This design comes from an exercise in tuning for small area, a short achievable clock period and few clock cycles on the open sky130 flow, not from production work.
At most, simulation tests tie the RTL to the original design; equivalence was not proved.
Some runs may be left out. An edit can pass the tests and still lose a function that they never use.
The RTL of run 3 was laid out without a check of its function.

==> design/flow/design.v <==
module lenet (
    input wire clk,
    input wire rst_n,
    input wire compute_start,
    output reg compute_finish,
    input wire [31:0] scale_CONV1,
    input wire [31:0] scale_CONV2,
    input wire [31:0] scale_CONV3,
    input wire [31:0] scale_FC1,
    input wire [31:0] scale_FC2,
    output reg [ 3:0] sram_weight_wea0,
    output reg [15:0] sram_weight_addr0,
    output reg [31:0] sram_weight_wdata0,
    input wire [31:0] sram_weight_rdata0,
    output reg [ 3:0] sram_weight_wea1,
    output reg [15:0] sram_weight_addr1,
    output reg [31:0] sram_weight_wdata1,
    input wire [31:0] sram_weight_rdata1,
    output reg [ 3:0] sram_act_wea0,
    output reg [15:0] sram_act_addr0,
    output reg [31:0] sram_act_wdata0,
    input wire [31:0] sram_act_rdata0,
    output reg [ 3:0] sram_act_wea1,
    output reg [15:0] sram_act_addr1,
    output reg [31:0] sram_act_wdata1,
    input wire [31:0] sram_act_rdata1
);
    reg [2:0] state, next_state;
    wire load_done, layer_done, do_store;
    wire [8*8-1:0] in_act;  
    wire [10*8-1:0] weight;  
    wire [8*8-1:0] out_act;  
    reg [9:0] scale;
    wire [7:0] wea;
    wire [9:0] load_act_addr0, load_act_addr1, store_act_addr0, store_act_addr1;
    reg in_rst_n;
    reg in_compute_start;
    reg out_compute_finish;
    reg [9:0] in_scale_CONV1, in_scale_CONV2, in_scale_CONV3, in_scale_FC1;
    wire [13:0] out_sram_weight_addr0, out_sram_weight_addr1;
    reg [31:0] in_sram_weight_rdata0, in_sram_weight_rdata1;
    wire [3:0] out_sram_act_wea0, out_sram_act_wea1;
    reg [9:0] out_sram_act_addr0, out_sram_act_addr1;
    wire [31:0] out_sram_act_wdata0, out_sram_act_wdata1;
    reg [31:0] in_sram_act_rdata0, in_sram_act_rdata1;
    always @(posedge clk) begin
        in_rst_n <= rst_n;
        in_compute_start <= compute_start;
        in_scale_CONV1 <= scale_CONV1;
        in_scale_CONV2 <= scale_CONV2;
        in_scale_CONV3 <= scale_CONV3;
        in_scale_FC1 <= scale_FC1;
        in_sram_weight_rdata0 <= sram_weight_rdata0;
        in_sram_weight_rdata1 <= sram_weight_rdata1;
        in_sram_act_rdata0 <= sram_act_rdata0;
        in_sram_act_rdata1 <= sram_act_rdata1;
        compute_finish <= out_compute_finish;
        sram_weight_wea0 <= 1'b0;  
        sram_weight_addr0 <= out_sram_weight_addr0;
        sram_weight_wdata0 <= 1'b0;  
        sram_weight_wea1 <= 1'b0;  
        sram_weight_addr1 <= out_sram_weight_addr1;
        sram_weight_wdata1 <= 1'b0;  
        sram_act_wea0 <= out_sram_act_wea0;
        sram_act_addr0 <= out_sram_act_addr0;
        sram_act_wdata0 <= out_sram_act_wdata0;
        sram_act_wea1 <= out_sram_act_wea1;
        sram_act_addr1 <= out_sram_act_addr1;
        sram_act_wdata1 <= out_sram_act_wdata1;
    end  
    reg [6*3-1:0] state_delay;  
    reg [5:0] do_store_delay;  
    reg [2:0] layer_done_delay;  
    always @(posedge clk) begin
        if(!in_rst_n) begin
            state_delay <= 1'b0;
            do_store_delay <= 1'b0;
            layer_done_delay <= 1'b0;
        end
        else begin
            state_delay <= {state_delay[14:0], state[2:0]};
            do_store_delay <= {do_store_delay[4:0], do_store};
            layer_done_delay <= {layer_done_delay[1:0], layer_done};
        end
    end
    load_act lda(
        .clk(clk),
        .rst_n(in_rst_n),
        .state(state),
        .stop(do_store_delay[0]),
        .in_act(in_act),
        .load_done(load_done),
        .sram_act_addr0(load_act_addr0), .sram_act_addr1(load_act_addr1),
        .sram_act_rdata0(in_sram_act_rdata0), .sram_act_rdata1(in_sram_act_rdata1)     
    );
    load_weight ldw(
        .clk(clk),
        .rst_n(in_rst_n),
        .state(state),
        .stop(do_store_delay[0]),
        .weight(weight),
        .sram_weight_addr0(out_sram_weight_addr0), .sram_weight_addr1(out_sram_weight_addr1),
        .sram_weight_rdata0(in_sram_weight_rdata0), .sram_weight_rdata1(in_sram_weight_rdata1)    
    );
    layer ly(
        .clk(clk),
        .rst_n(in_rst_n),
        .state(state_delay[17:12]),
        .stop(do_store_delay[5:4]),
        .weight(weight),
        .in_act(in_act),
        .scale(scale),
        .out_act(out_act),
        .wea(wea),
        .do_store(do_store),
        .layer_done(layer_done)
    );
    store sd(
        .clk(clk),
        .rst_n(in_rst_n),
        .state(state_delay[17:15]),
        .do_store(do_store),
        .out_act(out_act),
        .wea(wea),
        .sram_act_wea0(out_sram_act_wea0), .sram_act_wea1(out_sram_act_wea1),
        .sram_act_addr0(store_act_addr0), .sram_act_addr1(store_act_addr1),
        .sram_act_wdata0(out_sram_act_wdata0), .sram_act_wdata1(out_sram_act_wdata1)    
    );
    always @(posedge clk) begin
        if(!in_rst_n) state <= 3'd0;       
        else state <= next_state;        
    end
    always @(*) begin    
        if(do_store_delay[0]) begin  
            out_sram_act_addr0 = store_act_addr0;
            out_sram_act_addr1 = store_act_addr1;
        end
        else begin  
            out_sram_act_addr0 = load_act_addr0;
            out_sram_act_addr1 = load_act_addr1;
        end
        case(state)
            3'd0: begin
                next_state = in_compute_start ? 3'd1 : 3'd0;
                scale = 0;          
            end
            3'd1: begin
                next_state = load_done? 3'd2: 3'd1;   
                scale = in_scale_CONV1;
            end      
            3'd2: begin
                next_state = load_done? 3'd3: 3'd2;  
                scale = in_scale_CONV2;
            end  
            3'd3: begin
                next_state = load_done? 3'd4: 3'd3;   
                scale = in_scale_CONV3;
            end  
            3'd4: begin
                next_state = load_done? 3'd5: 3'd4;    
                scale = in_scale_FC1;
            end  
            3'd5: begin
                next_state = load_done? 3'd7: 3'd5;     
                scale = in_scale_FC1;  
            end  
            default: begin  
                next_state = layer_done_delay[2]? 3'd0: 3'd7;
                scale = 0;
            end
        endcase
        case(state)
            3'd7: out_compute_finish = layer_done_delay[2];
            default: out_compute_finish = 1'b0;    
        endcase
    end
endmodule
module load_act(
    input wire clk,
    input wire rst_n,
    input wire [2:0] state,
    input wire stop,
    output reg [8*8-1:0] in_act,  
    output reg load_done,
    output reg [9:0] sram_act_addr0, sram_act_addr1,
    input wire [31:0] sram_act_rdata0, sram_act_rdata1
);
    reg [3:0] cnt_unit1, next_cnt_unit1;
    reg [6:0] cnt_unit2, next_cnt_unit2;
    reg [9:0] cnt_unit3, next_cnt_unit3;
    reg [13:0] cnt_unit4, next_cnt_unit4;
    reg unit1_bound, unit2_bound, unit3_bound, unit4_bound;
    reg [9:0] act_idx, next_act_idx;
    reg [8*8-1:0] next_in_act;
    reg [9:0] next_act_addr0, next_act_addr1;
    reg next_load_done;
    always @(posedge clk) begin
        if (!rst_n) begin
            cnt_unit1 <= 1'b0;
            cnt_unit2 <= 1'b0;
            cnt_unit3 <= 1'b0;
            cnt_unit4 <= 1'b0;
            act_idx <= 1'b0;
            in_act <= 1'b0;
            sram_act_addr0 <= 16'b0;
            sram_act_addr1 <= 16'b1;
            load_done <= 1'b0;
        end
        else begin
            cnt_unit1 <= next_cnt_unit1;
            cnt_unit2 <= next_cnt_unit2;
            cnt_unit3 <= next_cnt_unit3;
            cnt_unit4 <= next_cnt_unit4;
            act_idx <= next_act_idx;
            in_act <= next_in_act;
            sram_act_addr0 <= next_act_addr0;
            sram_act_addr1 <= next_act_addr1;  
            load_done <= next_load_done; 
        end
    end
    always @(*) begin
        if(!stop) begin
            case(state)
                3'd1: begin
                    unit1_bound = (cnt_unit1 == 4'd6-1);
                    unit2_bound = (cnt_unit2 == 7'd42-1); 
                    unit3_bound = (cnt_unit3 == 10'd588-1); 
                    unit4_bound = (cnt_unit4 == 14'd3528-1); 
                    next_cnt_unit1 = unit1_bound? 1'b0: (cnt_unit1 + 1'b1);
                    next_cnt_unit2 = unit2_bound? 1'b0: (cnt_unit2 + 1'b1);
                    next_cnt_unit3 = unit3_bound? 1'b0: (cnt_unit3 + 1'b1);
                    next_cnt_unit4 = unit4_bound? 1'b0: (cnt_unit4 + 1'b1);
                    if(unit4_bound)
                        next_act_idx = 10'd256;  
                    else begin
                        if(unit3_bound)
                            next_act_idx = 1'b0;  
                        else begin
                            if(unit2_bound)
                                next_act_idx = act_idx + 10'd10;  
                            else
                                next_act_idx = unit1_bound? (act_idx + 1'b1): act_idx;  
                        end        
                    end   
                    next_act_addr0 = act_idx + cnt_unit1*8;  
                    next_act_addr1 = act_idx + cnt_unit1*8 + 1'b1;              
                    next_in_act = {sram_act_rdata1, sram_act_rdata0};   
                    next_load_done = unit4_bound;
                end
                3'd2: begin
                    unit1_bound = (cnt_unit1 == 4'd6-1);
                    unit2_bound = (cnt_unit2 == 7'd108-1);
                    unit3_bound = (cnt_unit3 == 10'd540-1);
                    unit4_bound = (cnt_unit4 == 14'd8640-1);
                    next_cnt_unit1 = unit1_bound? 1'b0: (cnt_unit1 + 1'b1);
                    next_cnt_unit2 = unit2_bound? 1'b0: (cnt_unit2 + 1'b1);
                    next_cnt_unit3 = unit3_bound? 1'b0: (cnt_unit3 + 1'b1);
                    next_cnt_unit4 = unit4_bound? 1'b0: (cnt_unit4 + 1'b1);
                    if(unit4_bound)
                        next_act_idx = 10'd592;  
                    else begin
                        if(unit3_bound) 
                            next_act_idx = 10'd256;  
                        else begin
                            case(cnt_unit2)
                                7'd36-1, 7'd72-1: next_act_idx = act_idx - 10'd280 + 1'b1;  
                                7'd108-1: next_act_idx = act_idx - 10'd280 + 10'd6;  
                                default: next_act_idx = unit1_bound? (act_idx + 10'd56): act_idx;  
                            endcase  
                        end   
                    end
                    next_act_addr0 = act_idx + cnt_unit1*4;  
                    next_act_addr1 = act_idx + cnt_unit1*4 + 1'b1;  
                    next_in_act = {sram_act_rdata1, sram_act_rdata0}; 
                    next_load_done = unit4_bound;
                end
                3'd3: begin
                    unit1_bound = (cnt_unit1 == 4'd5-1);  
                    unit2_bound = (cnt_unit2 == 7'd5-1);  
                    unit3_bound = (cnt_unit3 == 10'd50-1); 
                    unit4_bound = (cnt_unit4 == 14'd6000-1); 
                    next_cnt_unit1 = unit1_bound? 1'b0: (cnt_unit1 + 1'b1);
                    next_cnt_unit2 = unit2_bound? 1'b0: (cnt_unit2 + 1'b1);
                    next_cnt_unit3 = unit3_bound? 1'b0: (cnt_unit3 + 1'b1); 
                    next_cnt_unit4 = unit4_bound? 1'b0: (cnt_unit4 + 1'b1);
                    next_act_idx = unit4_bound? 10'd692: act_idx;  
                    next_act_addr0 = act_idx + cnt_unit3*2;
                    next_act_addr1 = act_idx + cnt_unit3*2 + 1'b1;  
                    next_in_act = {sram_act_rdata1, sram_act_rdata0}; 
                    next_load_done = unit4_bound;
                end
                3'd4: begin
                    unit1_bound = (cnt_unit1 == 4'd15-1);  
                    unit2_bound = (cnt_unit2 == 7'd15-1);  
                    unit3_bound = (cnt_unit3 == 10'd15-1); 
                    unit4_bound = (cnt_unit4 == 14'd1260-1);
                    next_cnt_unit1 = unit1_bound? 1'b0: (cnt_unit1 + 1'b1);
                    next_cnt_unit2 = unit2_bound? 1'b0: (cnt_unit2 + 1'b1);
                    next_cnt_unit3 = unit3_bound? 1'b0: (cnt_unit3 + 1'b1); 
                    next_cnt_unit4 = unit4_bound? 1'b0: (cnt_unit4 + 1'b1);
                    next_act_idx =  unit4_bound? 10'd722: act_idx;  
                    next_act_addr0 = act_idx + cnt_unit3*2;
                    next_act_addr1 = act_idx + cnt_unit3*2 + 1'b1;  
                    next_in_act = {sram_act_rdata1, sram_act_rdata0}; 
                    next_load_done = unit4_bound;
                end
                3'd5: begin
                    unit1_bound = (cnt_unit1 == 4'd11-1);  
                    unit2_bound = (cnt_unit2 == 7'd11-1);  
                    unit3_bound = (cnt_unit3 == 10'd11-1); 
                    unit4_bound = (cnt_unit4 == 14'd110-1);
                    next_cnt_unit1 = unit1_bound? 1'b0: (cnt_unit1 + 1'b1);
                    next_cnt_unit2 = unit2_bound? 1'b0: (cnt_unit2 + 1'b1);
                    next_cnt_unit3 = unit3_bound? 1'b0: (cnt_unit3 + 1'b1); 
                    next_cnt_unit4 = unit4_bound? 1'b0: (cnt_unit4 + 1'b1);
                    next_act_idx = act_idx;
                    next_act_addr0 = act_idx + cnt_unit3*2;
                    next_act_addr1 = act_idx + cnt_unit3*2 + 1'b1;  
                    next_in_act = {sram_act_rdata1, sram_act_rdata0}; 
                    next_load_done = unit4_bound;
                end
                default: begin
                    unit1_bound = 1'b0;
                    unit2_bound = 1'b0;
                    unit3_bound = 1'b0;
                    unit4_bound = 1'b0;
                    next_cnt_unit1 = cnt_unit1;
                    next_cnt_unit2 = cnt_unit2;
                    next_cnt_unit3 = cnt_unit3;
                    next_cnt_unit4 = cnt_unit4;
                    next_act_idx = act_idx;
                    next_act_addr0 = sram_act_addr0;
                    next_act_addr1 = sram_act_addr1;
                    next_in_act = {sram_act_rdata1, sram_act_rdata0};
                    next_load_done = load_done;
                end
            endcase
        end
        else begin
            unit1_bound = 1'b0;
            unit2_bound = 1'b0;
            unit3_bound = 1'b0;
            unit4_bound = 1'b0;
            next_cnt_unit1 = cnt_unit1;
            next_cnt_unit2 = cnt_unit2;
            next_cnt_unit3 = cnt_unit3;
            next_cnt_unit4 = cnt_unit4;
            next_act_idx = act_idx;
            next_act_addr0 = sram_act_addr0;
            next_act_addr1 = sram_act_addr1;
            next_in_act = {sram_act_rdata1, sram_act_rdata0};
            next_load_done = load_done;
        end
    end
endmodule
module load_weight (
    input wire clk,
    input wire rst_n,
    input wire [2:0] state,
    input wire stop,
    output reg [10*8-1:0] weight,  
    output reg [13:0] sram_weight_addr0, sram_weight_addr1,
    input wire [31:0] sram_weight_rdata0, sram_weight_rdata1
);
    reg [3:0] cnt_unit1, next_cnt_unit1;
    reg [5:0] cnt_unit2, next_cnt_unit2;
    reg [12:0] cnt_unit3, next_cnt_unit3;
    reg unit1_bound, unit2_bound, unit3_bound;
    reg [13:0] weight_idx, next_weight_idx;
    reg [10*8-1:0] next_weight;
    reg [13:0] next_weight_addr0, next_weight_addr1;
    always @(posedge clk) begin
        if (!rst_n) begin
            cnt_unit1 <= 1'b0;
            cnt_unit2 <= 1'b0;
            cnt_unit3 <= 1'b0;
            weight_idx <= 1'b0;
            weight <= 1'b0;
            sram_weight_addr0 <= 16'b0;
            sram_weight_addr1 <= 16'b1;
        end
        else begin
            cnt_unit1 <= next_cnt_unit1;
            cnt_unit2 <= next_cnt_unit2;
            cnt_unit3 <= next_cnt_unit3;
            weight_idx <= next_weight_idx;
            weight <= next_weight;
            sram_weight_addr0 <= next_weight_addr0;
            sram_weight_addr1 <= next_weight_addr1;   
        end
    end
    always @(*) begin
        if(!stop) begin
            case(state)
                3'd1: begin
                    unit1_bound = (cnt_unit1 == 4'd6-1);
                    unit2_bound = (cnt_unit2 == 6'd6-1);  
                    unit3_bound = (cnt_unit3 == 13'd588-1); 
                    next_cnt_unit1 = unit1_bound? 1'b0: (cnt_unit1 + 1'b1);
                    next_cnt_unit2 = unit2_bound? 1'b0: (cnt_unit2 + 1'b1);
                    next_cnt_unit3 = unit3_bound? 1'b0: (cnt_unit3 + 1'b1);
                    next_weight_idx = unit3_bound? (weight_idx + 10'd10): weight_idx;  
                    next_weight_addr0 = unit1_bound? sram_weight_addr0: (weight_idx + cnt_unit1*2);  
                    next_weight_addr1 = unit1_bound? sram_weight_addr1: (weight_idx + cnt_unit1*2 + 1'b1);                       
                end 
                3'd2: begin
                    unit1_bound = (cnt_unit1 == 4'd6-1);
                    unit2_bound = (cnt_unit2 == 6'd36-1);
                    unit3_bound = (cnt_unit3 == 13'd540-1);
                    next_cnt_unit1 = unit1_bound? 1'b0: (cnt_unit1 + 1'b1);
                    next_cnt_unit2 = unit2_bound? 1'b0: (cnt_unit2 + 1'b1);
                    next_cnt_unit3 = unit3_bound? 1'b0: (cnt_unit3 + 1'b1);
                    if(unit3_bound)
                        next_weight_idx = weight_idx + 10'd10;  
                    else begin
                        if(unit2_bound)
                            next_weight_idx = weight_idx - 10'd50;  
                        else
                            next_weight_idx = unit1_bound? (weight_idx + 10'd10): weight_idx;  
                    end
                    next_weight_addr0 = unit1_bound? sram_weight_addr0: (weight_idx + cnt_unit1*2);  
                    next_weight_addr1 = unit1_bound? sram_weight_addr1: (weight_idx + cnt_unit1*2 + 1'b1);                           
                end
                3'd3: begin
                    unit1_bound = (cnt_unit1 == 4'd6-1);  
                    unit2_bound = (cnt_unit2 == 6'd6-1);  
                    unit3_bound = (cnt_unit3 == 13'd6000-1);
                    next_cnt_unit1 = unit1_bound? 1'b0: (cnt_unit1 + 1'b1);
                    next_cnt_unit2 = unit2_bound? 1'b0: (cnt_unit2 + 1'b1);
                    next_cnt_unit3 = unit3_bound? 1'b0: (cnt_unit3 + 1'b1);
                    next_weight_idx = unit3_bound? 16'd13020: weight_idx;  
                    next_weight_addr0 = weight_idx + cnt_unit3*2;
                    next_weight_addr1 = weight_idx + cnt_unit3*2 + 1'b1;                           
                end
                3'd4: begin
                    unit1_bound = (cnt_unit1 == 4'd6-1);  
                    unit2_bound = (cnt_unit2 == 6'd6-1);  
                    unit3_bound = (cnt_unit3 == 13'd1260-1);
                    next_cnt_unit1 = unit1_bound? 1'b0: (cnt_unit1 + 1'b1);
                    next_cnt_unit2 = 1'b0;
                    next_cnt_unit3 = unit3_bound? 1'b0: (cnt_unit3 + 1'b1);
                    next_weight_idx = unit3_bound? 16'd15540: weight_idx;  
                    next_weight_addr0 = weight_idx + cnt_unit3*2;
                    next_weight_addr1 = weight_idx + cnt_unit3*2 + 1'b1;                           
                end
                3'd5: begin
                    unit1_bound = (cnt_unit1 == 4'd11-1);
                    unit2_bound = (cnt_unit2 == 6'd1-1);
                    unit3_bound = (cnt_unit3 == 13'd110-1);  
                    next_cnt_unit1 = unit1_bound? 1'b0: (cnt_unit1 + 1'b1);
                    next_cnt_unit2 = unit1_bound? (cnt_unit2 + 1'b1): cnt_unit2;
                    next_cnt_unit3 = unit3_bound? 1'b0: (cnt_unit3 + 1'b1);
                    next_weight_idx = unit1_bound? (weight_idx + 16'd21): weight_idx;
                    next_weight_addr0 = weight_idx + cnt_unit1*2;
                    next_weight_addr1 = unit1_bound? (16'd15750 + cnt_unit2): (weight_idx + cnt_unit1*2 + 1'b1);  
                end
                default: begin
                    unit1_bound = 1'b0;
                    unit2_bound = 1'b0;
                    unit3_bound = 1'b0;
                    next_cnt_unit1 = cnt_unit1;
                    next_cnt_unit2 = cnt_unit2;
                    next_cnt_unit3 = cnt_unit3;
                    next_weight_idx = weight_idx;
                    next_weight_addr0 = sram_weight_addr0;
                    next_weight_addr1 = sram_weight_addr1;
                end
            endcase
        end
        else begin
            unit1_bound = 1'b0;
            unit2_bound = 1'b0;
            unit3_bound = 1'b0;
            next_cnt_unit1 = cnt_unit1;
            next_cnt_unit2 = cnt_unit2;
            next_cnt_unit3 = cnt_unit3;
            next_weight_idx = weight_idx;
            next_weight_addr0 = sram_weight_addr0;
            next_weight_addr1 = sram_weight_addr1;
        end
        case(state)
            3'd1, 3'd2: next_weight = {weight[39:0], sram_weight_rdata1[7:0], sram_weight_rdata0};
            3'd3, 3'd4, 3'd5, 3'd7: next_weight = {16'b0, sram_weight_rdata1, sram_weight_rdata0};
            default: next_weight = weight;
        endcase
    end
endmodule
module layer (
    input wire clk,
    input wire rst_n,
    input wire [5:0] state,  
    input wire [1:0] stop,  
    input wire [10*8-1:0] weight,  
    input wire [8*8-1:0] in_act,  
    input wire [9:0] scale,
    output reg [8*8-1:0] out_act,  
    output reg [7:0] wea,
    output reg do_store,
    output reg layer_done
);
    reg [8:0] cnt_unit1, next_cnt_unit1;
    reg [13:0] cnt_unit2, next_cnt_unit2;
    reg [8*32-1:0] psum;  
    wire [8*32-1:0] next_psum;  
    wire [2*32-1:0] max;  
    wire [2*8-1:0] cur_out_act;  
    reg [8*8-1:0] next_out_act;  
    reg [7:0] next_wea;
    reg next_layer_done, next_do_store;
    mul_iw mul1(  
        .clk(clk),
        .rst_n(rst_n),
        .state(state[2:0]),  
        .stop(stop[0]),
        .psum(psum),  
        .weight(weight),
        .in_act(in_act),
        .next_psum(next_psum)  
    );
    comparator cmp1(  
        .in({psum[191:128], psum[63:0]}),  
        .max(max[31:0])  
    ); 
    comparator cmp2(  
        .in({psum[255:192], psum[127:64]}),  
        .max(max[63:32])  
    );  
    rqc r1(  
        .in(max[31:0]),  
        .scale(scale),
        .out(cur_out_act[7:0])  
    );
    rqc r2(  
        .in(max[63:32]),  
        .scale(scale),
        .out(cur_out_act[15:8])  
    );
    always @(posedge clk) begin
        if(!rst_n) begin
            cnt_unit1 <= 1'b0;
            cnt_unit2 <= 1'b0;
            psum <= 1'b0;
            out_act <= 1'b0;
            wea <= 1'b0;
            do_store <= 1'b0;
            layer_done <= 1'b0;
        end
        else begin
            cnt_unit1 <= next_cnt_unit1;
            cnt_unit2 <= next_cnt_unit2;
            psum <= next_psum;
            out_act <= next_out_act;
            wea <= next_wea;
            do_store <= next_do_store;
            layer_done <= next_layer_done;
        end
    end
    always @(*) begin
        next_out_act = out_act;
        if(!stop[1]) begin
            case(state[5:3])  
                3'd1: begin 
                    next_cnt_unit1 = (cnt_unit1 == 9'd42-1)? 1'b0: (cnt_unit1 + 1'b1);
                    next_cnt_unit2 = (cnt_unit2 == 14'd3528-1)? 1'b0: (cnt_unit2 + 1'b1);
                    case(cnt_unit1)
                        9'd6-1, 9'd30-1: next_out_act = {48'b0, cur_out_act};
                        9'd12-1, 9'd36-1: next_out_act[31:16] = cur_out_act;
                        9'd18-1, 9'd42-1: next_out_act[47:32] = cur_out_act;
                        9'd24-1: next_out_act[63:48] = cur_out_act;
                    endcase
                    next_do_store = (cnt_unit1 == 9'd24-1) | (cnt_unit1 == 9'd42-1);
                    next_layer_done = (cnt_unit2 == 14'd3528-1);
                    next_wea = 8'b1111_1111;
                end
                3'd2: begin
                    next_cnt_unit1 = (cnt_unit1 == 9'd432-1)? 1'b0: (cnt_unit1 + 1'b1);
                    next_cnt_unit2 = (cnt_unit2 == 14'd8640-1)? 1'b0: (cnt_unit2 + 1'b1);
                    case(cnt_unit1)
                        9'd36-1: next_out_act = {48'b0, cur_out_act};
                        9'd72-1: next_out_act[31:16] = cur_out_act;
                        9'd108-1: next_out_act[39:32] = cur_out_act[7:0];
                        9'd144-1: next_out_act = {40'b0, cur_out_act, 8'b0};
                        9'd180-1: next_out_act[39:24] = cur_out_act;
                        9'd216-1: next_out_act[47:40] = cur_out_act[7:0];
                        9'd252-1: next_out_act = {32'b0, cur_out_act, 16'b0};
                        9'd288-1: next_out_act[47:32] = cur_out_act;
                        9'd324-1: next_out_act[55:48] = cur_out_act[7:0];
                        9'd360-1: next_out_act = {24'b0, cur_out_act, 24'b0};
                        9'd396-1: next_out_act[55:40] = cur_out_act;
                        9'd432-1: next_out_act[63:56] = cur_out_act[7:0];
                    endcase
                    case(cnt_unit1)
                        9'd108-1: next_wea = 8'b0001_1111;
                        9'd216-1: next_wea = 8'b0011_1110;
                        9'd324-1: next_wea = 8'b0111_1100;
                        9'd432-1: next_wea = 8'b1111_1000;
                        default: next_wea = 8'b0000_0000;
                    endcase
                    next_do_store = (cnt_unit1 == 9'd108-1) | (cnt_unit1 == 9'd216-1) | (cnt_unit1 == 9'd324-1) | (cnt_unit1 == 9'd432-1);
                    next_layer_done = (cnt_unit2 == 14'd8640-1);
                end
                3'd3: begin
                    next_cnt_unit1 = (cnt_unit1 == 9'd400-1)? 1'b0: (cnt_unit1 + 1'b1);
                    next_cnt_unit2 = (cnt_unit2 == 14'd6000-1)? 1'b0: (cnt_unit2 + 1'b1);
                    case(cnt_unit1)
                        9'd50-1: next_out_act[7:0] = cur_out_act[7:0];
                        9'd100-1: next_out_act[15:8] = cur_out_act[7:0];
                        9'd150-1: next_out_act[23:16] = cur_out_act[7:0];
                        9'd200-1: next_out_act[31:24] = cur_out_act[7:0];
                        9'd250-1: next_out_act[39:32] = cur_out_act[7:0];
                        9'd300-1: next_out_act[47:40] = cur_out_act[7:0];
                        9'd350-1: next_out_act[55:48] = cur_out_act[7:0];
                        9'd400-1: next_out_act[63:56] = cur_out_act[7:0];
                    endcase
                    next_wea = 8'b1111_1111;
                    next_do_store = (cnt_unit1 == 9'd400-1);
                    next_layer_done = (cnt_unit2 == 14'd6000-1);
                end
                3'd4: begin
                    next_cnt_unit1 = ((cnt_unit1 == 9'd120-1) | (cnt_unit2 == 14'd1260-1))? 1'b0: (cnt_unit1 + 1'b1);
                    next_cnt_unit2 = (cnt_unit2 == 14'd1260-1)? 1'b0: (cnt_unit2 + 1'b1);
                    case(cnt_unit1)
                        9'd15-1: next_out_act[7:0] = cur_out_act[7:0];
                        9'd30-1: next_out_act[15:8] = cur_out_act[7:0];
                        9'd45-1: next_out_act[23:16] = cur_out_act[7:0];
                        9'd60-1: next_out_act[31:24] = cur_out_act[7:0];
                        9'd75-1: next_out_act[39:32] = cur_out_act[7:0];
                        9'd90-1: next_out_act[47:40] = cur_out_act[7:0];
                        9'd105-1: next_out_act[55:48] = cur_out_act[7:0];
                        9'd120-1: next_out_act[63:56] = cur_out_act[7:0];
                    endcase
                    next_wea = (cnt_unit2 == 14'd1260-1)? 8'b0000_1111: 8'b1111_1111;
                    next_do_store = (cnt_unit1 == 9'd120-1) | (cnt_unit2 == 14'd1260-1);
                    next_layer_done = (cnt_unit2 == 14'd1260-1);
                end
                3'd5: begin
                    next_cnt_unit1 = (cnt_unit1 == 9'd22-1)? 1'b0: (cnt_unit1 + 1'b1);
                    next_cnt_unit2 = (cnt_unit2 == 14'd110-1)? 1'b0: (cnt_unit2 + 1'b1);
                    case(cnt_unit1)
                        9'd11-2: next_out_act[31:0] = next_psum[31:0];
                        9'd22-2: next_out_act[63:32] = next_psum[31:0];
                    endcase
                    next_wea = 8'b1111_1111;
                    next_do_store = (cnt_unit1 == 9'd22-2);
                    next_layer_done = (cnt_unit2 == 14'd110-2);
                end
                default: begin
                    next_cnt_unit1 = cnt_unit1;
                    next_cnt_unit2 = cnt_unit2;
                    next_do_store = do_store;
                    next_layer_done = layer_done;
                    next_wea = wea;
                end
            endcase
        end
        else begin
            next_cnt_unit1 = cnt_unit1;
            next_cnt_unit2 = cnt_unit2;
            next_do_store = do_store;
            next_layer_done = layer_done;
            next_wea = wea;
        end
    end
endmodule
module mul_iw(
    input wire clk,
    input wire rst_n,
    input wire [2:0] state,
    input wire stop,
    input wire [8*32-1:0] psum,  
    input wire [10*8-1:0] weight,  
    input wire [8*8-1:0] in_act,  
    output reg [8*32-1:0] next_psum  
);
    integer i;
    reg [5:0] cnt_unit1, next_cnt_unit1;
    always @(posedge clk) begin
        if(!rst_n) begin
            cnt_unit1 <= 1'b0;
        end
        else begin
            cnt_unit1 <= next_cnt_unit1;
        end
    end
    always @(*) begin
        if(!stop) begin
            case(state)
                3'd1: next_cnt_unit1 = (cnt_unit1 == 6'd6-1)? 1'b0: (cnt_unit1 + 1'b1);
                3'd2: next_cnt_unit1 = (cnt_unit1 == 6'd36-1)? 1'b0: (cnt_unit1 + 1'b1);
                3'd3: next_cnt_unit1 = (cnt_unit1 == 6'd50-1)? 1'b0: (cnt_unit1 + 1'b1);
                3'd4: next_cnt_unit1 = (cnt_unit1 == 6'd15-1)? 1'b0: (cnt_unit1 + 1'b1);
                3'd5: next_cnt_unit1 = (cnt_unit1 == 6'd11-1)? 1'b0: (cnt_unit1 + 1'b1);
                default: next_cnt_unit1 = cnt_unit1;
            endcase
            case(state)
                3'd1, 3'd2: begin
                    case(cnt_unit1)
                        6'd0: begin
                            for(i = 0; i < 4; i = i+1) begin
                                next_psum[i*32 +: 32] = ($signed(in_act[i*8 +: 8])*$signed(weight[7:0]) + $signed(in_act[(i+1)*8 +: 8])*$signed(weight[15:8])) + 
                                                        ($signed(in_act[(i+2)*8 +: 8])*$signed(weight[23:16]) + $signed(in_act[(i+3)*8 +: 8])*$signed(weight[31:24])) + 
                                                        $signed(in_act[(i+4)*8 +: 8])*$signed(weight[39:32]);
                            end
                            next_psum[32*8-1:32*4] = 1'b0;
                        end
                        6'd6, 6'd12, 6'd18, 6'd24, 6'd30: begin
                            for(i = 0; i < 4; i = i+1) begin
                                next_psum[i*32 +: 32] = ($signed(in_act[i*8 +: 8])*$signed(weight[7:0]) + $signed(in_act[(i+1)*8 +: 8])*$signed(weight[15:8])) + 
                                                        ($signed(in_act[(i+2)*8 +: 8])*$signed(weight[23:16]) + $signed(in_act[(i+3)*8 +: 8])*$signed(weight[31:24])) + 
                                                        $signed(in_act[(i+4)*8 +: 8])*$signed(weight[39:32]) + $signed(psum[i*32 +: 32]);
                            end
                            next_psum[32*8-1:32*4] = psum[32*8-1:32*4];
                        end
                        6'd5, 6'd11, 6'd17, 6'd23, 6'd29, 6'd35: begin
                            next_psum[32*4-1:0] = psum[32*4-1:0];
                            for(i = 0; i < 4; i = i+1) begin
                                next_psum[(i+4)*32 +: 32] = ($signed(in_act[i*8 +: 8])*$signed(weight[47:40]) + $signed(in_act[(i+1)*8 +: 8])*$signed(weight[55:48])) + 
                                                            ($signed(in_act[(i+2)*8 +: 8])*$signed(weight[63:56]) + $signed(in_act[(i+3)*8 +: 8])*$signed(weight[71:64])) + 
                                                            $signed(in_act[(i+4)*8 +: 8])*$signed(weight[79:72]) + $signed(psum[(i+4)*32 +: 32]);
                            end
                        end
                        default: begin
                            for(i = 0; i < 4; i = i+1) begin
                                next_psum[i*32 +: 32] = ($signed(in_act[i*8 +: 8])*$signed(weight[7:0]) + $signed(in_act[(i+1)*8 +: 8])*$signed(weight[15:8])) + 
                                                        ($signed(in_act[(i+2)*8 +: 8])*$signed(weight[23:16]) + $signed(in_act[(i+3)*8 +: 8])*$signed(weight[31:24])) + 
                                                        $signed(in_act[(i+4)*8 +: 8])*$signed(weight[39:32]) + $signed(psum[i*32 +: 32]);
                            end
                            for(i = 0; i < 4; i = i+1) begin
                                next_psum[(i+4)*32 +: 32] = ($signed(in_act[i*8 +: 8])*$signed(weight[47:40]) + $signed(in_act[(i+1)*8 +: 8])*$signed(weight[55:48])) + 
                                                            ($signed(in_act[(i+2)*8 +: 8])*$signed(weight[63:56]) + $signed(in_act[(i+3)*8 +: 8])*$signed(weight[71:64])) + 
                                                            $signed(in_act[(i+4)*8 +: 8])*$signed(weight[79:72]) + $signed(psum[(i+4)*32 +: 32]);
                            end
                        end
                    endcase
                end
                3'd3, 3'd4: begin
                    next_psum[255:32] = 1'b0;
                    case(cnt_unit1)
                        6'd0: begin
                            next_psum[31:0] = (($signed(in_act[7:0])*$signed(weight[7:0]) + $signed(in_act[15:8])*$signed(weight[15:8])) +
                                            ($signed(in_act[23:16])*$signed(weight[23:16]) + $signed(in_act[31:24])*$signed(weight[31:24]))) + 
                                            (($signed(in_act[39:32])*$signed(weight[39:32]) + $signed(in_act[47:40])*$signed(weight[47:40])) + 
                                            ($signed(in_act[55:48])*$signed(weight[55:48]) + $signed(in_act[63:56])*$signed(weight[63:56])));
                        end
                        default: begin
                            next_psum[31:0] = (($signed(in_act[7:0])*$signed(weight[7:0]) + $signed(in_act[15:8])*$signed(weight[15:8])) +
                                            ($signed(in_act[23:16])*$signed(weight[23:16]) + $signed(in_act[31:24])*$signed(weight[31:24]))) + 
                                            (($signed(in_act[39:32])*$signed(weight[39:32]) + $signed(in_act[47:40])*$signed(weight[47:40])) + 
                                            ($signed(in_act[55:48])*$signed(weight[55:48]) + $signed(in_act[63:56])*$signed(weight[63:56]))) +
                                            $signed(psum[31:0]);
                        end
                    endcase
                end
                3'd5: begin
                    next_psum[255:32] = 1'b0;
                    case(cnt_unit1)
                        6'd0: begin
                            next_psum[31:0] = (($signed(in_act[7:0])*$signed(weight[7:0]) + $signed(in_act[15:8])*$signed(weight[15:8])) +
                                            ($signed(in_act[23:16])*$signed(weight[23:16]) + $signed(in_act[31:24])*$signed(weight[31:24]))) + 
                                            (($signed(in_act[39:32])*$signed(weight[39:32]) + $signed(in_act[47:40])*$signed(weight[47:40])) + 
                                            ($signed(in_act[55:48])*$signed(weight[55:48]) + $signed(in_act[63:56])*$signed(weight[63:56])));
                        end
                        6'd11-1: begin  
                            next_psum[31:0] = (($signed(in_act[7:0])*$signed(weight[7:0]) + $signed(in_act[15:8])*$signed(weight[15:8])) +
                                            ($signed(in_act[23:16])*$signed(weight[23:16]) + $signed(in_act[31:24])*$signed(weight[31:24]))) +
                                            $signed(psum[31:0]) + $signed(weight[63:32]);
                        end
                        default: begin
                            next_psum[31:0] = (($signed(in_act[7:0])*$signed(weight[7:0]) + $signed(in_act[15:8])*$signed(weight[15:8])) +
                                            ($signed(in_act[23:16])*$signed(weight[23:16]) + $signed(in_act[31:24])*$signed(weight[31:24]))) + 
                                            (($signed(in_act[39:32])*$signed(weight[39:32]) + $signed(in_act[47:40])*$signed(weight[47:40])) + 
                                            ($signed(in_act[55:48])*$signed(weight[55:48]) + $signed(in_act[63:56])*$signed(weight[63:56]))) +
                                            $signed(psum[31:0]);
                        end
                    endcase
                end
                default: next_psum = psum;
            endcase
        end
        else begin
            next_psum = psum;
            next_cnt_unit1 = cnt_unit1;
        end
    end
endmodule
module comparator(  
    input wire [4*32-1:0] in,  
    output reg [31:0] max  
);  
    always @(*) begin
        if($signed(in[31:0]) > $signed(in[63:32])) begin
            if($signed(in[95:64]) > $signed(in[127:96]))
                max = ($signed(in[31:0]) > $signed(in[95:64]))? $signed(in[31:0]): $signed(in[95:64]);
            else
                max = ($signed(in[31:0]) > $signed(in[127:96]))? $signed(in[31:0]): $signed(in[127:96]);
        end
        else begin
            if($signed(in[95:64]) > $signed(in[127:96]))
                max = ($signed(in[63:32]) > $signed(in[95:64]))? $signed(in[63:32]): $signed(in[95:64]);
            else
                max = ($signed(in[63:32]) > $signed(in[127:96]))? $signed(in[63:32]): $signed(in[127:96]);
        end
    end
endmodule
module rqc(  
    input wire [31:0] in,  
    input [9:0] scale,
    output reg [7:0] out  
);
    reg [31:0] quant;
    always @(*) begin
        if($signed(in) > 0) begin  
            quant = ($signed(scale) * $signed(in)) >>> 16;  
            out = (quant > 32'h7f)? 8'h7f: quant[7:0];  
        end
        else begin
            quant = 32'b0;
            out = 8'b0;
        end
    end
endmodule
module store(
    input wire clk,
    input wire rst_n,
    input wire [2:0] state,
    input wire do_store,
    input wire [8*8-1:0] out_act,  
    input wire [7:0] wea,
    output reg [3:0] sram_act_wea0, sram_act_wea1,
    output reg [9:0] sram_act_addr0, sram_act_addr1,
    output reg [31:0] sram_act_wdata0, sram_act_wdata1
);
    reg [3:0] next_act_wea0, next_act_wea1;
    reg [9:0] next_act_addr0, next_act_addr1;
    reg [31:0] next_sram_act_wdata0, next_sram_act_wdata1;
    always @(posedge clk) begin
        if(!rst_n) begin
            sram_act_wea0 <= 4'b0;
            sram_act_wea1 <= 4'b0;
            sram_act_addr0 <= 16'd0; 
            sram_act_addr1 <= 16'd0;
            sram_act_wdata0 <= 32'b0;
            sram_act_wdata1 <= 32'b0;
        end
        else begin
            sram_act_wea0 <= next_act_wea0;
            sram_act_wea1 <= next_act_wea1;
            sram_act_addr0 <= next_act_addr0; 
            sram_act_addr1 <= next_act_addr1; 
            sram_act_wdata0 <= next_sram_act_wdata0;
            sram_act_wdata1 <= next_sram_act_wdata1;
        end
    end
    always @(*) begin
        if(do_store) begin
            next_act_wea0 = wea[3:0];
            next_act_wea1 = wea[7:4]; 
            next_sram_act_wdata0 = out_act[31:0];
            next_sram_act_wdata1 = out_act[63:32];
            case(state)
                3'd1, 3'd3, 3'd4: begin                 
                    next_act_addr0 = sram_act_addr0 + 2'd2;
                    next_act_addr1 = sram_act_addr1 + 2'd2;      
                end
                3'd2: begin
                    case(wea) 
                        8'b0001_1111: begin
                            next_act_addr0 = sram_act_addr0 + 2'd2;
                            next_act_addr1 = sram_act_addr1 + 2'd2; 
                        end
                        default: begin
                            next_act_addr0 = sram_act_addr0 + 2'd1;
                            next_act_addr1 = sram_act_addr1 + 2'd1; 
                        end
                    endcase                   
                end
                3'd5: begin
                    if(sram_act_addr0 == 16'd742) begin  
                        next_act_addr0 = sram_act_addr0 + 2'd1;
                        next_act_addr1 = sram_act_addr1 + 2'd1; 
                    end
                    else begin
                        next_act_addr0 = sram_act_addr0 + 2'd2;
                        next_act_addr1 = sram_act_addr1 + 2'd2; 
                    end
                end
                default: begin                   
                    next_act_addr0 = sram_act_addr0;
                    next_act_addr1 = sram_act_addr1; 
                end
            endcase
        end
        else begin
            next_act_wea0 = 4'b0;
            next_act_wea1 = 4'b0;
            next_sram_act_wdata0 = 1'b0;
            next_sram_act_wdata1 = 1'b0;
            next_act_addr0 = (state == 3'd0)? 16'd256-2: sram_act_addr0;
            next_act_addr1 = (state == 3'd0)? 16'd257-2: sram_act_addr1;
        end
    end
endmodule
==> design/flow/run.sh <==
#!/bin/bash
# synth_recipe.tcl (not shown) runs the flow's synth.tcl, then flattens the netlist and writes it again
# the make line also repeats each setting of config.mk as NAME=value (left out here)
make -C /OpenROAD-flow-scripts/flow DESIGN_CONFIG=/design/flow/config.mk WORK_HOME=/design/flow/orfs CLKGATE_MAP_FILE= SYNTH_SCRIPT=/design/flow/synth_recipe.tcl finish
==> design/flow/config.mk <==
export PLATFORM = sky130hd
export DESIGN_NAME = lenet
export DESIGN_NICKNAME = lenet
export VERILOG_FILES = /design/flow/design.v
export SDC_FILE = /design/flow/constraint.sdc
export NUM_CORES = 4
export LEC_CHECK = 0
export CAP_MARGIN = 20
export CORE_MARGIN = 2
export CORE_UTILIZATION = 40
export SLEW_MARGIN = 20
==> design/flow/constraint.sdc <==
create_clock -name core_clock -period 14.0 [get_ports {clk}]
set_input_delay 2.8000 -clock core_clock [delete_from_list [all_inputs] [get_ports {clk}]]
set_output_delay 2.8000 -clock core_clock [all_outputs]
set_load 0.01 [all_outputs]
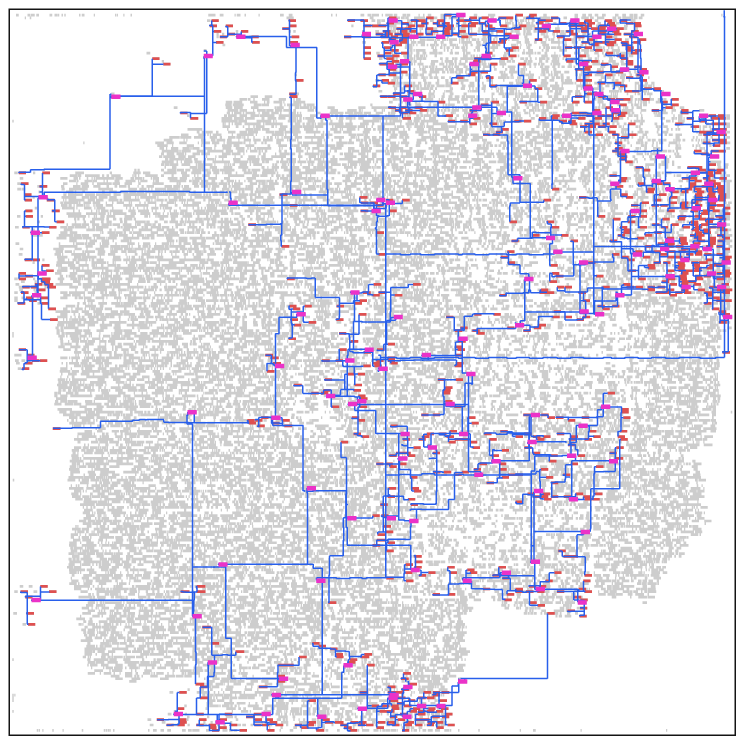
*Clock network drawn from the DEF, run 1*
Scale: 1 px per µm.
[magenta] cells driving clock nets | count: 144
[red] flip-flops | count: 1047
[blue] clock wires | length: 21.5 mm
routed clock nets: 145
Clock Skews: 0.118 ns

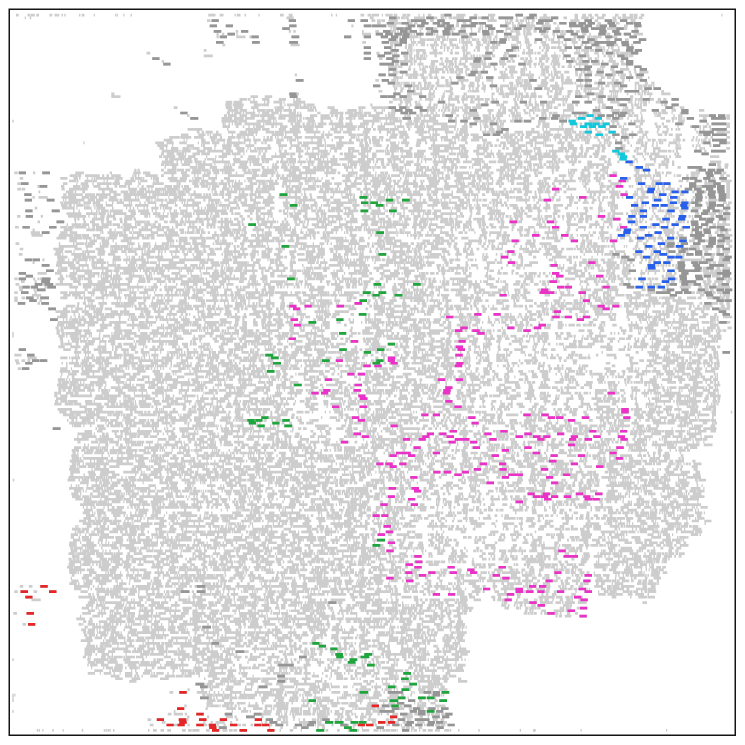
*Where the registers sit, run 1*
Scale: 1 px per µm. Other sequential cells in the stronger gray, the rest of the logic in the fainter gray.
[red] `in_sram_act_rdata0` | placed flops: 32
[blue] `ly.out_act` | placed flops: 64
[green] `ldw.weight` | placed flops: 80 | where: a column down the middle
[magenta] `ly.psum` | placed flops: 256
[cyan] `state_delay` | placed flops: 18 | where: top right
not colored: 597
final core utilization: 0.437
sequential cell area: 21200 µm²

==> impl_results.md, run 1 <==
- Status: complete, no violations
- Num CTS Buffers: 144
- GRT Residual Overflow: 0
- Setup-failing EPs final: 0
- Std-Cell Rows: 264
- Relative slew slack: 0.0847
- Layout cells sized above 1: 0.0520
- Critical path origin: lda.in_act[11]
- Area of the multi-input gates: 166000 µm²
- Worst-path maximum fanout: 26
- Worst-margin pin slew: 1.37 ns
- Latest clock arrival within the worst-skew pair: 0.93 ns
- Vias in the first global route: 167k
- DRC viols: 0
- CTS tree: built
- Via count: 163k
- FFs w/ async S/R, synth: 0
- Hold_buf cts: 0
- Worst hold path type: reg2reg
- Post-synth cell types: 105
- Clock transition at path regs: 0.06 ns
- Tcrit/Tclk final: 0.959
- Setup WS pre-CTS: -0.199 ns
- Clock Sinks: 1047
- Post-Syn Instances: 23.4k
- Main synth FF type: dfxtp_1
- Maxcap violations: 0
- Synth top area share: 0.372
- Final-report max-slew violation count: 0
- Buffers added on ports: 291
- Hpwl dp: 589000 µm
- Critical path buffers and inverters: 14
- Min Hold Slack: 0.324 ns
- Layout area overhead: 8.81%
- Global-route usage over all layers: 0.279
- Fin nets: 29.7k
Testbench counts for the RTL of run 1, summed over its fixed seeds: cycles 475,968.
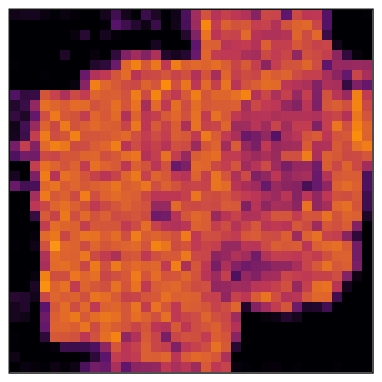
*Cell area per tile, run 1*
Scale: 0.5 px per µm. 36 x 36 tiles, from black (low) to pale yellow (high), 0 to 100% covered.
densest ninth of the die: middle
nearly empty tiles: 18%
fullest tile: 77%
core area: 517000 µm²
initial core utilization: 0.402

==> run 1: per-stage QoR <==
step                      TNS, ns  utilization  cells
after floorplan                 0            -  23500
after global placement     -0.213        0.427  30200
after detailed placement   -0.476        0.427  30200
after CTS                       0        0.436  30500
after global routing       -0.276        0.437  30500
final                           0        0.437  30500
==> run 1: layout by cell type (no fill, tap or decap), types with 67 or more instances in the layout <==
cell type	synthesis	routed
nor3_1	239	232
nor2b_1	103	102
nand3_1	222	220
dfxtp_2	0	88
o211ai_1	90	90
buf_4	89	612
and3_1	141	139
a21o_1	221	221
clkbuf_16	0	147
o21bai_1	149	148
o22ai_1	68	67
fa_1	3855	3854
inv_1	4602	4602
xnor2_1	695	677
ha_1	2113	2107
nand4_1	125	125
a31oi_1	81	80
conb_1	1	88
nand2_1	2187	2182
a211oi_1	103	97
dfxtp_1	1047	937
a21oi_1	969	957
a22oi_1	186	185
nor2_1	1229	1222
o21a_1	75	75
nand2b_1	327	326
o21ai_0	677	663
and2_1	1530	1530
xor2_1	253	248
clkdlybuf4s50_1	0	291
==> run 1: cells by family (layout without fill, tap and decap cells) <==
group           Yosys count  after routing  share of synthesized area
other cells               1            113                  0.0000181
compound gates         3223           3223                     0.0997
simple gates           6368           6368                      0.149
fa+ha+maj              5968           5968                      0.499
xor+xnor                960            960                     0.0413
buf+inv                5698           5788                      0.105
flops                  1047           1047                      0.101
mux                     100            100                    0.00516
==> run 1: path summary, 6_finish.rpt <==
kind                            depth (start not counted)             endpoint  slack [ns]
worst max-delay path                                   57       ly.out_act[62]        0.57
worst min-delay path                                    0  sram_act_wdata0[28]        0.32
worst max register to register                         57       ly.out_act[62]        0.57
worst min register to register                          0  sram_act_wdata0[28]        0.32
==> run 1: state kept, by name, summed over array words and instances, names as in the netlist, 13 cells and up <==
signal                 count
ly.psum                  256
ldw.weight                80
lda.in_act                64
ly.out_act                64
in_sram_act_rdata0        32
in_sram_act_rdata1        32
in_sram_weight_rdata0     32
in_sram_weight_rdata1     32
sd.sram_act_wdata0        32
sd.sram_act_wdata1        32
sram_act_wdata0           32
sram_act_wdata1           32
state_delay               18
lda.cnt_unit4             14
ldw.sram_weight_addr0     14
ldw.sram_weight_addr1     14
ldw.weight_idx            14
ly.cnt_unit2              14
sram_weight_addr0         14
sram_weight_addr1         14
ldw.cnt_unit3             13
==> run 1: cell type report <==
type | instances | area share
antenna | 25 | 0.000277
multi-input combinational | 16700 | 0.735
timing repair buffer | 929 | 0.0351
inverter | 4607 | 0.0766
clock buffer | 188 | 0.0178
sequential | 1047 | 0.0936
clock inverter | 64 | 0.00347
tap | 6916 | 0.0383
==> run 1: metal layers <==
| metal | vias up | wire length [µm] | track usage | part of all wire |
|---|---|---|---|---|
| met5 | - | 161 | 0 | 0.00022 |
| met4 | 24 | 44900 | 0.138 | 0.061 |
| met3 | 1282 | 69600 | 0.0672 | 0.095 |
| met2 | 6818 | 310000 | 0.419 | 0.42 |
| met1 | 82200 | 309000 | 0.377 | 0.42 |
| li1 | 73200 | - | - | - |
==> run 1: what timing repair did <==
item                       4_1_cts  5_1_grt
resized for setup                3       73
cloned                           0        0
pin swaps                        0       23
setup endpoints to repair        4       24
setup buffers                    0        2
--- run 2 (changed files replaced; the others as in run 1) ---
==> design/flow/design.v <==
module lenet (
    input wire clk,
    input wire rst_n,
    input wire compute_start,
    output reg compute_finish,
    input wire [31:0] scale_CONV1,
    input wire [31:0] scale_CONV2,
    input wire [31:0] scale_CONV3,
    input wire [31:0] scale_FC1,
    input wire [31:0] scale_FC2,
    output wire [ 3:0] sram_weight_wea0,
    output wire [15:0] sram_weight_addr0,
    output wire [31:0] sram_weight_wdata0,
    input wire [31:0] sram_weight_rdata0,
    output wire [ 3:0] sram_weight_wea1,
    output wire [15:0] sram_weight_addr1,
    output wire [31:0] sram_weight_wdata1,
    input wire [31:0] sram_weight_rdata1,
    output reg [ 3:0] sram_act_wea0,
    output wire [15:0] sram_act_addr0,
    output wire [31:0] sram_act_wdata0,
    input wire [31:0] sram_act_rdata0,
    output reg [ 3:0] sram_act_wea1,
    output wire [15:0] sram_act_addr1,
    output wire [31:0] sram_act_wdata1,
    input wire [31:0] sram_act_rdata1
);
    reg rst_q, start_q;
    always @(posedge clk) begin
        rst_q <= rst_n;
        start_q <= compute_start;
    end
    reg s_idle, s_c1, s_c2, s_c3, s_f1, s_f2, s_done;
    wire conv = s_c1 | s_c2;
    wire dense = s_c3 | s_f1 | s_f2;
    reg running;            
    reg wr_req;             
    wire issue = running & ~wr_req;
    reg [2:0] r;  reg r_e;        
    reg [2:0] c;  reg c_e;        
    reg dy;                       
    reg [2:0] j;  reg j_e;        
    reg [3:0] py; reg py_e;       
    reg [3:0] f;  reg f_e;        
    reg [5:0] k;  reg k_e;        
    reg [6:0] n;  reg n_e;        
    reg k_e1;                     
    wire grp_e = r_e & c_e;                   
    wire conv_last = grp_e & dy & j_e & py_e & f_e;
    wire at_last = conv ? conv_last : (k_e & n_e);
    reg [9:0] ap, ap1;      
    reg [9:0] rb;           
    reg [13:0] wa0, wa1;    
    reg [13:0] wb, wb1;     
    reg [13:0] bpa;         
    reg [9:0] aa0, aa1;     
    reg q_n;                
    reg t1v, t1f, t1l, t1d, t1g, t1q, t1a, t1b;
    reg t2v, t2f, t2l, t2d, t2g, t2q, t2a, t2b;
    reg t3v, t3f, t3l, t3d, t3g, t3a;
    reg t4v, t4f, t4l, t4d, t4g;
    reg t5v, t5d, t5g;
    reg go;                 
    reg [3:0] rq_cnt;
    wire pipe_empty = ~(t1v | t2v | t3v | t4v | t5v | go | (rq_cnt != 4'd0) | wr_req);
    reg [11:0] wptr, wptr1;
    reg rq_g;               
    wire [2:0] r_n = r_e ? 3'd0 : r + 3'd1;
    wire [2:0] c_n = c_e ? 3'd0 : c + 3'd1;
    wire [2:0] j_n = j_e ? 3'd0 : j + 3'd1;
    wire [3:0] py_n = py_e ? 4'd0 : py + 4'd1;
    wire [5:0] k_n = k_e ? 6'd0 : k + 6'd1;
    reg [5:0] k_last;
    always @(*) begin
        if (s_c3) k_last = 6'd49;
        else if (s_f1) k_last = 6'd14;
        else k_last = 6'd10;
    end
    always @(posedge clk) begin
        if (!rst_q) begin
            {s_c1, s_c2, s_c3, s_f1, s_f2, s_done} <= 6'd0;
            s_idle <= 1'b1;
            running <= 1'b0;
            compute_finish <= 1'b0;
            t1v <= 1'b0;
        end else begin
            t1v <= 1'b0;
            if (issue & at_last) running <= 1'b0;
            if (issue & ~at_last) begin
                t1v <= 1'b1;
                t1a <= 1'b0;
                t1b <= 1'b0;
                t1q <= 1'b0;
                if (conv) begin
                    r <= r_n;
                    r_e <= (r_n == 3'd4);
                    t1f <= grp_e;
                    t1l <= (r == 3'd3) & c_e;
                    wa0 <= wa0 + 14'd2;
                    wa1 <= wa1 + 14'd2;
                    if (!r_e) begin
                        ap <= ap + (s_c1 ? 10'd8 : 10'd4); aa0 <= ap + (s_c1 ? 10'd8 : 10'd4);
                        ap1 <= ap1 + (s_c1 ? 10'd8 : 10'd4); aa1 <= ap1 + (s_c1 ? 10'd8 : 10'd4);
                        if (q_n) begin
                            t1q <= 1'b1;
                            if (r == 3'd1) wa1 <= wa1 + 14'd4;
                            if (r == 3'd3) wa1 <= wa1;
                        end
                    end else if (!c_e) begin
                        c <= c_n;
                        c_e <= (c_n == 3'd5);
                        ap <= ap + 10'd40; aa0 <= ap + 10'd40;
                        ap1 <= ap1 + 10'd40; aa1 <= ap1 + 10'd40;
                    end else begin
                        c <= 3'd0;
                        c_e <= s_c1;
                        dy <= ~dy;
                        wa0 <= wb;
                        wa1 <= wb1;
                        if (!dy) begin
                            ap <= rb + (s_c1 ? 10'd8 : 10'd4); aa0 <= rb + (s_c1 ? 10'd8 : 10'd4);
                            ap1 <= rb + (s_c1 ? 10'd9 : 10'd5); aa1 <= rb + (s_c1 ? 10'd9 : 10'd5);
                        end else begin
                            j <= j_n;
                            j_e <= s_c1 ? (j_n == 3'd6) : (j_n == 3'd2);
                            if (!j_e) begin
                                rb <= rb + 10'd1;
                                ap <= rb + 10'd1; aa0 <= rb + 10'd1;
                                ap1 <= rb + 10'd2; aa1 <= rb + 10'd2;
                            end else begin
                                py <= py_n;
                                py_e <= s_c1 ? (py_n == 4'd13) : (py_n == 4'd4);
                                if (!py_e) begin
                                    rb <= rb + (s_c1 ? 10'd10 : 10'd6);
                                    ap <= rb + (s_c1 ? 10'd10 : 10'd6); aa0 <= rb + (s_c1 ? 10'd10 : 10'd6);
                                    ap1 <= rb + (s_c1 ? 10'd11 : 10'd7); aa1 <= rb + (s_c1 ? 10'd11 : 10'd7);
                                end else begin
                                    rb <= s_c1 ? 10'd0 : 10'd256;
                                    ap <= s_c1 ? 10'd0 : 10'd256; aa0 <= s_c1 ? 10'd0 : 10'd256;
                                    ap1 <= s_c1 ? 10'd1 : 10'd257; aa1 <= s_c1 ? 10'd1 : 10'd257;
                                    f <= f + 4'd1;
                                    f_e <= s_c1 ? (f == 4'd4) : (f == 4'd14);
                                    wa0 <= wa0 + 14'd2;
                                    wa1 <= wa1 + 14'd2;
                                    wb <= wa0 + 14'd2;
                                    wb1 <= wa1 + 14'd2;
                                end
                            end
                        end
                    end
                    q_n <= s_c2 & f_e & py_e & j_e & dy & c_e & ((r_n == 3'd1) | (r_n == 3'd2) | (r_n == 3'd3));
                end else begin
                    k <= k_n;
                    k_e <= k_e1;
                    k_e1 <= (k_n == k_last - 6'd1);
                    t1f <= k_e;
                    t1l <= k_e1;
                    wa0 <= wa0 + 14'd2;
                    wa1 <= wa1 + 14'd2;
                    ap <= ap + 10'd2; aa0 <= ap + 10'd2;
                    ap1 <= ap1 + 10'd2; aa1 <= ap1 + 10'd2;
                    if (k_e1 & s_f2) begin
                        wa1 <= bpa;
                        bpa <= bpa + 14'd1;
                        t1a <= 1'b1;
                        t1b <= 1'b1;
                    end
                    if (k_e) begin
                        n <= n + 7'd1;
                        n_e <= s_c3 ? (n == 7'd118) : s_f1 ? (n == 7'd82) : (n == 7'd8);
                        ap <= s_c3 ? 10'd592 : s_f1 ? 10'd692 : 10'd722; aa0 <= s_c3 ? 10'd592 : s_f1 ? 10'd692 : 10'd722;
                        ap1 <= s_c3 ? 10'd593 : s_f1 ? 10'd693 : 10'd723; aa1 <= s_c3 ? 10'd593 : s_f1 ? 10'd693 : 10'd723;
                        if (s_f2) begin
                            wa0 <= wa0 + 14'd1;
                            wa1 <= wa0 + 14'd2;
                        end
                    end
                end
                t1d <= conv & (grp_e ? ~dy : dy);
                t1g <= conv & (grp_e & dy ? (s_c1 ? (j_n == 3'd6) : (j_n == 3'd2)) : j_e);
            end
            if (wr_req) begin
                aa0 <= wptr[11:2];
                aa1 <= s_c1 ? wptr[11:2] : wptr1[11:2];
            end
            if (!running && pipe_empty && !s_done) begin
                if (s_idle & ~start_q) begin
                end else if (s_f2) begin
                    s_f2 <= 1'b0;
                    s_done <= 1'b1;
                    compute_finish <= 1'b1;
                end else begin
                    {s_c1, s_c2, s_c3, s_f1, s_f2} <= {s_idle, s_c1, s_c2, s_c3, s_f1};
                    s_idle <= 1'b0;
                    running <= 1'b1;
                    r <= 3'd0; r_e <= 1'b0;
                    c <= 3'd0; c_e <= s_idle;
                    dy <= 1'b0;
                    j <= 3'd0; j_e <= 1'b0;
                    py <= 4'd0; py_e <= 1'b0;
                    f <= 4'd0; f_e <= 1'b0;
                    k <= 6'd0; k_e <= 1'b0;
                    k_e1 <= 1'b0;
                    n <= 7'd0; n_e <= 1'b0;
                    q_n <= 1'b0;
                    bpa <= 14'd15750;
                    if (s_idle) begin
                        wa0 <= 14'd0; wa1 <= 14'd1; wb <= 14'd0; wb1 <= 14'd1;
                    end else begin
                        wa0 <= wa0 + 14'd2; wa1 <= wa0 + 14'd3;
                        wb <= wa0 + 14'd2; wb1 <= wa0 + 14'd3;
                    end
                    if (s_idle) begin ap <= 10'd0; aa0 <= 10'd0; ap1 <= 10'd1; aa1 <= 10'd1; rb <= 10'd0; end
                    else if (s_c1) begin ap <= 10'd256; aa0 <= 10'd256; ap1 <= 10'd257; aa1 <= 10'd257; rb <= 10'd256; end
                    else if (s_c2) begin ap <= 10'd592; aa0 <= 10'd592; ap1 <= 10'd593; aa1 <= 10'd593; end
                    else if (s_c3) begin ap <= 10'd692; aa0 <= 10'd692; ap1 <= 10'd693; aa1 <= 10'd693; end
                    else begin ap <= 10'd722; aa0 <= 10'd722; ap1 <= 10'd723; aa1 <= 10'd723; end
                    t1v <= 1'b1;
                    t1f <= 1'b1;
                    t1l <= 1'b0;
                    t1d <= 1'b0;
                    t1g <= 1'b0;
                    t1q <= 1'b0;
                    t1a <= 1'b0;
                    t1b <= s_c2;             
                end
            end
        end
    end
    reg conv1_w, conv2_w, fc2_w;
    always @(posedge clk) begin
        if (!rst_q) begin
            sram_act_wea0 <= 4'd0;
            sram_act_wea1 <= 4'd0;
        end else begin
            sram_act_wea0 <= 4'd0;
            sram_act_wea1 <= 4'd0;
            if (wr_req) begin
                if (s_c1) begin
                    sram_act_wea0 <= wptr[1] ? 4'b1100 : 4'b0011;
                    sram_act_wea1 <= rq_g ? 4'b1100 : 4'b0000;
                end else if (s_f2) begin
                    sram_act_wea0 <= 4'b1111;
                end else begin
                    sram_act_wea0 <= 4'b0001 << wptr[1:0];
                    sram_act_wea1 <= (s_c2 & ~rq_g) ? (4'b0001 << wptr1[1:0]) : 4'b0000;
                end
            end
        end
    end
    assign sram_weight_wea0 = 4'd0;
    assign sram_weight_wea1 = 4'd0;
    assign sram_weight_wdata0 = 32'd0;
    assign sram_weight_wdata1 = 32'd0;
    assign sram_weight_addr0 = {2'b00, wa0};
    assign sram_weight_addr1 = {2'b00, wa1};
    assign sram_act_addr0 = {6'd0, aa0};
    assign sram_act_addr1 = {6'd0, aa1};
    reg [7:0] A0, A1, A2, A3, A4, A5, A6, A7;   
    reg [7:0] W0, W1, W2, W3, W4;               
    reg [7:0] V2, V3, V4;                       
    reg lane3_zero;                             
    wire [63:0] ab = {sram_act_rdata1, sram_act_rdata0};
    wire [63:0] wbt = {sram_weight_rdata1, sram_weight_rdata0};
    always @(posedge clk) begin
        t2v <= t1v & rst_q; t2f <= t1f; t2l <= t1l; t2d <= t1d; t2g <= t1g;
        t2q <= t1q; t2a <= t1a; t2b <= t1b;
        t3v <= t2v & rst_q; t3f <= t2f; t3l <= t2l; t3d <= t2d; t3g <= t2g; t3a <= t2a;
        t4v <= t3v & rst_q; t4f <= t3f; t4l <= t3l; t4d <= t3d; t4g <= t3g;
        A0 <= ab[7:0];
        A1 <= ab[15:8];
        A2 <= ab[23:16];
        A3 <= ab[31:24];
        A4 <= t2a ? 8'd0 : ab[39:32];
        A5 <= t2b ? 8'd0 : ab[47:40];
        A6 <= t2b ? 8'd0 : ab[55:48];
        A7 <= t2b ? 8'd0 : ab[63:56];
        W0 <= t2q ? wbt[47:40] : wbt[7:0];
        W1 <= t2q ? wbt[55:48] : wbt[15:8];
        W2 <= t2q ? wbt[63:56] : wbt[23:16];
        W3 <= t2q ? 8'd0 : wbt[31:24];
        W4 <= t2q ? 8'd0 : wbt[39:32];
        V2 <= dense ? wbt[47:40] : t2q ? wbt[63:56] : wbt[23:16];
        V3 <= dense ? wbt[55:48] : t2q ? 8'd0 : wbt[31:24];
        V4 <= dense ? wbt[63:56] : t2q ? 8'd0 : wbt[39:32];
        lane3_zero <= dense;
    end
    wire [7:0] V0 = lane3_zero ? 8'd0 : W0;
    wire [7:0] V1 = lane3_zero ? 8'd0 : W1;
    wire [23:0] p0r0, p0r1, p0r2, p0r3, p1r0, p1r1, p1r2, p1r3;
    wire [23:0] p2r0, p2r1, p2r2, p2r3, p3r0, p3r1, p3r2, p3r3;
    csa5 m0 (.a0(A0), .w0(W0), .a1(A1), .w1(W1), .a2(A2), .w2(W2), .a3(A3), .w3(W3), .a4(A4), .w4(W4),
             .r0(p0r0), .r1(p0r1), .r2(p0r2), .r3(p0r3));
    csa5 m1 (.a0(A1), .w0(W0), .a1(A2), .w1(W1), .a2(A3), .w2(W2), .a3(A4), .w3(W3), .a4(A5), .w4(W4),
             .r0(p1r0), .r1(p1r1), .r2(p1r2), .r3(p1r3));
    csa5 m2 (.a0(A2), .w0(W0), .a1(A3), .w1(W1), .a2(A4), .w2(W2), .a3(A5), .w3(W3), .a4(A6), .w4(W4),
             .r0(p2r0), .r1(p2r1), .r2(p2r2), .r3(p2r3));
    csa5 m3 (.a0(A3), .w0(V0), .a1(A4), .w1(V1), .a2(A5), .w2(V2), .a3(A6), .w3(V3), .a4(A7), .w4(V4),
             .r0(p3r0), .r1(p3r1), .r2(p3r2), .r3(p3r3));
    reg [23:0] R00, R01, R02, R03, R10, R11, R12, R13, R20, R21, R22, R23, R30, R31, R32, R33;
    always @(posedge clk) begin
        R00 <= p0r0; R01 <= p0r1; R02 <= p0r2; R03 <= p0r3;
        R10 <= p1r0; R11 <= p1r1; R12 <= p1r2; R13 <= p1r3;
        R20 <= p2r0; R21 <= p2r1; R22 <= p2r2; R23 <= p2r3;
        R30 <= p3r0; R31 <= p3r1; R32 <= p3r2; R33 <= p3r3;
    end
    reg signed [23:0] acc0, acc1, acc2, acc3;
    wire [23:0] ai0 = t4f ? 24'd0 : acc0;
    wire [23:0] ai1 = t4f ? 24'd0 : acc1;
    wire [23:0] ai2 = t4f ? 24'd0 : acc2;
    wire [23:0] ai3 = t4f ? 24'd0 : acc3;
    wire [23:0] s0, c0, s1, c1, s2, c2, s3, c3;
    csa_acc x0 (.acc(ai0), .r0(R00), .r1(R01), .r2(R02), .r3(R03), .s(s0), .c(c0));
    csa_acc x1 (.acc(ai1), .r0(R10), .r1(R11), .r2(R12), .r3(R13), .s(s1), .c(c1));
    csa_acc x2 (.acc(ai2), .r0(R20), .r1(R21), .r2(R22), .r3(R23), .s(s2), .c(c2));
    csa_acc x3 (.acc(ai3), .r0(R30), .r1(R31), .r2(R32), .r3(R33), .s(s3), .c(c3));
    always @(posedge clk) begin
        t5v <= t4v & t4l & rst_q;
        t5d <= t4d;
        t5g <= t4g;
        if (t4v) begin
            acc0 <= s0 + c0;
            acc1 <= s1 + c1;
            acc2 <= s2 + c2;
            acc3 <= s3 + c3;
        end
    end
    reg signed [23:0] pp0, pp1, m1r, rq_m;
    wire signed [23:0] h0 = (acc0 > acc1) ? acc0 : acc1;
    wire signed [23:0] h1 = (acc2 > acc3) ? acc2 : acc3;
    wire signed [23:0] v0 = (pp0 > h0) ? pp0 : h0;
    wire signed [23:0] v1 = (pp1 > h1) ? pp1 : h1;
    wire signed [23:0] dsum = acc0 + acc3;
    wire signed [23:0] mv0 = conv ? v0 : dsum;
    wire mv0_pos = ~mv0[23] & (|mv0[22:0]);
    wire mv1_pos = ~v1[23] & (|v1[22:0]);
    wire [23:0] m0_new = (s_f2 | mv0_pos) ? mv0 : 24'sd0;
    always @(posedge clk) begin
        go <= 1'b0;
        if (t5v) begin
            if (conv & ~t5d) begin
                pp0 <= h0;
                pp1 <= h1;
            end else begin
                go <= rst_q;
                rq_g <= t5g;
                m1r <= mv1_pos ? v1 : 24'sd0;
            end
        end
    end
    reg [9:0] scale;
    wire scale_next = (wptr == 12'd2364) | (wptr == 12'd2767) | (wptr == 12'd2887);
    always @(posedge clk) begin
        if (s_c1 & ~scale_next) scale <= scale_CONV1[9:0];
        else if ((s_c1 & scale_next) | (s_c2 & ~scale_next)) scale <= scale_CONV2[9:0];
        else if ((s_c2 & scale_next) | (s_c3 & ~scale_next)) scale <= scale_CONV3[9:0];
        else scale <= scale_FC1[9:0];
    end
    reg [31:0] rq_acc;
    reg [12:0] sh;          
    reg [7:0] q0;
    reg [31:0] wd0;
    reg [7:0] wd1;
    wire [31:0] M = {{8{rq_m[23]}}, rq_m};
    function [32:0] bsel;   
        input [2:0] d;
        input [31:0] x;
        reg neg, two, one;
        begin
            neg = d[2] & ~(d[1] & d[0]);
            two = (d == 3'b011) | (d == 3'b100);
            one = d[1] ^ d[0];
            bsel = {neg, (two ? {x[30:0], 1'b0} : one ? x : 32'd0) ^ {32{neg}}};
        end
    endfunction
    wire [32:0] bh = bsel(sh[12:10], M);
    wire [32:0] bl = bsel(sh[10:8], M);
    wire first_step = (rq_cnt == 4'd1) | (rq_cnt == 4'd5);
    wire [31:0] rq_base = s_f2 ? rq_acc : first_step ? 32'd0 : {rq_acc[27:0], 4'd0};
    wire [31:0] rq_x1 = s_f2 ? M : {bh[29:0], 2'b00};
    wire [31:0] rq_x2 = s_f2 ? 32'd0 : bl[31:0];
    wire [31:0] rq_ci = s_f2 ? 32'd0 : {29'd0, bh[32], 1'b0, bl[32]};
    wire [31:0] rq_sum = rq_base + rq_x1 + rq_x2 + rq_ci;
    wire [7:0] qbyte = (rq_acc[31:23] != 9'd0) ? 8'h7f : {1'b0, rq_acc[22:16]};
    always @(posedge clk) begin
        if (!rst_q) begin
            rq_cnt <= 4'd0;
            wr_req <= 1'b0;
        end else begin
            if (wr_req) wr_req <= 1'b0;
            if (t3a) rq_acc <= {V4, V3, V2, W4};
            if (t5v & ~(conv & ~t5d)) rq_m <= m0_new;
            if (go) begin
                sh <= {scale[9], scale[9], scale, 1'b0};
                if (s_f2) rq_cnt <= 4'd9;
                else rq_cnt <= 4'd1;
            end else if (rq_cnt != 4'd0) begin
                rq_cnt <= rq_cnt + 4'd1;
                sh <= {sh[8:0], 4'd0};
                rq_acc <= rq_sum;
                if (rq_cnt == 4'd4) begin
                    q0 <= qbyte;
                    wd0 <= {4{qbyte}};
                    if (conv) begin
                        rq_m <= m1r;
                        sh <= {scale[9], scale[9], scale, 1'b0};
                    end else begin
                        rq_cnt <= 4'd0;
                        wr_req <= 1'b1;
                    end
                end
                if (rq_cnt == 4'd8) begin
                    rq_cnt <= 4'd0;
                    wr_req <= 1'b1;
                    if (s_c1) wd0 <= {qbyte, q0, qbyte, q0};
                end
                if (rq_cnt == 4'd9) rq_cnt <= 4'd10;
                if (rq_cnt == 4'd10) begin
                    wd0 <= rq_acc;
                    rq_cnt <= 4'd0;
                    wr_req <= 1'b1;
                end
            end
        end
    end
    always @(posedge clk) if (rq_cnt == 4'd8) wd1 <= s_c1 ? 8'd0 : qbyte;
    assign sram_act_wdata0 = wd0;
    assign sram_act_wdata1 = {4{wd1}};
    always @(posedge clk) begin
        if (!rst_q) begin
            wptr <= 12'd1024;
            wptr1 <= 12'd1025;
        end else if (wr_req) begin
            if (s_c1) begin
                wptr <= wptr + (rq_g ? 12'd4 : 12'd2);
                wptr1 <= wptr1 + (rq_g ? 12'd4 : 12'd2);
            end else if (s_c2 & ~rq_g) begin
                wptr <= wptr + 12'd2;
                wptr1 <= wptr1 + 12'd2;
            end else if (s_f2) begin
                wptr <= wptr + 12'd4;
                wptr1 <= wptr1 + 12'd4;
            end else begin
                wptr <= wptr + 12'd1;
                wptr1 <= wptr1 + 12'd1;
            end
        end
    end
endmodule
module csa5 (
    input wire [7:0] a0, w0, a1, w1, a2, w2, a3, w3, a4, w4,
    output wire [23:0] r0, r1, r2, r3
);
    wire p1 = (a0[0] & w0[0]) ^ (a1[0] & w1[0]) ^ (a2[0] & w2[0]);
    wire p2 = ((a0[0] & w0[0]) & (a1[0] & w1[0])) | ((a0[0] & w0[0]) & (a2[0] & w2[0])) | ((a1[0] & w1[0]) & (a2[0] & w2[0]));
    wire p3 = (a0[0] & w0[1]) ^ (a0[1] & w0[0]) ^ (a1[0] & w1[1]);
    wire p4 = ((a0[0] & w0[1]) & (a0[1] & w0[0])) | ((a0[0] & w0[1]) & (a1[0] & w1[1])) | ((a0[1] & w0[0]) & (a1[0] & w1[1]));
    wire p5 = (a1[1] & w1[0]) ^ (a2[0] & w2[1]) ^ (a2[1] & w2[0]);
    wire p6 = ((a1[1] & w1[0]) & (a2[0] & w2[1])) | ((a1[1] & w1[0]) & (a2[1] & w2[0])) | ((a2[0] & w2[1]) & (a2[1] & w2[0]));
    wire p7 = (a3[0] & w3[1]) ^ (a3[1] & w3[0]) ^ (a4[0] & w4[1]);
    wire p8 = ((a3[0] & w3[1]) & (a3[1] & w3[0])) | ((a3[0] & w3[1]) & (a4[0] & w4[1])) | ((a3[1] & w3[0]) & (a4[0] & w4[1]));
    wire p9 = (a0[0] & w0[2]) ^ (a0[1] & w0[1]) ^ (a0[2] & w0[0]);
    wire p10 = ((a0[0] & w0[2]) & (a0[1] & w0[1])) | ((a0[0] & w0[2]) & (a0[2] & w0[0])) | ((a0[1] & w0[1]) & (a0[2] & w0[0]));
    wire p11 = (a1[0] & w1[2]) ^ (a1[1] & w1[1]) ^ (a1[2] & w1[0]);
    wire p12 = ((a1[0] & w1[2]) & (a1[1] & w1[1])) | ((a1[0] & w1[2]) & (a1[2] & w1[0])) | ((a1[1] & w1[1]) & (a1[2] & w1[0]));
    wire p13 = (a2[0] & w2[2]) ^ (a2[1] & w2[1]) ^ (a2[2] & w2[0]);
    wire p14 = ((a2[0] & w2[2]) & (a2[1] & w2[1])) | ((a2[0] & w2[2]) & (a2[2] & w2[0])) | ((a2[1] & w2[1]) & (a2[2] & w2[0]));
    wire p15 = (a3[0] & w3[2]) ^ (a3[1] & w3[1]) ^ (a3[2] & w3[0]);
    wire p16 = ((a3[0] & w3[2]) & (a3[1] & w3[1])) | ((a3[0] & w3[2]) & (a3[2] & w3[0])) | ((a3[1] & w3[1]) & (a3[2] & w3[0]));
    wire p17 = (a4[0] & w4[2]) ^ (a4[1] & w4[1]) ^ (a4[2] & w4[0]);
    wire p18 = ((a4[0] & w4[2]) & (a4[1] & w4[1])) | ((a4[0] & w4[2]) & (a4[2] & w4[0])) | ((a4[1] & w4[1]) & (a4[2] & w4[0]));
    wire p19 = (a0[0] & w0[3]) ^ (a0[1] & w0[2]) ^ (a0[2] & w0[1]);
    wire p20 = ((a0[0] & w0[3]) & (a0[1] & w0[2])) | ((a0[0] & w0[3]) & (a0[2] & w0[1])) | ((a0[1] & w0[2]) & (a0[2] & w0[1]));
    wire p21 = (a0[3] & w0[0]) ^ (a1[0] & w1[3]) ^ (a1[1] & w1[2]);
    wire p22 = ((a0[3] & w0[0]) & (a1[0] & w1[3])) | ((a0[3] & w0[0]) & (a1[1] & w1[2])) | ((a1[0] & w1[3]) & (a1[1] & w1[2]));
    wire p23 = (a1[2] & w1[1]) ^ (a1[3] & w1[0]) ^ (a2[0] & w2[3]);
    wire p24 = ((a1[2] & w1[1]) & (a1[3] & w1[0])) | ((a1[2] & w1[1]) & (a2[0] & w2[3])) | ((a1[3] & w1[0]) & (a2[0] & w2[3]));
    wire p25 = (a2[1] & w2[2]) ^ (a2[2] & w2[1]) ^ (a2[3] & w2[0]);
    wire p26 = ((a2[1] & w2[2]) & (a2[2] & w2[1])) | ((a2[1] & w2[2]) & (a2[3] & w2[0])) | ((a2[2] & w2[1]) & (a2[3] & w2[0]));
    wire p27 = (a3[0] & w3[3]) ^ (a3[1] & w3[2]) ^ (a3[2] & w3[1]);
    wire p28 = ((a3[0] & w3[3]) & (a3[1] & w3[2])) | ((a3[0] & w3[3]) & (a3[2] & w3[1])) | ((a3[1] & w3[2]) & (a3[2] & w3[1]));
    wire p29 = (a3[3] & w3[0]) ^ (a4[0] & w4[3]) ^ (a4[1] & w4[2]);
    wire p30 = ((a3[3] & w3[0]) & (a4[0] & w4[3])) | ((a3[3] & w3[0]) & (a4[1] & w4[2])) | ((a4[0] & w4[3]) & (a4[1] & w4[2]));
    wire p31 = (a4[2] & w4[1]) ^ (a4[3] & w4[0]);
    wire p32 = (a4[2] & w4[1]) & (a4[3] & w4[0]);
    wire p33 = (a0[0] & w0[4]) ^ (a0[1] & w0[3]) ^ (a0[2] & w0[2]);
    wire p34 = ((a0[0] & w0[4]) & (a0[1] & w0[3])) | ((a0[0] & w0[4]) & (a0[2] & w0[2])) | ((a0[1] & w0[3]) & (a0[2] & w0[2]));
    wire p35 = (a0[3] & w0[1]) ^ (a0[4] & w0[0]) ^ (a1[0] & w1[4]);
    wire p36 = ((a0[3] & w0[1]) & (a0[4] & w0[0])) | ((a0[3] & w0[1]) & (a1[0] & w1[4])) | ((a0[4] & w0[0]) & (a1[0] & w1[4]));
    wire p37 = (a1[1] & w1[3]) ^ (a1[2] & w1[2]) ^ (a1[3] & w1[1]);
    wire p38 = ((a1[1] & w1[3]) & (a1[2] & w1[2])) | ((a1[1] & w1[3]) & (a1[3] & w1[1])) | ((a1[2] & w1[2]) & (a1[3] & w1[1]));
    wire p39 = (a1[4] & w1[0]) ^ (a2[0] & w2[4]) ^ (a2[1] & w2[3]);
    wire p40 = ((a1[4] & w1[0]) & (a2[0] & w2[4])) | ((a1[4] & w1[0]) & (a2[1] & w2[3])) | ((a2[0] & w2[4]) & (a2[1] & w2[3]));
    wire p41 = (a2[2] & w2[2]) ^ (a2[3] & w2[1]) ^ (a2[4] & w2[0]);
    wire p42 = ((a2[2] & w2[2]) & (a2[3] & w2[1])) | ((a2[2] & w2[2]) & (a2[4] & w2[0])) | ((a2[3] & w2[1]) & (a2[4] & w2[0]));
    wire p43 = (a3[0] & w3[4]) ^ (a3[1] & w3[3]) ^ (a3[2] & w3[2]);
    wire p44 = ((a3[0] & w3[4]) & (a3[1] & w3[3])) | ((a3[0] & w3[4]) & (a3[2] & w3[2])) | ((a3[1] & w3[3]) & (a3[2] & w3[2]));
    wire p45 = (a3[3] & w3[1]) ^ (a3[4] & w3[0]) ^ (a4[0] & w4[4]);
    wire p46 = ((a3[3] & w3[1]) & (a3[4] & w3[0])) | ((a3[3] & w3[1]) & (a4[0] & w4[4])) | ((a3[4] & w3[0]) & (a4[0] & w4[4]));
    wire p47 = (a4[1] & w4[3]) ^ (a4[2] & w4[2]) ^ (a4[3] & w4[1]);
    wire p48 = ((a4[1] & w4[3]) & (a4[2] & w4[2])) | ((a4[1] & w4[3]) & (a4[3] & w4[1])) | ((a4[2] & w4[2]) & (a4[3] & w4[1]));
    wire p49 = (a0[0] & w0[5]) ^ (a0[1] & w0[4]) ^ (a0[2] & w0[3]);
    wire p50 = ((a0[0] & w0[5]) & (a0[1] & w0[4])) | ((a0[0] & w0[5]) & (a0[2] & w0[3])) | ((a0[1] & w0[4]) & (a0[2] & w0[3]));
    wire p51 = (a0[3] & w0[2]) ^ (a0[4] & w0[1]) ^ (a0[5] & w0[0]);
    wire p52 = ((a0[3] & w0[2]) & (a0[4] & w0[1])) | ((a0[3] & w0[2]) & (a0[5] & w0[0])) | ((a0[4] & w0[1]) & (a0[5] & w0[0]));
    wire p53 = (a1[0] & w1[5]) ^ (a1[1] & w1[4]) ^ (a1[2] & w1[3]);
    wire p54 = ((a1[0] & w1[5]) & (a1[1] & w1[4])) | ((a1[0] & w1[5]) & (a1[2] & w1[3])) | ((a1[1] & w1[4]) & (a1[2] & w1[3]));
    wire p55 = (a1[3] & w1[2]) ^ (a1[4] & w1[1]) ^ (a1[5] & w1[0]);
    wire p56 = ((a1[3] & w1[2]) & (a1[4] & w1[1])) | ((a1[3] & w1[2]) & (a1[5] & w1[0])) | ((a1[4] & w1[1]) & (a1[5] & w1[0]));
    wire p57 = (a2[0] & w2[5]) ^ (a2[1] & w2[4]) ^ (a2[2] & w2[3]);
    wire p58 = ((a2[0] & w2[5]) & (a2[1] & w2[4])) | ((a2[0] & w2[5]) & (a2[2] & w2[3])) | ((a2[1] & w2[4]) & (a2[2] & w2[3]));
    wire p59 = (a2[3] & w2[2]) ^ (a2[4] & w2[1]) ^ (a2[5] & w2[0]);
    wire p60 = ((a2[3] & w2[2]) & (a2[4] & w2[1])) | ((a2[3] & w2[2]) & (a2[5] & w2[0])) | ((a2[4] & w2[1]) & (a2[5] & w2[0]));
    wire p61 = (a3[0] & w3[5]) ^ (a3[1] & w3[4]) ^ (a3[2] & w3[3]);
    wire p62 = ((a3[0] & w3[5]) & (a3[1] & w3[4])) | ((a3[0] & w3[5]) & (a3[2] & w3[3])) | ((a3[1] & w3[4]) & (a3[2] & w3[3]));
    wire p63 = (a3[3] & w3[2]) ^ (a3[4] & w3[1]) ^ (a3[5] & w3[0]);
    wire p64 = ((a3[3] & w3[2]) & (a3[4] & w3[1])) | ((a3[3] & w3[2]) & (a3[5] & w3[0])) | ((a3[4] & w3[1]) & (a3[5] & w3[0]));
    wire p65 = (a4[0] & w4[5]) ^ (a4[1] & w4[4]) ^ (a4[2] & w4[3]);
    wire p66 = ((a4[0] & w4[5]) & (a4[1] & w4[4])) | ((a4[0] & w4[5]) & (a4[2] & w4[3])) | ((a4[1] & w4[4]) & (a4[2] & w4[3]));
    wire p67 = (a4[3] & w4[2]) ^ (a4[4] & w4[1]) ^ (a4[5] & w4[0]);
    wire p68 = ((a4[3] & w4[2]) & (a4[4] & w4[1])) | ((a4[3] & w4[2]) & (a4[5] & w4[0])) | ((a4[4] & w4[1]) & (a4[5] & w4[0]));
    wire p69 = (a0[0] & w0[6]) ^ (a0[1] & w0[5]) ^ (a0[2] & w0[4]);
    wire p70 = ((a0[0] & w0[6]) & (a0[1] & w0[5])) | ((a0[0] & w0[6]) & (a0[2] & w0[4])) | ((a0[1] & w0[5]) & (a0[2] & w0[4]));
    wire p71 = (a0[3] & w0[3]) ^ (a0[4] & w0[2]) ^ (a0[5] & w0[1]);
    wire p72 = ((a0[3] & w0[3]) & (a0[4] & w0[2])) | ((a0[3] & w0[3]) & (a0[5] & w0[1])) | ((a0[4] & w0[2]) & (a0[5] & w0[1]));
    wire p73 = (a0[6] & w0[0]) ^ (a1[0] & w1[6]) ^ (a1[1] & w1[5]);
    wire p74 = ((a0[6] & w0[0]) & (a1[0] & w1[6])) | ((a0[6] & w0[0]) & (a1[1] & w1[5])) | ((a1[0] & w1[6]) & (a1[1] & w1[5]));
    wire p75 = (a1[2] & w1[4]) ^ (a1[3] & w1[3]) ^ (a1[4] & w1[2]);
    wire p76 = ((a1[2] & w1[4]) & (a1[3] & w1[3])) | ((a1[2] & w1[4]) & (a1[4] & w1[2])) | ((a1[3] & w1[3]) & (a1[4] & w1[2]));
    wire p77 = (a1[5] & w1[1]) ^ (a1[6] & w1[0]) ^ (a2[0] & w2[6]);
    wire p78 = ((a1[5] & w1[1]) & (a1[6] & w1[0])) | ((a1[5] & w1[1]) & (a2[0] & w2[6])) | ((a1[6] & w1[0]) & (a2[0] & w2[6]));
    wire p79 = (a2[1] & w2[5]) ^ (a2[2] & w2[4]) ^ (a2[3] & w2[3]);
    wire p80 = ((a2[1] & w2[5]) & (a2[2] & w2[4])) | ((a2[1] & w2[5]) & (a2[3] & w2[3])) | ((a2[2] & w2[4]) & (a2[3] & w2[3]));
    wire p81 = (a2[4] & w2[2]) ^ (a2[5] & w2[1]) ^ (a2[6] & w2[0]);
    wire p82 = ((a2[4] & w2[2]) & (a2[5] & w2[1])) | ((a2[4] & w2[2]) & (a2[6] & w2[0])) | ((a2[5] & w2[1]) & (a2[6] & w2[0]));
    wire p83 = (a3[0] & w3[6]) ^ (a3[1] & w3[5]) ^ (a3[2] & w3[4]);
    wire p84 = ((a3[0] & w3[6]) & (a3[1] & w3[5])) | ((a3[0] & w3[6]) & (a3[2] & w3[4])) | ((a3[1] & w3[5]) & (a3[2] & w3[4]));
    wire p85 = (a3[3] & w3[3]) ^ (a3[4] & w3[2]) ^ (a3[5] & w3[1]);
    wire p86 = ((a3[3] & w3[3]) & (a3[4] & w3[2])) | ((a3[3] & w3[3]) & (a3[5] & w3[1])) | ((a3[4] & w3[2]) & (a3[5] & w3[1]));
    wire p87 = (a3[6] & w3[0]) ^ (a4[0] & w4[6]) ^ (a4[1] & w4[5]);
    wire p88 = ((a3[6] & w3[0]) & (a4[0] & w4[6])) | ((a3[6] & w3[0]) & (a4[1] & w4[5])) | ((a4[0] & w4[6]) & (a4[1] & w4[5]));
    wire p89 = (a4[2] & w4[4]) ^ (a4[3] & w4[3]) ^ (a4[4] & w4[2]);
    wire p90 = ((a4[2] & w4[4]) & (a4[3] & w4[3])) | ((a4[2] & w4[4]) & (a4[4] & w4[2])) | ((a4[3] & w4[3]) & (a4[4] & w4[2]));
    wire p91 = (a4[5] & w4[1]) ^ (a4[6] & w4[0]);
    wire p92 = (a4[5] & w4[1]) & (a4[6] & w4[0]);
    wire p93 = (a0[1] & w0[6]) ^ (a0[2] & w0[5]) ^ (a0[3] & w0[4]);
    wire p94 = ((a0[1] & w0[6]) & (a0[2] & w0[5])) | ((a0[1] & w0[6]) & (a0[3] & w0[4])) | ((a0[2] & w0[5]) & (a0[3] & w0[4]));
    wire p95 = (a0[4] & w0[3]) ^ (a0[5] & w0[2]) ^ (a0[6] & w0[1]);
    wire p96 = ((a0[4] & w0[3]) & (a0[5] & w0[2])) | ((a0[4] & w0[3]) & (a0[6] & w0[1])) | ((a0[5] & w0[2]) & (a0[6] & w0[1]));
    wire p97 = (a1[1] & w1[6]) ^ (a1[2] & w1[5]) ^ (a1[3] & w1[4]);
    wire p98 = ((a1[1] & w1[6]) & (a1[2] & w1[5])) | ((a1[1] & w1[6]) & (a1[3] & w1[4])) | ((a1[2] & w1[5]) & (a1[3] & w1[4]));
    wire p99 = (a1[4] & w1[3]) ^ (a1[5] & w1[2]) ^ (a1[6] & w1[1]);
    wire p100 = ((a1[4] & w1[3]) & (a1[5] & w1[2])) | ((a1[4] & w1[3]) & (a1[6] & w1[1])) | ((a1[5] & w1[2]) & (a1[6] & w1[1]));
    wire p101 = (a2[1] & w2[6]) ^ (a2[2] & w2[5]) ^ (a2[3] & w2[4]);
    wire p102 = ((a2[1] & w2[6]) & (a2[2] & w2[5])) | ((a2[1] & w2[6]) & (a2[3] & w2[4])) | ((a2[2] & w2[5]) & (a2[3] & w2[4]));
    wire p103 = (a2[4] & w2[3]) ^ (a2[5] & w2[2]) ^ (a2[6] & w2[1]);
    wire p104 = ((a2[4] & w2[3]) & (a2[5] & w2[2])) | ((a2[4] & w2[3]) & (a2[6] & w2[1])) | ((a2[5] & w2[2]) & (a2[6] & w2[1]));
    wire p105 = (a3[1] & w3[6]) ^ (a3[2] & w3[5]) ^ (a3[3] & w3[4]);
    wire p106 = ((a3[1] & w3[6]) & (a3[2] & w3[5])) | ((a3[1] & w3[6]) & (a3[3] & w3[4])) | ((a3[2] & w3[5]) & (a3[3] & w3[4]));
    wire p107 = (a3[4] & w3[3]) ^ (a3[5] & w3[2]) ^ (a3[6] & w3[1]);
    wire p108 = ((a3[4] & w3[3]) & (a3[5] & w3[2])) | ((a3[4] & w3[3]) & (a3[6] & w3[1])) | ((a3[5] & w3[2]) & (a3[6] & w3[1]));
    wire p109 = (a4[1] & w4[6]) ^ (a4[2] & w4[5]) ^ (a4[3] & w4[4]);
    wire p110 = ((a4[1] & w4[6]) & (a4[2] & w4[5])) | ((a4[1] & w4[6]) & (a4[3] & w4[4])) | ((a4[2] & w4[5]) & (a4[3] & w4[4]));
    wire p111 = (a4[4] & w4[3]) ^ (a4[5] & w4[2]) ^ (a4[6] & w4[1]);
    wire p112 = ((a4[4] & w4[3]) & (a4[5] & w4[2])) | ((a4[4] & w4[3]) & (a4[6] & w4[1])) | ((a4[5] & w4[2]) & (a4[6] & w4[1]));
    wire p113 = ~(a0[0] & w0[7]) ^ ~(a0[7] & w0[0]) ^ ~(a1[0] & w1[7]);
    wire p114 = (~(a0[0] & w0[7]) & ~(a0[7] & w0[0])) | (~(a0[0] & w0[7]) & ~(a1[0] & w1[7])) | (~(a0[7] & w0[0]) & ~(a1[0] & w1[7]));
    wire p115 = ~(a1[7] & w1[0]) ^ ~(a2[0] & w2[7]) ^ ~(a2[7] & w2[0]);
    wire p116 = (~(a1[7] & w1[0]) & ~(a2[0] & w2[7])) | (~(a1[7] & w1[0]) & ~(a2[7] & w2[0])) | (~(a2[0] & w2[7]) & ~(a2[7] & w2[0]));
    wire p117 = ~(a3[0] & w3[7]) ^ ~(a3[7] & w3[0]) ^ ~(a4[0] & w4[7]);
    wire p118 = (~(a3[0] & w3[7]) & ~(a3[7] & w3[0])) | (~(a3[0] & w3[7]) & ~(a4[0] & w4[7])) | (~(a3[7] & w3[0]) & ~(a4[0] & w4[7]));
    wire p119 = 1'b1 ^ (a0[2] & w0[6]) ^ (a0[3] & w0[5]);
    wire p120 = (1'b1 & (a0[2] & w0[6])) | (1'b1 & (a0[3] & w0[5])) | ((a0[2] & w0[6]) & (a0[3] & w0[5]));
    wire p121 = (a0[4] & w0[4]) ^ (a0[5] & w0[3]) ^ (a0[6] & w0[2]);
    wire p122 = ((a0[4] & w0[4]) & (a0[5] & w0[3])) | ((a0[4] & w0[4]) & (a0[6] & w0[2])) | ((a0[5] & w0[3]) & (a0[6] & w0[2]));
    wire p123 = (a1[2] & w1[6]) ^ (a1[3] & w1[5]) ^ (a1[4] & w1[4]);
    wire p124 = ((a1[2] & w1[6]) & (a1[3] & w1[5])) | ((a1[2] & w1[6]) & (a1[4] & w1[4])) | ((a1[3] & w1[5]) & (a1[4] & w1[4]));
    wire p125 = (a1[5] & w1[3]) ^ (a1[6] & w1[2]) ^ (a2[2] & w2[6]);
    wire p126 = ((a1[5] & w1[3]) & (a1[6] & w1[2])) | ((a1[5] & w1[3]) & (a2[2] & w2[6])) | ((a1[6] & w1[2]) & (a2[2] & w2[6]));
    wire p127 = (a2[3] & w2[5]) ^ (a2[4] & w2[4]) ^ (a2[5] & w2[3]);
    wire p128 = ((a2[3] & w2[5]) & (a2[4] & w2[4])) | ((a2[3] & w2[5]) & (a2[5] & w2[3])) | ((a2[4] & w2[4]) & (a2[5] & w2[3]));
    wire p129 = (a2[6] & w2[2]) ^ (a3[2] & w3[6]) ^ (a3[3] & w3[5]);
    wire p130 = ((a2[6] & w2[2]) & (a3[2] & w3[6])) | ((a2[6] & w2[2]) & (a3[3] & w3[5])) | ((a3[2] & w3[6]) & (a3[3] & w3[5]));
    wire p131 = (a3[4] & w3[4]) ^ (a3[5] & w3[3]) ^ (a3[6] & w3[2]);
    wire p132 = ((a3[4] & w3[4]) & (a3[5] & w3[3])) | ((a3[4] & w3[4]) & (a3[6] & w3[2])) | ((a3[5] & w3[3]) & (a3[6] & w3[2]));
    wire p133 = (a4[2] & w4[6]) ^ (a4[3] & w4[5]) ^ (a4[4] & w4[4]);
    wire p134 = ((a4[2] & w4[6]) & (a4[3] & w4[5])) | ((a4[2] & w4[6]) & (a4[4] & w4[4])) | ((a4[3] & w4[5]) & (a4[4] & w4[4]));
    wire p135 = (a4[5] & w4[3]) ^ (a4[6] & w4[2]) ^ ~(a0[1] & w0[7]);
    wire p136 = ((a4[5] & w4[3]) & (a4[6] & w4[2])) | ((a4[5] & w4[3]) & ~(a0[1] & w0[7])) | ((a4[6] & w4[2]) & ~(a0[1] & w0[7]));
    wire p137 = ~(a0[7] & w0[1]) ^ ~(a1[1] & w1[7]) ^ ~(a1[7] & w1[1]);
    wire p138 = (~(a0[7] & w0[1]) & ~(a1[1] & w1[7])) | (~(a0[7] & w0[1]) & ~(a1[7] & w1[1])) | (~(a1[1] & w1[7]) & ~(a1[7] & w1[1]));
    wire p139 = ~(a2[1] & w2[7]) ^ ~(a2[7] & w2[1]) ^ ~(a3[1] & w3[7]);
    wire p140 = (~(a2[1] & w2[7]) & ~(a2[7] & w2[1])) | (~(a2[1] & w2[7]) & ~(a3[1] & w3[7])) | (~(a2[7] & w2[1]) & ~(a3[1] & w3[7]));
    wire p141 = ~(a3[7] & w3[1]) ^ ~(a4[1] & w4[7]) ^ ~(a4[7] & w4[1]);
    wire p142 = (~(a3[7] & w3[1]) & ~(a4[1] & w4[7])) | (~(a3[7] & w3[1]) & ~(a4[7] & w4[1])) | (~(a4[1] & w4[7]) & ~(a4[7] & w4[1]));
    wire p143 = (a0[3] & w0[6]) ^ (a0[4] & w0[5]) ^ (a0[5] & w0[4]);
    wire p144 = ((a0[3] & w0[6]) & (a0[4] & w0[5])) | ((a0[3] & w0[6]) & (a0[5] & w0[4])) | ((a0[4] & w0[5]) & (a0[5] & w0[4]));
    wire p145 = (a0[6] & w0[3]) ^ (a1[3] & w1[6]) ^ (a1[4] & w1[5]);
    wire p146 = ((a0[6] & w0[3]) & (a1[3] & w1[6])) | ((a0[6] & w0[3]) & (a1[4] & w1[5])) | ((a1[3] & w1[6]) & (a1[4] & w1[5]));
    wire p147 = (a1[5] & w1[4]) ^ (a1[6] & w1[3]) ^ (a2[3] & w2[6]);
    wire p148 = ((a1[5] & w1[4]) & (a1[6] & w1[3])) | ((a1[5] & w1[4]) & (a2[3] & w2[6])) | ((a1[6] & w1[3]) & (a2[3] & w2[6]));
    wire p149 = (a2[4] & w2[5]) ^ (a2[5] & w2[4]) ^ (a2[6] & w2[3]);
    wire p150 = ((a2[4] & w2[5]) & (a2[5] & w2[4])) | ((a2[4] & w2[5]) & (a2[6] & w2[3])) | ((a2[5] & w2[4]) & (a2[6] & w2[3]));
    wire p151 = (a3[3] & w3[6]) ^ (a3[4] & w3[5]) ^ (a3[5] & w3[4]);
    wire p152 = ((a3[3] & w3[6]) & (a3[4] & w3[5])) | ((a3[3] & w3[6]) & (a3[5] & w3[4])) | ((a3[4] & w3[5]) & (a3[5] & w3[4]));
    wire p153 = (a3[6] & w3[3]) ^ (a4[3] & w4[6]) ^ (a4[4] & w4[5]);
    wire p154 = ((a3[6] & w3[3]) & (a4[3] & w4[6])) | ((a3[6] & w3[3]) & (a4[4] & w4[5])) | ((a4[3] & w4[6]) & (a4[4] & w4[5]));
    wire p155 = (a4[5] & w4[4]) ^ (a4[6] & w4[3]) ^ ~(a0[2] & w0[7]);
    wire p156 = ((a4[5] & w4[4]) & (a4[6] & w4[3])) | ((a4[5] & w4[4]) & ~(a0[2] & w0[7])) | ((a4[6] & w4[3]) & ~(a0[2] & w0[7]));
    wire p157 = ~(a0[7] & w0[2]) ^ ~(a1[2] & w1[7]) ^ ~(a1[7] & w1[2]);
    wire p158 = (~(a0[7] & w0[2]) & ~(a1[2] & w1[7])) | (~(a0[7] & w0[2]) & ~(a1[7] & w1[2])) | (~(a1[2] & w1[7]) & ~(a1[7] & w1[2]));
    wire p159 = ~(a2[2] & w2[7]) ^ ~(a2[7] & w2[2]) ^ ~(a3[2] & w3[7]);
    wire p160 = (~(a2[2] & w2[7]) & ~(a2[7] & w2[2])) | (~(a2[2] & w2[7]) & ~(a3[2] & w3[7])) | (~(a2[7] & w2[2]) & ~(a3[2] & w3[7]));
    wire p161 = ~(a3[7] & w3[2]) ^ ~(a4[2] & w4[7]) ^ ~(a4[7] & w4[2]);
    wire p162 = (~(a3[7] & w3[2]) & ~(a4[2] & w4[7])) | (~(a3[7] & w3[2]) & ~(a4[7] & w4[2])) | (~(a4[2] & w4[7]) & ~(a4[7] & w4[2]));
    wire p163 = 1'b1 ^ (a0[4] & w0[6]) ^ (a0[5] & w0[5]);
    wire p164 = (1'b1 & (a0[4] & w0[6])) | (1'b1 & (a0[5] & w0[5])) | ((a0[4] & w0[6]) & (a0[5] & w0[5]));
    wire p165 = (a0[6] & w0[4]) ^ (a1[4] & w1[6]) ^ (a1[5] & w1[5]);
    wire p166 = ((a0[6] & w0[4]) & (a1[4] & w1[6])) | ((a0[6] & w0[4]) & (a1[5] & w1[5])) | ((a1[4] & w1[6]) & (a1[5] & w1[5]));
    wire p167 = (a1[6] & w1[4]) ^ (a2[4] & w2[6]) ^ (a2[5] & w2[5]);
    wire p168 = ((a1[6] & w1[4]) & (a2[4] & w2[6])) | ((a1[6] & w1[4]) & (a2[5] & w2[5])) | ((a2[4] & w2[6]) & (a2[5] & w2[5]));
    wire p169 = (a2[6] & w2[4]) ^ (a3[4] & w3[6]) ^ (a3[5] & w3[5]);
    wire p170 = ((a2[6] & w2[4]) & (a3[4] & w3[6])) | ((a2[6] & w2[4]) & (a3[5] & w3[5])) | ((a3[4] & w3[6]) & (a3[5] & w3[5]));
    wire p171 = (a3[6] & w3[4]) ^ (a4[4] & w4[6]) ^ (a4[5] & w4[5]);
    wire p172 = ((a3[6] & w3[4]) & (a4[4] & w4[6])) | ((a3[6] & w3[4]) & (a4[5] & w4[5])) | ((a4[4] & w4[6]) & (a4[5] & w4[5]));
    wire p173 = (a4[6] & w4[4]) ^ ~(a0[3] & w0[7]) ^ ~(a0[7] & w0[3]);
    wire p174 = ((a4[6] & w4[4]) & ~(a0[3] & w0[7])) | ((a4[6] & w4[4]) & ~(a0[7] & w0[3])) | (~(a0[3] & w0[7]) & ~(a0[7] & w0[3]));
    wire p175 = ~(a1[3] & w1[7]) ^ ~(a1[7] & w1[3]) ^ ~(a2[3] & w2[7]);
    wire p176 = (~(a1[3] & w1[7]) & ~(a1[7] & w1[3])) | (~(a1[3] & w1[7]) & ~(a2[3] & w2[7])) | (~(a1[7] & w1[3]) & ~(a2[3] & w2[7]));
    wire p177 = ~(a2[7] & w2[3]) ^ ~(a3[3] & w3[7]) ^ ~(a3[7] & w3[3]);
    wire p178 = (~(a2[7] & w2[3]) & ~(a3[3] & w3[7])) | (~(a2[7] & w2[3]) & ~(a3[7] & w3[3])) | (~(a3[3] & w3[7]) & ~(a3[7] & w3[3]));
    wire p179 = ~(a4[3] & w4[7]) ^ ~(a4[7] & w4[3]);
    wire p180 = ~(a4[3] & w4[7]) & ~(a4[7] & w4[3]);
    wire p181 = (a0[5] & w0[6]) ^ (a0[6] & w0[5]) ^ (a1[5] & w1[6]);
    wire p182 = ((a0[5] & w0[6]) & (a0[6] & w0[5])) | ((a0[5] & w0[6]) & (a1[5] & w1[6])) | ((a0[6] & w0[5]) & (a1[5] & w1[6]));
    wire p183 = (a1[6] & w1[5]) ^ (a2[5] & w2[6]) ^ (a2[6] & w2[5]);
    wire p184 = ((a1[6] & w1[5]) & (a2[5] & w2[6])) | ((a1[6] & w1[5]) & (a2[6] & w2[5])) | ((a2[5] & w2[6]) & (a2[6] & w2[5]));
    wire p185 = (a3[5] & w3[6]) ^ (a3[6] & w3[5]) ^ (a4[5] & w4[6]);
    wire p186 = ((a3[5] & w3[6]) & (a3[6] & w3[5])) | ((a3[5] & w3[6]) & (a4[5] & w4[6])) | ((a3[6] & w3[5]) & (a4[5] & w4[6]));
    wire p187 = (a4[6] & w4[5]) ^ ~(a0[4] & w0[7]) ^ ~(a0[7] & w0[4]);
    wire p188 = ((a4[6] & w4[5]) & ~(a0[4] & w0[7])) | ((a4[6] & w4[5]) & ~(a0[7] & w0[4])) | (~(a0[4] & w0[7]) & ~(a0[7] & w0[4]));
    wire p189 = ~(a1[4] & w1[7]) ^ ~(a1[7] & w1[4]) ^ ~(a2[4] & w2[7]);
    wire p190 = (~(a1[4] & w1[7]) & ~(a1[7] & w1[4])) | (~(a1[4] & w1[7]) & ~(a2[4] & w2[7])) | (~(a1[7] & w1[4]) & ~(a2[4] & w2[7]));
    wire p191 = ~(a2[7] & w2[4]) ^ ~(a3[4] & w3[7]) ^ ~(a3[7] & w3[4]);
    wire p192 = (~(a2[7] & w2[4]) & ~(a3[4] & w3[7])) | (~(a2[7] & w2[4]) & ~(a3[7] & w3[4])) | (~(a3[4] & w3[7]) & ~(a3[7] & w3[4]));
    wire p193 = ~(a4[4] & w4[7]) ^ ~(a4[7] & w4[4]);
    wire p194 = ~(a4[4] & w4[7]) & ~(a4[7] & w4[4]);
    wire p195 = (a0[6] & w0[6]) ^ (a1[6] & w1[6]) ^ (a2[6] & w2[6]);
    wire p196 = ((a0[6] & w0[6]) & (a1[6] & w1[6])) | ((a0[6] & w0[6]) & (a2[6] & w2[6])) | ((a1[6] & w1[6]) & (a2[6] & w2[6]));
    wire p197 = (a3[6] & w3[6]) ^ (a4[6] & w4[6]) ^ ~(a0[5] & w0[7]);
    wire p198 = ((a3[6] & w3[6]) & (a4[6] & w4[6])) | ((a3[6] & w3[6]) & ~(a0[5] & w0[7])) | ((a4[6] & w4[6]) & ~(a0[5] & w0[7]));
    wire p199 = ~(a0[7] & w0[5]) ^ ~(a1[5] & w1[7]) ^ ~(a1[7] & w1[5]);
    wire p200 = (~(a0[7] & w0[5]) & ~(a1[5] & w1[7])) | (~(a0[7] & w0[5]) & ~(a1[7] & w1[5])) | (~(a1[5] & w1[7]) & ~(a1[7] & w1[5]));
    wire p201 = ~(a2[5] & w2[7]) ^ ~(a2[7] & w2[5]) ^ ~(a3[5] & w3[7]);
    wire p202 = (~(a2[5] & w2[7]) & ~(a2[7] & w2[5])) | (~(a2[5] & w2[7]) & ~(a3[5] & w3[7])) | (~(a2[7] & w2[5]) & ~(a3[5] & w3[7]));
    wire p203 = ~(a3[7] & w3[5]) ^ ~(a4[5] & w4[7]) ^ ~(a4[7] & w4[5]);
    wire p204 = (~(a3[7] & w3[5]) & ~(a4[5] & w4[7])) | (~(a3[7] & w3[5]) & ~(a4[7] & w4[5])) | (~(a4[5] & w4[7]) & ~(a4[7] & w4[5]));
    wire p205 = ~(a0[6] & w0[7]) ^ ~(a0[7] & w0[6]) ^ ~(a1[6] & w1[7]);
    wire p206 = (~(a0[6] & w0[7]) & ~(a0[7] & w0[6])) | (~(a0[6] & w0[7]) & ~(a1[6] & w1[7])) | (~(a0[7] & w0[6]) & ~(a1[6] & w1[7]));
    wire p207 = ~(a1[7] & w1[6]) ^ ~(a2[6] & w2[7]) ^ ~(a2[7] & w2[6]);
    wire p208 = (~(a1[7] & w1[6]) & ~(a2[6] & w2[7])) | (~(a1[7] & w1[6]) & ~(a2[7] & w2[6])) | (~(a2[6] & w2[7]) & ~(a2[7] & w2[6]));
    wire p209 = ~(a3[6] & w3[7]) ^ ~(a3[7] & w3[6]) ^ ~(a4[6] & w4[7]);
    wire p210 = (~(a3[6] & w3[7]) & ~(a3[7] & w3[6])) | (~(a3[6] & w3[7]) & ~(a4[6] & w4[7])) | (~(a3[7] & w3[6]) & ~(a4[6] & w4[7]));
    wire p211 = (a0[7] & w0[7]) ^ (a1[7] & w1[7]) ^ (a2[7] & w2[7]);
    wire p212 = ((a0[7] & w0[7]) & (a1[7] & w1[7])) | ((a0[7] & w0[7]) & (a2[7] & w2[7])) | ((a1[7] & w1[7]) & (a2[7] & w2[7]));
    wire p213 = (a3[7] & w3[7]) ^ (a4[7] & w4[7]);
    wire p214 = (a3[7] & w3[7]) & (a4[7] & w4[7]);
    wire p215 = (a4[1] & w4[0]) ^ p2 ^ p3;
    wire p216 = ((a4[1] & w4[0]) & p2) | ((a4[1] & w4[0]) & p3) | (p2 & p3);
    wire p217 = p4 ^ p6 ^ p8;
    wire p218 = (p4 & p6) | (p4 & p8) | (p6 & p8);
    wire p219 = p11 ^ p13 ^ p15;
    wire p220 = (p11 & p13) | (p11 & p15) | (p13 & p15);
    wire p221 = p17 ^ p9;
    wire p222 = p17 & p9;
    wire p223 = p31 ^ p10 ^ p12;
    wire p224 = (p31 & p10) | (p31 & p12) | (p10 & p12);
    wire p225 = p14 ^ p16 ^ p18;
    wire p226 = (p14 & p16) | (p14 & p18) | (p16 & p18);
    wire p227 = p19 ^ p21 ^ p23;
    wire p228 = (p19 & p21) | (p19 & p23) | (p21 & p23);
    wire p229 = p25 ^ p27 ^ p29;
    wire p230 = (p25 & p27) | (p25 & p29) | (p27 & p29);
    wire p231 = (a4[4] & w4[0]) ^ p32 ^ p20;
    wire p232 = ((a4[4] & w4[0]) & p32) | ((a4[4] & w4[0]) & p20) | (p32 & p20);
    wire p233 = p22 ^ p24 ^ p26;
    wire p234 = (p22 & p24) | (p22 & p26) | (p24 & p26);
    wire p235 = p28 ^ p30 ^ p33;
    wire p236 = (p28 & p30) | (p28 & p33) | (p30 & p33);
    wire p237 = p35 ^ p37 ^ p39;
    wire p238 = (p35 & p37) | (p35 & p39) | (p37 & p39);
    wire p239 = p41 ^ p43 ^ p45;
    wire p240 = (p41 & p43) | (p41 & p45) | (p43 & p45);
    wire p241 = p34 ^ p36 ^ p38;
    wire p242 = (p34 & p36) | (p34 & p38) | (p36 & p38);
    wire p243 = p40 ^ p42 ^ p44;
    wire p244 = (p40 & p42) | (p40 & p44) | (p42 & p44);
    wire p245 = p46 ^ p48 ^ p49;
    wire p246 = (p46 & p48) | (p46 & p49) | (p48 & p49);
    wire p247 = p51 ^ p53 ^ p55;
    wire p248 = (p51 & p53) | (p51 & p55) | (p53 & p55);
    wire p249 = p57 ^ p59 ^ p61;
    wire p250 = (p57 & p59) | (p57 & p61) | (p59 & p61);
    wire p251 = p63 ^ p65 ^ p67;
    wire p252 = (p63 & p65) | (p63 & p67) | (p65 & p67);
    wire p253 = p91 ^ p50 ^ p52;
    wire p254 = (p91 & p50) | (p91 & p52) | (p50 & p52);
    wire p255 = p54 ^ p56 ^ p58;
    wire p256 = (p54 & p56) | (p54 & p58) | (p56 & p58);
    wire p257 = p60 ^ p62 ^ p64;
    wire p258 = (p60 & p62) | (p60 & p64) | (p62 & p64);
    wire p259 = p66 ^ p68 ^ p69;
    wire p260 = (p66 & p68) | (p66 & p69) | (p68 & p69);
    wire p261 = p71 ^ p73 ^ p75;
    wire p262 = (p71 & p73) | (p71 & p75) | (p73 & p75);
    wire p263 = p77 ^ p79 ^ p81;
    wire p264 = (p77 & p79) | (p77 & p81) | (p79 & p81);
    wire p265 = p83 ^ p85 ^ p87;
    wire p266 = (p83 & p85) | (p83 & p87) | (p85 & p87);
    wire p267 = ~(a4[7] & w4[0]) ^ p92 ^ p70;
    wire p268 = (~(a4[7] & w4[0]) & p92) | (~(a4[7] & w4[0]) & p70) | (p92 & p70);
    wire p269 = p72 ^ p74 ^ p76;
    wire p270 = (p72 & p74) | (p72 & p76) | (p74 & p76);
    wire p271 = p78 ^ p80 ^ p82;
    wire p272 = (p78 & p80) | (p78 & p82) | (p80 & p82);
    wire p273 = p84 ^ p86 ^ p88;
    wire p274 = (p84 & p86) | (p84 & p88) | (p86 & p88);
    wire p275 = p90 ^ p101 ^ p103;
    wire p276 = (p90 & p101) | (p90 & p103) | (p101 & p103);
    wire p277 = p105 ^ p107 ^ p109;
    wire p278 = (p105 & p107) | (p105 & p109) | (p107 & p109);
    wire p279 = p111 ^ p113 ^ p115;
    wire p280 = (p111 & p113) | (p111 & p115) | (p113 & p115);
    wire p281 = p117 ^ p93 ^ p95;
    wire p282 = (p117 & p93) | (p117 & p95) | (p93 & p95);
    wire p283 = p97 ^ p99;
    wire p284 = p97 & p99;
    wire p285 = p100 ^ p102 ^ p104;
    wire p286 = (p100 & p102) | (p100 & p104) | (p102 & p104);
    wire p287 = p106 ^ p108 ^ p110;
    wire p288 = (p106 & p108) | (p106 & p110) | (p108 & p110);
    wire p289 = p112 ^ p114 ^ p116;
    wire p290 = (p112 & p114) | (p112 & p116) | (p114 & p116);
    wire p291 = p118 ^ p94 ^ p96;
    wire p292 = (p118 & p94) | (p118 & p96) | (p94 & p96);
    wire p293 = p98 ^ p119 ^ p121;
    wire p294 = (p98 & p119) | (p98 & p121) | (p119 & p121);
    wire p295 = p123 ^ p125 ^ p127;
    wire p296 = (p123 & p125) | (p123 & p127) | (p125 & p127);
    wire p297 = p129 ^ p131 ^ p133;
    wire p298 = (p129 & p131) | (p129 & p133) | (p131 & p133);
    wire p299 = p135 ^ p137 ^ p139;
    wire p300 = (p135 & p137) | (p135 & p139) | (p137 & p139);
    wire p301 = p120 ^ p122 ^ p124;
    wire p302 = (p120 & p122) | (p120 & p124) | (p122 & p124);
    wire p303 = p126 ^ p128 ^ p130;
    wire p304 = (p126 & p128) | (p126 & p130) | (p128 & p130);
    wire p305 = p132 ^ p134 ^ p136;
    wire p306 = (p132 & p134) | (p132 & p136) | (p134 & p136);
    wire p307 = p138 ^ p140 ^ p142;
    wire p308 = (p138 & p140) | (p138 & p142) | (p140 & p142);
    wire p309 = p143 ^ p145 ^ p147;
    wire p310 = (p143 & p145) | (p143 & p147) | (p145 & p147);
    wire p311 = p149 ^ p151 ^ p153;
    wire p312 = (p149 & p151) | (p149 & p153) | (p151 & p153);
    wire p313 = p155 ^ p157 ^ p159;
    wire p314 = (p155 & p157) | (p155 & p159) | (p157 & p159);
    wire p315 = p179 ^ p144 ^ p146;
    wire p316 = (p179 & p144) | (p179 & p146) | (p144 & p146);
    wire p317 = p148 ^ p150 ^ p152;
    wire p318 = (p148 & p150) | (p148 & p152) | (p150 & p152);
    wire p319 = p154 ^ p156 ^ p158;
    wire p320 = (p154 & p156) | (p154 & p158) | (p156 & p158);
    wire p321 = p160 ^ p162 ^ p163;
    wire p322 = (p160 & p162) | (p160 & p163) | (p162 & p163);
    wire p323 = p165 ^ p167 ^ p169;
    wire p324 = (p165 & p167) | (p165 & p169) | (p167 & p169);
    wire p325 = p171 ^ p173 ^ p175;
    wire p326 = (p171 & p173) | (p171 & p175) | (p173 & p175);
    wire p327 = p180 ^ p193 ^ p164;
    wire p328 = (p180 & p193) | (p180 & p164) | (p193 & p164);
    wire p329 = p166 ^ p168 ^ p170;
    wire p330 = (p166 & p168) | (p166 & p170) | (p168 & p170);
    wire p331 = p172 ^ p174 ^ p176;
    wire p332 = (p172 & p174) | (p172 & p176) | (p174 & p176);
    wire p333 = p178 ^ p181 ^ p183;
    wire p334 = (p178 & p181) | (p178 & p183) | (p181 & p183);
    wire p335 = p185 ^ p187 ^ p189;
    wire p336 = (p185 & p187) | (p185 & p189) | (p187 & p189);
    wire p337 = p194 ^ p182 ^ p184;
    wire p338 = (p194 & p182) | (p194 & p184) | (p182 & p184);
    wire p339 = p186 ^ p188 ^ p190;
    wire p340 = (p186 & p188) | (p186 & p190) | (p188 & p190);
    wire p341 = p192 ^ p195 ^ p197;
    wire p342 = (p192 & p195) | (p192 & p197) | (p195 & p197);
    wire p343 = p199 ^ p201 ^ p203;
    wire p344 = (p199 & p201) | (p199 & p203) | (p201 & p203);
    wire p345 = ~(a4[7] & w4[6]) ^ p196 ^ p198;
    wire p346 = (~(a4[7] & w4[6]) & p196) | (~(a4[7] & w4[6]) & p198) | (p196 & p198);
    wire p347 = p200 ^ p202 ^ p204;
    wire p348 = (p200 & p202) | (p200 & p204) | (p202 & p204);
    wire p349 = p205 ^ p207 ^ p209;
    wire p350 = (p205 & p207) | (p205 & p209) | (p207 & p209);
    wire p351 = p213 ^ p206 ^ p208;
    wire p352 = (p213 & p206) | (p213 & p208) | (p206 & p208);
    wire p353 = p210 ^ p211;
    wire p354 = p210 & p211;
    wire p355 = 1'b1 ^ p214 ^ p212;
    wire p356 = (1'b1 & p214) | (1'b1 & p212) | (p214 & p212);
    wire p357 = p222 ^ p218 ^ p223;
    wire p358 = (p222 & p218) | (p222 & p223) | (p218 & p223);
    wire p359 = p225 ^ p220 ^ p227;
    wire p360 = (p225 & p220) | (p225 & p227) | (p220 & p227);
    wire p361 = p47 ^ p224 ^ p226;
    wire p362 = (p47 & p224) | (p47 & p226) | (p224 & p226);
    wire p363 = p231 ^ p233 ^ p228;
    wire p364 = (p231 & p233) | (p231 & p228) | (p233 & p228);
    wire p365 = p230 ^ p235 ^ p237;
    wire p366 = (p230 & p235) | (p230 & p237) | (p235 & p237);
    wire p367 = p232 ^ p234 ^ p241;
    wire p368 = (p232 & p234) | (p232 & p241) | (p234 & p241);
    wire p369 = p243 ^ p236 ^ p238;
    wire p370 = (p243 & p236) | (p243 & p238) | (p236 & p238);
    wire p371 = p240 ^ p245 ^ p247;
    wire p372 = (p240 & p245) | (p240 & p247) | (p245 & p247);
    wire p373 = p249 ^ p251;
    wire p374 = p249 & p251;
    wire p375 = p89 ^ p242 ^ p244;
    wire p376 = (p89 & p242) | (p89 & p244) | (p242 & p244);
    wire p377 = p253 ^ p255 ^ p257;
    wire p378 = (p253 & p255) | (p253 & p257) | (p255 & p257);
    wire p379 = p246 ^ p248 ^ p250;
    wire p380 = (p246 & p248) | (p246 & p250) | (p248 & p250);
    wire p381 = p252 ^ p259 ^ p261;
    wire p382 = (p252 & p259) | (p252 & p261) | (p259 & p261);
    wire p383 = p263 ^ p265;
    wire p384 = p263 & p265;
    wire p385 = p283 ^ p254 ^ p256;
    wire p386 = (p283 & p254) | (p283 & p256) | (p254 & p256);
    wire p387 = p258 ^ p267 ^ p269;
    wire p388 = (p258 & p267) | (p258 & p269) | (p267 & p269);
    wire p389 = p271 ^ p273 ^ p260;
    wire p390 = (p271 & p273) | (p271 & p260) | (p273 & p260);
    wire p391 = p262 ^ p264 ^ p266;
    wire p392 = (p262 & p264) | (p262 & p266) | (p264 & p266);
    wire p393 = p275 ^ p277 ^ p279;
    wire p394 = (p275 & p277) | (p275 & p279) | (p277 & p279);
    wire p395 = p141 ^ p284 ^ p268;
    wire p396 = (p141 & p284) | (p141 & p268) | (p284 & p268);
    wire p397 = p270 ^ p272 ^ p274;
    wire p398 = (p270 & p272) | (p270 & p274) | (p272 & p274);
    wire p399 = p285 ^ p287 ^ p289;
    wire p400 = (p285 & p287) | (p285 & p289) | (p287 & p289);
    wire p401 = p291 ^ p276 ^ p278;
    wire p402 = (p291 & p276) | (p291 & p278) | (p276 & p278);
    wire p403 = p280 ^ p282 ^ p293;
    wire p404 = (p280 & p282) | (p280 & p293) | (p282 & p293);
    wire p405 = p295 ^ p297 ^ p299;
    wire p406 = (p295 & p297) | (p295 & p299) | (p297 & p299);
    wire p407 = p161 ^ p286 ^ p288;
    wire p408 = (p161 & p286) | (p161 & p288) | (p286 & p288);
    wire p409 = p290 ^ p292 ^ p301;
    wire p410 = (p290 & p292) | (p290 & p301) | (p292 & p301);
    wire p411 = p303 ^ p305 ^ p307;
    wire p412 = (p303 & p305) | (p303 & p307) | (p305 & p307);
    wire p413 = p294 ^ p296 ^ p298;
    wire p414 = (p294 & p296) | (p294 & p298) | (p296 & p298);
    wire p415 = p300 ^ p309 ^ p311;
    wire p416 = (p300 & p309) | (p300 & p311) | (p309 & p311);
    wire p417 = p177 ^ p302 ^ p304;
    wire p418 = (p177 & p302) | (p177 & p304) | (p302 & p304);
    wire p419 = p306 ^ p308 ^ p315;
    wire p420 = (p306 & p308) | (p306 & p315) | (p308 & p315);
    wire p421 = p317 ^ p319 ^ p310;
    wire p422 = (p317 & p319) | (p317 & p310) | (p319 & p310);
    wire p423 = p312 ^ p314 ^ p321;
    wire p424 = (p312 & p314) | (p312 & p321) | (p314 & p321);
    wire p425 = p323 ^ p325;
    wire p426 = p323 & p325;
    wire p427 = p191 ^ p316 ^ p318;
    wire p428 = (p191 & p316) | (p191 & p318) | (p316 & p318);
    wire p429 = p320 ^ p327 ^ p329;
    wire p430 = (p320 & p327) | (p320 & p329) | (p327 & p329);
    wire p431 = p331 ^ p322 ^ p324;
    wire p432 = (p331 & p322) | (p331 & p324) | (p322 & p324);
    wire p433 = p326 ^ p333 ^ p335;
    wire p434 = (p326 & p333) | (p326 & p335) | (p333 & p335);
    wire p435 = p328 ^ p330 ^ p332;
    wire p436 = (p328 & p330) | (p328 & p332) | (p330 & p332);
    wire p437 = p337 ^ p339 ^ p334;
    wire p438 = (p337 & p339) | (p337 & p334) | (p339 & p334);
    wire p439 = p336 ^ p341 ^ p343;
    wire p440 = (p336 & p341) | (p336 & p343) | (p341 & p343);
    wire p441 = p338 ^ p340 ^ p345;
    wire p442 = (p338 & p340) | (p338 & p345) | (p340 & p345);
    wire p443 = p347 ^ p342 ^ p344;
    wire p444 = (p347 & p342) | (p347 & p344) | (p342 & p344);
    wire p445 = p353 ^ p346 ^ p348;
    wire p446 = (p353 & p346) | (p353 & p348) | (p346 & p348);
    wire p447 = p351 ^ p350;
    wire p448 = p351 & p350;
    wire p449 = p354 ^ p352 ^ p355;
    wire p450 = (p354 & p352) | (p354 & p355) | (p352 & p355);
    wire p451 = p239 ^ p358 ^ p361;
    wire p452 = (p239 & p358) | (p239 & p361) | (p358 & p361);
    wire p453 = p373 ^ p362 ^ p364;
    wire p454 = (p373 & p362) | (p373 & p364) | (p362 & p364);
    wire p455 = p366 ^ p367 ^ p369;
    wire p456 = (p366 & p367) | (p366 & p369) | (p367 & p369);
    wire p457 = p374 ^ p383 ^ p368;
    wire p458 = (p374 & p383) | (p374 & p368) | (p383 & p368);
    wire p459 = p370 ^ p375 ^ p372;
    wire p460 = (p370 & p375) | (p370 & p372) | (p375 & p372);
    wire p461 = p377 ^ p379 ^ p381;
    wire p462 = (p377 & p379) | (p377 & p381) | (p379 & p381);
    wire p463 = p281 ^ p384 ^ p376;
    wire p464 = (p281 & p384) | (p281 & p376) | (p384 & p376);
    wire p465 = p378 ^ p380 ^ p385;
    wire p466 = (p378 & p380) | (p378 & p385) | (p380 & p385);
    wire p467 = p382 ^ p387 ^ p389;
    wire p468 = (p382 & p387) | (p382 & p389) | (p387 & p389);
    wire p469 = p391 ^ p393;
    wire p470 = p391 & p393;
    wire p471 = p386 ^ p388 ^ p390;
    wire p472 = (p386 & p388) | (p386 & p390) | (p388 & p390);
    wire p473 = p392 ^ p395 ^ p397;
    wire p474 = (p392 & p395) | (p392 & p397) | (p395 & p397);
    wire p475 = p394 ^ p399 ^ p401;
    wire p476 = (p394 & p399) | (p394 & p401) | (p399 & p401);
    wire p477 = p403 ^ p405;
    wire p478 = p403 & p405;
    wire p479 = p313 ^ p396 ^ p398;
    wire p480 = (p313 & p396) | (p313 & p398) | (p396 & p398);
    wire p481 = p400 ^ p402 ^ p407;
    wire p482 = (p400 & p402) | (p400 & p407) | (p402 & p407);
    wire p483 = p404 ^ p406 ^ p409;
    wire p484 = (p404 & p406) | (p404 & p409) | (p406 & p409);
    wire p485 = p411 ^ p413 ^ p415;
    wire p486 = (p411 & p413) | (p411 & p415) | (p413 & p415);
    wire p487 = p425 ^ p408 ^ p410;
    wire p488 = (p425 & p408) | (p425 & p410) | (p408 & p410);
    wire p489 = p412 ^ p414 ^ p417;
    wire p490 = (p412 & p414) | (p412 & p417) | (p414 & p417);
    wire p491 = p416 ^ p419 ^ p421;
    wire p492 = (p416 & p419) | (p416 & p421) | (p419 & p421);
    wire p493 = p426 ^ p418 ^ p420;
    wire p494 = (p426 & p418) | (p426 & p420) | (p418 & p420);
    wire p495 = p422 ^ p427 ^ p424;
    wire p496 = (p422 & p427) | (p422 & p424) | (p427 & p424);
    wire p497 = p429 ^ p431 ^ p433;
    wire p498 = (p429 & p431) | (p429 & p433) | (p431 & p433);
    wire p499 = p428 ^ p430 ^ p432;
    wire p500 = (p428 & p430) | (p428 & p432) | (p430 & p432);
    wire p501 = p435 ^ p434 ^ p437;
    wire p502 = (p435 & p434) | (p435 & p437) | (p434 & p437);
    wire p503 = p349 ^ p436 ^ p438;
    wire p504 = (p349 & p436) | (p349 & p438) | (p436 & p438);
    wire p505 = p440 ^ p441 ^ p443;
    wire p506 = (p440 & p441) | (p440 & p443) | (p441 & p443);
    wire p507 = p447 ^ p442 ^ p444;
    wire p508 = (p447 & p442) | (p447 & p444) | (p442 & p444);
    wire p509 = p454 ^ p457 ^ p456;
    wire p510 = (p454 & p457) | (p454 & p456) | (p457 & p456);
    wire p511 = p469 ^ p458 ^ p463;
    wire p512 = (p469 & p458) | (p469 & p463) | (p458 & p463);
    wire p513 = p460 ^ p465 ^ p462;
    wire p514 = (p460 & p465) | (p460 & p462) | (p465 & p462);
    wire p515 = p464 ^ p470 ^ p477;
    wire p516 = (p464 & p470) | (p464 & p477) | (p470 & p477);
    wire p517 = p466 ^ p468 ^ p471;
    wire p518 = (p466 & p468) | (p466 & p471) | (p468 & p471);
    wire p519 = p473 ^ p475;
    wire p520 = p473 & p475;
    wire p521 = p478 ^ p472 ^ p474;
    wire p522 = (p478 & p472) | (p478 & p474) | (p472 & p474);
    wire p523 = p479 ^ p476 ^ p481;
    wire p524 = (p479 & p476) | (p479 & p481) | (p476 & p481);
    wire p525 = p483 ^ p485;
    wire p526 = p483 & p485;
    wire p527 = p423 ^ p480 ^ p482;
    wire p528 = (p423 & p480) | (p423 & p482) | (p480 & p482);
    wire p529 = p484 ^ p487 ^ p489;
    wire p530 = (p484 & p487) | (p484 & p489) | (p487 & p489);
    wire p531 = p486 ^ p491;
    wire p532 = p486 & p491;
    wire p533 = p488 ^ p490 ^ p493;
    wire p534 = (p488 & p490) | (p488 & p493) | (p490 & p493);
    wire p535 = p492 ^ p495 ^ p497;
    wire p536 = (p492 & p495) | (p492 & p497) | (p495 & p497);
    wire p537 = p439 ^ p494 ^ p496;
    wire p538 = (p439 & p494) | (p439 & p496) | (p494 & p496);
    wire p539 = p499 ^ p498 ^ p501;
    wire p540 = (p499 & p498) | (p499 & p501) | (p498 & p501);
    wire p541 = p500 ^ p502 ^ p503;
    wire p542 = (p500 & p502) | (p500 & p503) | (p502 & p503);
    wire p543 = p445 ^ p504 ^ p506;
    wire p544 = (p445 & p504) | (p445 & p506) | (p504 & p506);
    wire p545 = p448 ^ p446 ^ p449;
    wire p546 = (p448 & p446) | (p448 & p449) | (p446 & p449);
    wire p547 = p519 ^ p512 ^ p515;
    wire p548 = (p519 & p512) | (p519 & p515) | (p512 & p515);
    wire p549 = p520 ^ p516 ^ p525;
    wire p550 = (p520 & p516) | (p520 & p525) | (p516 & p525);
    wire p551 = p518 ^ p521 ^ p523;
    wire p552 = (p518 & p521) | (p518 & p523) | (p521 & p523);
    wire p553 = p531 ^ p522 ^ p526;
    wire p554 = (p531 & p522) | (p531 & p526) | (p522 & p526);
    wire p555 = p524 ^ p527 ^ p529;
    wire p556 = (p524 & p527) | (p524 & p529) | (p527 & p529);
    wire p557 = p532 ^ p528 ^ p530;
    wire p558 = (p532 & p528) | (p532 & p530) | (p528 & p530);
    wire p559 = p533 ^ p535;
    wire p560 = p533 & p535;
    wire p561 = p534 ^ p537 ^ p536;
    wire p562 = (p534 & p537) | (p534 & p536) | (p537 & p536);
    wire p563 = p505 ^ p538 ^ p540;
    wire p564 = (p505 & p538) | (p505 & p540) | (p538 & p540);
    assign r0 = {1'b1, 1'b1, 1'b1, 1'b1, 1'b1, 1'b1, 1'b0, 1'b1, p508, p507, p541, p539, p554, p550, p548, p514, p467, p459, p371, p360, p229, p221, p5, (a3[0] & w3[0])};
    assign r1 = {1'b0, 1'b0, 1'b0, 1'b0, 1'b0, 1'b0, 1'b0, p356, p545, p542, p562, p558, p559, p553, p549, p517, p510, p461, p452, p363, p357, p217, p7, (a4[0] & w4[0])};
    assign r2 = {1'b0, 1'b0, 1'b0, 1'b0, 1'b0, 1'b0, 1'b0, p450, p544, p543, p563, p560, p556, p552, p551, p547, p511, p509, p453, p365, p359, p216, p215, p1};
    assign r3 = {1'b0, 1'b0, 1'b0, 1'b0, 1'b0, 1'b0, 1'b0, p546, 1'b0, p564, 1'b0, p561, p557, p555, 1'b0, 1'b0, p513, 1'b0, p455, p451, 1'b0, p219, 1'b0, 1'b0};
endmodule
module csa_acc (
    input wire [23:0] acc, r0, r1, r2, r3,
    output wire [23:0] s, c
);
    wire q1 = r0[0] ^ r1[0] ^ r2[0];
    wire q2 = (r0[0] & r1[0]) | (r0[0] & r2[0]) | (r1[0] & r2[0]);
    wire q3 = r3[0] ^ acc[0];
    wire q4 = r3[0] & acc[0];
    wire q5 = r0[1] ^ r1[1] ^ r2[1];
    wire q6 = (r0[1] & r1[1]) | (r0[1] & r2[1]) | (r1[1] & r2[1]);
    wire q7 = r3[1] ^ acc[1];
    wire q8 = r3[1] & acc[1];
    wire q9 = r0[2] ^ r1[2] ^ r2[2];
    wire q10 = (r0[2] & r1[2]) | (r0[2] & r2[2]) | (r1[2] & r2[2]);
    wire q11 = r3[2] ^ acc[2];
    wire q12 = r3[2] & acc[2];
    wire q13 = r0[3] ^ r1[3] ^ r2[3];
    wire q14 = (r0[3] & r1[3]) | (r0[3] & r2[3]) | (r1[3] & r2[3]);
    wire q15 = r3[3] ^ acc[3];
    wire q16 = r3[3] & acc[3];
    wire q17 = r0[4] ^ r1[4] ^ r2[4];
    wire q18 = (r0[4] & r1[4]) | (r0[4] & r2[4]) | (r1[4] & r2[4]);
    wire q19 = r3[4] ^ acc[4];
    wire q20 = r3[4] & acc[4];
    wire q21 = r0[5] ^ r1[5] ^ r2[5];
    wire q22 = (r0[5] & r1[5]) | (r0[5] & r2[5]) | (r1[5] & r2[5]);
    wire q23 = r3[5] ^ acc[5];
    wire q24 = r3[5] & acc[5];
    wire q25 = r0[6] ^ r1[6] ^ r2[6];
    wire q26 = (r0[6] & r1[6]) | (r0[6] & r2[6]) | (r1[6] & r2[6]);
    wire q27 = r3[6] ^ acc[6];
    wire q28 = r3[6] & acc[6];
    wire q29 = r0[7] ^ r1[7] ^ r2[7];
    wire q30 = (r0[7] & r1[7]) | (r0[7] & r2[7]) | (r1[7] & r2[7]);
    wire q31 = r3[7] ^ acc[7];
    wire q32 = r3[7] & acc[7];
    wire q33 = r0[8] ^ r1[8] ^ r2[8];
    wire q34 = (r0[8] & r1[8]) | (r0[8] & r2[8]) | (r1[8] & r2[8]);
    wire q35 = r3[8] ^ acc[8];
    wire q36 = r3[8] & acc[8];
    wire q37 = r0[9] ^ r1[9] ^ r2[9];
    wire q38 = (r0[9] & r1[9]) | (r0[9] & r2[9]) | (r1[9] & r2[9]);
    wire q39 = r3[9] ^ acc[9];
    wire q40 = r3[9] & acc[9];
    wire q41 = r0[10] ^ r1[10] ^ r2[10];
    wire q42 = (r0[10] & r1[10]) | (r0[10] & r2[10]) | (r1[10] & r2[10]);
    wire q43 = r3[10] ^ acc[10];
    wire q44 = r3[10] & acc[10];
    wire q45 = r0[11] ^ r1[11] ^ r2[11];
    wire q46 = (r0[11] & r1[11]) | (r0[11] & r2[11]) | (r1[11] & r2[11]);
    wire q47 = r3[11] ^ acc[11];
    wire q48 = r3[11] & acc[11];
    wire q49 = r0[12] ^ r1[12] ^ r2[12];
    wire q50 = (r0[12] & r1[12]) | (r0[12] & r2[12]) | (r1[12] & r2[12]);
    wire q51 = r3[12] ^ acc[12];
    wire q52 = r3[12] & acc[12];
    wire q53 = r0[13] ^ r1[13] ^ r2[13];
    wire q54 = (r0[13] & r1[13]) | (r0[13] & r2[13]) | (r1[13] & r2[13]);
    wire q55 = r3[13] ^ acc[13];
    wire q56 = r3[13] & acc[13];
    wire q57 = r0[14] ^ r1[14] ^ r2[14];
    wire q58 = (r0[14] & r1[14]) | (r0[14] & r2[14]) | (r1[14] & r2[14]);
    wire q59 = r3[14] ^ acc[14];
    wire q60 = r3[14] & acc[14];
    wire q61 = r0[15] ^ r1[15] ^ r2[15];
    wire q62 = (r0[15] & r1[15]) | (r0[15] & r2[15]) | (r1[15] & r2[15]);
    wire q63 = r3[15] ^ acc[15];
    wire q64 = r3[15] & acc[15];
    wire q65 = r0[16] ^ r1[16] ^ r2[16];
    wire q66 = (r0[16] & r1[16]) | (r0[16] & r2[16]) | (r1[16] & r2[16]);
    wire q67 = r3[16] ^ acc[16];
    wire q68 = r3[16] & acc[16];
    wire q69 = r0[17] ^ r1[17] ^ r2[17];
    wire q70 = (r0[17] & r1[17]) | (r0[17] & r2[17]) | (r1[17] & r2[17]);
    wire q71 = r3[17] ^ acc[17];
    wire q72 = r3[17] & acc[17];
    wire q73 = r0[18] ^ r1[18] ^ r2[18];
    wire q74 = (r0[18] & r1[18]) | (r0[18] & r2[18]) | (r1[18] & r2[18]);
    wire q75 = r3[18] ^ acc[18];
    wire q76 = r3[18] & acc[18];
    wire q77 = r0[19] ^ r1[19] ^ r2[19];
    wire q78 = (r0[19] & r1[19]) | (r0[19] & r2[19]) | (r1[19] & r2[19]);
    wire q79 = r3[19] ^ acc[19];
    wire q80 = r3[19] & acc[19];
    wire q81 = r0[20] ^ r1[20] ^ r2[20];
    wire q82 = (r0[20] & r1[20]) | (r0[20] & r2[20]) | (r1[20] & r2[20]);
    wire q83 = r3[20] ^ acc[20];
    wire q84 = r3[20] & acc[20];
    wire q85 = r0[21] ^ r1[21] ^ r2[21];
    wire q86 = (r0[21] & r1[21]) | (r0[21] & r2[21]) | (r1[21] & r2[21]);
    wire q87 = r3[21] ^ acc[21];
    wire q88 = r3[21] & acc[21];
    wire q89 = r0[22] ^ r1[22] ^ r2[22];
    wire q90 = (r0[22] & r1[22]) | (r0[22] & r2[22]) | (r1[22] & r2[22]);
    wire q91 = r3[22] ^ acc[22];
    wire q92 = r3[22] & acc[22];
    wire q93 = r0[23] ^ r1[23] ^ r2[23];
    wire q94 = (r0[23] & r1[23]) | (r0[23] & r2[23]) | (r1[23] & r2[23]);
    wire q95 = r3[23] ^ acc[23];
    wire q96 = r3[23] & acc[23];
    wire q97 = q2 ^ q4 ^ q5;
    wire q98 = (q2 & q4) | (q2 & q5) | (q4 & q5);
    wire q99 = q6 ^ q8 ^ q9;
    wire q100 = (q6 & q8) | (q6 & q9) | (q8 & q9);
    wire q101 = q10 ^ q12 ^ q13;
    wire q102 = (q10 & q12) | (q10 & q13) | (q12 & q13);
    wire q103 = q14 ^ q16 ^ q17;
    wire q104 = (q14 & q16) | (q14 & q17) | (q16 & q17);
    wire q105 = q18 ^ q20 ^ q21;
    wire q106 = (q18 & q20) | (q18 & q21) | (q20 & q21);
    wire q107 = q22 ^ q24 ^ q25;
    wire q108 = (q22 & q24) | (q22 & q25) | (q24 & q25);
    wire q109 = q26 ^ q28 ^ q29;
    wire q110 = (q26 & q28) | (q26 & q29) | (q28 & q29);
    wire q111 = q30 ^ q32 ^ q33;
    wire q112 = (q30 & q32) | (q30 & q33) | (q32 & q33);
    wire q113 = q34 ^ q36 ^ q37;
    wire q114 = (q34 & q36) | (q34 & q37) | (q36 & q37);
    wire q115 = q38 ^ q40 ^ q41;
    wire q116 = (q38 & q40) | (q38 & q41) | (q40 & q41);
    wire q117 = q42 ^ q44 ^ q45;
    wire q118 = (q42 & q44) | (q42 & q45) | (q44 & q45);
    wire q119 = q46 ^ q48 ^ q49;
    wire q120 = (q46 & q48) | (q46 & q49) | (q48 & q49);
    wire q121 = q50 ^ q52 ^ q53;
    wire q122 = (q50 & q52) | (q50 & q53) | (q52 & q53);
    wire q123 = q54 ^ q56 ^ q57;
    wire q124 = (q54 & q56) | (q54 & q57) | (q56 & q57);
    wire q125 = q58 ^ q60 ^ q61;
    wire q126 = (q58 & q60) | (q58 & q61) | (q60 & q61);
    wire q127 = q62 ^ q64 ^ q65;
    wire q128 = (q62 & q64) | (q62 & q65) | (q64 & q65);
    wire q129 = q66 ^ q68 ^ q69;
    wire q130 = (q66 & q68) | (q66 & q69) | (q68 & q69);
    wire q131 = q70 ^ q72 ^ q73;
    wire q132 = (q70 & q72) | (q70 & q73) | (q72 & q73);
    wire q133 = q74 ^ q76 ^ q77;
    wire q134 = (q74 & q76) | (q74 & q77) | (q76 & q77);
    wire q135 = q78 ^ q80 ^ q81;
    wire q136 = (q78 & q80) | (q78 & q81) | (q80 & q81);
    wire q137 = q82 ^ q84 ^ q85;
    wire q138 = (q82 & q84) | (q82 & q85) | (q84 & q85);
    wire q139 = q86 ^ q88 ^ q89;
    wire q140 = (q86 & q88) | (q86 & q89) | (q88 & q89);
    wire q141 = q90 ^ q92 ^ q93;
    wire q142 = (q90 & q92) | (q90 & q93) | (q92 & q93);
    wire q143 = q11 ^ q98 ^ q99;
    wire q144 = (q11 & q98) | (q11 & q99) | (q98 & q99);
    wire q145 = q15 ^ q100 ^ q101;
    wire q146 = (q15 & q100) | (q15 & q101) | (q100 & q101);
    wire q147 = q19 ^ q102 ^ q103;
    wire q148 = (q19 & q102) | (q19 & q103) | (q102 & q103);
    wire q149 = q23 ^ q104 ^ q105;
    wire q150 = (q23 & q104) | (q23 & q105) | (q104 & q105);
    wire q151 = q27 ^ q106 ^ q107;
    wire q152 = (q27 & q106) | (q27 & q107) | (q106 & q107);
    wire q153 = q31 ^ q108 ^ q109;
    wire q154 = (q31 & q108) | (q31 & q109) | (q108 & q109);
    wire q155 = q35 ^ q110 ^ q111;
    wire q156 = (q35 & q110) | (q35 & q111) | (q110 & q111);
    wire q157 = q39 ^ q112 ^ q113;
    wire q158 = (q39 & q112) | (q39 & q113) | (q112 & q113);
    wire q159 = q43 ^ q114 ^ q115;
    wire q160 = (q43 & q114) | (q43 & q115) | (q114 & q115);
    wire q161 = q47 ^ q116 ^ q117;
    wire q162 = (q47 & q116) | (q47 & q117) | (q116 & q117);
    wire q163 = q51 ^ q118 ^ q119;
    wire q164 = (q51 & q118) | (q51 & q119) | (q118 & q119);
    wire q165 = q55 ^ q120 ^ q121;
    wire q166 = (q55 & q120) | (q55 & q121) | (q120 & q121);
    wire q167 = q59 ^ q122 ^ q123;
    wire q168 = (q59 & q122) | (q59 & q123) | (q122 & q123);
    wire q169 = q63 ^ q124 ^ q125;
    wire q170 = (q63 & q124) | (q63 & q125) | (q124 & q125);
    wire q171 = q67 ^ q126 ^ q127;
    wire q172 = (q67 & q126) | (q67 & q127) | (q126 & q127);
    wire q173 = q71 ^ q128 ^ q129;
    wire q174 = (q71 & q128) | (q71 & q129) | (q128 & q129);
    wire q175 = q75 ^ q130 ^ q131;
    wire q176 = (q75 & q130) | (q75 & q131) | (q130 & q131);
    wire q177 = q79 ^ q132 ^ q133;
    wire q178 = (q79 & q132) | (q79 & q133) | (q132 & q133);
    wire q179 = q83 ^ q134 ^ q135;
    wire q180 = (q83 & q134) | (q83 & q135) | (q134 & q135);
    wire q181 = q87 ^ q136 ^ q137;
    wire q182 = (q87 & q136) | (q87 & q137) | (q136 & q137);
    wire q183 = q91 ^ q138 ^ q139;
    wire q184 = (q91 & q138) | (q91 & q139) | (q138 & q139);
    wire q185 = q95 ^ q140 ^ q141;
    wire q186 = (q95 & q140) | (q95 & q141) | (q140 & q141);
    assign s = {q184, q182, q180, q178, q176, q174, q172, q170, q168, q166, q164, q162, q160, q158, q156, q154, q152, q150, q148, q146, q144, q143, q7, q1};
    assign c = {q185, q183, q181, q179, q177, q175, q173, q171, q169, q167, q165, q163, q161, q159, q157, q155, q153, q151, q149, q147, q145, 1'b0, q97, q3};
endmodule
==> run 2 against run 1 <==
Net effect: still clean; wire length fell by 61%; flip-flop and latch count fell by 151; first-iteration DRC count fell by 56%; die area fell by 57%; setup slack improved by 7.1 ns; clock-buffer cell count fell by 31; non-clock buffer count fell by 520; final cell count fell by 59%; critical path type unchanged.
==> impl_results.md, run 2 <==
- Worst-path maximum fanout: 29 (was 26)
- Buffers added on ports: 287 (was 291)
- Initial DRT Pass Iterations: 6 (was 10)
- Clock transition at path regs: 0.06 ns (about the same)
- Status: complete, no violations (unchanged)
- Fin nets: 11.4k (was 29.7k)
- Hold_buf cts: 0 (unchanged)
- Global-route usage over all layers: 0.252 (was 0.279)
- Commonest non-fill, non-tap cell in the layout: inv_1 (unchanged)
- Tcrit/Tclk final: 0.454 (was 0.959)
- Std-Cell Rows: 173 (was 264)
- Vias in the first global route: 69.3k (was 167k)
- Post-Route Setup TNS: 0 ns (unchanged)
- Synth top area share: 0.280 (was 0.372)
- Hpwl dp: 206000 µm (was 589000 µm)
- Main synth FF type: edfxtp_1 (was dfxtp_1)
- Num CTS Buffers: 107 (was 144)
- Setup-failing EPs final: 0 (unchanged)
- R2R Path End: rq_m[10] (was ly.out_act[62])
- Layout area overhead: 10.2% (was 8.81%)
- Relative slew slack: 0.155 (was 0.0847)
- Min Hold Slack: 0.326 ns (was 0.324 ns)
- FFs w/ async S/R, synth: 0 (unchanged)
- R2r setup slk: 7.65 ns (was 0.57 ns)
- Commonest cells after routing, fill and taps aside: inv_1 (1480), fa_1 (1248), and2_1 (988) (was inv_1 (4602), fa_1 (3854), nand2_1 (2182))
- Cells after DPL: 12.2k (was 30.2k)
- Worst hold path type: reg2reg (unchanged)
- Reg2reg path depth: 20 (was 57)
- Layout cells sized above 1: 0.0524 (was 0.0520)
- CTS tree: built (unchanged)
- GRT Residual Overflow: 0 (unchanged)
- Clock Sinks: 896 (was 1047)
- Post-CTS Setup Bufs: 0 (unchanged)
- Post-synth cell types: 103 (was 105)
- Avg Inst Size Synth: 9.60 µm² (was 8.89 µm²)
- Critical path buffers and inverters: 3 (was 14)
- DRC viols: 0 (unchanged)
- Post-CTS Resized: 0 (was 3)
- Hold EP: t3g (was sram_act_wdata0[28])
- Final non-filler cell total: 12.4k (was 30.5k)
- Critical path origin: acc0[23] (was lda.in_act[11])
- Worst hold path depth: 0 (unchanged)
- Worst-margin pin slew: 1.27 ns (was 1.37 ns)
- Final-report max-slew violation count: 0 (unchanged)
- Top flop regs: rq_acc x32, wd0 x32 (was ly.psum x256, ldw.weight x80)
Testbench counts for the RTL of run 2, summed over its fixed seeds: cycles 690,096.
-- run 2: cell count changes after synthesis, sizes merged, moves of 551 or more --
| cell | previous run | this run |
|---|---|---|
| inv | 4602 | 1483 |
| fa | 3855 | 1248 |
| ha | 2113 | 488 |
| nand2 | 2187 | 685 |
| nor2 | 1231 | 479 |
| dfxtp | 1047 | 446 |
| clkbuf | 941 | 390 |
-- run 2: worst max-delay path by stage --
stage,cells after the start,slack [ns],to
after floorplan,3,6.27,rq_cnt[2]
after global placement,22,7.40,rq_m[17]
after CTS,22,7.36,rq_m[17]
after global routing,21,7.24,rq_acc[28]
final,20,7.65,rq_m[10]
after detailed placement,22,7.33,rq_m[17]
-- run 2: layout make-up --
| type | count | area (µm²) |
|---|---|---|
| Antenna cell | 21 | 52.6 |
| Clock buffer | 157 | 3220 |
| Clock inverter | 44 | 408 |
| Fill cell | 21500 | 124000 |
| Inverter | 1484 | 5570 |
| Multi-Input combinational cell | 6451 | 59100 |
| Sequential cell | 896 | 22500 |
| Tap cell | 2975 | 3720 |
| Timing Repair Buffer | 409 | 3800 |
-- run 2: metrics by stage --
step	instance area, µm²	worst slack, ns
detailed placement	94600	7.33
global route	98300	7.24
global placement	94600	7.40
CTS	98200	7.36
finish	98300	7.65
floorplan	89600	6.27
-- run 2: cells by family after synthesis --
kind of cell             synth area share
XOR/XNOR                           0.0322
adder cells (fa/ha/maj)             0.348
other                           0.0000420
AO/OA/AOI/OAI                      0.0900
buffers and inverters              0.0915
flip-flops                          0.252
multiplexers                       0.0209
AND/OR/NAND/NOR                     0.165
-- run 2: layer usage --
layer  GRT usage  vias to the layer above  wire length [µm]
li1            -                    29600                 -
met1       0.343                    33600            121000
met2       0.391                     3343            128000
met3      0.0527                      693             26100
met4       0.102                        4             13100
met5           0                        -                25
-- run 2: worst reg2reg max path, delay by kind of cell (launching register included) --
kind | cells | cell delay, ns
compound gates | 10 | 2.66
fa+ha+maj | 2 | 0.72
buf+inv | 3 | 0.90
flops | 1 | 0.55
simple gates | 5 | 1.26
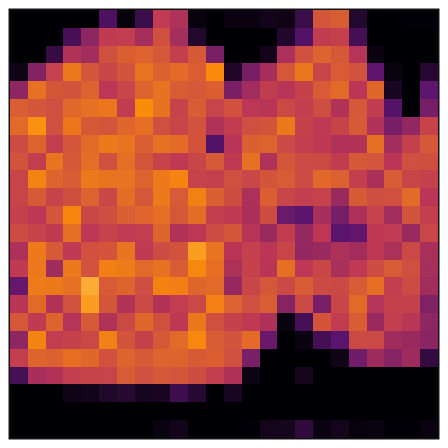
*Cell area per tile, run 2*
24 x 24 tiles, from black (low) to pale yellow (high), 0 to 100% covered.
mean over tiles: 42%
nearly empty tiles: 17%
fullest tile: 82%
tiles over 75% full: 0.70%

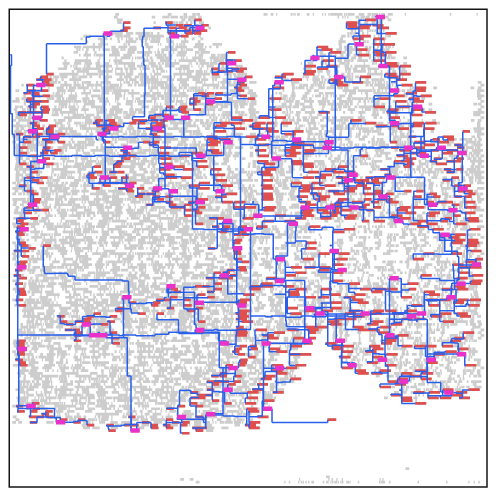
*Clock network drawn from the DEF, run 2*
Scale: 1 px per µm.
[blue] clock wires | length: 14400 µm
[red] flip-flops | count: 896
[magenta] cells driving clock nets | count: 107
routed clock nets: 108
Clock Skews: 0.0352 ns

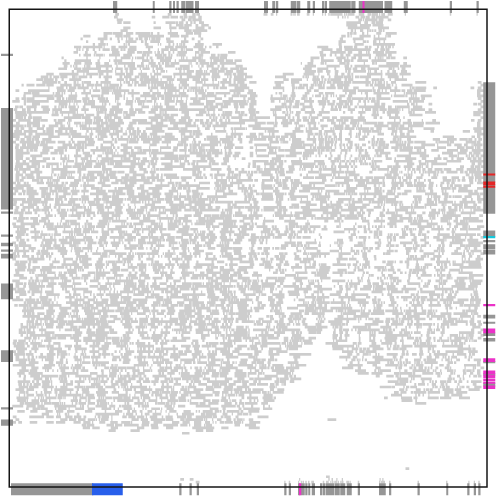
*I/O pins on the die edge, run 2*
Scale: 1 px per µm. Pins as bars across the die edge, other pins in gray.
[red] `sram_act_wea0` | pins: 4 | direction: output | edge: right
[blue] `scale_FC2` | pins: 32 | direction: input | edge: bottom
[cyan] `compute_finish` | pins: 1 | direction: output | edge: right
[magenta] `sram_weight_addr1` | pins: 16 | direction: output | edge: 14 right, 1 top, 1 bottom

==> run 3: too many edits to list; what changed since run 2 <==
design/flow/design.v: 1215 -> 1165 lines; modules unchanged: 0
  lenet: edited, 449 -> 462 lines
  csa5: edited, 573 -> 602 lines
  csa_acc: edited, 193 -> 101 lines
==> module csa_acc as of run 3 <==
module csa_acc (
    input wire [23:0] acc, r0, r1, r2,
    output wire [23:0] s, c
);
    wire q1 = r0[0] ^ r1[0] ^ r2[0];
    wire q2 = (r0[0] & r1[0]) | (r0[0] & r2[0]) | (r1[0] & r2[0]);
    wire q3 = r0[1] ^ r1[1] ^ r2[1];
    wire q4 = (r0[1] & r1[1]) | (r0[1] & r2[1]) | (r1[1] & r2[1]);
    wire q5 = r0[2] ^ r1[2] ^ r2[2];
    wire q6 = (r0[2] & r1[2]) | (r0[2] & r2[2]) | (r1[2] & r2[2]);
    wire q7 = r0[3] ^ r1[3] ^ r2[3];
    wire q8 = (r0[3] & r1[3]) | (r0[3] & r2[3]) | (r1[3] & r2[3]);
    wire q9 = r0[4] ^ r1[4] ^ r2[4];
    wire q10 = (r0[4] & r1[4]) | (r0[4] & r2[4]) | (r1[4] & r2[4]);
    wire q11 = r0[5] ^ r1[5] ^ r2[5];
    wire q12 = (r0[5] & r1[5]) | (r0[5] & r2[5]) | (r1[5] & r2[5]);
    wire q13 = r0[6] ^ r1[6] ^ r2[6];
    wire q14 = (r0[6] & r1[6]) | (r0[6] & r2[6]) | (r1[6] & r2[6]);
    wire q15 = r0[7] ^ r1[7] ^ r2[7];
    wire q16 = (r0[7] & r1[7]) | (r0[7] & r2[7]) | (r1[7] & r2[7]);
    wire q17 = r0[8] ^ r1[8] ^ r2[8];
    wire q18 = (r0[8] & r1[8]) | (r0[8] & r2[8]) | (r1[8] & r2[8]);
    wire q19 = r0[9] ^ r1[9] ^ r2[9];
    wire q20 = (r0[9] & r1[9]) | (r0[9] & r2[9]) | (r1[9] & r2[9]);
    wire q21 = r0[10] ^ r1[10] ^ r2[10];
    wire q22 = (r0[10] & r1[10]) | (r0[10] & r2[10]) | (r1[10] & r2[10]);
    wire q23 = r0[11] ^ r1[11] ^ r2[11];
    wire q24 = (r0[11] & r1[11]) | (r0[11] & r2[11]) | (r1[11] & r2[11]);
    wire q25 = r0[12] ^ r1[12] ^ r2[12];
    wire q26 = (r0[12] & r1[12]) | (r0[12] & r2[12]) | (r1[12] & r2[12]);
    wire q27 = r0[13] ^ r1[13] ^ r2[13];
    wire q28 = (r0[13] & r1[13]) | (r0[13] & r2[13]) | (r1[13] & r2[13]);
    wire q29 = r0[14] ^ r1[14] ^ r2[14];
    wire q30 = (r0[14] & r1[14]) | (r0[14] & r2[14]) | (r1[14] & r2[14]);
    wire q31 = r0[15] ^ r1[15] ^ r2[15];
    wire q32 = (r0[15] & r1[15]) | (r0[15] & r2[15]) | (r1[15] & r2[15]);
    wire q33 = r0[16] ^ r1[16] ^ r2[16];
    wire q34 = (r0[16] & r1[16]) | (r0[16] & r2[16]) | (r1[16] & r2[16]);
    wire q35 = r0[17] ^ r1[17] ^ r2[17];
    wire q36 = (r0[17] & r1[17]) | (r0[17] & r2[17]) | (r1[17] & r2[17]);
    wire q37 = r0[18] ^ r1[18] ^ r2[18];
    wire q38 = (r0[18] & r1[18]) | (r0[18] & r2[18]) | (r1[18] & r2[18]);
    wire q39 = r0[19] ^ r1[19] ^ r2[19];
    wire q40 = (r0[19] & r1[19]) | (r0[19] & r2[19]) | (r1[19] & r2[19]);
    wire q41 = r0[20] ^ r1[20] ^ r2[20];
    wire q42 = (r0[20] & r1[20]) | (r0[20] & r2[20]) | (r1[20] & r2[20]);
    wire q43 = r0[21] ^ r1[21] ^ r2[21];
    wire q44 = (r0[21] & r1[21]) | (r0[21] & r2[21]) | (r1[21] & r2[21]);
    wire q45 = r0[22] ^ r1[22] ^ r2[22];
    wire q46 = (r0[22] & r1[22]) | (r0[22] & r2[22]) | (r1[22] & r2[22]);
    wire q47 = r0[23] ^ r1[23] ^ r2[23];
    wire q48 = (r0[23] & r1[23]) | (r0[23] & r2[23]) | (r1[23] & r2[23]);
    wire q49 = q2 ^ q3 ^ acc[1];
    wire q50 = (q2 & q3) | (q2 & acc[1]) | (q3 & acc[1]);
    wire q51 = q4 ^ q5 ^ acc[2];
    wire q52 = (q4 & q5) | (q4 & acc[2]) | (q5 & acc[2]);
    wire q53 = q6 ^ q7 ^ acc[3];
    wire q54 = (q6 & q7) | (q6 & acc[3]) | (q7 & acc[3]);
    wire q55 = q8 ^ q9 ^ acc[4];
    wire q56 = (q8 & q9) | (q8 & acc[4]) | (q9 & acc[4]);
    wire q57 = q10 ^ q11 ^ acc[5];
    wire q58 = (q10 & q11) | (q10 & acc[5]) | (q11 & acc[5]);
    wire q59 = q12 ^ q13 ^ acc[6];
    wire q60 = (q12 & q13) | (q12 & acc[6]) | (q13 & acc[6]);
    wire q61 = q14 ^ q15 ^ acc[7];
    wire q62 = (q14 & q15) | (q14 & acc[7]) | (q15 & acc[7]);
    wire q63 = q16 ^ q17 ^ acc[8];
    wire q64 = (q16 & q17) | (q16 & acc[8]) | (q17 & acc[8]);
    wire q65 = q18 ^ q19 ^ acc[9];
    wire q66 = (q18 & q19) | (q18 & acc[9]) | (q19 & acc[9]);
    wire q67 = q20 ^ q21 ^ acc[10];
    wire q68 = (q20 & q21) | (q20 & acc[10]) | (q21 & acc[10]);
    wire q69 = q22 ^ q23 ^ acc[11];
    wire q70 = (q22 & q23) | (q22 & acc[11]) | (q23 & acc[11]);
    wire q71 = q24 ^ q25 ^ acc[12];
    wire q72 = (q24 & q25) | (q24 & acc[12]) | (q25 & acc[12]);
    wire q73 = q26 ^ q27 ^ acc[13];
    wire q74 = (q26 & q27) | (q26 & acc[13]) | (q27 & acc[13]);
    wire q75 = q28 ^ q29 ^ acc[14];
    wire q76 = (q28 & q29) | (q28 & acc[14]) | (q29 & acc[14]);
    wire q77 = q30 ^ q31 ^ acc[15];
    wire q78 = (q30 & q31) | (q30 & acc[15]) | (q31 & acc[15]);
    wire q79 = q32 ^ q33 ^ acc[16];
    wire q80 = (q32 & q33) | (q32 & acc[16]) | (q33 & acc[16]);
    wire q81 = q34 ^ q35 ^ acc[17];
    wire q82 = (q34 & q35) | (q34 & acc[17]) | (q35 & acc[17]);
    wire q83 = q36 ^ q37 ^ acc[18];
    wire q84 = (q36 & q37) | (q36 & acc[18]) | (q37 & acc[18]);
    wire q85 = q38 ^ q39 ^ acc[19];
    wire q86 = (q38 & q39) | (q38 & acc[19]) | (q39 & acc[19]);
    wire q87 = q40 ^ q41 ^ acc[20];
    wire q88 = (q40 & q41) | (q40 & acc[20]) | (q41 & acc[20]);
    wire q89 = q42 ^ q43 ^ acc[21];
    wire q90 = (q42 & q43) | (q42 & acc[21]) | (q43 & acc[21]);
    wire q91 = q44 ^ q45 ^ acc[22];
    wire q92 = (q44 & q45) | (q44 & acc[22]) | (q45 & acc[22]);
    wire q93 = q46 ^ q47 ^ acc[23];
    wire q94 = (q46 & q47) | (q46 & acc[23]) | (q47 & acc[23]);
    assign s = {q92, q90, q88, q86, q84, q82, q80, q78, q76, q74, q72, q70, q68, q66, q64, q62, q60, q58, q56, q54, q52, q50, q49, q1};
    assign c = {q93, q91, q89, q87, q85, q83, q81, q79, q77, q75, q73, q71, q69, q67, q65, q63, q61, q59, q57, q55, q53, q51, 1'b0, acc[0]};
endmodule
--- a/design/flow/config.mk
+++ b/design/flow/config.mk
@@ -6,6 +6,6 @@
 export NUM_CORES = 4
 export LEC_CHECK = 0
-export CAP_MARGIN = 20
+export CAP_MARGIN = 80
 export CORE_MARGIN = 2
 export CORE_UTILIZATION = 40
-export SLEW_MARGIN = 20
+export SLEW_MARGIN = 80
==> run 3 against run 2 <==
Net effect: still clean on timing, DRC and antenna; first-iteration DRC count is 0.26% higher; worst hold slack got worse by 0.036 ns; sequential share of layout area fell by 1.2 points; final area rose by 8.1%; register-to-register slack improved by 0.58 ns.
==> impl_results.md, run 3 <==
- Worst-path maximum fanout: 41 (was 29)
- Critical path buffers and inverters: 6 (was 3)
- Post-CTS Resized: 0 (unchanged)
- Post-Route Setup TNS: 0 ns (unchanged)
- Status: complete, no violations (unchanged)
- Maxcap violations: 0 (unchanged)
- Via count: 69.3k (was 67.2k)
- GRT Residual Overflow: 0 (unchanged)
- Clock Skews: 0.0734 ns (was 0.0352 ns)
- R2r setup slk: 8.23 ns (was 7.65 ns)
- Latest clock arrival within the worst-skew pair: 0.82 ns (was 0.77 ns)
- CTS tree: built (unchanged)
- Post-Layout Inst Area: 106000 µm² (was 98300 µm²)
- Synth top area share: 0.283 (was 0.280)
- Worst hold path type: reg2reg (unchanged)
- Avg Inst Size Synth: 9.68 µm² (was 9.60 µm²)
- Fin nets: 11.7k (was 11.4k)
- Area of placed instances: 101000 µm² (was 94600 µm²)
- Commonest cells after routing, fill and taps aside: inv_1 (1402), fa_1 (1262), and2_1 (1004) (was inv_1 (1480), fa_1 (1248), and2_1 (988))
- Post-Syn Instances: 9268 (was 9294)
- Critical path origin: t4f (was acc0[23])
run 3: cell types whose count changed in the layout (fill, tap and decap cells not counted), sizes merged, moves of 23 or more:
| cell | before | now |
|---|---|---|
| clkdlybuf4s15 | 0 | 31 |
| edfxtp | 450 | 482 |
| a22oi | 43 | 17 |
| dfxtp | 446 | 413 |
| buf | 122 | 395 |
| nand3 | 109 | 168 |
| clkdlybuf4s18 | 0 | 26 |
| o21ai | 301 | 324 |
| nand2 | 685 | 713 |
| clkbuf | 157 | 186 |
| a21oi | 435 | 347 |
| a21o | 68 | 96 |
| inv | 1489 | 1426 |
| xor2 | 115 | 138 |
run 3: path summary, 6_finish.rpt:
| kind | end | cells past startpoint |
|---|---|---|
| min | t4l | 0 |
| max | acc3[23] | 21 |
| max reg2reg | acc3[23] | 21 |
| min reg2reg | t4l | 0 |
run 3: cell type report:
type	count	area, µm²
timing repair buffer	788	8690
antenna	14	35.0
tap	2975	3720
sequential	895	23100
multi-input combinational	6494	61700
clock buffer	153	3290
clock inverter	49	444
inverter	1417	5330
fill	20800	116000
run 3: kinds of logic after synthesis:
group | after synthesis | synth area share
other | 1 | 0.0000418
flip-flops | 895 | 0.253
buffers and inverters | 1971 | 0.0875
XOR/XNOR | 334 | 0.0328
adder cells (fa/ha/maj) | 1736 | 0.348
AND/OR/NAND/NOR | 2930 | 0.171
multiplexers | 180 | 0.0210
AO/OA/AOI/OAI | 1221 | 0.0863
run 3: worst register-to-register path, cell delays in order, from the launching register on:
cell,delay (ns)
dfxtp_2,0.33
buf_8,0.25
buf_8,0.27
buf_16,0.22
nor2_1,0.11
fa_1,0.49
ha_1,0.34
a31oi_2,0.19
nor2b_1,0.08
o21ai_1,0.19
a21oi_1,0.13
nor4_2,0.19
clkdlybuf4s25_1,0.36
o31ai_4,0.11
o41ai_2,0.22
clkdlybuf4s50_1,0.57
clkdlybuf4s50_1,0.52
o21ai_2,0.11
o211a_1,0.24
o21a_1,0.20
o2111a_1,0.24
a211oi_1,0.24
run 3: metrics by stage:
step | setup slack [ns]
2_1_floorplan | 5.93
3_3_place_gp | 8.57
3_5_place_dp | 8.17
4_1_cts | 8.11
5_1_grt | 7.99
6_report | 8.23
run 3: routing by layer:
metal  GRT usage  up-vias  share of wire
li1            -    30400              -
met1       0.352    34900           0.42
met3      0.0533      759          0.085
met5           0        -        0.00032
met4       0.108       16          0.047
met2       0.408     3240           0.45
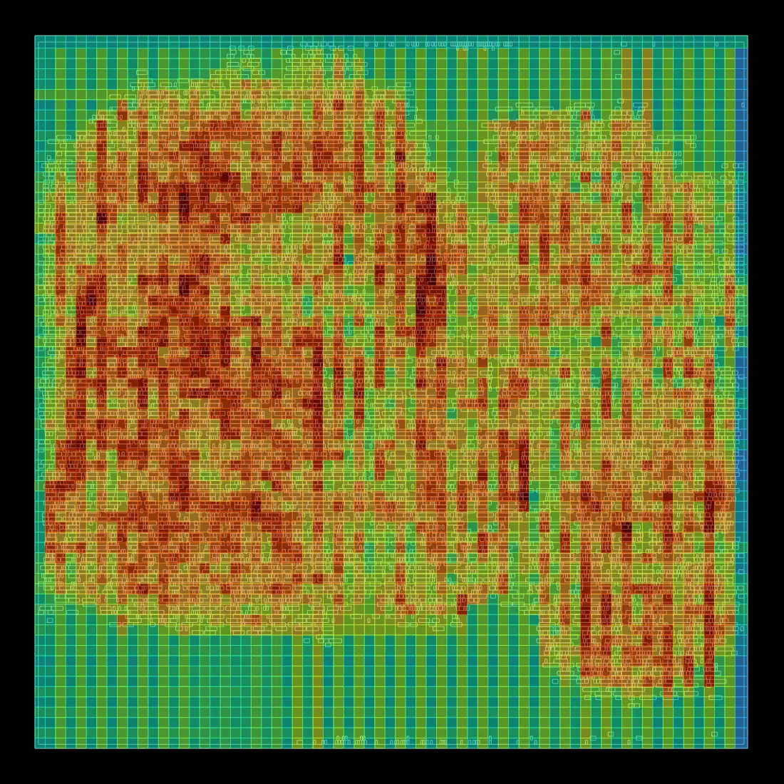
*Track usage over the die, run 3*
final core utilization: 0.478
Global Route met3 Usage: 0.0533
gr busiest metal: met2
grt met2 use: 0.408
post-DR wirelength/cell: 23.4 µm

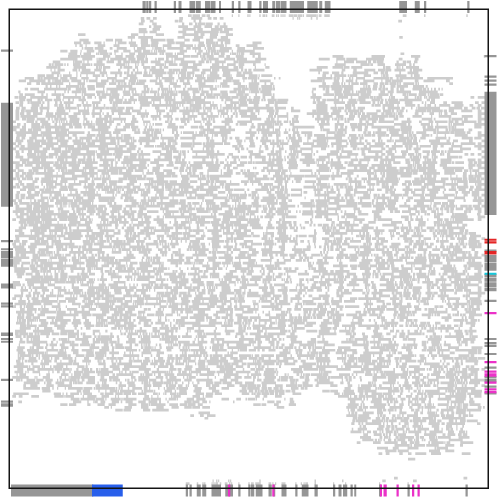
*I/O pins on the die edge, run 3*
Scale: 1 px per µm. Pins as bars across the die edge, other pins in gray.
[magenta] `sram_weight_addr1` | pins: 16 | direction: output | edge: 8 right, 8 bottom
[blue] `scale_FC2` | pins: 32 | direction: input | edge: bottom
[cyan] `compute_finish` | pins: 1 | direction: output | edge: right
[red] `sram_act_wea0` | pins: 4 | direction: output | edge: right
all pins by edge: 181 bottom, 138 right, 102 left, 79 top
buffers added on ports: 287
Die H: 478 µm

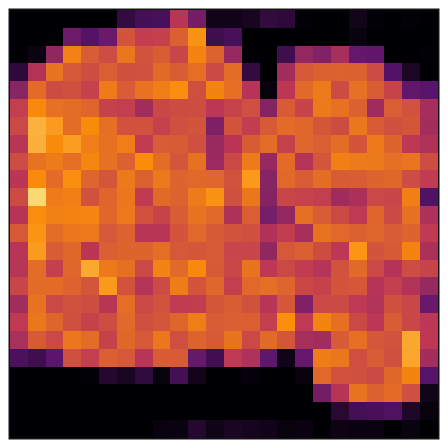
*Cell area per tile, run 3*
24 x 24 tiles, from black (low) to pale yellow (high), 0 to 100% covered.
fullest tile: 92%
tiles over 75% full: 3.3%
nearly empty tiles: 16%
densest ninth of the die: left middle
mean over tiles: 45%
initial core utilization: 0.403
core area: 223000 µm²

==> run 3 -> run 4 <==
--- a/design/flow/design.v
+++ b/design/flow/design.v
@@ -48,11 +48,10 @@
     wire grp_e = r_e & c_e;                   
     wire conv_last = grp_e & dy & j_e & py_e & f_e;
     wire at_last = conv ? conv_last : (k_e & n_e);
-    reg [9:0] ap, ap1;      
+    reg [9:0] ap;           
     reg [9:0] rb;           
     reg [13:0] wa0, wa1;    
-    reg [13:0] wb, wb1;     
-    reg [13:0] bpa;         
+    reg [13:0] wb;          
     reg [9:0] aa0, aa1;     
     reg q_n;                
     reg t1v, t1f, t1l, t1d, t1g, t1q, t1a, t1b;
@@ -63,7 +62,7 @@
     reg go;                 
     reg [3:0] rq_cnt;
     wire pipe_empty = ~(t1v | t2v | t3v | t4v | t5v | go | (rq_cnt != 4'd0) | wr_req);
-    reg [11:0] wptr, wptr1;
+    reg [11:0] wptr;
     reg rq_g;               
     wire [2:0] r_n = r_e ? 3'd0 : r + 3'd1;
     wire [2:0] c_n = c_e ? 3'd0 : c + 3'd1;
@@ -76,6 +75,35 @@
         else if (s_f1) k_last = 6'd14;
         else k_last = 6'd10;
     end
+    wire st_r  = conv & ~r_e;                   
+    wire st_c  = conv & r_e & ~c_e;             
+    wire st_g  = conv & grp_e;                  
+    wire st_dy = st_g & ~dy;                    
+    wire st_j  = st_g & dy & ~j_e;              
+    wire st_py = st_g & dy & j_e & ~py_e;       
+    wire st_f  = st_g & dy & j_e & py_e;        
+    wire st_n  = dense & k_e;                   
+    reg [9:0] dlt, dlt1;
+    always @(*) begin
+        if (st_c) begin dlt = 10'd40; dlt1 = 10'd41; end
+        else if (st_j) begin dlt = 10'd1; dlt1 = 10'd2; end
+        else if (st_py) begin dlt = s_c1 ? 10'd10 : 10'd6; dlt1 = s_c1 ? 10'd11 : 10'd7; end
+        else if (conv) begin dlt = s_c1 ? 10'd8 : 10'd4; dlt1 = s_c1 ? 10'd9 : 10'd5; end
+        else begin dlt = 10'd2; dlt1 = 10'd3; end
+    end
+    wire [9:0] apb = (st_dy | st_j | st_py) ? rb : ap;
+    wire [9:0] apsum = apb + dlt;
+    wire [9:0] apsum1 = apb + dlt1;
+    wire [9:0] lbase = s_c3 ? 10'd592 : s_f1 ? 10'd692 : 10'd722;
+    wire [9:0] ap_nx = st_f ? (s_c1 ? 10'd0 : 10'd256) : st_n ? lbase : apsum;
+    wire [9:0] lbase1 = s_c3 ? 10'd593 : s_f1 ? 10'd693 : 10'd723;
+    wire [9:0] ap1_nx = st_f ? (s_c1 ? 10'd1 : 10'd257) : st_n ? lbase1 : apsum1;
+    wire [13:0] wsum = wa0 + ((s_f2 & k_e) ? 14'd1 : 14'd2);
+    wire [13:0] wa0_nx = (st_g & ~st_f) ? wb : wsum;
+    wire q3 = q_n & ((r == 3'd1) | (r == 3'd2));
+    wire fc2_bias = s_f2 & k_e1;
+    wire [13:0] wa1_nx = fc2_bias ? (14'd15750 + {7'd0, n}) : (st_g & ~st_f) ? (wb + 14'd1) : (wa0 + ((s_f2 & k_e) ? 14'd2 : q3 ? 14'd5 : 14'd3));
+    wire [11:0] wptr_p1 = wptr + 12'd1;
     always @(posedge clk) begin
         if (!rst_q) begin
             {s_c1, s_c2, s_c3, s_f1, s_f2, s_done} <= 6'd0;
@@ -83,70 +111,48 @@
             running <= 1'b0;
             compute_finish <= 1'b0;
             t1v <= 1'b0;
+            t1f <= 1'b0;
         end else begin
             t1v <= 1'b0;
+            t1f <= 1'b0;
             if (issue & at_last) running <= 1'b0;
             if (issue & ~at_last) begin
                 t1v <= 1'b1;
-                t1a <= 1'b0;
-                t1b <= 1'b0;
-                t1q <= 1'b0;
+                t1a <= fc2_bias;
+                t1b <= fc2_bias;
+                t1q <= conv & q_n;
+                ap <= ap_nx;
+                aa0 <= ap_nx;
+                aa1 <= ap1_nx;
+                wa0 <= wa0_nx;
+                wa1 <= wa1_nx;
+                if (st_j | st_py | st_f) rb <= ap_nx;
+                if (st_f) wb <= wsum;
                 if (conv) begin
                     r <= r_n;
                     r_e <= (r_n == 3'd4);
                     t1f <= grp_e;
                     t1l <= (r == 3'd3) & c_e;
-                    wa0 <= wa0 + 14'd2;
-                    wa1 <= wa1 + 14'd2;
-                    if (!r_e) begin
-                        ap <= ap + (s_c1 ? 10'd8 : 10'd4); aa0 <= ap + (s_c1 ? 10'd8 : 10'd4);
-                        ap1 <= ap1 + (s_c1 ? 10'd8 : 10'd4); aa1 <= ap1 + (s_c1 ? 10'd8 : 10'd4);
-                        if (q_n) begin
-                            t1q <= 1'b1;
-                            if (r == 3'd1) wa1 <= wa1 + 14'd4;
-                            if (r == 3'd3) wa1 <= wa1;
-                        end
-                    end else if (!c_e) begin
+                    if (st_c) begin
                         c <= c_n;
                         c_e <= (c_n == 3'd5);
-                        ap <= ap + 10'd40; aa0 <= ap + 10'd40;
-                        ap1 <= ap1 + 10'd40; aa1 <= ap1 + 10'd40;
-                    end else begin
+                    end
+                    if (st_g) begin
                         c <= 3'd0;
                         c_e <= s_c1;
                         dy <= ~dy;
-                        wa0 <= wb;
-                        wa1 <= wb1;
-                        if (!dy) begin
-                            ap <= rb + (s_c1 ? 10'd8 : 10'd4); aa0 <= rb + (s_c1 ? 10'd8 : 10'd4);
-                            ap1 <= rb + (s_c1 ? 10'd9 : 10'd5); aa1 <= rb + (s_c1 ? 10'd9 : 10'd5);
-                        end else begin
-                            j <= j_n;
-                            j_e <= s_c1 ? (j_n == 3'd6) : (j_n == 3'd2);
-                            if (!j_e) begin
-                                rb <= rb + 10'd1;
-                                ap <= rb + 10'd1; aa0 <= rb + 10'd1;
-                                ap1 <= rb + 10'd2; aa1 <= rb + 10'd2;
-                            end else begin
-                                py <= py_n;
-                                py_e <= s_c1 ? (py_n == 4'd13) : (py_n == 4'd4);
-                                if (!py_e) begin
-                                    rb <= rb + (s_c1 ? 10'd10 : 10'd6);
-                                    ap <= rb + (s_c1 ? 10'd10 : 10'd6); aa0 <= rb + (s_c1 ? 10'd10 : 10'd6);
-                                    ap1 <= rb + (s_c1 ? 10'd11 : 10'd7); aa1 <= rb + (s_c1 ? 10'd11 : 10'd7);
-                                end else begin
-                                    rb <= s_c1 ? 10'd0 : 10'd256;
-                                    ap <= s_c1 ? 10'd0 : 10'd256; aa0 <= s_c1 ? 10'd0 : 10'd256;
-                                    ap1 <= s_c1 ? 10'd1 : 10'd257; aa1 <= s_c1 ? 10'd1 : 10'd257;
-                                    f <= f + 4'd1;
-                                    f_e <= s_c1 ? (f == 4'd4) : (f == 4'd14);
-                                    wa0 <= wa0 + 14'd2;
-                                    wa1 <= wa1 + 14'd2;
-                                    wb <= wa0 + 14'd2;
-                                    wb1 <= wa1 + 14'd2;
-                                end
-                            end
-                        end
+                    end
+                    if (st_j | st_py | st_f) begin
+                        j <= j_n;
+                        j_e <= s_c1 ? (j_n == 3'd6) : (j_n == 3'd2);
+                    end
+                    if (st_py | st_f) begin
+                        py <= py_n;
+                        py_e <= s_c1 ? (py_n == 4'd13) : (py_n == 4'd4);
+                    end
+                    if (st_f) begin
+                        f <= f + 4'd1;
+                        f_e <= s_c1 ? (f == 4'd4) : (f == 4'd14);
                     end
                     q_n <= s_c2 & f_e & py_e & j_e & dy & c_e & ((r_n == 3'd1) | (r_n == 3'd2) | (r_n == 3'd3));
                 end else begin
@@ -155,25 +161,9 @@
                     k_e1 <= (k_n == k_last - 6'd1);
                     t1f <= k_e;
                     t1l <= k_e1;
-                    wa0 <= wa0 + 14'd2;
-                    wa1 <= wa1 + 14'd2;
-                    ap <= ap + 10'd2; aa0 <= ap + 10'd2;
-                    ap1 <= ap1 + 10'd2; aa1 <= ap1 + 10'd2;
-                    if (k_e1 & s_f2) begin
-                        wa1 <= bpa;
-                        bpa <= bpa + 14'd1;
-                        t1a <= 1'b1;
-                        t1b <= 1'b1;
-                    end
                     if (k_e) begin
                         n <= n + 7'd1;
                         n_e <= s_c3 ? (n == 7'd118) : s_f1 ? (n == 7'd82) : (n == 7'd8);
-                        ap <= s_c3 ? 10'd592 : s_f1 ? 10'd692 : 10'd722; aa0 <= s_c3 ? 10'd592 : s_f1 ? 10'd692 : 10'd722;
-                        ap1 <= s_c3 ? 10'd593 : s_f1 ? 10'd693 : 10'd723; aa1 <= s_c3 ? 10'd593 : s_f1 ? 10'd693 : 10'd723;
-                        if (s_f2) begin
-                            wa0 <= wa0 + 14'd1;
-                            wa1 <= wa0 + 14'd2;
-                        end
                     end
                 end
                 t1d <= conv & (grp_e ? ~dy : dy);
@@ -181,7 +171,7 @@
             end
             if (wr_req) begin
                 aa0 <= wptr[11:2];
-                aa1 <= s_c1 ? wptr[11:2] : wptr1[11:2];
+                aa1 <= s_c1 ? wptr[11:2] : wptr_p1[11:2];
             end
             if (!running && pipe_empty && !s_done) begin
                 if (s_idle & ~start_q) begin
@@ -203,18 +193,14 @@
                     k_e1 <= 1'b0;
                     n <= 7'd0; n_e <= 1'b0;
                     q_n <= 1'b0;
-                    bpa <= 14'd15750;
-                    if (s_idle) begin
-                        wa0 <= 14'd0; wa1 <= 14'd1; wb <= 14'd0; wb1 <= 14'd1;
-                    end else begin
-                        wa0 <= wa0 + 14'd2; wa1 <= wa0 + 14'd3;
-                        wb <= wa0 + 14'd2; wb1 <= wa0 + 14'd3;
-                    end
-                    if (s_idle) begin ap <= 10'd0; aa0 <= 10'd0; ap1 <= 10'd1; aa1 <= 10'd1; rb <= 10'd0; end
-                    else if (s_c1) begin ap <= 10'd256; aa0 <= 10'd256; ap1 <= 10'd257; aa1 <= 10'd257; rb <= 10'd256; end
-                    else if (s_c2) begin ap <= 10'd592; aa0 <= 10'd592; ap1 <= 10'd593; aa1 <= 10'd593; end
-                    else if (s_c3) begin ap <= 10'd692; aa0 <= 10'd692; ap1 <= 10'd693; aa1 <= 10'd693; end
-                    else begin ap <= 10'd722; aa0 <= 10'd722; ap1 <= 10'd723; aa1 <= 10'd723; end
+                    wa0 <= s_idle ? 14'd0 : wsum;
+                    wb <= s_idle ? 14'd0 : wsum;
+                    wa1 <= s_idle ? 14'd1 : wsum + 14'd1;
+                    if (s_idle) begin ap <= 10'd0; aa0 <= 10'd0; aa1 <= 10'd1; rb <= 10'd0; end
+                    else if (s_c1) begin ap <= 10'd256; aa0 <= 10'd256; aa1 <= 10'd257; rb <= 10'd256; end
+                    else if (s_c2) begin ap <= 10'd592; aa0 <= 10'd592; aa1 <= 10'd593; end
+                    else if (s_c3) begin ap <= 10'd692; aa0 <= 10'd692; aa1 <= 10'd693; end
+                    else begin ap <= 10'd722; aa0 <= 10'd722; aa1 <= 10'd723; end
                     t1v <= 1'b1;
                     t1f <= 1'b1;
                     t1l <= 1'b0;
@@ -227,7 +213,6 @@
             end
         end
     end
-    reg conv1_w, conv2_w, fc2_w;
     always @(posedge clk) begin
         if (!rst_q) begin
             sram_act_wea0 <= 4'd0;
@@ -243,7 +228,7 @@
                     sram_act_wea0 <= 4'b1111;
                 end else begin
                     sram_act_wea0 <= 4'b0001 << wptr[1:0];
-                    sram_act_wea1 <= (s_c2 & ~rq_g) ? (4'b0001 << wptr1[1:0]) : 4'b0000;
+                    sram_act_wea1 <= (s_c2 & ~rq_g) ? (4'b0001 << wptr_p1[1:0]) : 4'b0000;
                 end
             end
         end
@@ -268,14 +253,14 @@
         t2q <= t1q; t2a <= t1a; t2b <= t1b;
         t3v <= t2v & rst_q; t3f <= t2f; t3l <= t2l; t3d <= t2d; t3g <= t2g; t3a <= t2a;
         t4v <= t3v & rst_q; t4f <= t3f; t4l <= t3l; t4d <= t3d; t4g <= t3g;
-        A0 <= ab[7:0];
-        A1 <= ab[15:8];
-        A2 <= ab[23:16];
-        A3 <= ab[31:24];
-        A4 <= t2a ? 8'd0 : ab[39:32];
-        A5 <= t2b ? 8'd0 : ab[47:40];
-        A6 <= t2b ? 8'd0 : ab[55:48];
-        A7 <= t2b ? 8'd0 : ab[63:56];
+        A0 <= t2v ? ab[7:0] : 8'd0;
+        A1 <= t2v ? ab[15:8] : 8'd0;
+        A2 <= t2v ? ab[23:16] : 8'd0;
+        A3 <= t2v ? ab[31:24] : 8'd0;
+        A4 <= (t2v & ~t2a) ? ab[39:32] : 8'd0;
+        A5 <= (t2v & ~t2b) ? ab[47:40] : 8'd0;
+        A6 <= (t2v & ~t2b) ? ab[55:48] : 8'd0;
+        A7 <= (t2v & ~t2b) ? ab[63:56] : 8'd0;
         W0 <= W0_n;
         W1 <= W1_n;
         W2 <= t2q ? wbt[63:56] : wbt[23:16];
@@ -318,12 +303,10 @@
         t5v <= t4v & t4l & rst_q;
         t5d <= t4d;
         t5g <= t4g;
-        if (t4v) begin
-            acc0 <= s0 + c0;
-            acc1 <= s1 + c1;
-            acc2 <= s2 + c2;
-            acc3 <= s3 + c3;
-        end
+        acc0 <= s0 + c0;
+        acc1 <= s1 + c1;
+        acc2 <= s2 + c2;
+        acc3 <= s3 + c3;
     end
     reg signed [23:0] pp0, pp1, m1r, rq_m;
     wire g01 = acc0 > acc1, gp0 = pp0 > acc0, gp1 = pp0 > acc1;
@@ -440,24 +423,8 @@
     assign sram_act_wdata0 = wd0;
     assign sram_act_wdata1 = {4{wd1}};
     always @(posedge clk) begin
-        if (!rst_q) begin
-            wptr <= 12'd1024;
-            wptr1 <= 12'd1025;
-        end else if (wr_req) begin
-            if (s_c1) begin
-                wptr <= wptr + (rq_g ? 12'd4 : 12'd2);
-                wptr1 <= wptr1 + (rq_g ? 12'd4 : 12'd2);
-            end else if (s_c2 & ~rq_g) begin
-                wptr <= wptr + 12'd2;
-                wptr1 <= wptr1 + 12'd2;
-            end else if (s_f2) begin
-                wptr <= wptr + 12'd4;
-                wptr1 <= wptr1 + 12'd4;
-            end else begin
-                wptr <= wptr + 12'd1;
-                wptr1 <= wptr1 + 12'd1;
-            end
-        end
+        if (!rst_q) wptr <= 12'd1024;
+        else if (wr_req) wptr <= wptr + ((s_c1 & rq_g) | s_f2 ? 12'd4 : (s_c1 | (s_c2 & ~rq_g)) ? 12'd2 : 12'd1);
     end
 endmodule
 module csa5 (
==> design/flow/config.mk (replaced) <==
export PLATFORM = sky130hd
export DESIGN_NAME = lenet
export DESIGN_NICKNAME = lenet
export VERILOG_FILES = /design/flow/design.v
export SDC_FILE = /design/flow/constraint.sdc
export NUM_CORES = 4
export LEC_CHECK = 0
export CAP_MARGIN = 20
export CORE_MARGIN = 2
export CORE_UTILIZATION = 65
export PLACE_DENSITY = 0.75
export SLEW_MARGIN = 20
==> run 4 against run 3 <==
Net effect: core utilization rose by 24 points; final area down 14%; final cell count decreased by 17%; highest routed layer unchanged.
==> impl_results.md, run 4 <==
- Buffers added on ports: 287 (unchanged)
- Worst-path maximum fanout: 50 (was 41)
- Top flop regs: rq_c x32, rq_s x32, wd0 x32 (unchanged)
- Status: complete, no violations (unchanged)
- GRT Residual Overflow: 0 (unchanged)
- Post-synthesis compound-gate area fraction: 0.0797 (was 0.0863)
- Critical path origin: t4f (unchanged)
- Commonest cells after routing, fill and taps aside: inv_1 (1488), fa_1 (1269), and2_1 (1094) (was inv_1 (1402), fa_1 (1262), and2_1 (1004))
- Main synth FF type: dfxtp_1 (was edfxtp_1)
- Synth Area in XOR/XNOR: 0.0276 (was 0.0328)
- Commonest non-fill, non-tap cell in the layout: inv_1 (unchanged)
- Hpwl dp: 180000 µm (was 229000 µm)
- Multiplexer area fraction after synthesis: 0.0195 (was 0.0210)
- Adder-cell area share of the yosys netlist: 0.369 (was 0.348)
- DRC viols: 0 (unchanged)
- Setup-failing EPs final: 0 (unchanged)
- Initial core utilization: 0.657 (was 0.403)
- Final-report max-slew violation count: 0 (unchanged)
- Vias in the first global route: 65.7k (was 72.7k)
- Clock Sinks: 845 (was 895)
- Clock Skews: 0.0613 ns (was 0.0734 ns)
- Synth top area share: 0.302 (was 0.283)
- FFs w/ async S/R, synth: 0 (unchanged)
- Latest clock arrival within the worst-skew pair: 0.75 ns (was 0.82 ns)
- Min Hold Slack: 0.275 ns (was 0.290 ns)
- Crit path capture: acc1[23] (was acc3[23])
- Post-synth cell types: 92 (was 102)
- Synth Area in Simple Gates: 0.168 (was 0.171)
- Reg2reg path depth: 17 (was 21)
Testbench counts for the RTL of run 4, summed over its fixed seeds: cycles 690,072.
==> run 4: changes by cell type in the layout (fill, tap and decap cells not counted), moves of 90 or more <==
cell      change
nand2_1      -91
nor2_1       -94
edfxtp_1    -135
dfxtp_1     +176
and2_1       +90
buf_8       -104
buf_2        -91
==> run 4: kinds of logic after synthesis <==
group | after synthesis
XOR/XNOR | 265
adder cells (fa/ha/maj) | 1718
other | 1
AND/OR/NAND/NOR | 2669
multiplexers | 156
flip-flops | 845
AO/OA/AOI/OAI | 1057
buffers and inverters | 1967
==> run 4: layout make-up <==
type / instances / area [µm²]
Tap cell: 1729 / 2160
Sequential cell: 845 / 20400
Multi-Input combinational cell: 5958 / 56300
Timing Repair Buffer: 395 / 3700
Clock buffer: 133 / 2830
Antenna cell: 20 / 50.0
Inverter: 1488 / 5590
Fill cell: 9723 / 36400
Clock inverter: 48 / 562
==> run 4: per-stage QoR <==
| step | instances | worst slack (ns) | area [µm²] |
|---|---|---|---|
| after floorplan | 8770 | 6.39 | 84400 |
| after global placement | 10400 | 8.59 | 88100 |
| after detailed placement | 10400 | 8.54 | 88100 |
| after CTS | 10600 | 8.49 | 91500 |
| after global routing | 10600 | 8.04 | 91600 |
| final | 10600 | 8.48 | 91600 |
==> run 4: critical path, cell delays in order (launching register included) <==
cell and delay [ns]:
dfxtp_2 0.63, buf_4 0.34, buf_4 0.50, nor2_1 0.13, fa_1 0.50, ha_1 0.33, a31oi_1 0.27, o21bai_1 0.13
a211o_1 0.32, a2111oi_0 0.59, o31ai_1 0.26, o211ai_1 0.36, a311oi_1 0.25, o21ai_1 0.18, nand2b_1 0.11, a21o_1 0.19
a21oi_1 0.17, xor2_1 0.15
==> run 4: how the worst min path moves through the flow <==
stage	start	end	cells past startpoint
after floorplan	t1f	t2f	0
after CTS	t3l	t4l	0
final	t3l	t4l	0
after global placement	t3l	t4l	0
after detailed placement	t3f	t4f	0
after global routing	t3l	t4l	0
==> run 4: per-layer routing <==
metal  up-vias  global-route usage  part of all wire  routed length [µm]
li1      27400                   -                 -                   -
met1     31100               0.498              0.37               94300
met2      3769               0.612              0.46              115000
met3       919               0.101              0.11               28700
met4         2               0.205             0.059               15000
met5         -                   0          0.000051                  13
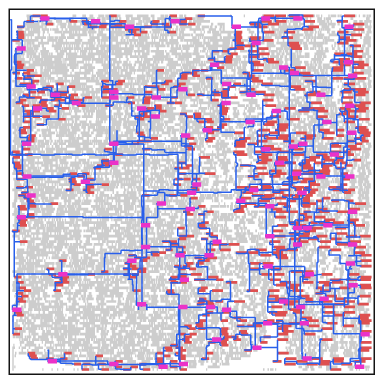
*Clock network drawn from the DEF, run 4*
Scale: 1 px per µm.
[red] flip-flops | count: 845
[magenta] cells driving clock nets | count: 97
[blue] clock wires | length: 12300 µm
routed clock nets: 98

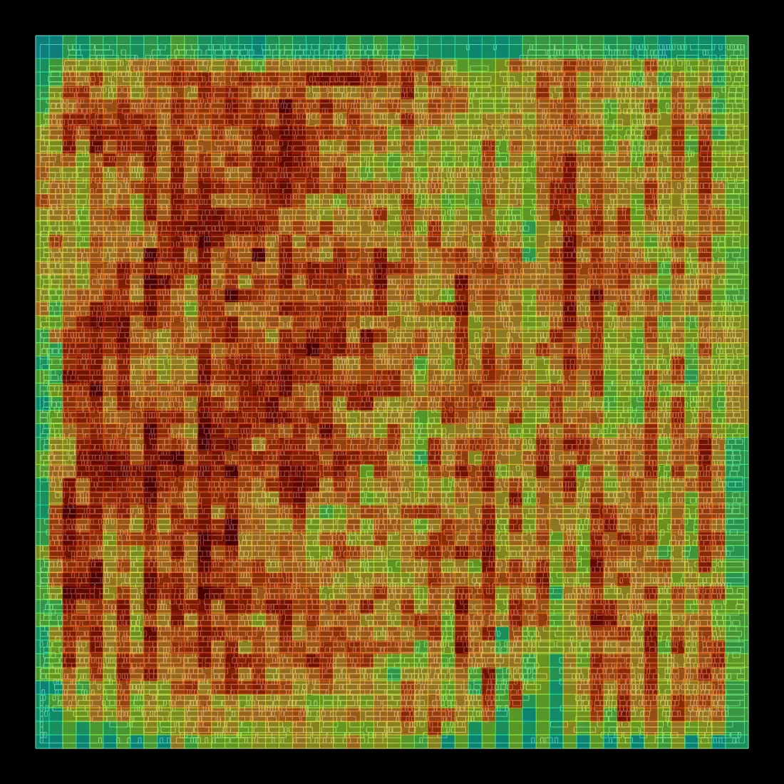
*Track usage over the die, run 4*
final core utilization: 0.716
grt met2 use: 0.612
post-DR wirelength/cell: 23.9 µm
global-route usage over all layers: 0.389
GR Util met1: 0.498

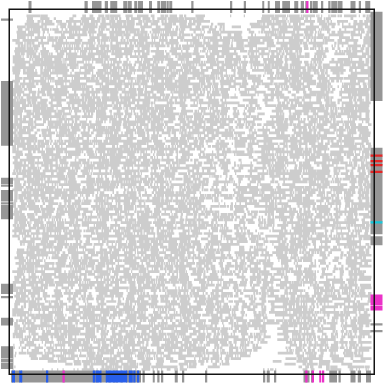
*I/O pins on the die edge, run 4*
Scale: 1 px per µm. Pins as bars across the die edge, other pins in gray.
[blue] `scale_FC2` | pins: 32 | direction: input | edge: bottom
[red] `sram_act_wea0` | pins: 4 | direction: output | edge: right
[magenta] `sram_weight_addr1` | pins: 16 | direction: output | edge: 10 right, 5 bottom, 1 top
[cyan] `compute_finish` | pins: 1 | direction: output | edge: right
all pins by edge: 175 bottom, 146 right, 99 left, 80 top

==> run 4 -> run 5 <==
--- a/design/flow/config.mk
+++ b/design/flow/config.mk
@@ -5,8 +5,8 @@
 export SDC_FILE = /design/flow/constraint.sdc
 export NUM_CORES = 4
 export LEC_CHECK = 0
-export CAP_MARGIN = 20
+export CAP_MARGIN = 80
 export CORE_MARGIN = 2
 export CORE_UTILIZATION = 65
 export PLACE_DENSITY = 0.75
-export SLEW_MARGIN = 20
+export SLEW_MARGIN = 80
==> run 5 against run 4 <==
Net effect: worst hold slack better by 0.051 ns; global-route usage grew 0.68 points; critical endpoint is now acc2[20]; largest cell class unchanged; highest routed layer unchanged.
==> impl_results.md, run 5 <==
- Status: complete, no violations (unchanged)
- Maxcap violations: 0 (unchanged)
- Std-Cell Rows: 131 (unchanged)
- Avg Inst Size Synth: 9.68 µm² (unchanged)
- Commonest non-fill, non-tap cell in the layout: inv_1 (unchanged)
- Worst-path maximum fanout: 30 (was 50)
- Layout area overhead: 15.2% (was 9.01%)
- Worst hold path type: reg2reg (unchanged)
- Hold_buf cts: 0 (unchanged)
- Critical path, cell by cell: buf_6 -> buf_4 -> buf_8 -> buf_12 -> nor2_1 -> fa_1 -> ha_1 -> a21o_1 -> a21oi_1 -> o21bai_1 -> a21oi_1 -> o21bai_1 -> a41oi_1 -> a21oi_2 -> a41o_1 -> o41ai_2 -> clkdlybuf4s50_1 -> o21ai_2 -> or2_1 -> xor2_1 (was buf_4 -> buf_4 -> nor2_1 -> fa_1 -> ha_1 -> a31oi_1 -> o21bai_1 -> a211o_1 -> a2111oi_0 -> o31ai_1 -> o211ai_1 -> a311oi_1 -> o21ai_1 -> nand2b_1 -> a21o_1 -> a21oi_1 -> xor2_1)
- Fin nets: 11.0k (was 10.8k)
- Post-Syn Instances: 8678 (unchanged)
- Slowest stage delay, CP: 0.60 ns (was 0.63 ns)
- Die H: 364 µm (unchanged)
- Max stage delay cell, worst path: clkdlybuf4s50_1 (was dfxtp_2)
- Top flop regs: rq_c x32, rq_s x32, wd0 x32 (unchanged)
- Final-report max-slew violation count: 0 (unchanged)
- Wire length on met1: 94600 µm (was 94300 µm)
- CTS tree: built (unchanged)
- Layout cells sized above 1: 0.105 (was 0.0462)
- FFs w/ async S/R, synth: 0 (unchanged)
- Via count: 64.7k (was 63.2k)
- Num CTS Buffers: 98 (was 97)
- Post-CTS Setup Bufs: 0 (unchanged)
- Setup-failing EPs final: 0 (unchanged)
- Synth top area share: 0.302 (unchanged)
- Initial DRT Pass Iterations: 6 (was 9)
-- run 5: cell counts after synthesis --
Identical to the previous run, type by type.
-- run 5: cell type report --
| cell class | instances | area [µm²] |
|---|---|---|
| multi-input combinational | 5958 | 58100 |
| fill | 8846 | 31200 |
| sequential | 845 | 20700 |
| timing repair buffer | 603 | 6780 |
| inverter | 1488 | 5590 |
| clock buffer | 137 | 2800 |
| tap | 1729 | 2160 |
| clock inverter | 49 | 617 |
| antenna | 16 | 40.0 |
-- run 5: per-layer routing --
metal / up-vias / global-route usage
li1: 27900 / -
met5: - / 0.00581
met2: 3900 / 0.628
met3: 1060 / 0.109
met1: 31900 / 0.494
met4: 6 / 0.215
-- run 5: metrics by stage --
stage	hold slack (ns)	worst slack (ns)	instances
floorplan	0.310	6.39	8770
global placement	0.313	8.59	10400
detailed placement	0.314	8.83	10600
CTS	0.327	8.77	10800
global route	0.328	8.43	10800
finish	0.326	8.63	10800
-- run 5: kinds of logic (layout without fill, tap and decap cells) --
family	Yosys count	in the layout	synth area share
xor+xnor	265	265	0.0276
compound gates	1057	1057	0.0797
flops	845	845	0.243
other cells	1	109	0.0000446
buf+inv	1967	2277	0.0930
simple gates	2669	2669	0.168
mux	156	156	0.0195
fa+ha+maj	1718	1718	0.369
-- run 5: worst paths after layout --
kind	startpoint	to	slack, ns	cells past startpoint
worst min-delay path	t4d	t5d	0.33	0
worst max-delay path	t4f	acc2[20]	8.63	20
worst min register to register	t4d	t5d	0.33	0
worst max register to register	t4f	acc2[20]	8.63	20
-- run 5: worst reg2reg max path, delay by kind of cell, from the launching register on --
family,cells,cell delay (ns)
compound gates,10,2.00
buf+inv,5,1.54
fa+ha+maj,2,0.81
flops,1,0.38
simple gates,2,0.35
xor+xnor,1,0.15
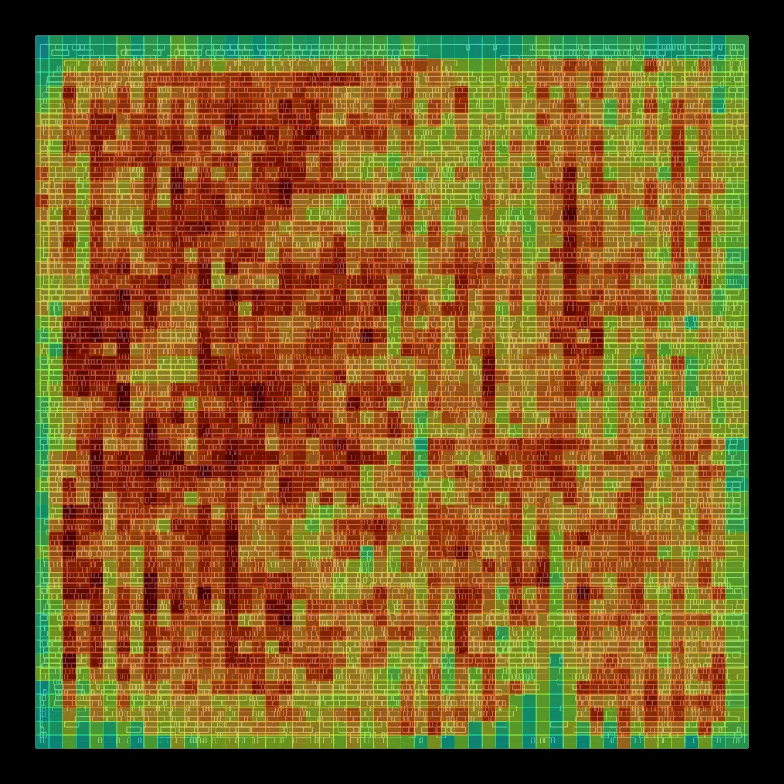
*Track usage over the die, run 5*
GR Util met1: 0.494
global-route usage over all layers: 0.396

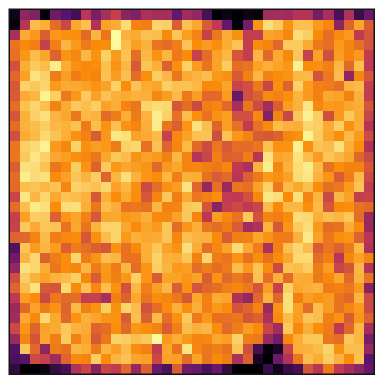
*Cell area per tile, run 5*
Scale: 1 px per µm. 36 x 36 tiles, from black (low) to pale yellow (high), 0 to 100% covered.
fullest tile: 99%
nearly empty tiles: 0.90%
tiles over 75% full: 52%
mean over tiles: 72%
core area: 128000 µm²
initial core utilization: 0.657
final core utilization: 0.757

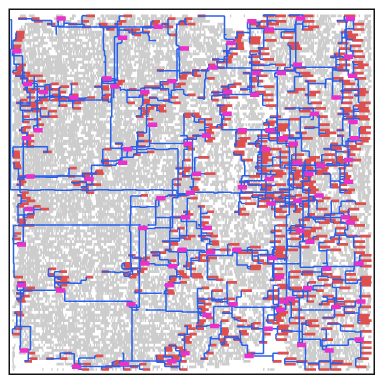
*Clock network drawn from the DEF, run 5*
Scale: 1 px per µm.
[magenta] cells driving clock nets | count: 98
[red] flip-flops | count: 845
[blue] clock wires | length: 12500 µm
flops lie: all over the die
Clock Skews: 0.0596 ns

==> run 5 -> run 6 <==
--- a/design/flow/design.v
+++ b/design/flow/design.v
@@ -57,7 +57,8 @@
     reg t1v, t1f, t1l, t1d, t1g, t1q, t1a, t1b;
     reg t2v, t2f, t2l, t2d, t2g, t2q, t2a, t2b;
     reg t3v, t3f, t3l, t3d, t3g, t3a;
-    reg t4v, t4f, t4l, t4d, t4g;
+    reg t4v, t4l, t4d, t4g;
+    reg clr0, clr1, clr2, clr3;   
     reg t5v, t5d, t5g;
     reg go;                 
     reg [3:0] rq_cnt;
@@ -252,7 +253,7 @@
         t2v <= t1v & rst_q; t2f <= t1f; t2l <= t1l; t2d <= t1d; t2g <= t1g;
         t2q <= t1q; t2a <= t1a; t2b <= t1b;
         t3v <= t2v & rst_q; t3f <= t2f; t3l <= t2l; t3d <= t2d; t3g <= t2g; t3a <= t2a;
-        t4v <= t3v & rst_q; t4f <= t3f; t4l <= t3l; t4d <= t3d; t4g <= t3g;
+        t4v <= t3v & rst_q; t4l <= t3l; t4d <= t3d; t4g <= t3g;
         A0 <= t2v ? ab[7:0] : 8'd0;
         A1 <= t2v ? ab[15:8] : 8'd0;
         A2 <= t2v ? ab[23:16] : 8'd0;
@@ -290,10 +291,16 @@
         R30 <= p3r0; R31 <= p3r1; R32 <= p3r2;
     end
     reg signed [23:0] acc0, acc1, acc2, acc3;
-    wire [23:0] ai0 = t4f ? 24'd0 : acc0;
-    wire [23:0] ai1 = t4f ? 24'd0 : acc1;
-    wire [23:0] ai2 = t4f ? 24'd0 : acc2;
-    wire [23:0] ai3 = t4f ? 24'd0 : acc3;
+    always @(posedge clk) begin
+        clr0 <= t3f;
+        clr1 <= t3f | dense;
+        clr2 <= t3f | dense | (s_c2 & t3g);
+        clr3 <= t3f | (s_c2 & t3g);
+    end
+    wire [23:0] ai0 = clr0 ? 24'd0 : acc0;
+    wire [23:0] ai1 = clr1 ? 24'd0 : acc1;
+    wire [23:0] ai2 = clr2 ? 24'd0 : acc2;
+    wire [23:0] ai3 = clr3 ? 24'd0 : acc3;
     wire [23:0] s0, c0, s1, c1, s2, c2, s3, c3;
     csa_acc x0 (.acc(ai0), .r0(R00), .r1(R01), .r2(R02), .s(s0), .c(c0));
     csa_acc x1 (.acc(ai1), .r0(R10), .r1(R11), .r2(R12), .s(s1), .c(c1));
--- a/design/flow/config.mk
+++ b/design/flow/config.mk
@@ -5,8 +5,8 @@
 export SDC_FILE = /design/flow/constraint.sdc
 export NUM_CORES = 4
 export LEC_CHECK = 0
-export CAP_MARGIN = 80
+export CAP_MARGIN = 20
 export CORE_MARGIN = 2
 export CORE_UTILIZATION = 65
 export PLACE_DENSITY = 0.75
-export SLEW_MARGIN = 80
+export SLEW_MARGIN = 20
==> run 6 against run 5 <==
Net effect: still clean on timing, DRC and antenna; via count is 2.5% lower; wire length is 3.1% lower; synthesized area hardly changed; first-iteration DRC count is 4.4% lower; core utilization is 4.0 points lower; worst hold slack worse by 0.00081 ns; synthesized cell count is 0.32% lower.
==> impl_results.md, run 6 <==
- Initial core utilization: 0.657 (about the same)
- Num CTS Buffers: 98 (unchanged)
- Critical path buffers and inverters: 4 (was 5)
- Hold_buf cts: 0 (unchanged)
- Worst-path maximum fanout: 32 (was 30)
- Reg2reg path depth: 12 (was 20)
- Hpwl dp: 180000 µm (was 191000 µm)
- DRC viols: 0 (unchanged)
- GRT Residual Overflow: 0 (unchanged)
- Max stage delay cell, worst path: dfxtp_2 (was clkdlybuf4s50_1)
- Commonest non-fill, non-tap cell in the layout: inv_1 (unchanged)
- Commonest cells after routing, fill and taps aside: inv_1 (1465), fa_1 (1269), and2_1 (1085) (was inv_1 (1483), fa_1 (1266), and2_1 (1091))
- Slowest stage delay, CP: 1.10 ns (was 0.60 ns)
- Main synth FF type: dfxtp_1 (unchanged)
- Area of the multi-input gates: 56300 µm² (was 58100 µm²)
- Post-Syn Instances: 8650 (was 8678)
- Setup-failing EPs final: 0 (unchanged)
- Clock Skews: 0.0442 ns (was 0.0596 ns)
- Fin nets: 10.8k (was 11.0k)
- Family with the most delay on the worst path: adder cells (was compound AO/OA/AOI/OAI gates)
- Critical path, cell by cell: and2_1 -> fa_1 -> inv_1 -> fa_1 -> fa_1 -> fa_1 -> inv_1 -> ha_1 -> inv_1 -> fa_1 -> inv_1 -> fa_1 (was buf_6 -> buf_4 -> buf_8 -> buf_12 -> nor2_1 -> fa_1 -> ha_1 -> a21o_1 -> a21oi_1 -> o21bai_1 -> a21oi_1 -> o21bai_1 -> a41oi_1 -> a21oi_2 -> a41o_1 -> o41ai_2 -> clkdlybuf4s50_1 -> o21ai_2 -> or2_1 -> xor2_1)
- Hold Path Origin: t3d (was t4d)
- Buffers added on ports: 287 (unchanged)
- Hold EP: t4d (was t5d)
- Std-Cell Rows: 131 (unchanged)
- Worst hold path type: reg2reg (unchanged)
- Initial DRT Pass Iterations: 8 (was 6)
- R2R Path End: R01[9] (was acc2[20])
- Relative slew slack: 0.206
- R2r startpoint: A3[5] (was t4f)
- Post-synth cell types: 87 (was 92)
- Layout area overhead: 8.98% (was 15.2%)
- Post-CTS Resized: 0 (unchanged)
- Die H: 364 µm (about the same)
- Maxcap violations: 0 (unchanged)
- Vias in the first global route: 65.7k (was 67.2k)
- CP dominant cell by count: fa_1
- Clock Sinks: 848 (was 845)
- Via count: 63.1k (was 64.7k)
- Worst-margin pin slew: 1.19 ns
- Status: complete, no violations (unchanged)
- Top flop regs: rq_c x32, rq_s x32, wd0 x32 (unchanged)
- Clock transition at path regs: 0.06 ns (about the same)
- Post-Route Setup TNS: 0 ns (unchanged)
- R2r setup slk: 8.98 ns (was 8.63 ns)
- Sequential cell area: 20500 µm² (was 20700 µm²)
- Min Hold Slack: 0.325 ns (was 0.326 ns)
- FFs w/ async S/R, synth: 0 (unchanged)
- Global-route usage over all layers: 0.387 (was 0.396)
- Fill count: 9723 (was 8846)
Testbench counts for the RTL of run 6, summed over its fixed seeds: cycles 690,072.
[run 6: through the flow]
stage	setup WS (ns)	instance area, µm²	std cells	utilization
floorplan	6.75	84400	8742	-
global placement	9.09	87900	10300	0.688
detailed placement	9.06	87900	10300	0.688
CTS	9.04	91500	10500	0.716
global route	8.84	91500	10500	0.716
finish	8.98	91600	10500	0.716
[run 6: per-layer routing]
metal | vias up | GRT usage | wire length (µm)
met4 | 8 | 0.212 | 15900
met2 | 3706 | 0.608 | 114000
li1 | 27400 | - | -
met1 | 31100 | 0.495 | 94200
met3 | 914 | 0.0978 | 28000
met5 | - | 0 | 48
[run 6: layout make-up]
type,instances,area share
diodes,15,0.000410
clock buffers,133,0.0324
flip-flops and latches,848,0.224
clock inverters,50,0.00626
well taps,1662,0.0227
multi-input cells,5947,0.615
inverters,1465,0.0601
repair buffers,390,0.0399
[run 6: how the worst max path moves through the flow]
stage / end / slack [ns] / cells past startpoint
2_1_floorplan: rq_c[0] / 6.75 / 2
3_3_place_gp: R01[9] / 9.09 / 12
3_5_place_dp: R01[9] / 9.06 / 12
4_1_cts: R01[9] / 9.04 / 12
5_1_grt: acc3[22] / 8.84 / 14
6_report: R01[9] / 8.98 / 12
[run 6: cells by family (layout without fill, tap and decap cells)]
logic type | Yosys count | in the layout | share of synthesized area
other cells | 1 | 108 | 0.0000446
fa+ha+maj | 1718 | 1718 | 0.369
compound gates | 1074 | 1074 | 0.0813
simple gates | 2634 | 2634 | 0.165
flops | 848 | 848 | 0.243
xor+xnor | 265 | 265 | 0.0276
buf+inv | 1947 | 2038 | 0.0925
mux | 163 | 163 | 0.0205
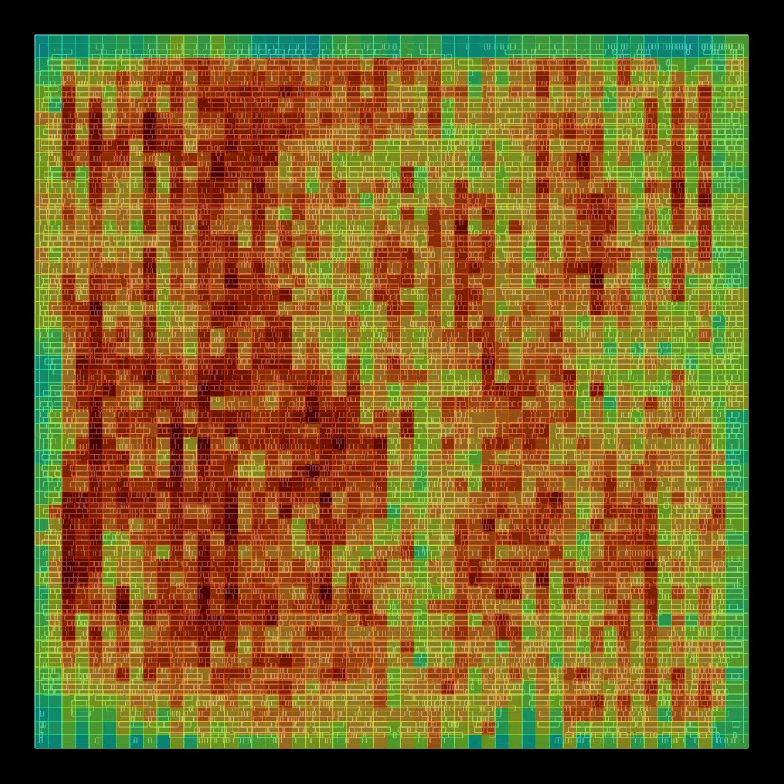
*Track usage over the die, run 6*
post-DR wirelength/cell: 24.0 µm
GR Util met1: 0.495
Global Route met3 Usage: 0.0978
grt met2 use: 0.608

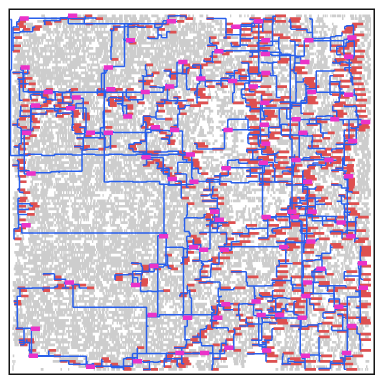
*Clock network drawn from the DEF, run 6*
Scale: 1 px per µm.
[red] flip-flops | count: 848
[magenta] cells driving clock nets | count: 98
[blue] clock wires | length: 12600 µm
routed clock nets: 99
flops lie: all over the die

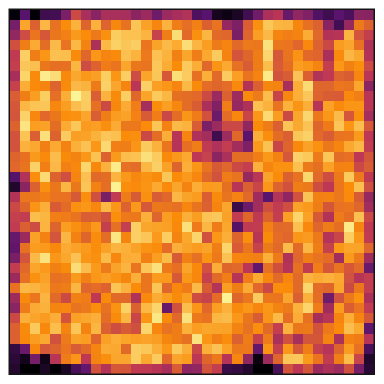
*Cell area per tile, run 6*
Scale: 1 px per µm. 36 x 36 tiles, from black (low) to pale yellow (high), 0 to 100% covered.
tiles over 75% full: 38%
mean over tiles: 68%
nearly empty tiles: 0.50%
fullest tile: 98%

==> run 6 -> run 7 <==
--- a/design/flow/config.mk
+++ b/design/flow/config.mk
@@ -8,5 +8,6 @@
 export CAP_MARGIN = 20
 export CORE_MARGIN = 2
 export CORE_UTILIZATION = 65
+export CTS_BUF_LIST = sky130_fd_sc_hd__clkbuf_8
 export PLACE_DENSITY = 0.75
 export SLEW_MARGIN = 20
==> run 7 against run 6 <==
Net effect: final cell count rose by 0.83%; non-clock buffer count rose by 1; critical endpoint is now R00[13]; sequential share of layout area rose by 0.12 points; clock-buffer cell count rose by 48; core utilization fell by 0.39 points; flip-flop and latch count did not move; synthesized cell count did not move.
==> impl_results.md, run 7 <==
- Clock transition at path regs: 0.06 ns (about the same)
- Vias in the first global route: 65.8k (was 65.7k)
- Layout cells sized above 1: 0.0558 (was 0.0503)
- FFs w/ async S/R, synth: 0 (unchanged)
- Worst Slack Setup Final: 8.99 ns (was 8.98 ns)
- Via count: 63.1k (about the same)
- Post-CTS Setup Bufs: 0 (unchanged)
- Adder-cell area share of the yosys netlist: 0.369 (unchanged)
- Layout area overhead: 8.38% (was 8.98%)
- Critical path, cell by cell: and2_1 -> fa_1 -> fa_1 -> inv_1 -> fa_1 -> inv_1 -> fa_1 -> fa_1 -> inv_1 -> ha_1 -> fa_1 (was and2_1 -> fa_1 -> inv_1 -> fa_1 -> fa_1 -> fa_1 -> inv_1 -> ha_1 -> inv_1 -> fa_1 -> inv_1 -> fa_1)
- DR WL met2: 113000 µm (was 114000 µm)
- Main synth FF type: dfxtp_1 (unchanged)
- Worst-path maximum fanout: 16 (was 32)
- Num CTS Buffers: 150 (was 98)
- Hpwl dp: 180000 µm (unchanged)
- Clock Sinks: 848 (unchanged)
- Post-synth cell types: 87 (unchanged)
- Commonest non-fill, non-tap cell in the layout: inv_1 (unchanged)
- Top sig layer: met5 (unchanged)
- Status: complete, no violations (unchanged)
- Post-Route Setup TNS: 0 ns (unchanged)
- Std-Cell Rows: 131 (unchanged)
- CP dominant cell by count: fa_1 (unchanged)
- Tcrit/Tclk final: 0.358 (about the same)
[run 7: final timing paths]
kind,from,endpoint,slack (ns),cells past startpoint
max,A1[4],R00[13],8.99,11
min,t2f,t3f,0.33,0
max reg2reg,A1[4],R00[13],8.99,11
min reg2reg,t2f,t3f,0.33,0
[run 7: routing by layer]
metal	vias to the layer above	GRT usage
met1	31000	0.498
met2	3688	0.601
met4	6	0.216
met3	945	0.0979
li1	27500	-
met5	-	0
[run 7: cell type report]
| cell class | count | area (µm²) |
|---|---|---|
| multi-input combinational | 5947 | 56300 |
| fill | 9859 | 36800 |
| clock buffer | 181 | 2490 |
| antenna | 11 | 27.5 |
| sequential | 848 | 20500 |
| inverter | 1465 | 5500 |
| timing repair buffer | 391 | 3660 |
| tap | 1662 | 2080 |
| clock inverter | 92 | 558 |
[run 7: cells by family (layout without fill, tap and decap cells)]
logic type               Yosys count  in the layout
adder cells (fa/ha/maj)         1718           1718
other                              1            104
AND/OR/NAND/NOR                 2634           2634
flip-flops                       848            848
multiplexers                     163            163
buffers and inverters           1947           2129
XOR/XNOR                         265            265
AO/OA/AOI/OAI                   1074           1074
[run 7: worst reg2reg max path: cells and delay by family, from the launching register on]
kind	cells	cell delay, ns
flip-flops	1	1.01
AND/OR/NAND/NOR	1	0.26
buffers and inverters	3	0.15
adder cells (fa/ha/maj)	7	3.36
[run 7: through the flow]
stage / utilization / cell area, µm²
6_report: 0.712 / 91100
5_1_grt: 0.712 / 91000
4_1_cts: 0.712 / 91000
3_5_place_dp: 0.688 / 87900
3_3_place_gp: 0.688 / 87900
2_1_floorplan: - / 84400
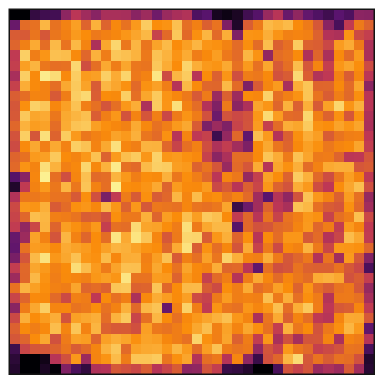
*Cell area per tile, run 7*
Scale: 1 px per µm. 36 x 36 tiles, from black (low) to pale yellow (high), 0 to 100% covered.
fullest tile: 97%
tiles over 75% full: 37%
mean over tiles: 67%
nearly empty tiles: 0.70%
final core utilization: 0.712
core area: 128000 µm²
initial core utilization: 0.657

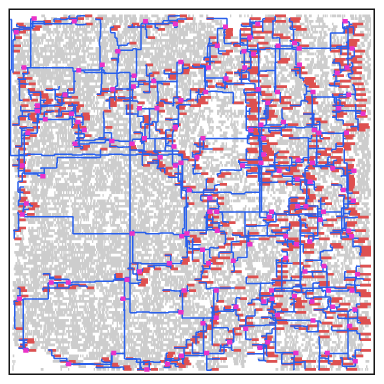
*Clock network drawn from the DEF, run 7*
Scale: 1 px per µm.
[blue] clock wires | length: 13000 µm
[red] flip-flops | count: 848
[magenta] cells driving clock nets | count: 150
flops lie: all over the die

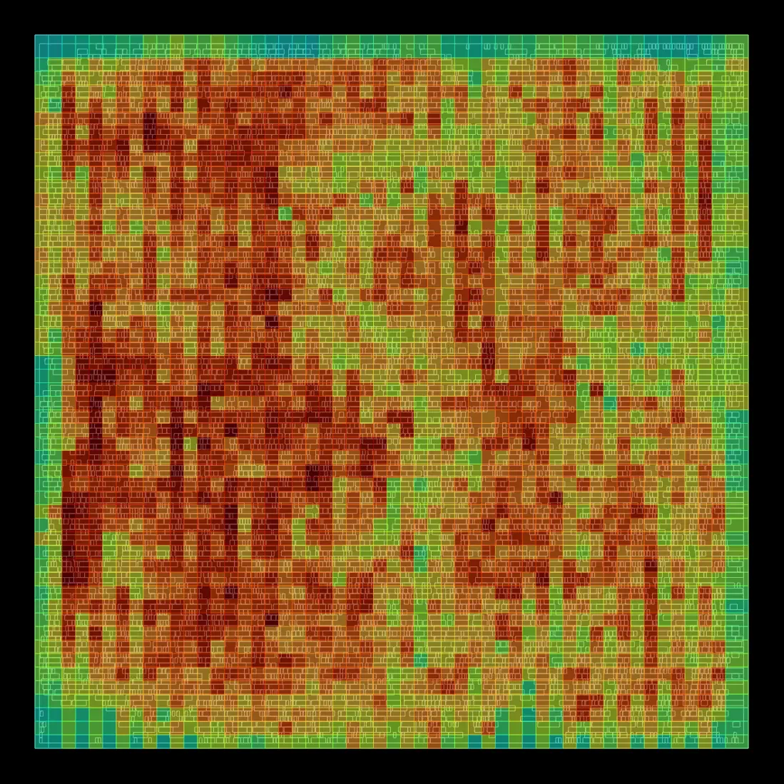
*Track usage over the die, run 7*
GR Util met1: 0.498
Global Route met3 Usage: 0.0979

==> run 7 -> run 8 <==
==> design/flow/config.mk (replaced) <==
export PLATFORM = sky130hd
export DESIGN_NAME = lenet
export DESIGN_NICKNAME = lenet
export VERILOG_FILES = /design/flow/design.v
export SDC_FILE = /design/flow/constraint.sdc
export NUM_CORES = 4
export LEC_CHECK = 0
export CAP_MARGIN = 45
export CORE_MARGIN = 2
export CORE_UTILIZATION = 65
export CTS_BUF_LIST = sky130_fd_sc_hd__clkbuf_8
export PLACE_DENSITY = 0.75
export SLEW_MARGIN = 45
==> run 8 against run 7 <==
Net effect: still clean on timing, DRC and antenna; die area unchanged; critical path type is now reg2out; largest cell class unchanged; highest routed layer unchanged.
==> impl_results.md, run 8 <==
- Status: complete, no violations (unchanged)
- Clock Sinks: 848 (unchanged)
- Setup-failing EPs final: 0 (unchanged)
- DRC viols: 0 (unchanged)
- Hpwl dp: 180000 µm (about the same)
- Top flop regs: rq_c x32, rq_s x32, wd0 x32 (unchanged)
- Post-CTS Resized: 0 (unchanged)
- Post-Syn Instances: 8650 (unchanged)
- Cells after DPL: 10.3k (about the same)
- Via count: 63.2k (was 63.1k)
- Slowest stage delay, CP: 0.61 ns (was 1.01 ns)
- Core area: 128000 µm² (unchanged)
- Maxcap violations: 0 (unchanged)
- CTS tree: built (unchanged)
- Max stage delay cell, worst path: clkdlybuf4s50_1 (was dfxtp_1)
- Reg2reg path depth: 12 (was 11)
- Commonest non-fill, non-tap cell in the layout: inv_1 (unchanged)
- Initial core utilization: 0.657 (unchanged)
- Critical path buffers and inverters: 1 (was 3)
- Synth top area share: 0.302 (unchanged)
- Num CTS Buffers: 152 (was 150)
- Initial DRT Pass Iterations: 6 (was 8)
- Fin nets: 10.8k (about the same)
- Avg Inst Size Synth: 9.71 µm² (unchanged)
- Cell depth of the worst setup path: 1 (was 11)
- Commonest cells after routing, fill and taps aside: inv_1 (1496), fa_1 (1269), and2_1 (1085) (was inv_1 (1508), fa_1 (1269), and2_1 (1085))
- Worst-margin pin slew: 0.865 ns (was 1.23 ns)
- Hold_buf cts: 0 (unchanged)
- Sequential cell area: 20600 µm² (was 20500 µm²)
- Final-report max-slew violation count: 0 (unchanged)
- R2r setup slk: 9.14 ns (was 8.99 ns)
- Post-synth cell types: 87 (unchanged)
- Final non-filler cell total: 10.6k (about the same)
- GRT Residual Overflow: 0 (unchanged)
- Layout area overhead: 8.70% (was 8.38%)
- Post-CTS Setup Bufs: 0 (unchanged)
- Clock Skews: 0.0843 ns (was 0.0837 ns)
- Buffers added on ports: 287 (unchanged)
- Fill count: 9726 (was 9859)
- Layout cells sized above 1: 0.0604 (was 0.0558)
- Worst hold path depth: 0 (unchanged)
- Main synth FF type: dfxtp_1 (unchanged)
- Post-Route Setup TNS: 0 ns (unchanged)
[run 8: cell counts after synthesis]
Identical to the previous run, type by type.
[run 8: cell type report]
| cell class | instances | area share |
|---|---|---|
| diodes | 9 | 0.000247 |
| clock buffers | 186 | 0.0280 |
| clock inverters | 95 | 0.00666 |
| inverters | 1465 | 0.0602 |
| multi-input cells | 5947 | 0.616 |
| flip-flops and latches | 848 | 0.225 |
| well taps | 1662 | 0.0228 |
| repair buffers | 393 | 0.0405 |
[run 8: worst register-to-register path: stages, from the launching register on]
cell	delay (ns)
dfxtp_2	0.31
buf_4	0.55
nand2_1	0.20
fa_1	0.53
fa_1	0.55
fa_1	0.53
fa_1	0.56
inv_1	0.05
ha_1	0.30
inv_1	0.07
fa_1	0.54
inv_1	0.06
fa_1	0.52
[run 8: logic make-up (layout without fill, tap and decap cells)]
kind of cell | count (synthesis) | after routing | synth area share
muxes | 163 | 163 | 0.0205
buffers and inverters | 1947 | 2139 | 0.0925
and+or+nand+nor | 2634 | 2634 | 0.165
AOI/OAI and AO/OA | 1074 | 1074 | 0.0813
other | 1 | 102 | 0.0000446
DFF | 848 | 848 | 0.243
xor gates and xnor gates | 265 | 265 | 0.0276
adders and majority gates | 1718 | 1718 | 0.369
[run 8: routing by layer]
metal  routed length, µm  vias up  part of all wire  global-route usage
met3               28300      946              0.11               0.102
li1                    -    27500                 -                   -
met2              113000     3771              0.45               0.603
met4               15700        2             0.063               0.214
met1               94300    31100              0.38               0.496
met5                  13        -          0.000052                   0
[run 8: final timing paths]
| path | from | endpoint |
|---|---|---|
| max reg2reg | A4[4] | R01[9] |
| min | t3d | t4d |
| max | wa0[7] | sram_weight_addr0[7] |
| min reg2reg | t3d | t4d |
[run 8: per-stage QoR]
step | utilization | hold WS, ns | instance area, µm² | setup WS (ns)
floorplan | - | 0.310 | 84400 | 6.75
global placement | 0.688 | 0.312 | 87900 | 9.09
detailed placement | 0.689 | 0.315 | 88100 | 9.24
CTS | 0.714 | 0.328 | 91300 | 9.04
global route | 0.714 | 0.331 | 91300 | 8.90
finish | 0.714 | 0.329 | 91300 | 9.11
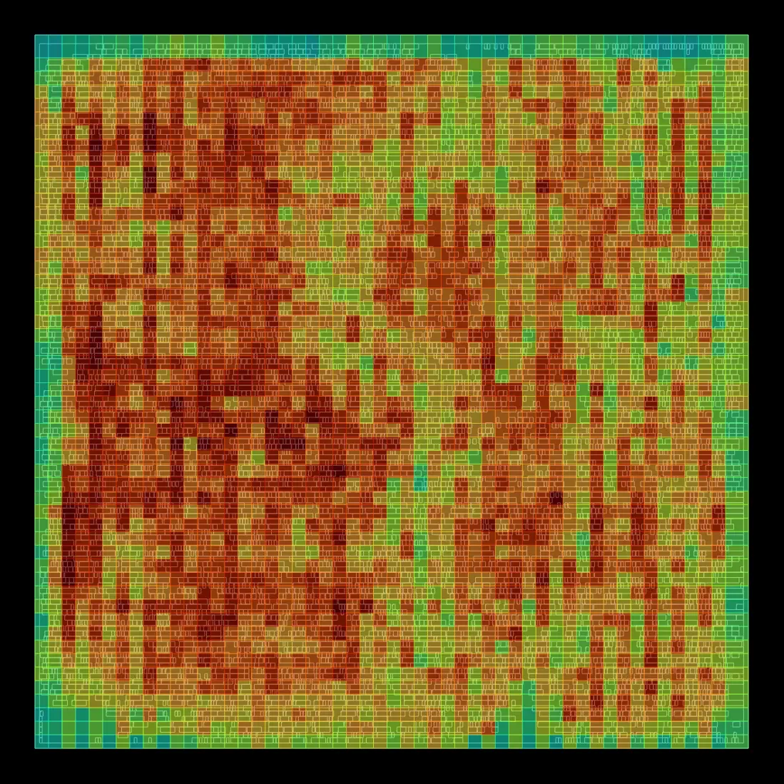
*Track usage over the die, run 8*
GR Util met1: 0.496
grt met2 use: 0.603
final core utilization: 0.714
Global Route met3 Usage: 0.102
post-DR wirelength/cell: 23.7 µm

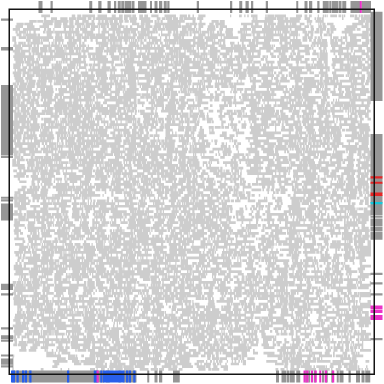
*I/O pins on the die edge, run 8*
Scale: 1 px per µm. Pins as bars across the die edge, other pins in gray.
[blue] `scale_FC2` | pins: 32 | direction: input | edge: bottom
[cyan] `compute_finish` | pins: 1 | direction: output | edge: right
[magenta] `sram_weight_addr1` | pins: 16 | direction: output | edge: 8 bottom, 7 right, 1 top
[red] `sram_act_wea0` | pins: 4 | direction: output | edge: right
all pins by edge: 185 bottom, 149 right, 84 left, 82 top
chip width: 364 µm
Die H: 364 µm

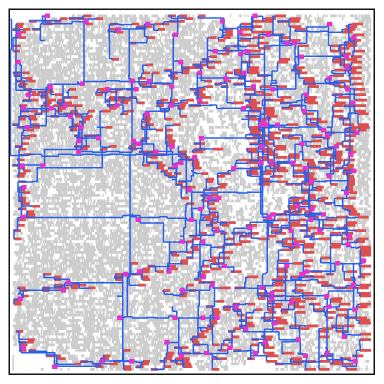
*Clock network drawn from the DEF, run 8*
Scale: 1 px per µm.
[blue] clock wires | length: 13400 µm
[red] flip-flops | count: 848
[magenta] cells driving clock nets | count: 152
routed clock nets: 153
flops lie: all over the die

==> run 8 -> run 9 <==
--- a/design/flow/config.mk
+++ b/design/flow/config.mk
@@ -8,6 +8,5 @@
 export CAP_MARGIN = 45
 export CORE_MARGIN = 2
 export CORE_UTILIZATION = 65
-export CTS_BUF_LIST = sky130_fd_sc_hd__clkbuf_8
 export PLACE_DENSITY = 0.75
 export SLEW_MARGIN = 45
==> run 9 against run 8 <==
Net effect: wire length grew 0.35%; flip-flop and latch count unchanged; final area up 0.44%; clock-buffer cell count fell by 70; global-route usage barely moved; core utilization rose by 0.31 points; setup slack improved by 0.10 ns; still clean.
==> impl_results.md, run 9 <==
- Tcrit/Tclk final: 0.342 (was 0.349)
- Num CTS Buffers: 99 (was 152)
- Synth top area share: 0.302 (unchanged)
- Area of placed instances: 88100 µm² (unchanged)
- Reg2reg path depth: 12 (unchanged)
- Via count: 63.4k (was 63.2k)
- Final core utilization: 0.717 (was 0.714)
- Cells after DPL: 10.3k (unchanged)
- Buffers added on ports: 287 (unchanged)
- Hold EP: t4d (unchanged)
- Avg Inst Size Synth: 9.71 µm² (unchanged)
- Post-Route Setup TNS: 0 ns (unchanged)
- Hold Path Origin: t3d (unchanged)
- DRC viols: 0 (unchanged)
- Post-CTS Resized: 0 (unchanged)
- CTS tree: built (unchanged)
- Die H: 364 µm (unchanged)
- Status: complete, no violations (unchanged)
- Relative slew slack: 0.426 (was 0.421)
- Setup-failing EPs final: 0 (unchanged)
- Post-Layout Inst Area: 91700 µm² (was 91300 µm²)
- Post-Syn Instances: 8650 (unchanged)
- Final-report max-slew violation count: 0 (unchanged)
- R2R Path End: R01[9] (unchanged)
- CP endpoint kind: flop (was primary output)
- Main synth FF type: dfxtp_1 (unchanged)
- Hold_buf cts: 0 (unchanged)
- Layout cells sized above 1: 0.0543 (was 0.0604)
- Hpwl dp: 180000 µm (unchanged)
- Layout area overhead: 9.17% (was 8.70%)
- Worst hold path depth: 0 (unchanged)
- Core area: 128000 µm² (unchanged)
- R2r startpoint: A4[4] (unchanged)
- Initial core utilization: 0.657 (unchanged)
- Vias in the first global route: 65.8k (was 66.0k)
- Commonest non-fill, non-tap cell in the layout: inv_1 (unchanged)
- Global-route usage over all layers: 0.388 (was 0.387)
- FFs w/ async S/R, synth: 0 (unchanged)
- FMAX: 209 MHz (was 204 MHz)
- Fin nets: 10.8k (about the same)
- Clock Sinks: 848 (unchanged)
- Worst-path maximum fanout: 33 (was 11)
- Latest clock arrival within the worst-skew pair: 0.74 ns (was 0.95 ns)
- Post-synth cell types: 87 (unchanged)
- Final non-filler cell total: 10.5k (was 10.6k)
- Std-Cell Rows: 131 (unchanged)
- GRT Residual Overflow: 0 (unchanged)
- Worst-margin pin slew: 0.860 ns (was 0.865 ns)
- Post-DR wirelength/cell: 24.0 µm (was 23.7 µm)
- Initial DRT Pass Iterations: 6 (unchanged)
- Cell Area, Synth: 84000 µm² (unchanged)
- R2r setup slk: 9.21 ns (was 9.14 ns)
- Chip width: 364 µm (unchanged)
- Commonest cells after routing, fill and taps aside: inv_1 (1464), fa_1 (1269), and2_1 (1085) (was inv_1 (1496), fa_1 (1269), and2_1 (1085))
run 9: logic make-up (layout without fill, tap and decap cells):
family	count (synthesis)	after routing	share of synthesized area
DFF	848	848	0.243
AOI/OAI and AO/OA	1074	1074	0.0813
adders and majority gates	1718	1718	0.369
other	1	108	0.0000446
buffers and inverters	1947	2045	0.0925
muxes	163	163	0.0205
xor gates and xnor gates	265	265	0.0276
and+or+nand+nor	2634	2634	0.165
run 9: layout make-up:
class	instances	area [µm²]	share of cell area
Multi-Input combinational cell	5947	56300	0.614
Timing Repair Buffer	393	3700	0.0404
Inverter	1465	5500	0.0600
Tap cell	1662	2080	0.0227
Clock buffer	116	2730	0.0298
Clock inverter	71	823	0.00898
Antenna cell	15	37.5	0.000409
Sequential cell	848	20500	0.224
run 9: per-layer routing:
layer  vias to the layer above  part of all wire  GRT usage  wire [µm]
met1                     31300              0.38      0.498      94700
li1                      27400                 -          -          -
met3                       889              0.11     0.0960      27900
met2                      3785              0.45      0.608     114000
met5                         -           0.00027          0         67
met4                        10             0.061      0.210      15400
run 9: critical path, stage by stage, from the launching register on:
cell     delay (ns)
dfxtp_2        0.31
buf_4          0.51
nand2_1        0.17
fa_1           0.53
fa_1           0.55
fa_1           0.53
fa_1           0.56
inv_1          0.05
ha_1           0.29
inv_1          0.06
fa_1           0.53
inv_1          0.05
fa_1           0.45
run 9: worst max path at each step:
stage	to	startpoint	slack (ns)	depth (start not counted)
floorplan	rq_c[0]	rst_q	6.75	2
global placement	R01[9]	A3[5]	9.09	12
detailed placement	R01[9]	A4[4]	9.24	12
CTS	R01[9]	A4[4]	9.21	12
global route	wd0[26]	rq_s[0]	8.87	14
finish	R01[9]	A4[4]	9.21	12
run 9: per-stage QoR:
| step | worst slack (ns) | hold WS, ns |
|---|---|---|
| 4_1_cts | 9.21 | 0.325 |
| 6_report | 9.21 | 0.325 |
| 2_1_floorplan | 6.75 | 0.310 |
| 3_5_place_dp | 9.24 | 0.315 |
| 3_3_place_gp | 9.09 | 0.312 |
| 5_1_grt | 8.87 | 0.330 |
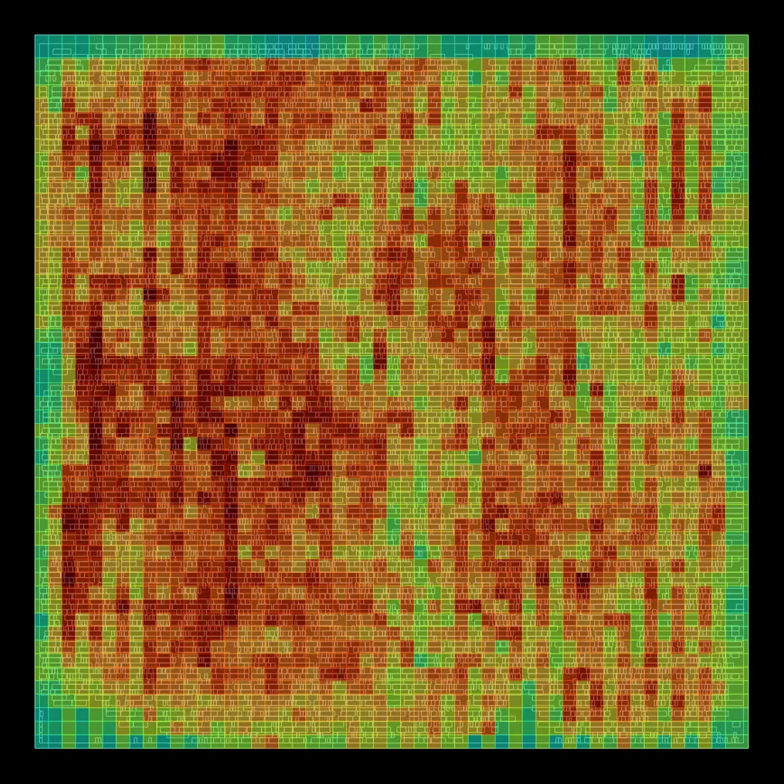
*Track usage over the die, run 9*
GR Util met1: 0.498
grt met2 use: 0.608

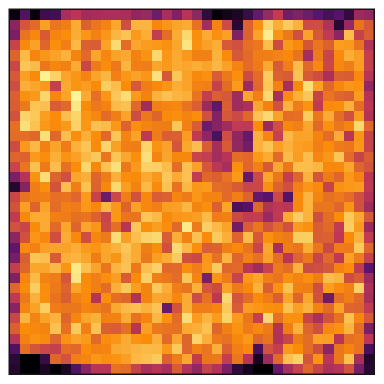
*Cell area per tile, run 9*
Scale: 1 px per µm. 36 x 36 tiles, from black (low) to pale yellow (high), 0 to 100% covered.
nearly empty tiles: 0.70%
fullest tile: 98%
tiles over 75% full: 39%

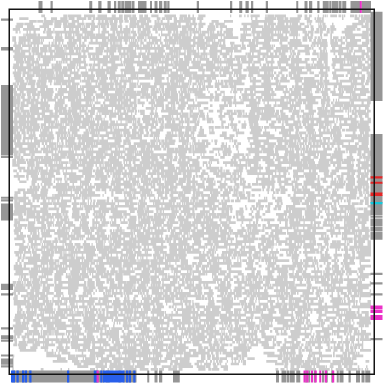
*I/O pins on the die edge, run 9*
Scale: 1 px per µm. Pins as bars across the die edge, other pins in gray.
[cyan] `compute_finish` | pins: 1 | direction: output | edge: right
[magenta] `sram_weight_addr1` | pins: 16 | direction: output | edge: 8 bottom, 7 right, 1 top
[red] `sram_act_wea0` | pins: 4 | direction: output | edge: right
[blue] `scale_FC2` | pins: 32 | direction: input | edge: bottom

==> run 9 -> run 10 <==
--- a/design/flow/config.mk
+++ b/design/flow/config.mk
@@ -8,5 +8,6 @@
 export CAP_MARGIN = 45
 export CORE_MARGIN = 2
 export CORE_UTILIZATION = 65
+export CTS_BUF_LIST = sky130_fd_sc_hd__clkbuf_8
 export PLACE_DENSITY = 0.75
-export SLEW_MARGIN = 45
+export SLEW_MARGIN = 65
==> run 10 against run 9 <==
Net effect: sequential share of layout area hardly changed; clock skew up 0.029 ns; final cell count grew 1.1%; register-to-register slack better by 0.04 ns; wire length fell by 0.28%; flip-flop and latch count stayed put; synthesized cell count unchanged; core utilization up 0.37 points; critical endpoint is now sram_weight_addr0[7]; largest cell class unchanged.
==> impl_results.md, run 10 <==
- Latest clock arrival within the worst-skew pair: 0.95 ns (was 0.74 ns)
- CP endpoint kind: primary output (was flop)
- Cell depth of the worst setup path: 1 (was 12)
- Clock Skews: 0.0673 ns (was 0.0384 ns)
- Family with the most delay on the worst path: buffers and inverters (was adder cells)
- Synth top area share: 0.302 (unchanged)
- Clock transition at path regs: 0.06 ns (about the same)
- Max stage delay cell, worst path: clkdlybuf4s50_1 (was fa_1)
- GRT Residual Overflow: 0 (unchanged)
- Die H: 364 µm (unchanged)
- Vias in the first global route: 66.2k (was 65.8k)
- Post-synth cell types: 87 (unchanged)
- Worst-path maximum fanout: 11 (was 33)
- Hold_buf cts: 0 (unchanged)
- R2R Path End: R00[13] (was R01[9])
- Fin nets: 10.8k (about the same)
- Layout cells sized above 1: 0.0716 (was 0.0543)
- Critical path origin: wa0[7] (was A4[4])
- Final-report max-slew violation count: 0 (unchanged)
- Post-CTS Resized: 0 (unchanged)
- Fill count: 9657 (was 9624)
- Critical path, cell by cell: clkdlybuf4s50_1 (was buf_4 -> nand2_1 -> fa_1 -> fa_1 -> fa_1 -> fa_1 -> inv_1 -> ha_1 -> inv_1 -> fa_1 -> inv_1 -> fa_1)
- Main synth FF type: dfxtp_1 (unchanged)
- Tcrit/Tclk final: 0.353 (was 0.342)
- Initial core utilization: 0.657 (unchanged)
- Status: complete, no violations (unchanged)
- Chip width: 364 µm (unchanged)
- Post-CTS Setup Bufs: 0 (unchanged)
- Crit path capture: sram_weight_addr0[7] (was R01[9])
- Maxcap violations: 0 (unchanged)
- Min Hold Slack: 0.321 ns (was 0.325 ns)
- Slowest stage delay, CP: 0.62 ns (was 0.56 ns)
- Via count: 63.4k (about the same)
- Setup-failing EPs final: 0 (unchanged)
- Post-Syn Instances: 8650 (unchanged)
- Initial DRT Pass Iterations: 6 (unchanged)
- Hpwl dp: 182000 µm (was 180000 µm)
- R2r setup slk: 9.25 ns (was 9.21 ns)
- Worst Slack Setup Final: 9.06 ns (was 9.21 ns)
- Worst hold path type: reg2reg (unchanged)
- CTS tree: built (unchanged)
- Worst-margin pin slew: 0.567 ns (was 0.860 ns)
- Area of placed instances: 88800 µm² (was 88100 µm²)
- FFs w/ async S/R, synth: 0 (unchanged)
- Reg2reg path depth: 13 (was 12)
- Layout area overhead: 9.74% (was 9.17%)
- Commonest cells after routing, fill and taps aside: inv_1 (1513), fa_1 (1269), and2_1 (1084) (was inv_1 (1464), fa_1 (1269), and2_1 (1085))
==> run 10: cell counts after synthesis <==
No cell type changed its count.
==> run 10: how the worst min path moves through the flow <==
stage | start | endpoint | depth (start not counted)
floorplan | t1f | t2f | 0
global placement | t2f | t3f | 0
detailed placement | t4d | t5d | 0
CTS | t4g | t5g | 0
global route | t4g | t5g | 0
finish | t4g | t5g | 0
==> run 10: layout make-up <==
| class | instances | area, µm² | area share |
|---|---|---|---|
| multi-input combinational | 5947 | 56600 | 0.614 |
| timing repair buffer | 415 | 4210 | 0.0456 |
| clock inverter | 94 | 537 | 0.00582 |
| inverter | 1465 | 5500 | 0.0597 |
| antenna | 9 | 22.5 | 0.000244 |
| tap | 1662 | 2080 | 0.0226 |
| sequential | 848 | 20600 | 0.224 |
| clock buffer | 188 | 2590 | 0.0281 |
==> run 10: cells by family after synthesis <==
family                   Yosys count  share of synthesized area
AO/OA/AOI/OAI                   1074                     0.0813
XOR/XNOR                         265                     0.0276
adder cells (fa/ha/maj)         1718                      0.369
buffers and inverters           1947                     0.0925
flip-flops                       848                      0.243
multiplexers                     163                     0.0205
other                              1                  0.0000446
AND/OR/NAND/NOR                 2634                      0.165
==> run 10: layer usage <==
| metal | share of wire | vias to the layer above | global-route usage |
|---|---|---|---|
| met5 | 0.00010 | - | 0 |
| met4 | 0.064 | 4 | 0.210 |
| met3 | 0.11 | 968 | 0.107 |
| met2 | 0.45 | 3685 | 0.603 |
| met1 | 0.37 | 31300 | 0.498 |
| li1 | - | 27500 | - |
==> run 10: stage by stage <==
stage / utilization / instances
after floorplan: - / 8742
after global placement: 0.688 / 10300
after detailed placement: 0.695 / 10300
after CTS: 0.719 / 10600
after global routing: 0.721 / 10600
final: 0.721 / 10600
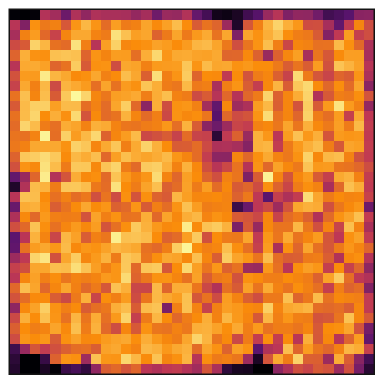
*Cell area per tile, run 10*
Scale: 1 px per µm. 36 x 36 tiles, from black (low) to pale yellow (high), 0 to 100% covered.
tiles over 75% full: 40%
fullest tile: 99%
nearly empty tiles: 0.80%
mean over tiles: 68%

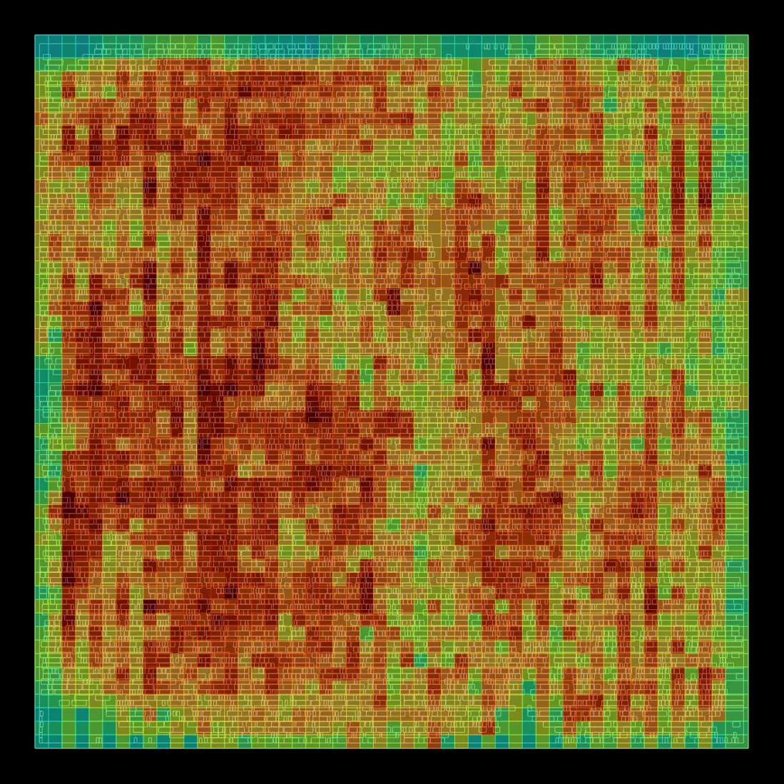
*Track usage over the die, run 10*
global-route usage over all layers: 0.389
Global Route met3 Usage: 0.107

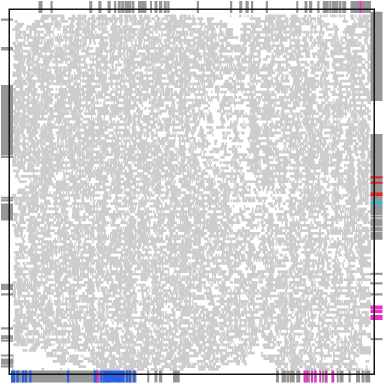
*I/O pins on the die edge, run 10*
Scale: 1 px per µm. Pins as bars across the die edge, other pins in gray.
[red] `sram_act_wea0` | pins: 4 | direction: output | edge: right
[blue] `scale_FC2` | pins: 32 | direction: input | edge: bottom
[cyan] `compute_finish` | pins: 1 | direction: output | edge: right
[magenta] `sram_weight_addr1` | pins: 16 | direction: output | edge: 8 bottom, 7 right, 1 top

==> run 10 -> run 11 <==
--- a/design/flow/config.mk
+++ b/design/flow/config.mk
@@ -7,7 +7,7 @@
 export LEC_CHECK = 0
 export CAP_MARGIN = 45
 export CORE_MARGIN = 2
-export CORE_UTILIZATION = 65
+export CORE_UTILIZATION = 72
 export CTS_BUF_LIST = sky130_fd_sc_hd__clkbuf_8
-export PLACE_DENSITY = 0.75
-export SLEW_MARGIN = 65
+export PLACE_DENSITY = 0.82
+export SLEW_MARGIN = 45
==> run 11 against run 10 <==
Net effect: still clean on timing, DRC and antenna; worst hold slack improved by 0.00075 ns; synthesized area unchanged; register-to-register slack lost 0.36 ns; flip-flop and latch count is the same; maximum frequency shrank 3.3%; critical path depth up 20; synthesized cell count stayed put; setup slack got worse by 0.17 ns; non-clock buffer count is 17 lower; first-iteration DRC count rose by 9.4%.
==> impl_results.md, run 11 <==
- Commonest non-fill, non-tap cell in the layout: inv_1 (unchanged)
- Hold Path Origin: t2f (was t4g)
- Fill count: 7704 (was 9657)
- Post-CTS Setup Bufs: 0 (unchanged)
- Chip width: 346 µm (was 364 µm)
- Latest clock arrival within the worst-skew pair: 0.96 ns (was 0.95 ns)
- Num CTS Buffers: 150 (was 154)
- Area of placed instances: 87900 µm² (was 88800 µm²)
- Tcrit/Tclk final: 0.365 (was 0.353)
- Vias in the first global route: 68.0k (was 66.2k)
- Area of the multi-input gates: 56300 µm² (was 56600 µm²)
- Reg2reg path depth: 21 (was 13)
- Critical path, cell by cell: buf_4 -> nor2_4 -> nor2_1 -> ha_1 -> a21oi_1 -> buf_4 -> mux2_2 -> ha_1 -> inv_1 -> fa_1 -> inv_1 -> a21oi_1 -> o21bai_1 -> a31oi_1 -> nor3_1 -> xor2_1 -> o22ai_1 -> mux2i_1 -> nor2_1 -> a21oi_1 -> o21ai_0 (was clkdlybuf4s50_1)
- Main synth FF type: dfxtp_1 (unchanged)
- Worst-margin pin slew: 0.868 ns (was 0.567 ns)
- Slowest stage delay, CP: 0.69 ns (was 0.62 ns)
- Initial DRT Pass Iterations: 6 (unchanged)
- R2r startpoint: s_c1 (was W0[4])
- Final-report max-slew violation count: 0 (unchanged)
- Top flop regs: rq_c x32, rq_s x32, wd0 x32 (unchanged)
- Clock Skews: 0.0593 ns (was 0.0673 ns)
- FMAX: 196 MHz (was 203 MHz)
- Status: complete, no violations (unchanged)
- Relative slew slack: 0.420 (was 0.622)
- Hpwl dp: 181000 µm (was 182000 µm)
- Layout area overhead: 8.49% (was 9.74%)
- Via count: 64.7k (was 63.4k)
- Buffers added on ports: 287 (unchanged)
- Worst-path maximum fanout: 25 (was 11)
- Std-Cell Rows: 125 (was 131)
- Sequential cell area: 20500 µm² (was 20600 µm²)
- Worst hold path depth: 0 (unchanged)
- Max stage delay cell, worst path: dfxtp_1 (was clkdlybuf4s50_1)
- CP dominant cell by count: a21oi_1
- Post-Route Setup TNS: 0 ns (unchanged)
- Synth top area share: 0.302 (unchanged)
- Setup-failing EPs final: 0 (unchanged)
- Avg Inst Size Synth: 9.71 µm² (unchanged)
- DRC viols: 0 (unchanged)
- Die H: 346 µm (was 364 µm)
- Post-CTS Resized: 0 (unchanged)
- Min Hold Slack: 0.321 ns (about the same)
- Post-Layout Inst Area: 91100 µm² (was 92200 µm²)
- Initial core utilization: 0.725 (was 0.657)
- Post-Syn Instances: 8650 (unchanged)
- Hold EP: t3f (was t5g)
[run 11: logic make-up after synthesis]
logic type,count (synthesis),synth area share
adders and majority gates,1718,0.369
AOI/OAI and AO/OA,1074,0.0813
and+or+nand+nor,2634,0.165
DFF,848,0.243
other,1,0.0000446
muxes,163,0.0205
buffers and inverters,1947,0.0925
xor gates and xnor gates,265,0.0276
[run 11: cell type report]
| type | count | share of cell area |
|---|---|---|
| multi-input cells | 5947 | 0.618 |
| flip-flops and latches | 848 | 0.225 |
| well taps | 1524 | 0.0209 |
| inverters | 1465 | 0.0603 |
| clock inverters | 92 | 0.00704 |
| repair buffers | 398 | 0.0407 |
| clock buffers | 182 | 0.0275 |
| diodes | 19 | 0.000522 |
[run 11: worst max path at each step]
stage,startpoint,end,slack [ns],depth (start not counted)
detailed placement,s_c1,aa1[8],8.99,21
finish,s_c1,aa1[8],8.89,21
CTS,s_c1,aa1[8],8.99,21
floorplan,rst_q,rq_c[0],6.75,2
global placement,A1[4],R01[13],9.04,11
global route,s_c1,aa1[8],8.51,21
[run 11: per-layer routing]
layer	GRT usage	vias to the layer above	wire (µm)
met5	0	-	76
met4	0.277	10	19900
met3	0.120	1317	30800
met2	0.667	4447	114000
met1	0.538	31500	89500
li1	-	27500	-
[run 11: stage by stage]
stage                     instances   util  setup slack, ns
after floorplan                8742      -             6.75
after global placement        10200  0.758             9.04
after detailed placement      10200  0.759             8.99
after CTS                     10500  0.786             8.99
after global routing          10500  0.786             8.51
final                         10500  0.787             8.89
[run 11: worst max-delay path: cells and delay by family, from the launching register on]
family | cells | cell delay, ns
adder cells (fa/ha/maj) | 3 | 1.20
AO/OA/AOI/OAI | 7 | 0.92
buffers and inverters | 4 | 0.82
flip-flops | 1 | 0.69
AND/OR/NAND/NOR | 4 | 0.58
multiplexers | 2 | 0.43
XOR/XNOR | 1 | 0.17
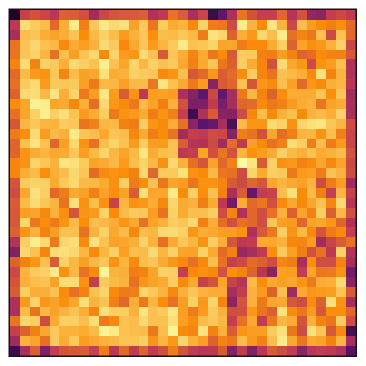
*Cell area per tile, run 11*
Scale: 1 px per µm. 35 x 35 tiles, from black (low) to pale yellow (high), 0 to 100% covered.
tiles over 75% full: 60%
mean over tiles: 75%
fullest tile: 99%

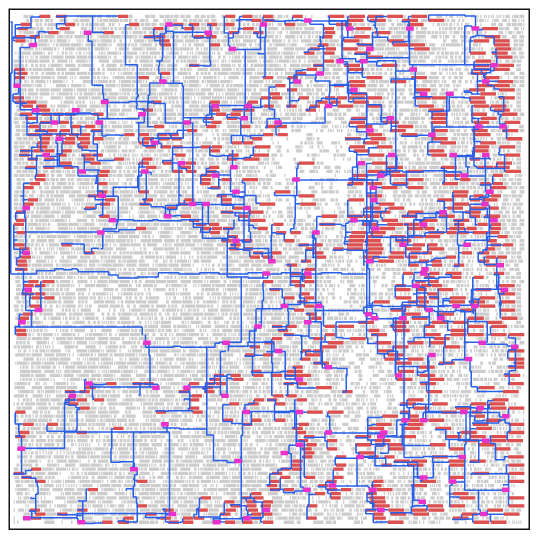
*Clock network drawn from the DEF, run 11*
Scale: 1.5 px per µm.
[blue] clock wires | length: 13100 µm
[magenta] cells driving clock nets | count: 150
[red] flip-flops | count: 848
routed clock nets: 151
flops lie: all over the die

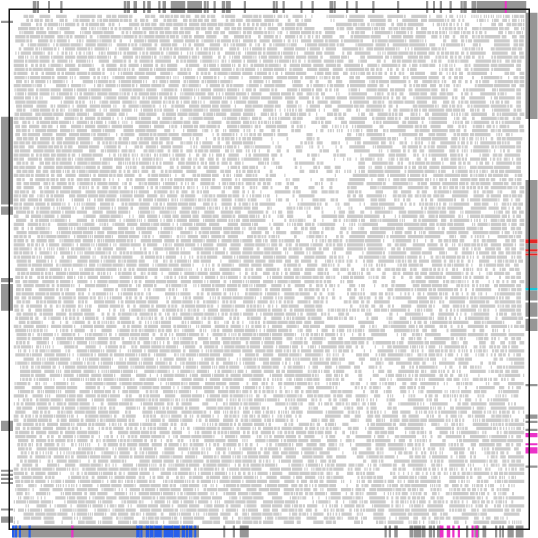
*I/O pins on the die edge, run 11*
Scale: 1.5 px per µm. Pins as bars across the die edge, other pins in gray.
[magenta] `sram_weight_addr1` | pins: 16 | direction: output | edge: 9 bottom, 6 right, 1 top
[cyan] `compute_finish` | pins: 1 | direction: output | edge: right
[red] `sram_act_wea0` | pins: 4 | direction: output | edge: right
[blue] `scale_FC2` | pins: 32 | direction: input | edge: bottom

==> run 12: too many edits to list; what changed since run 11 <==
design/flow/design.v: 1139 -> 1163 lines; modules unchanged: 2
  lenet: edited, 436 -> 460 lines
--- a/design/flow/config.mk
+++ b/design/flow/config.mk
@@ -8,6 +8,6 @@
 export CAP_MARGIN = 45
 export CORE_MARGIN = 2
-export CORE_UTILIZATION = 72
+export CORE_UTILIZATION = 65
 export CTS_BUF_LIST = sky130_fd_sc_hd__clkbuf_8
-export PLACE_DENSITY = 0.82
+export PLACE_DENSITY = 0.75
 export SLEW_MARGIN = 45
==> run 12 against run 11 <==
Net effect: critical path depth down 5; still clean on timing, DRC and antenna; final cell count up 5.7%; non-clock buffer count down 22; core utilization down 7.2 points; die area up 17%.
==> impl_results.md, run 12 <==
- Worst hold path depth: 0 (unchanged)
- Status: complete, no violations (unchanged)
- Chip width: 374 µm (was 346 µm)
- Post-Route Setup TNS: 0 ns (unchanged)
- FFs w/ async S/R, synth: 0 (unchanged)
- Cell Area, Synth: 88700 µm² (was 84000 µm²)
- Commonest cells after routing, fill and taps aside: inv_1 (1503), fa_1 (1269), and2_1 (1100) (was inv_1 (1507), fa_1 (1269), and2_1 (1085))
- Layout cells sized above 1: 0.0607 (was 0.0583)
- CTS tree: built (unchanged)
- Maxcap violations: 0 (unchanged)
- CP Launch Type: flop (unchanged)
- Buffers added on ports: 287 (unchanged)
- CP endpoint kind: flop (unchanged)
- Final-report max-slew violation count: 0 (unchanged)
- Hpwl dp: 213000 µm (was 181000 µm)
- Post-DR wirelength/cell: 25.4 µm (was 24.2 µm)
- Avg Inst Size Synth: 9.97 µm² (was 9.71 µm²)
- Via count: 66.4k (was 64.7k)
- Hold_buf cts: 0 (unchanged)
- Setup-failing EPs final: 0 (unchanged)
- Synth top area share: 0.286 (was 0.302)
- Post-CTS Setup Bufs: 0 (unchanged)
- Layout area overhead: 9.03% (was 8.49%)
- Clock transition at path regs: 0.06 ns (about the same)
- Std-Cell Rows: 135 (was 125)
- GRT Residual Overflow: 0 (unchanged)
- Main synth FF type: dfxtp_1 (unchanged)
- Latest clock arrival within the worst-skew pair: 0.95 ns (was 0.96 ns)
- Commonest non-fill, non-tap cell in the layout: inv_1 (unchanged)
- Hold Path Origin: t1f (was t2f)
- Initial DRT Pass Iterations: 8 (was 6)
- Tcrit/Tclk final: 0.386 (was 0.365)
- Num CTS Buffers: 174 (was 150)
- Min Hold Slack: 0.293 ns (was 0.321 ns)
- Worst hold path type: reg2reg (unchanged)
- Yosys top cell by area: fa_1 (unchanged)
- FMAX: 185 MHz (was 196 MHz)
- Relative slew slack: 0.366 (was 0.420)
- Critical path origin: acc0[10] (was s_c1)
- Reg2reg path depth: 16 (was 21)
- CTS Root Cell: clkbuf_8 (unchanged)
- R2r startpoint: acc0[10] (was s_c1)
- Die H: 374 µm (was 346 µm)
- DRC viols: 0 (unchanged)
- Vias in the first global route: 68.7k (was 68.0k)
- Core area: 135000 µm² (was 116000 µm²)
- Worst-margin pin slew: 0.946 ns (was 0.868 ns)
- Clock Skews: 0.0528 ns (was 0.0593 ns)
- Clock Sinks: 1010 (was 848)
Testbench counts for the RTL of run 12, summed over its fixed seeds: cycles 690,312.
==> run 12: cell families after synthesis <==
family,Yosys count,synth area share
AO/OA/AOI/OAI,1033,0.0741
XOR/XNOR,295,0.0291
adder cells (fa/ha/maj),1720,0.350
buffers and inverters,1868,0.0851
flip-flops,1010,0.276
multiplexers,153,0.0180
other,1,0.0000423
AND/OR/NAND/NOR,2823,0.168
==> run 12: final cells by class <==
| cell class | instances | area [µm²] |
|---|---|---|
| multi-input cells | 6117 | 57300 |
| fillers | 10300 | 38700 |
| flip-flops and latches | 1010 | 24600 |
| inverters | 1449 | 5440 |
| repair buffers | 376 | 3590 |
| clock buffers | 204 | 2810 |
| well taps | 1781 | 2230 |
| clock inverters | 117 | 785 |
| diodes | 18 | 45.0 |
==> run 12: final timing paths <==
path | endpoint | slack [ns]
worst min-delay path | t2f | 0.29
worst min register to register | t2f | 0.29
worst max-delay path | rq_m[3] | 8.59
worst max register to register | rq_m[3] | 8.59
==> run 12: routing by layer <==
metal	GRT usage	vias to the layer above	share of wire
met4	0.251	8	0.071
met2	0.633	3947	0.45
met1	0.510	32800	0.37
li1	-	28600	-
met3	0.110	1035	0.11
met5	0	-	0.00020
==> run 12: critical path: stages, from the launching register on <==
cell,delay (ns)
dfxtp_1,0.57
inv_1,0.12
ha_1,0.32
nand4_1,0.22
or4_1,0.57
nor3_1,0.27
nor3_1,0.10
mux2i_2,0.30
or3_1,0.45
buf_4,0.37
mux2_2,0.37
o21ai_0,0.35
nand2_1,0.10
nand4b_1,0.22
o41ai_4,0.37
buf_4,0.31
o31ai_1,0.11
==> run 12: metrics by stage <==
step	worst slack, ns	cells	instance area, µm²	utilization
floorplan	5.86	8995	89100	-
global placement	8.78	10700	92800	0.685
detailed placement	8.68	10700	93100	0.687
CTS	8.65	11100	96600	0.713
global route	8.32	11100	96700	0.714
finish	8.59	11100	96800	0.714
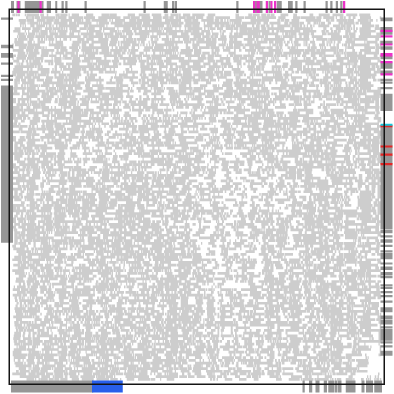
*I/O pins on the die edge, run 12*
Scale: 1 px per µm. Pins as bars across the die edge, other pins in gray.
[blue] `scale_FC2` | pins: 32 | direction: input | edge: bottom
[magenta] `sram_weight_addr1` | pins: 16 | direction: output | edge: 9 top, 7 right
[red] `sram_act_wea0` | pins: 4 | direction: output | edge: right
[cyan] `compute_finish` | pins: 1 | direction: output | edge: right
all pins by edge: 161 right, 156 bottom, 124 left, 59 top

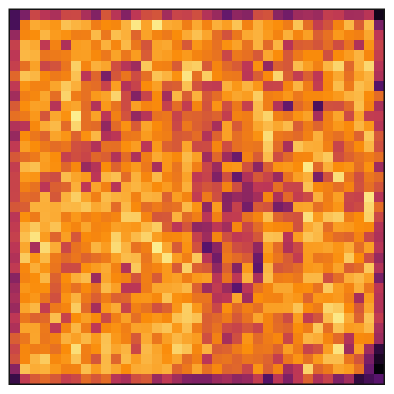
*Cell area per tile, run 12*
Scale: 1 px per µm. 37 x 37 tiles, from black (low) to pale yellow (high), 0 to 100% covered.
mean over tiles: 68%
nearly empty tiles: 0.10%
tiles over 75% full: 37%
fullest tile: 96%
final core utilization: 0.714
initial core utilization: 0.655

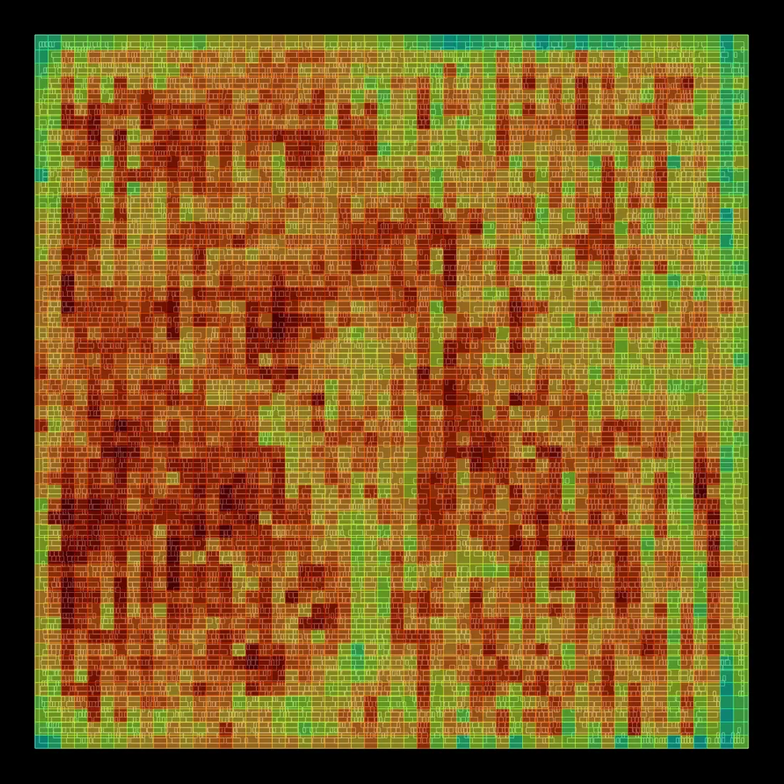
*Track usage over the die, run 12*
Global Route met3 Usage: 0.110
GR Util met1: 0.510
global-route usage over all layers: 0.407


==> notes/layouts.md <==
Pictures saved along the way, in no particular order.

Track usage over the die.
image #1
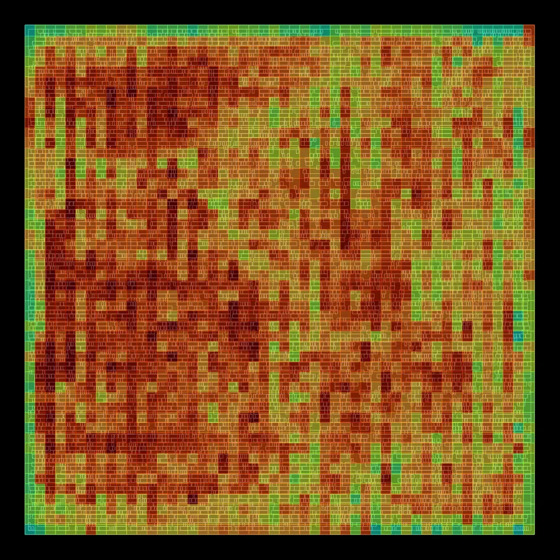
image #2
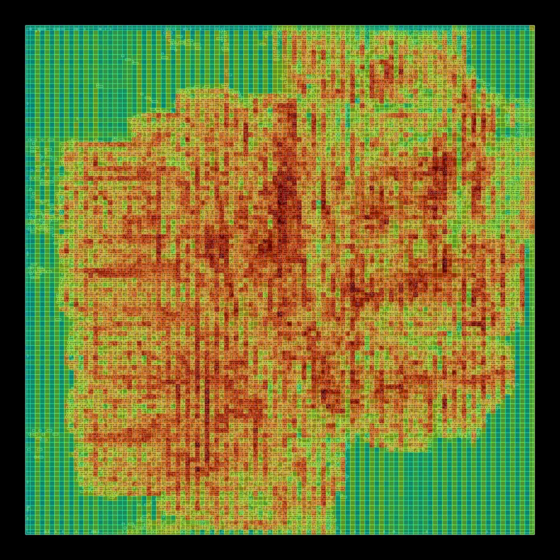
image #3
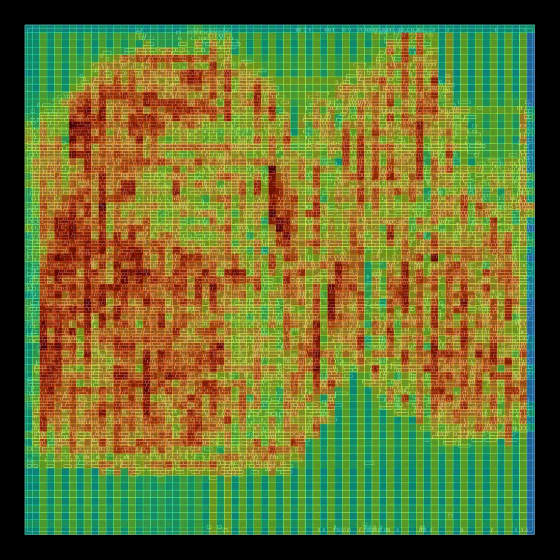
- image #3 = run 2
- image #2 = run 1
- image #1 = run 11
The one with the highest utilization is image #1.

==> afterwards: timing with drivers on the ports <==
No port has a modelled driver above. Below, the same layouts with a new extraction and two added sets of constraints. Step 1: set_driving_cell puts a clkbuf_16 on clk and a buf_2 on each other input, an assumption about the parent block. Step 2 adds t to the input delays and takes it off the output delays; t is the mean of the earliest and latest rising clock arrival at the registers after step 1. Input paths then give back, and output paths get back, about the clock's delay inside the block. a / b / c = ideal ports / drivers / drivers and shift; a / b = the first two.
run | t (ns) | setup slack, ns | hold WS [ns] | worst setup path at the end | latest minus earliest clock arrival (ns)
run 1 | 1.014 | 0.574 / 0.574 / 0.574 | 0.324 / 0.324 / 0.324 | register to register | 0.119 / 0.119
run 2 | 0.839 | 7.650 / 7.650 / 7.650 | 0.326 / 0.326 / 0.326 | register to register | 0.041 / 0.042
run 3 | 0.863 | 8.235 / 8.235 / 8.235 | 0.290 / 0.290 / 0.290 | register to register | 0.091 / 0.091
run 4 | 0.801 | 8.481 / 8.481 / 8.481 | 0.275 / 0.275 / 0.275 | register to register | 0.064 / 0.063
run 5 | 0.819 | 8.634 / 8.634 / 8.634 | 0.326 / 0.326 / 0.326 | register to register | 0.063 / 0.063
run 6 | 0.806 | 8.983 / 8.983 / 8.983 | 0.325 / 0.325 / 0.325 | register to register | 0.045 / 0.044
run 7 | 0.986 | 8.994 / 8.994 / 8.994 | 0.327 / 0.327 / 0.327 | register to register | 0.085 / 0.085
run 8 | 0.986 | 9.109 / 9.030 / 9.138 | 0.329 / 0.329 / 0.329 | register to register | 0.089 / 0.089
run 9 | 0.800 | 9.211 / 9.211 / 9.211 | 0.325 / 0.325 / 0.325 | register to register | 0.041 / 0.041
run 10 | 0.994 | 9.062 / 8.984 / 9.245 | 0.321 / 0.321 / 0.321 | register to register | 0.068 / 0.068
run 11 | 1.010 | 8.893 / 8.893 / 8.893 | 0.321 / 0.321 / 0.321 | register to register | 0.059 / 0.059
run 12 | 1.012 | 8.595 / 8.595 / 8.595 | 0.293 / 0.293 / 0.293 | register to register | 0.054 / 0.053
After both steps setup and hold are still met in every run listed.
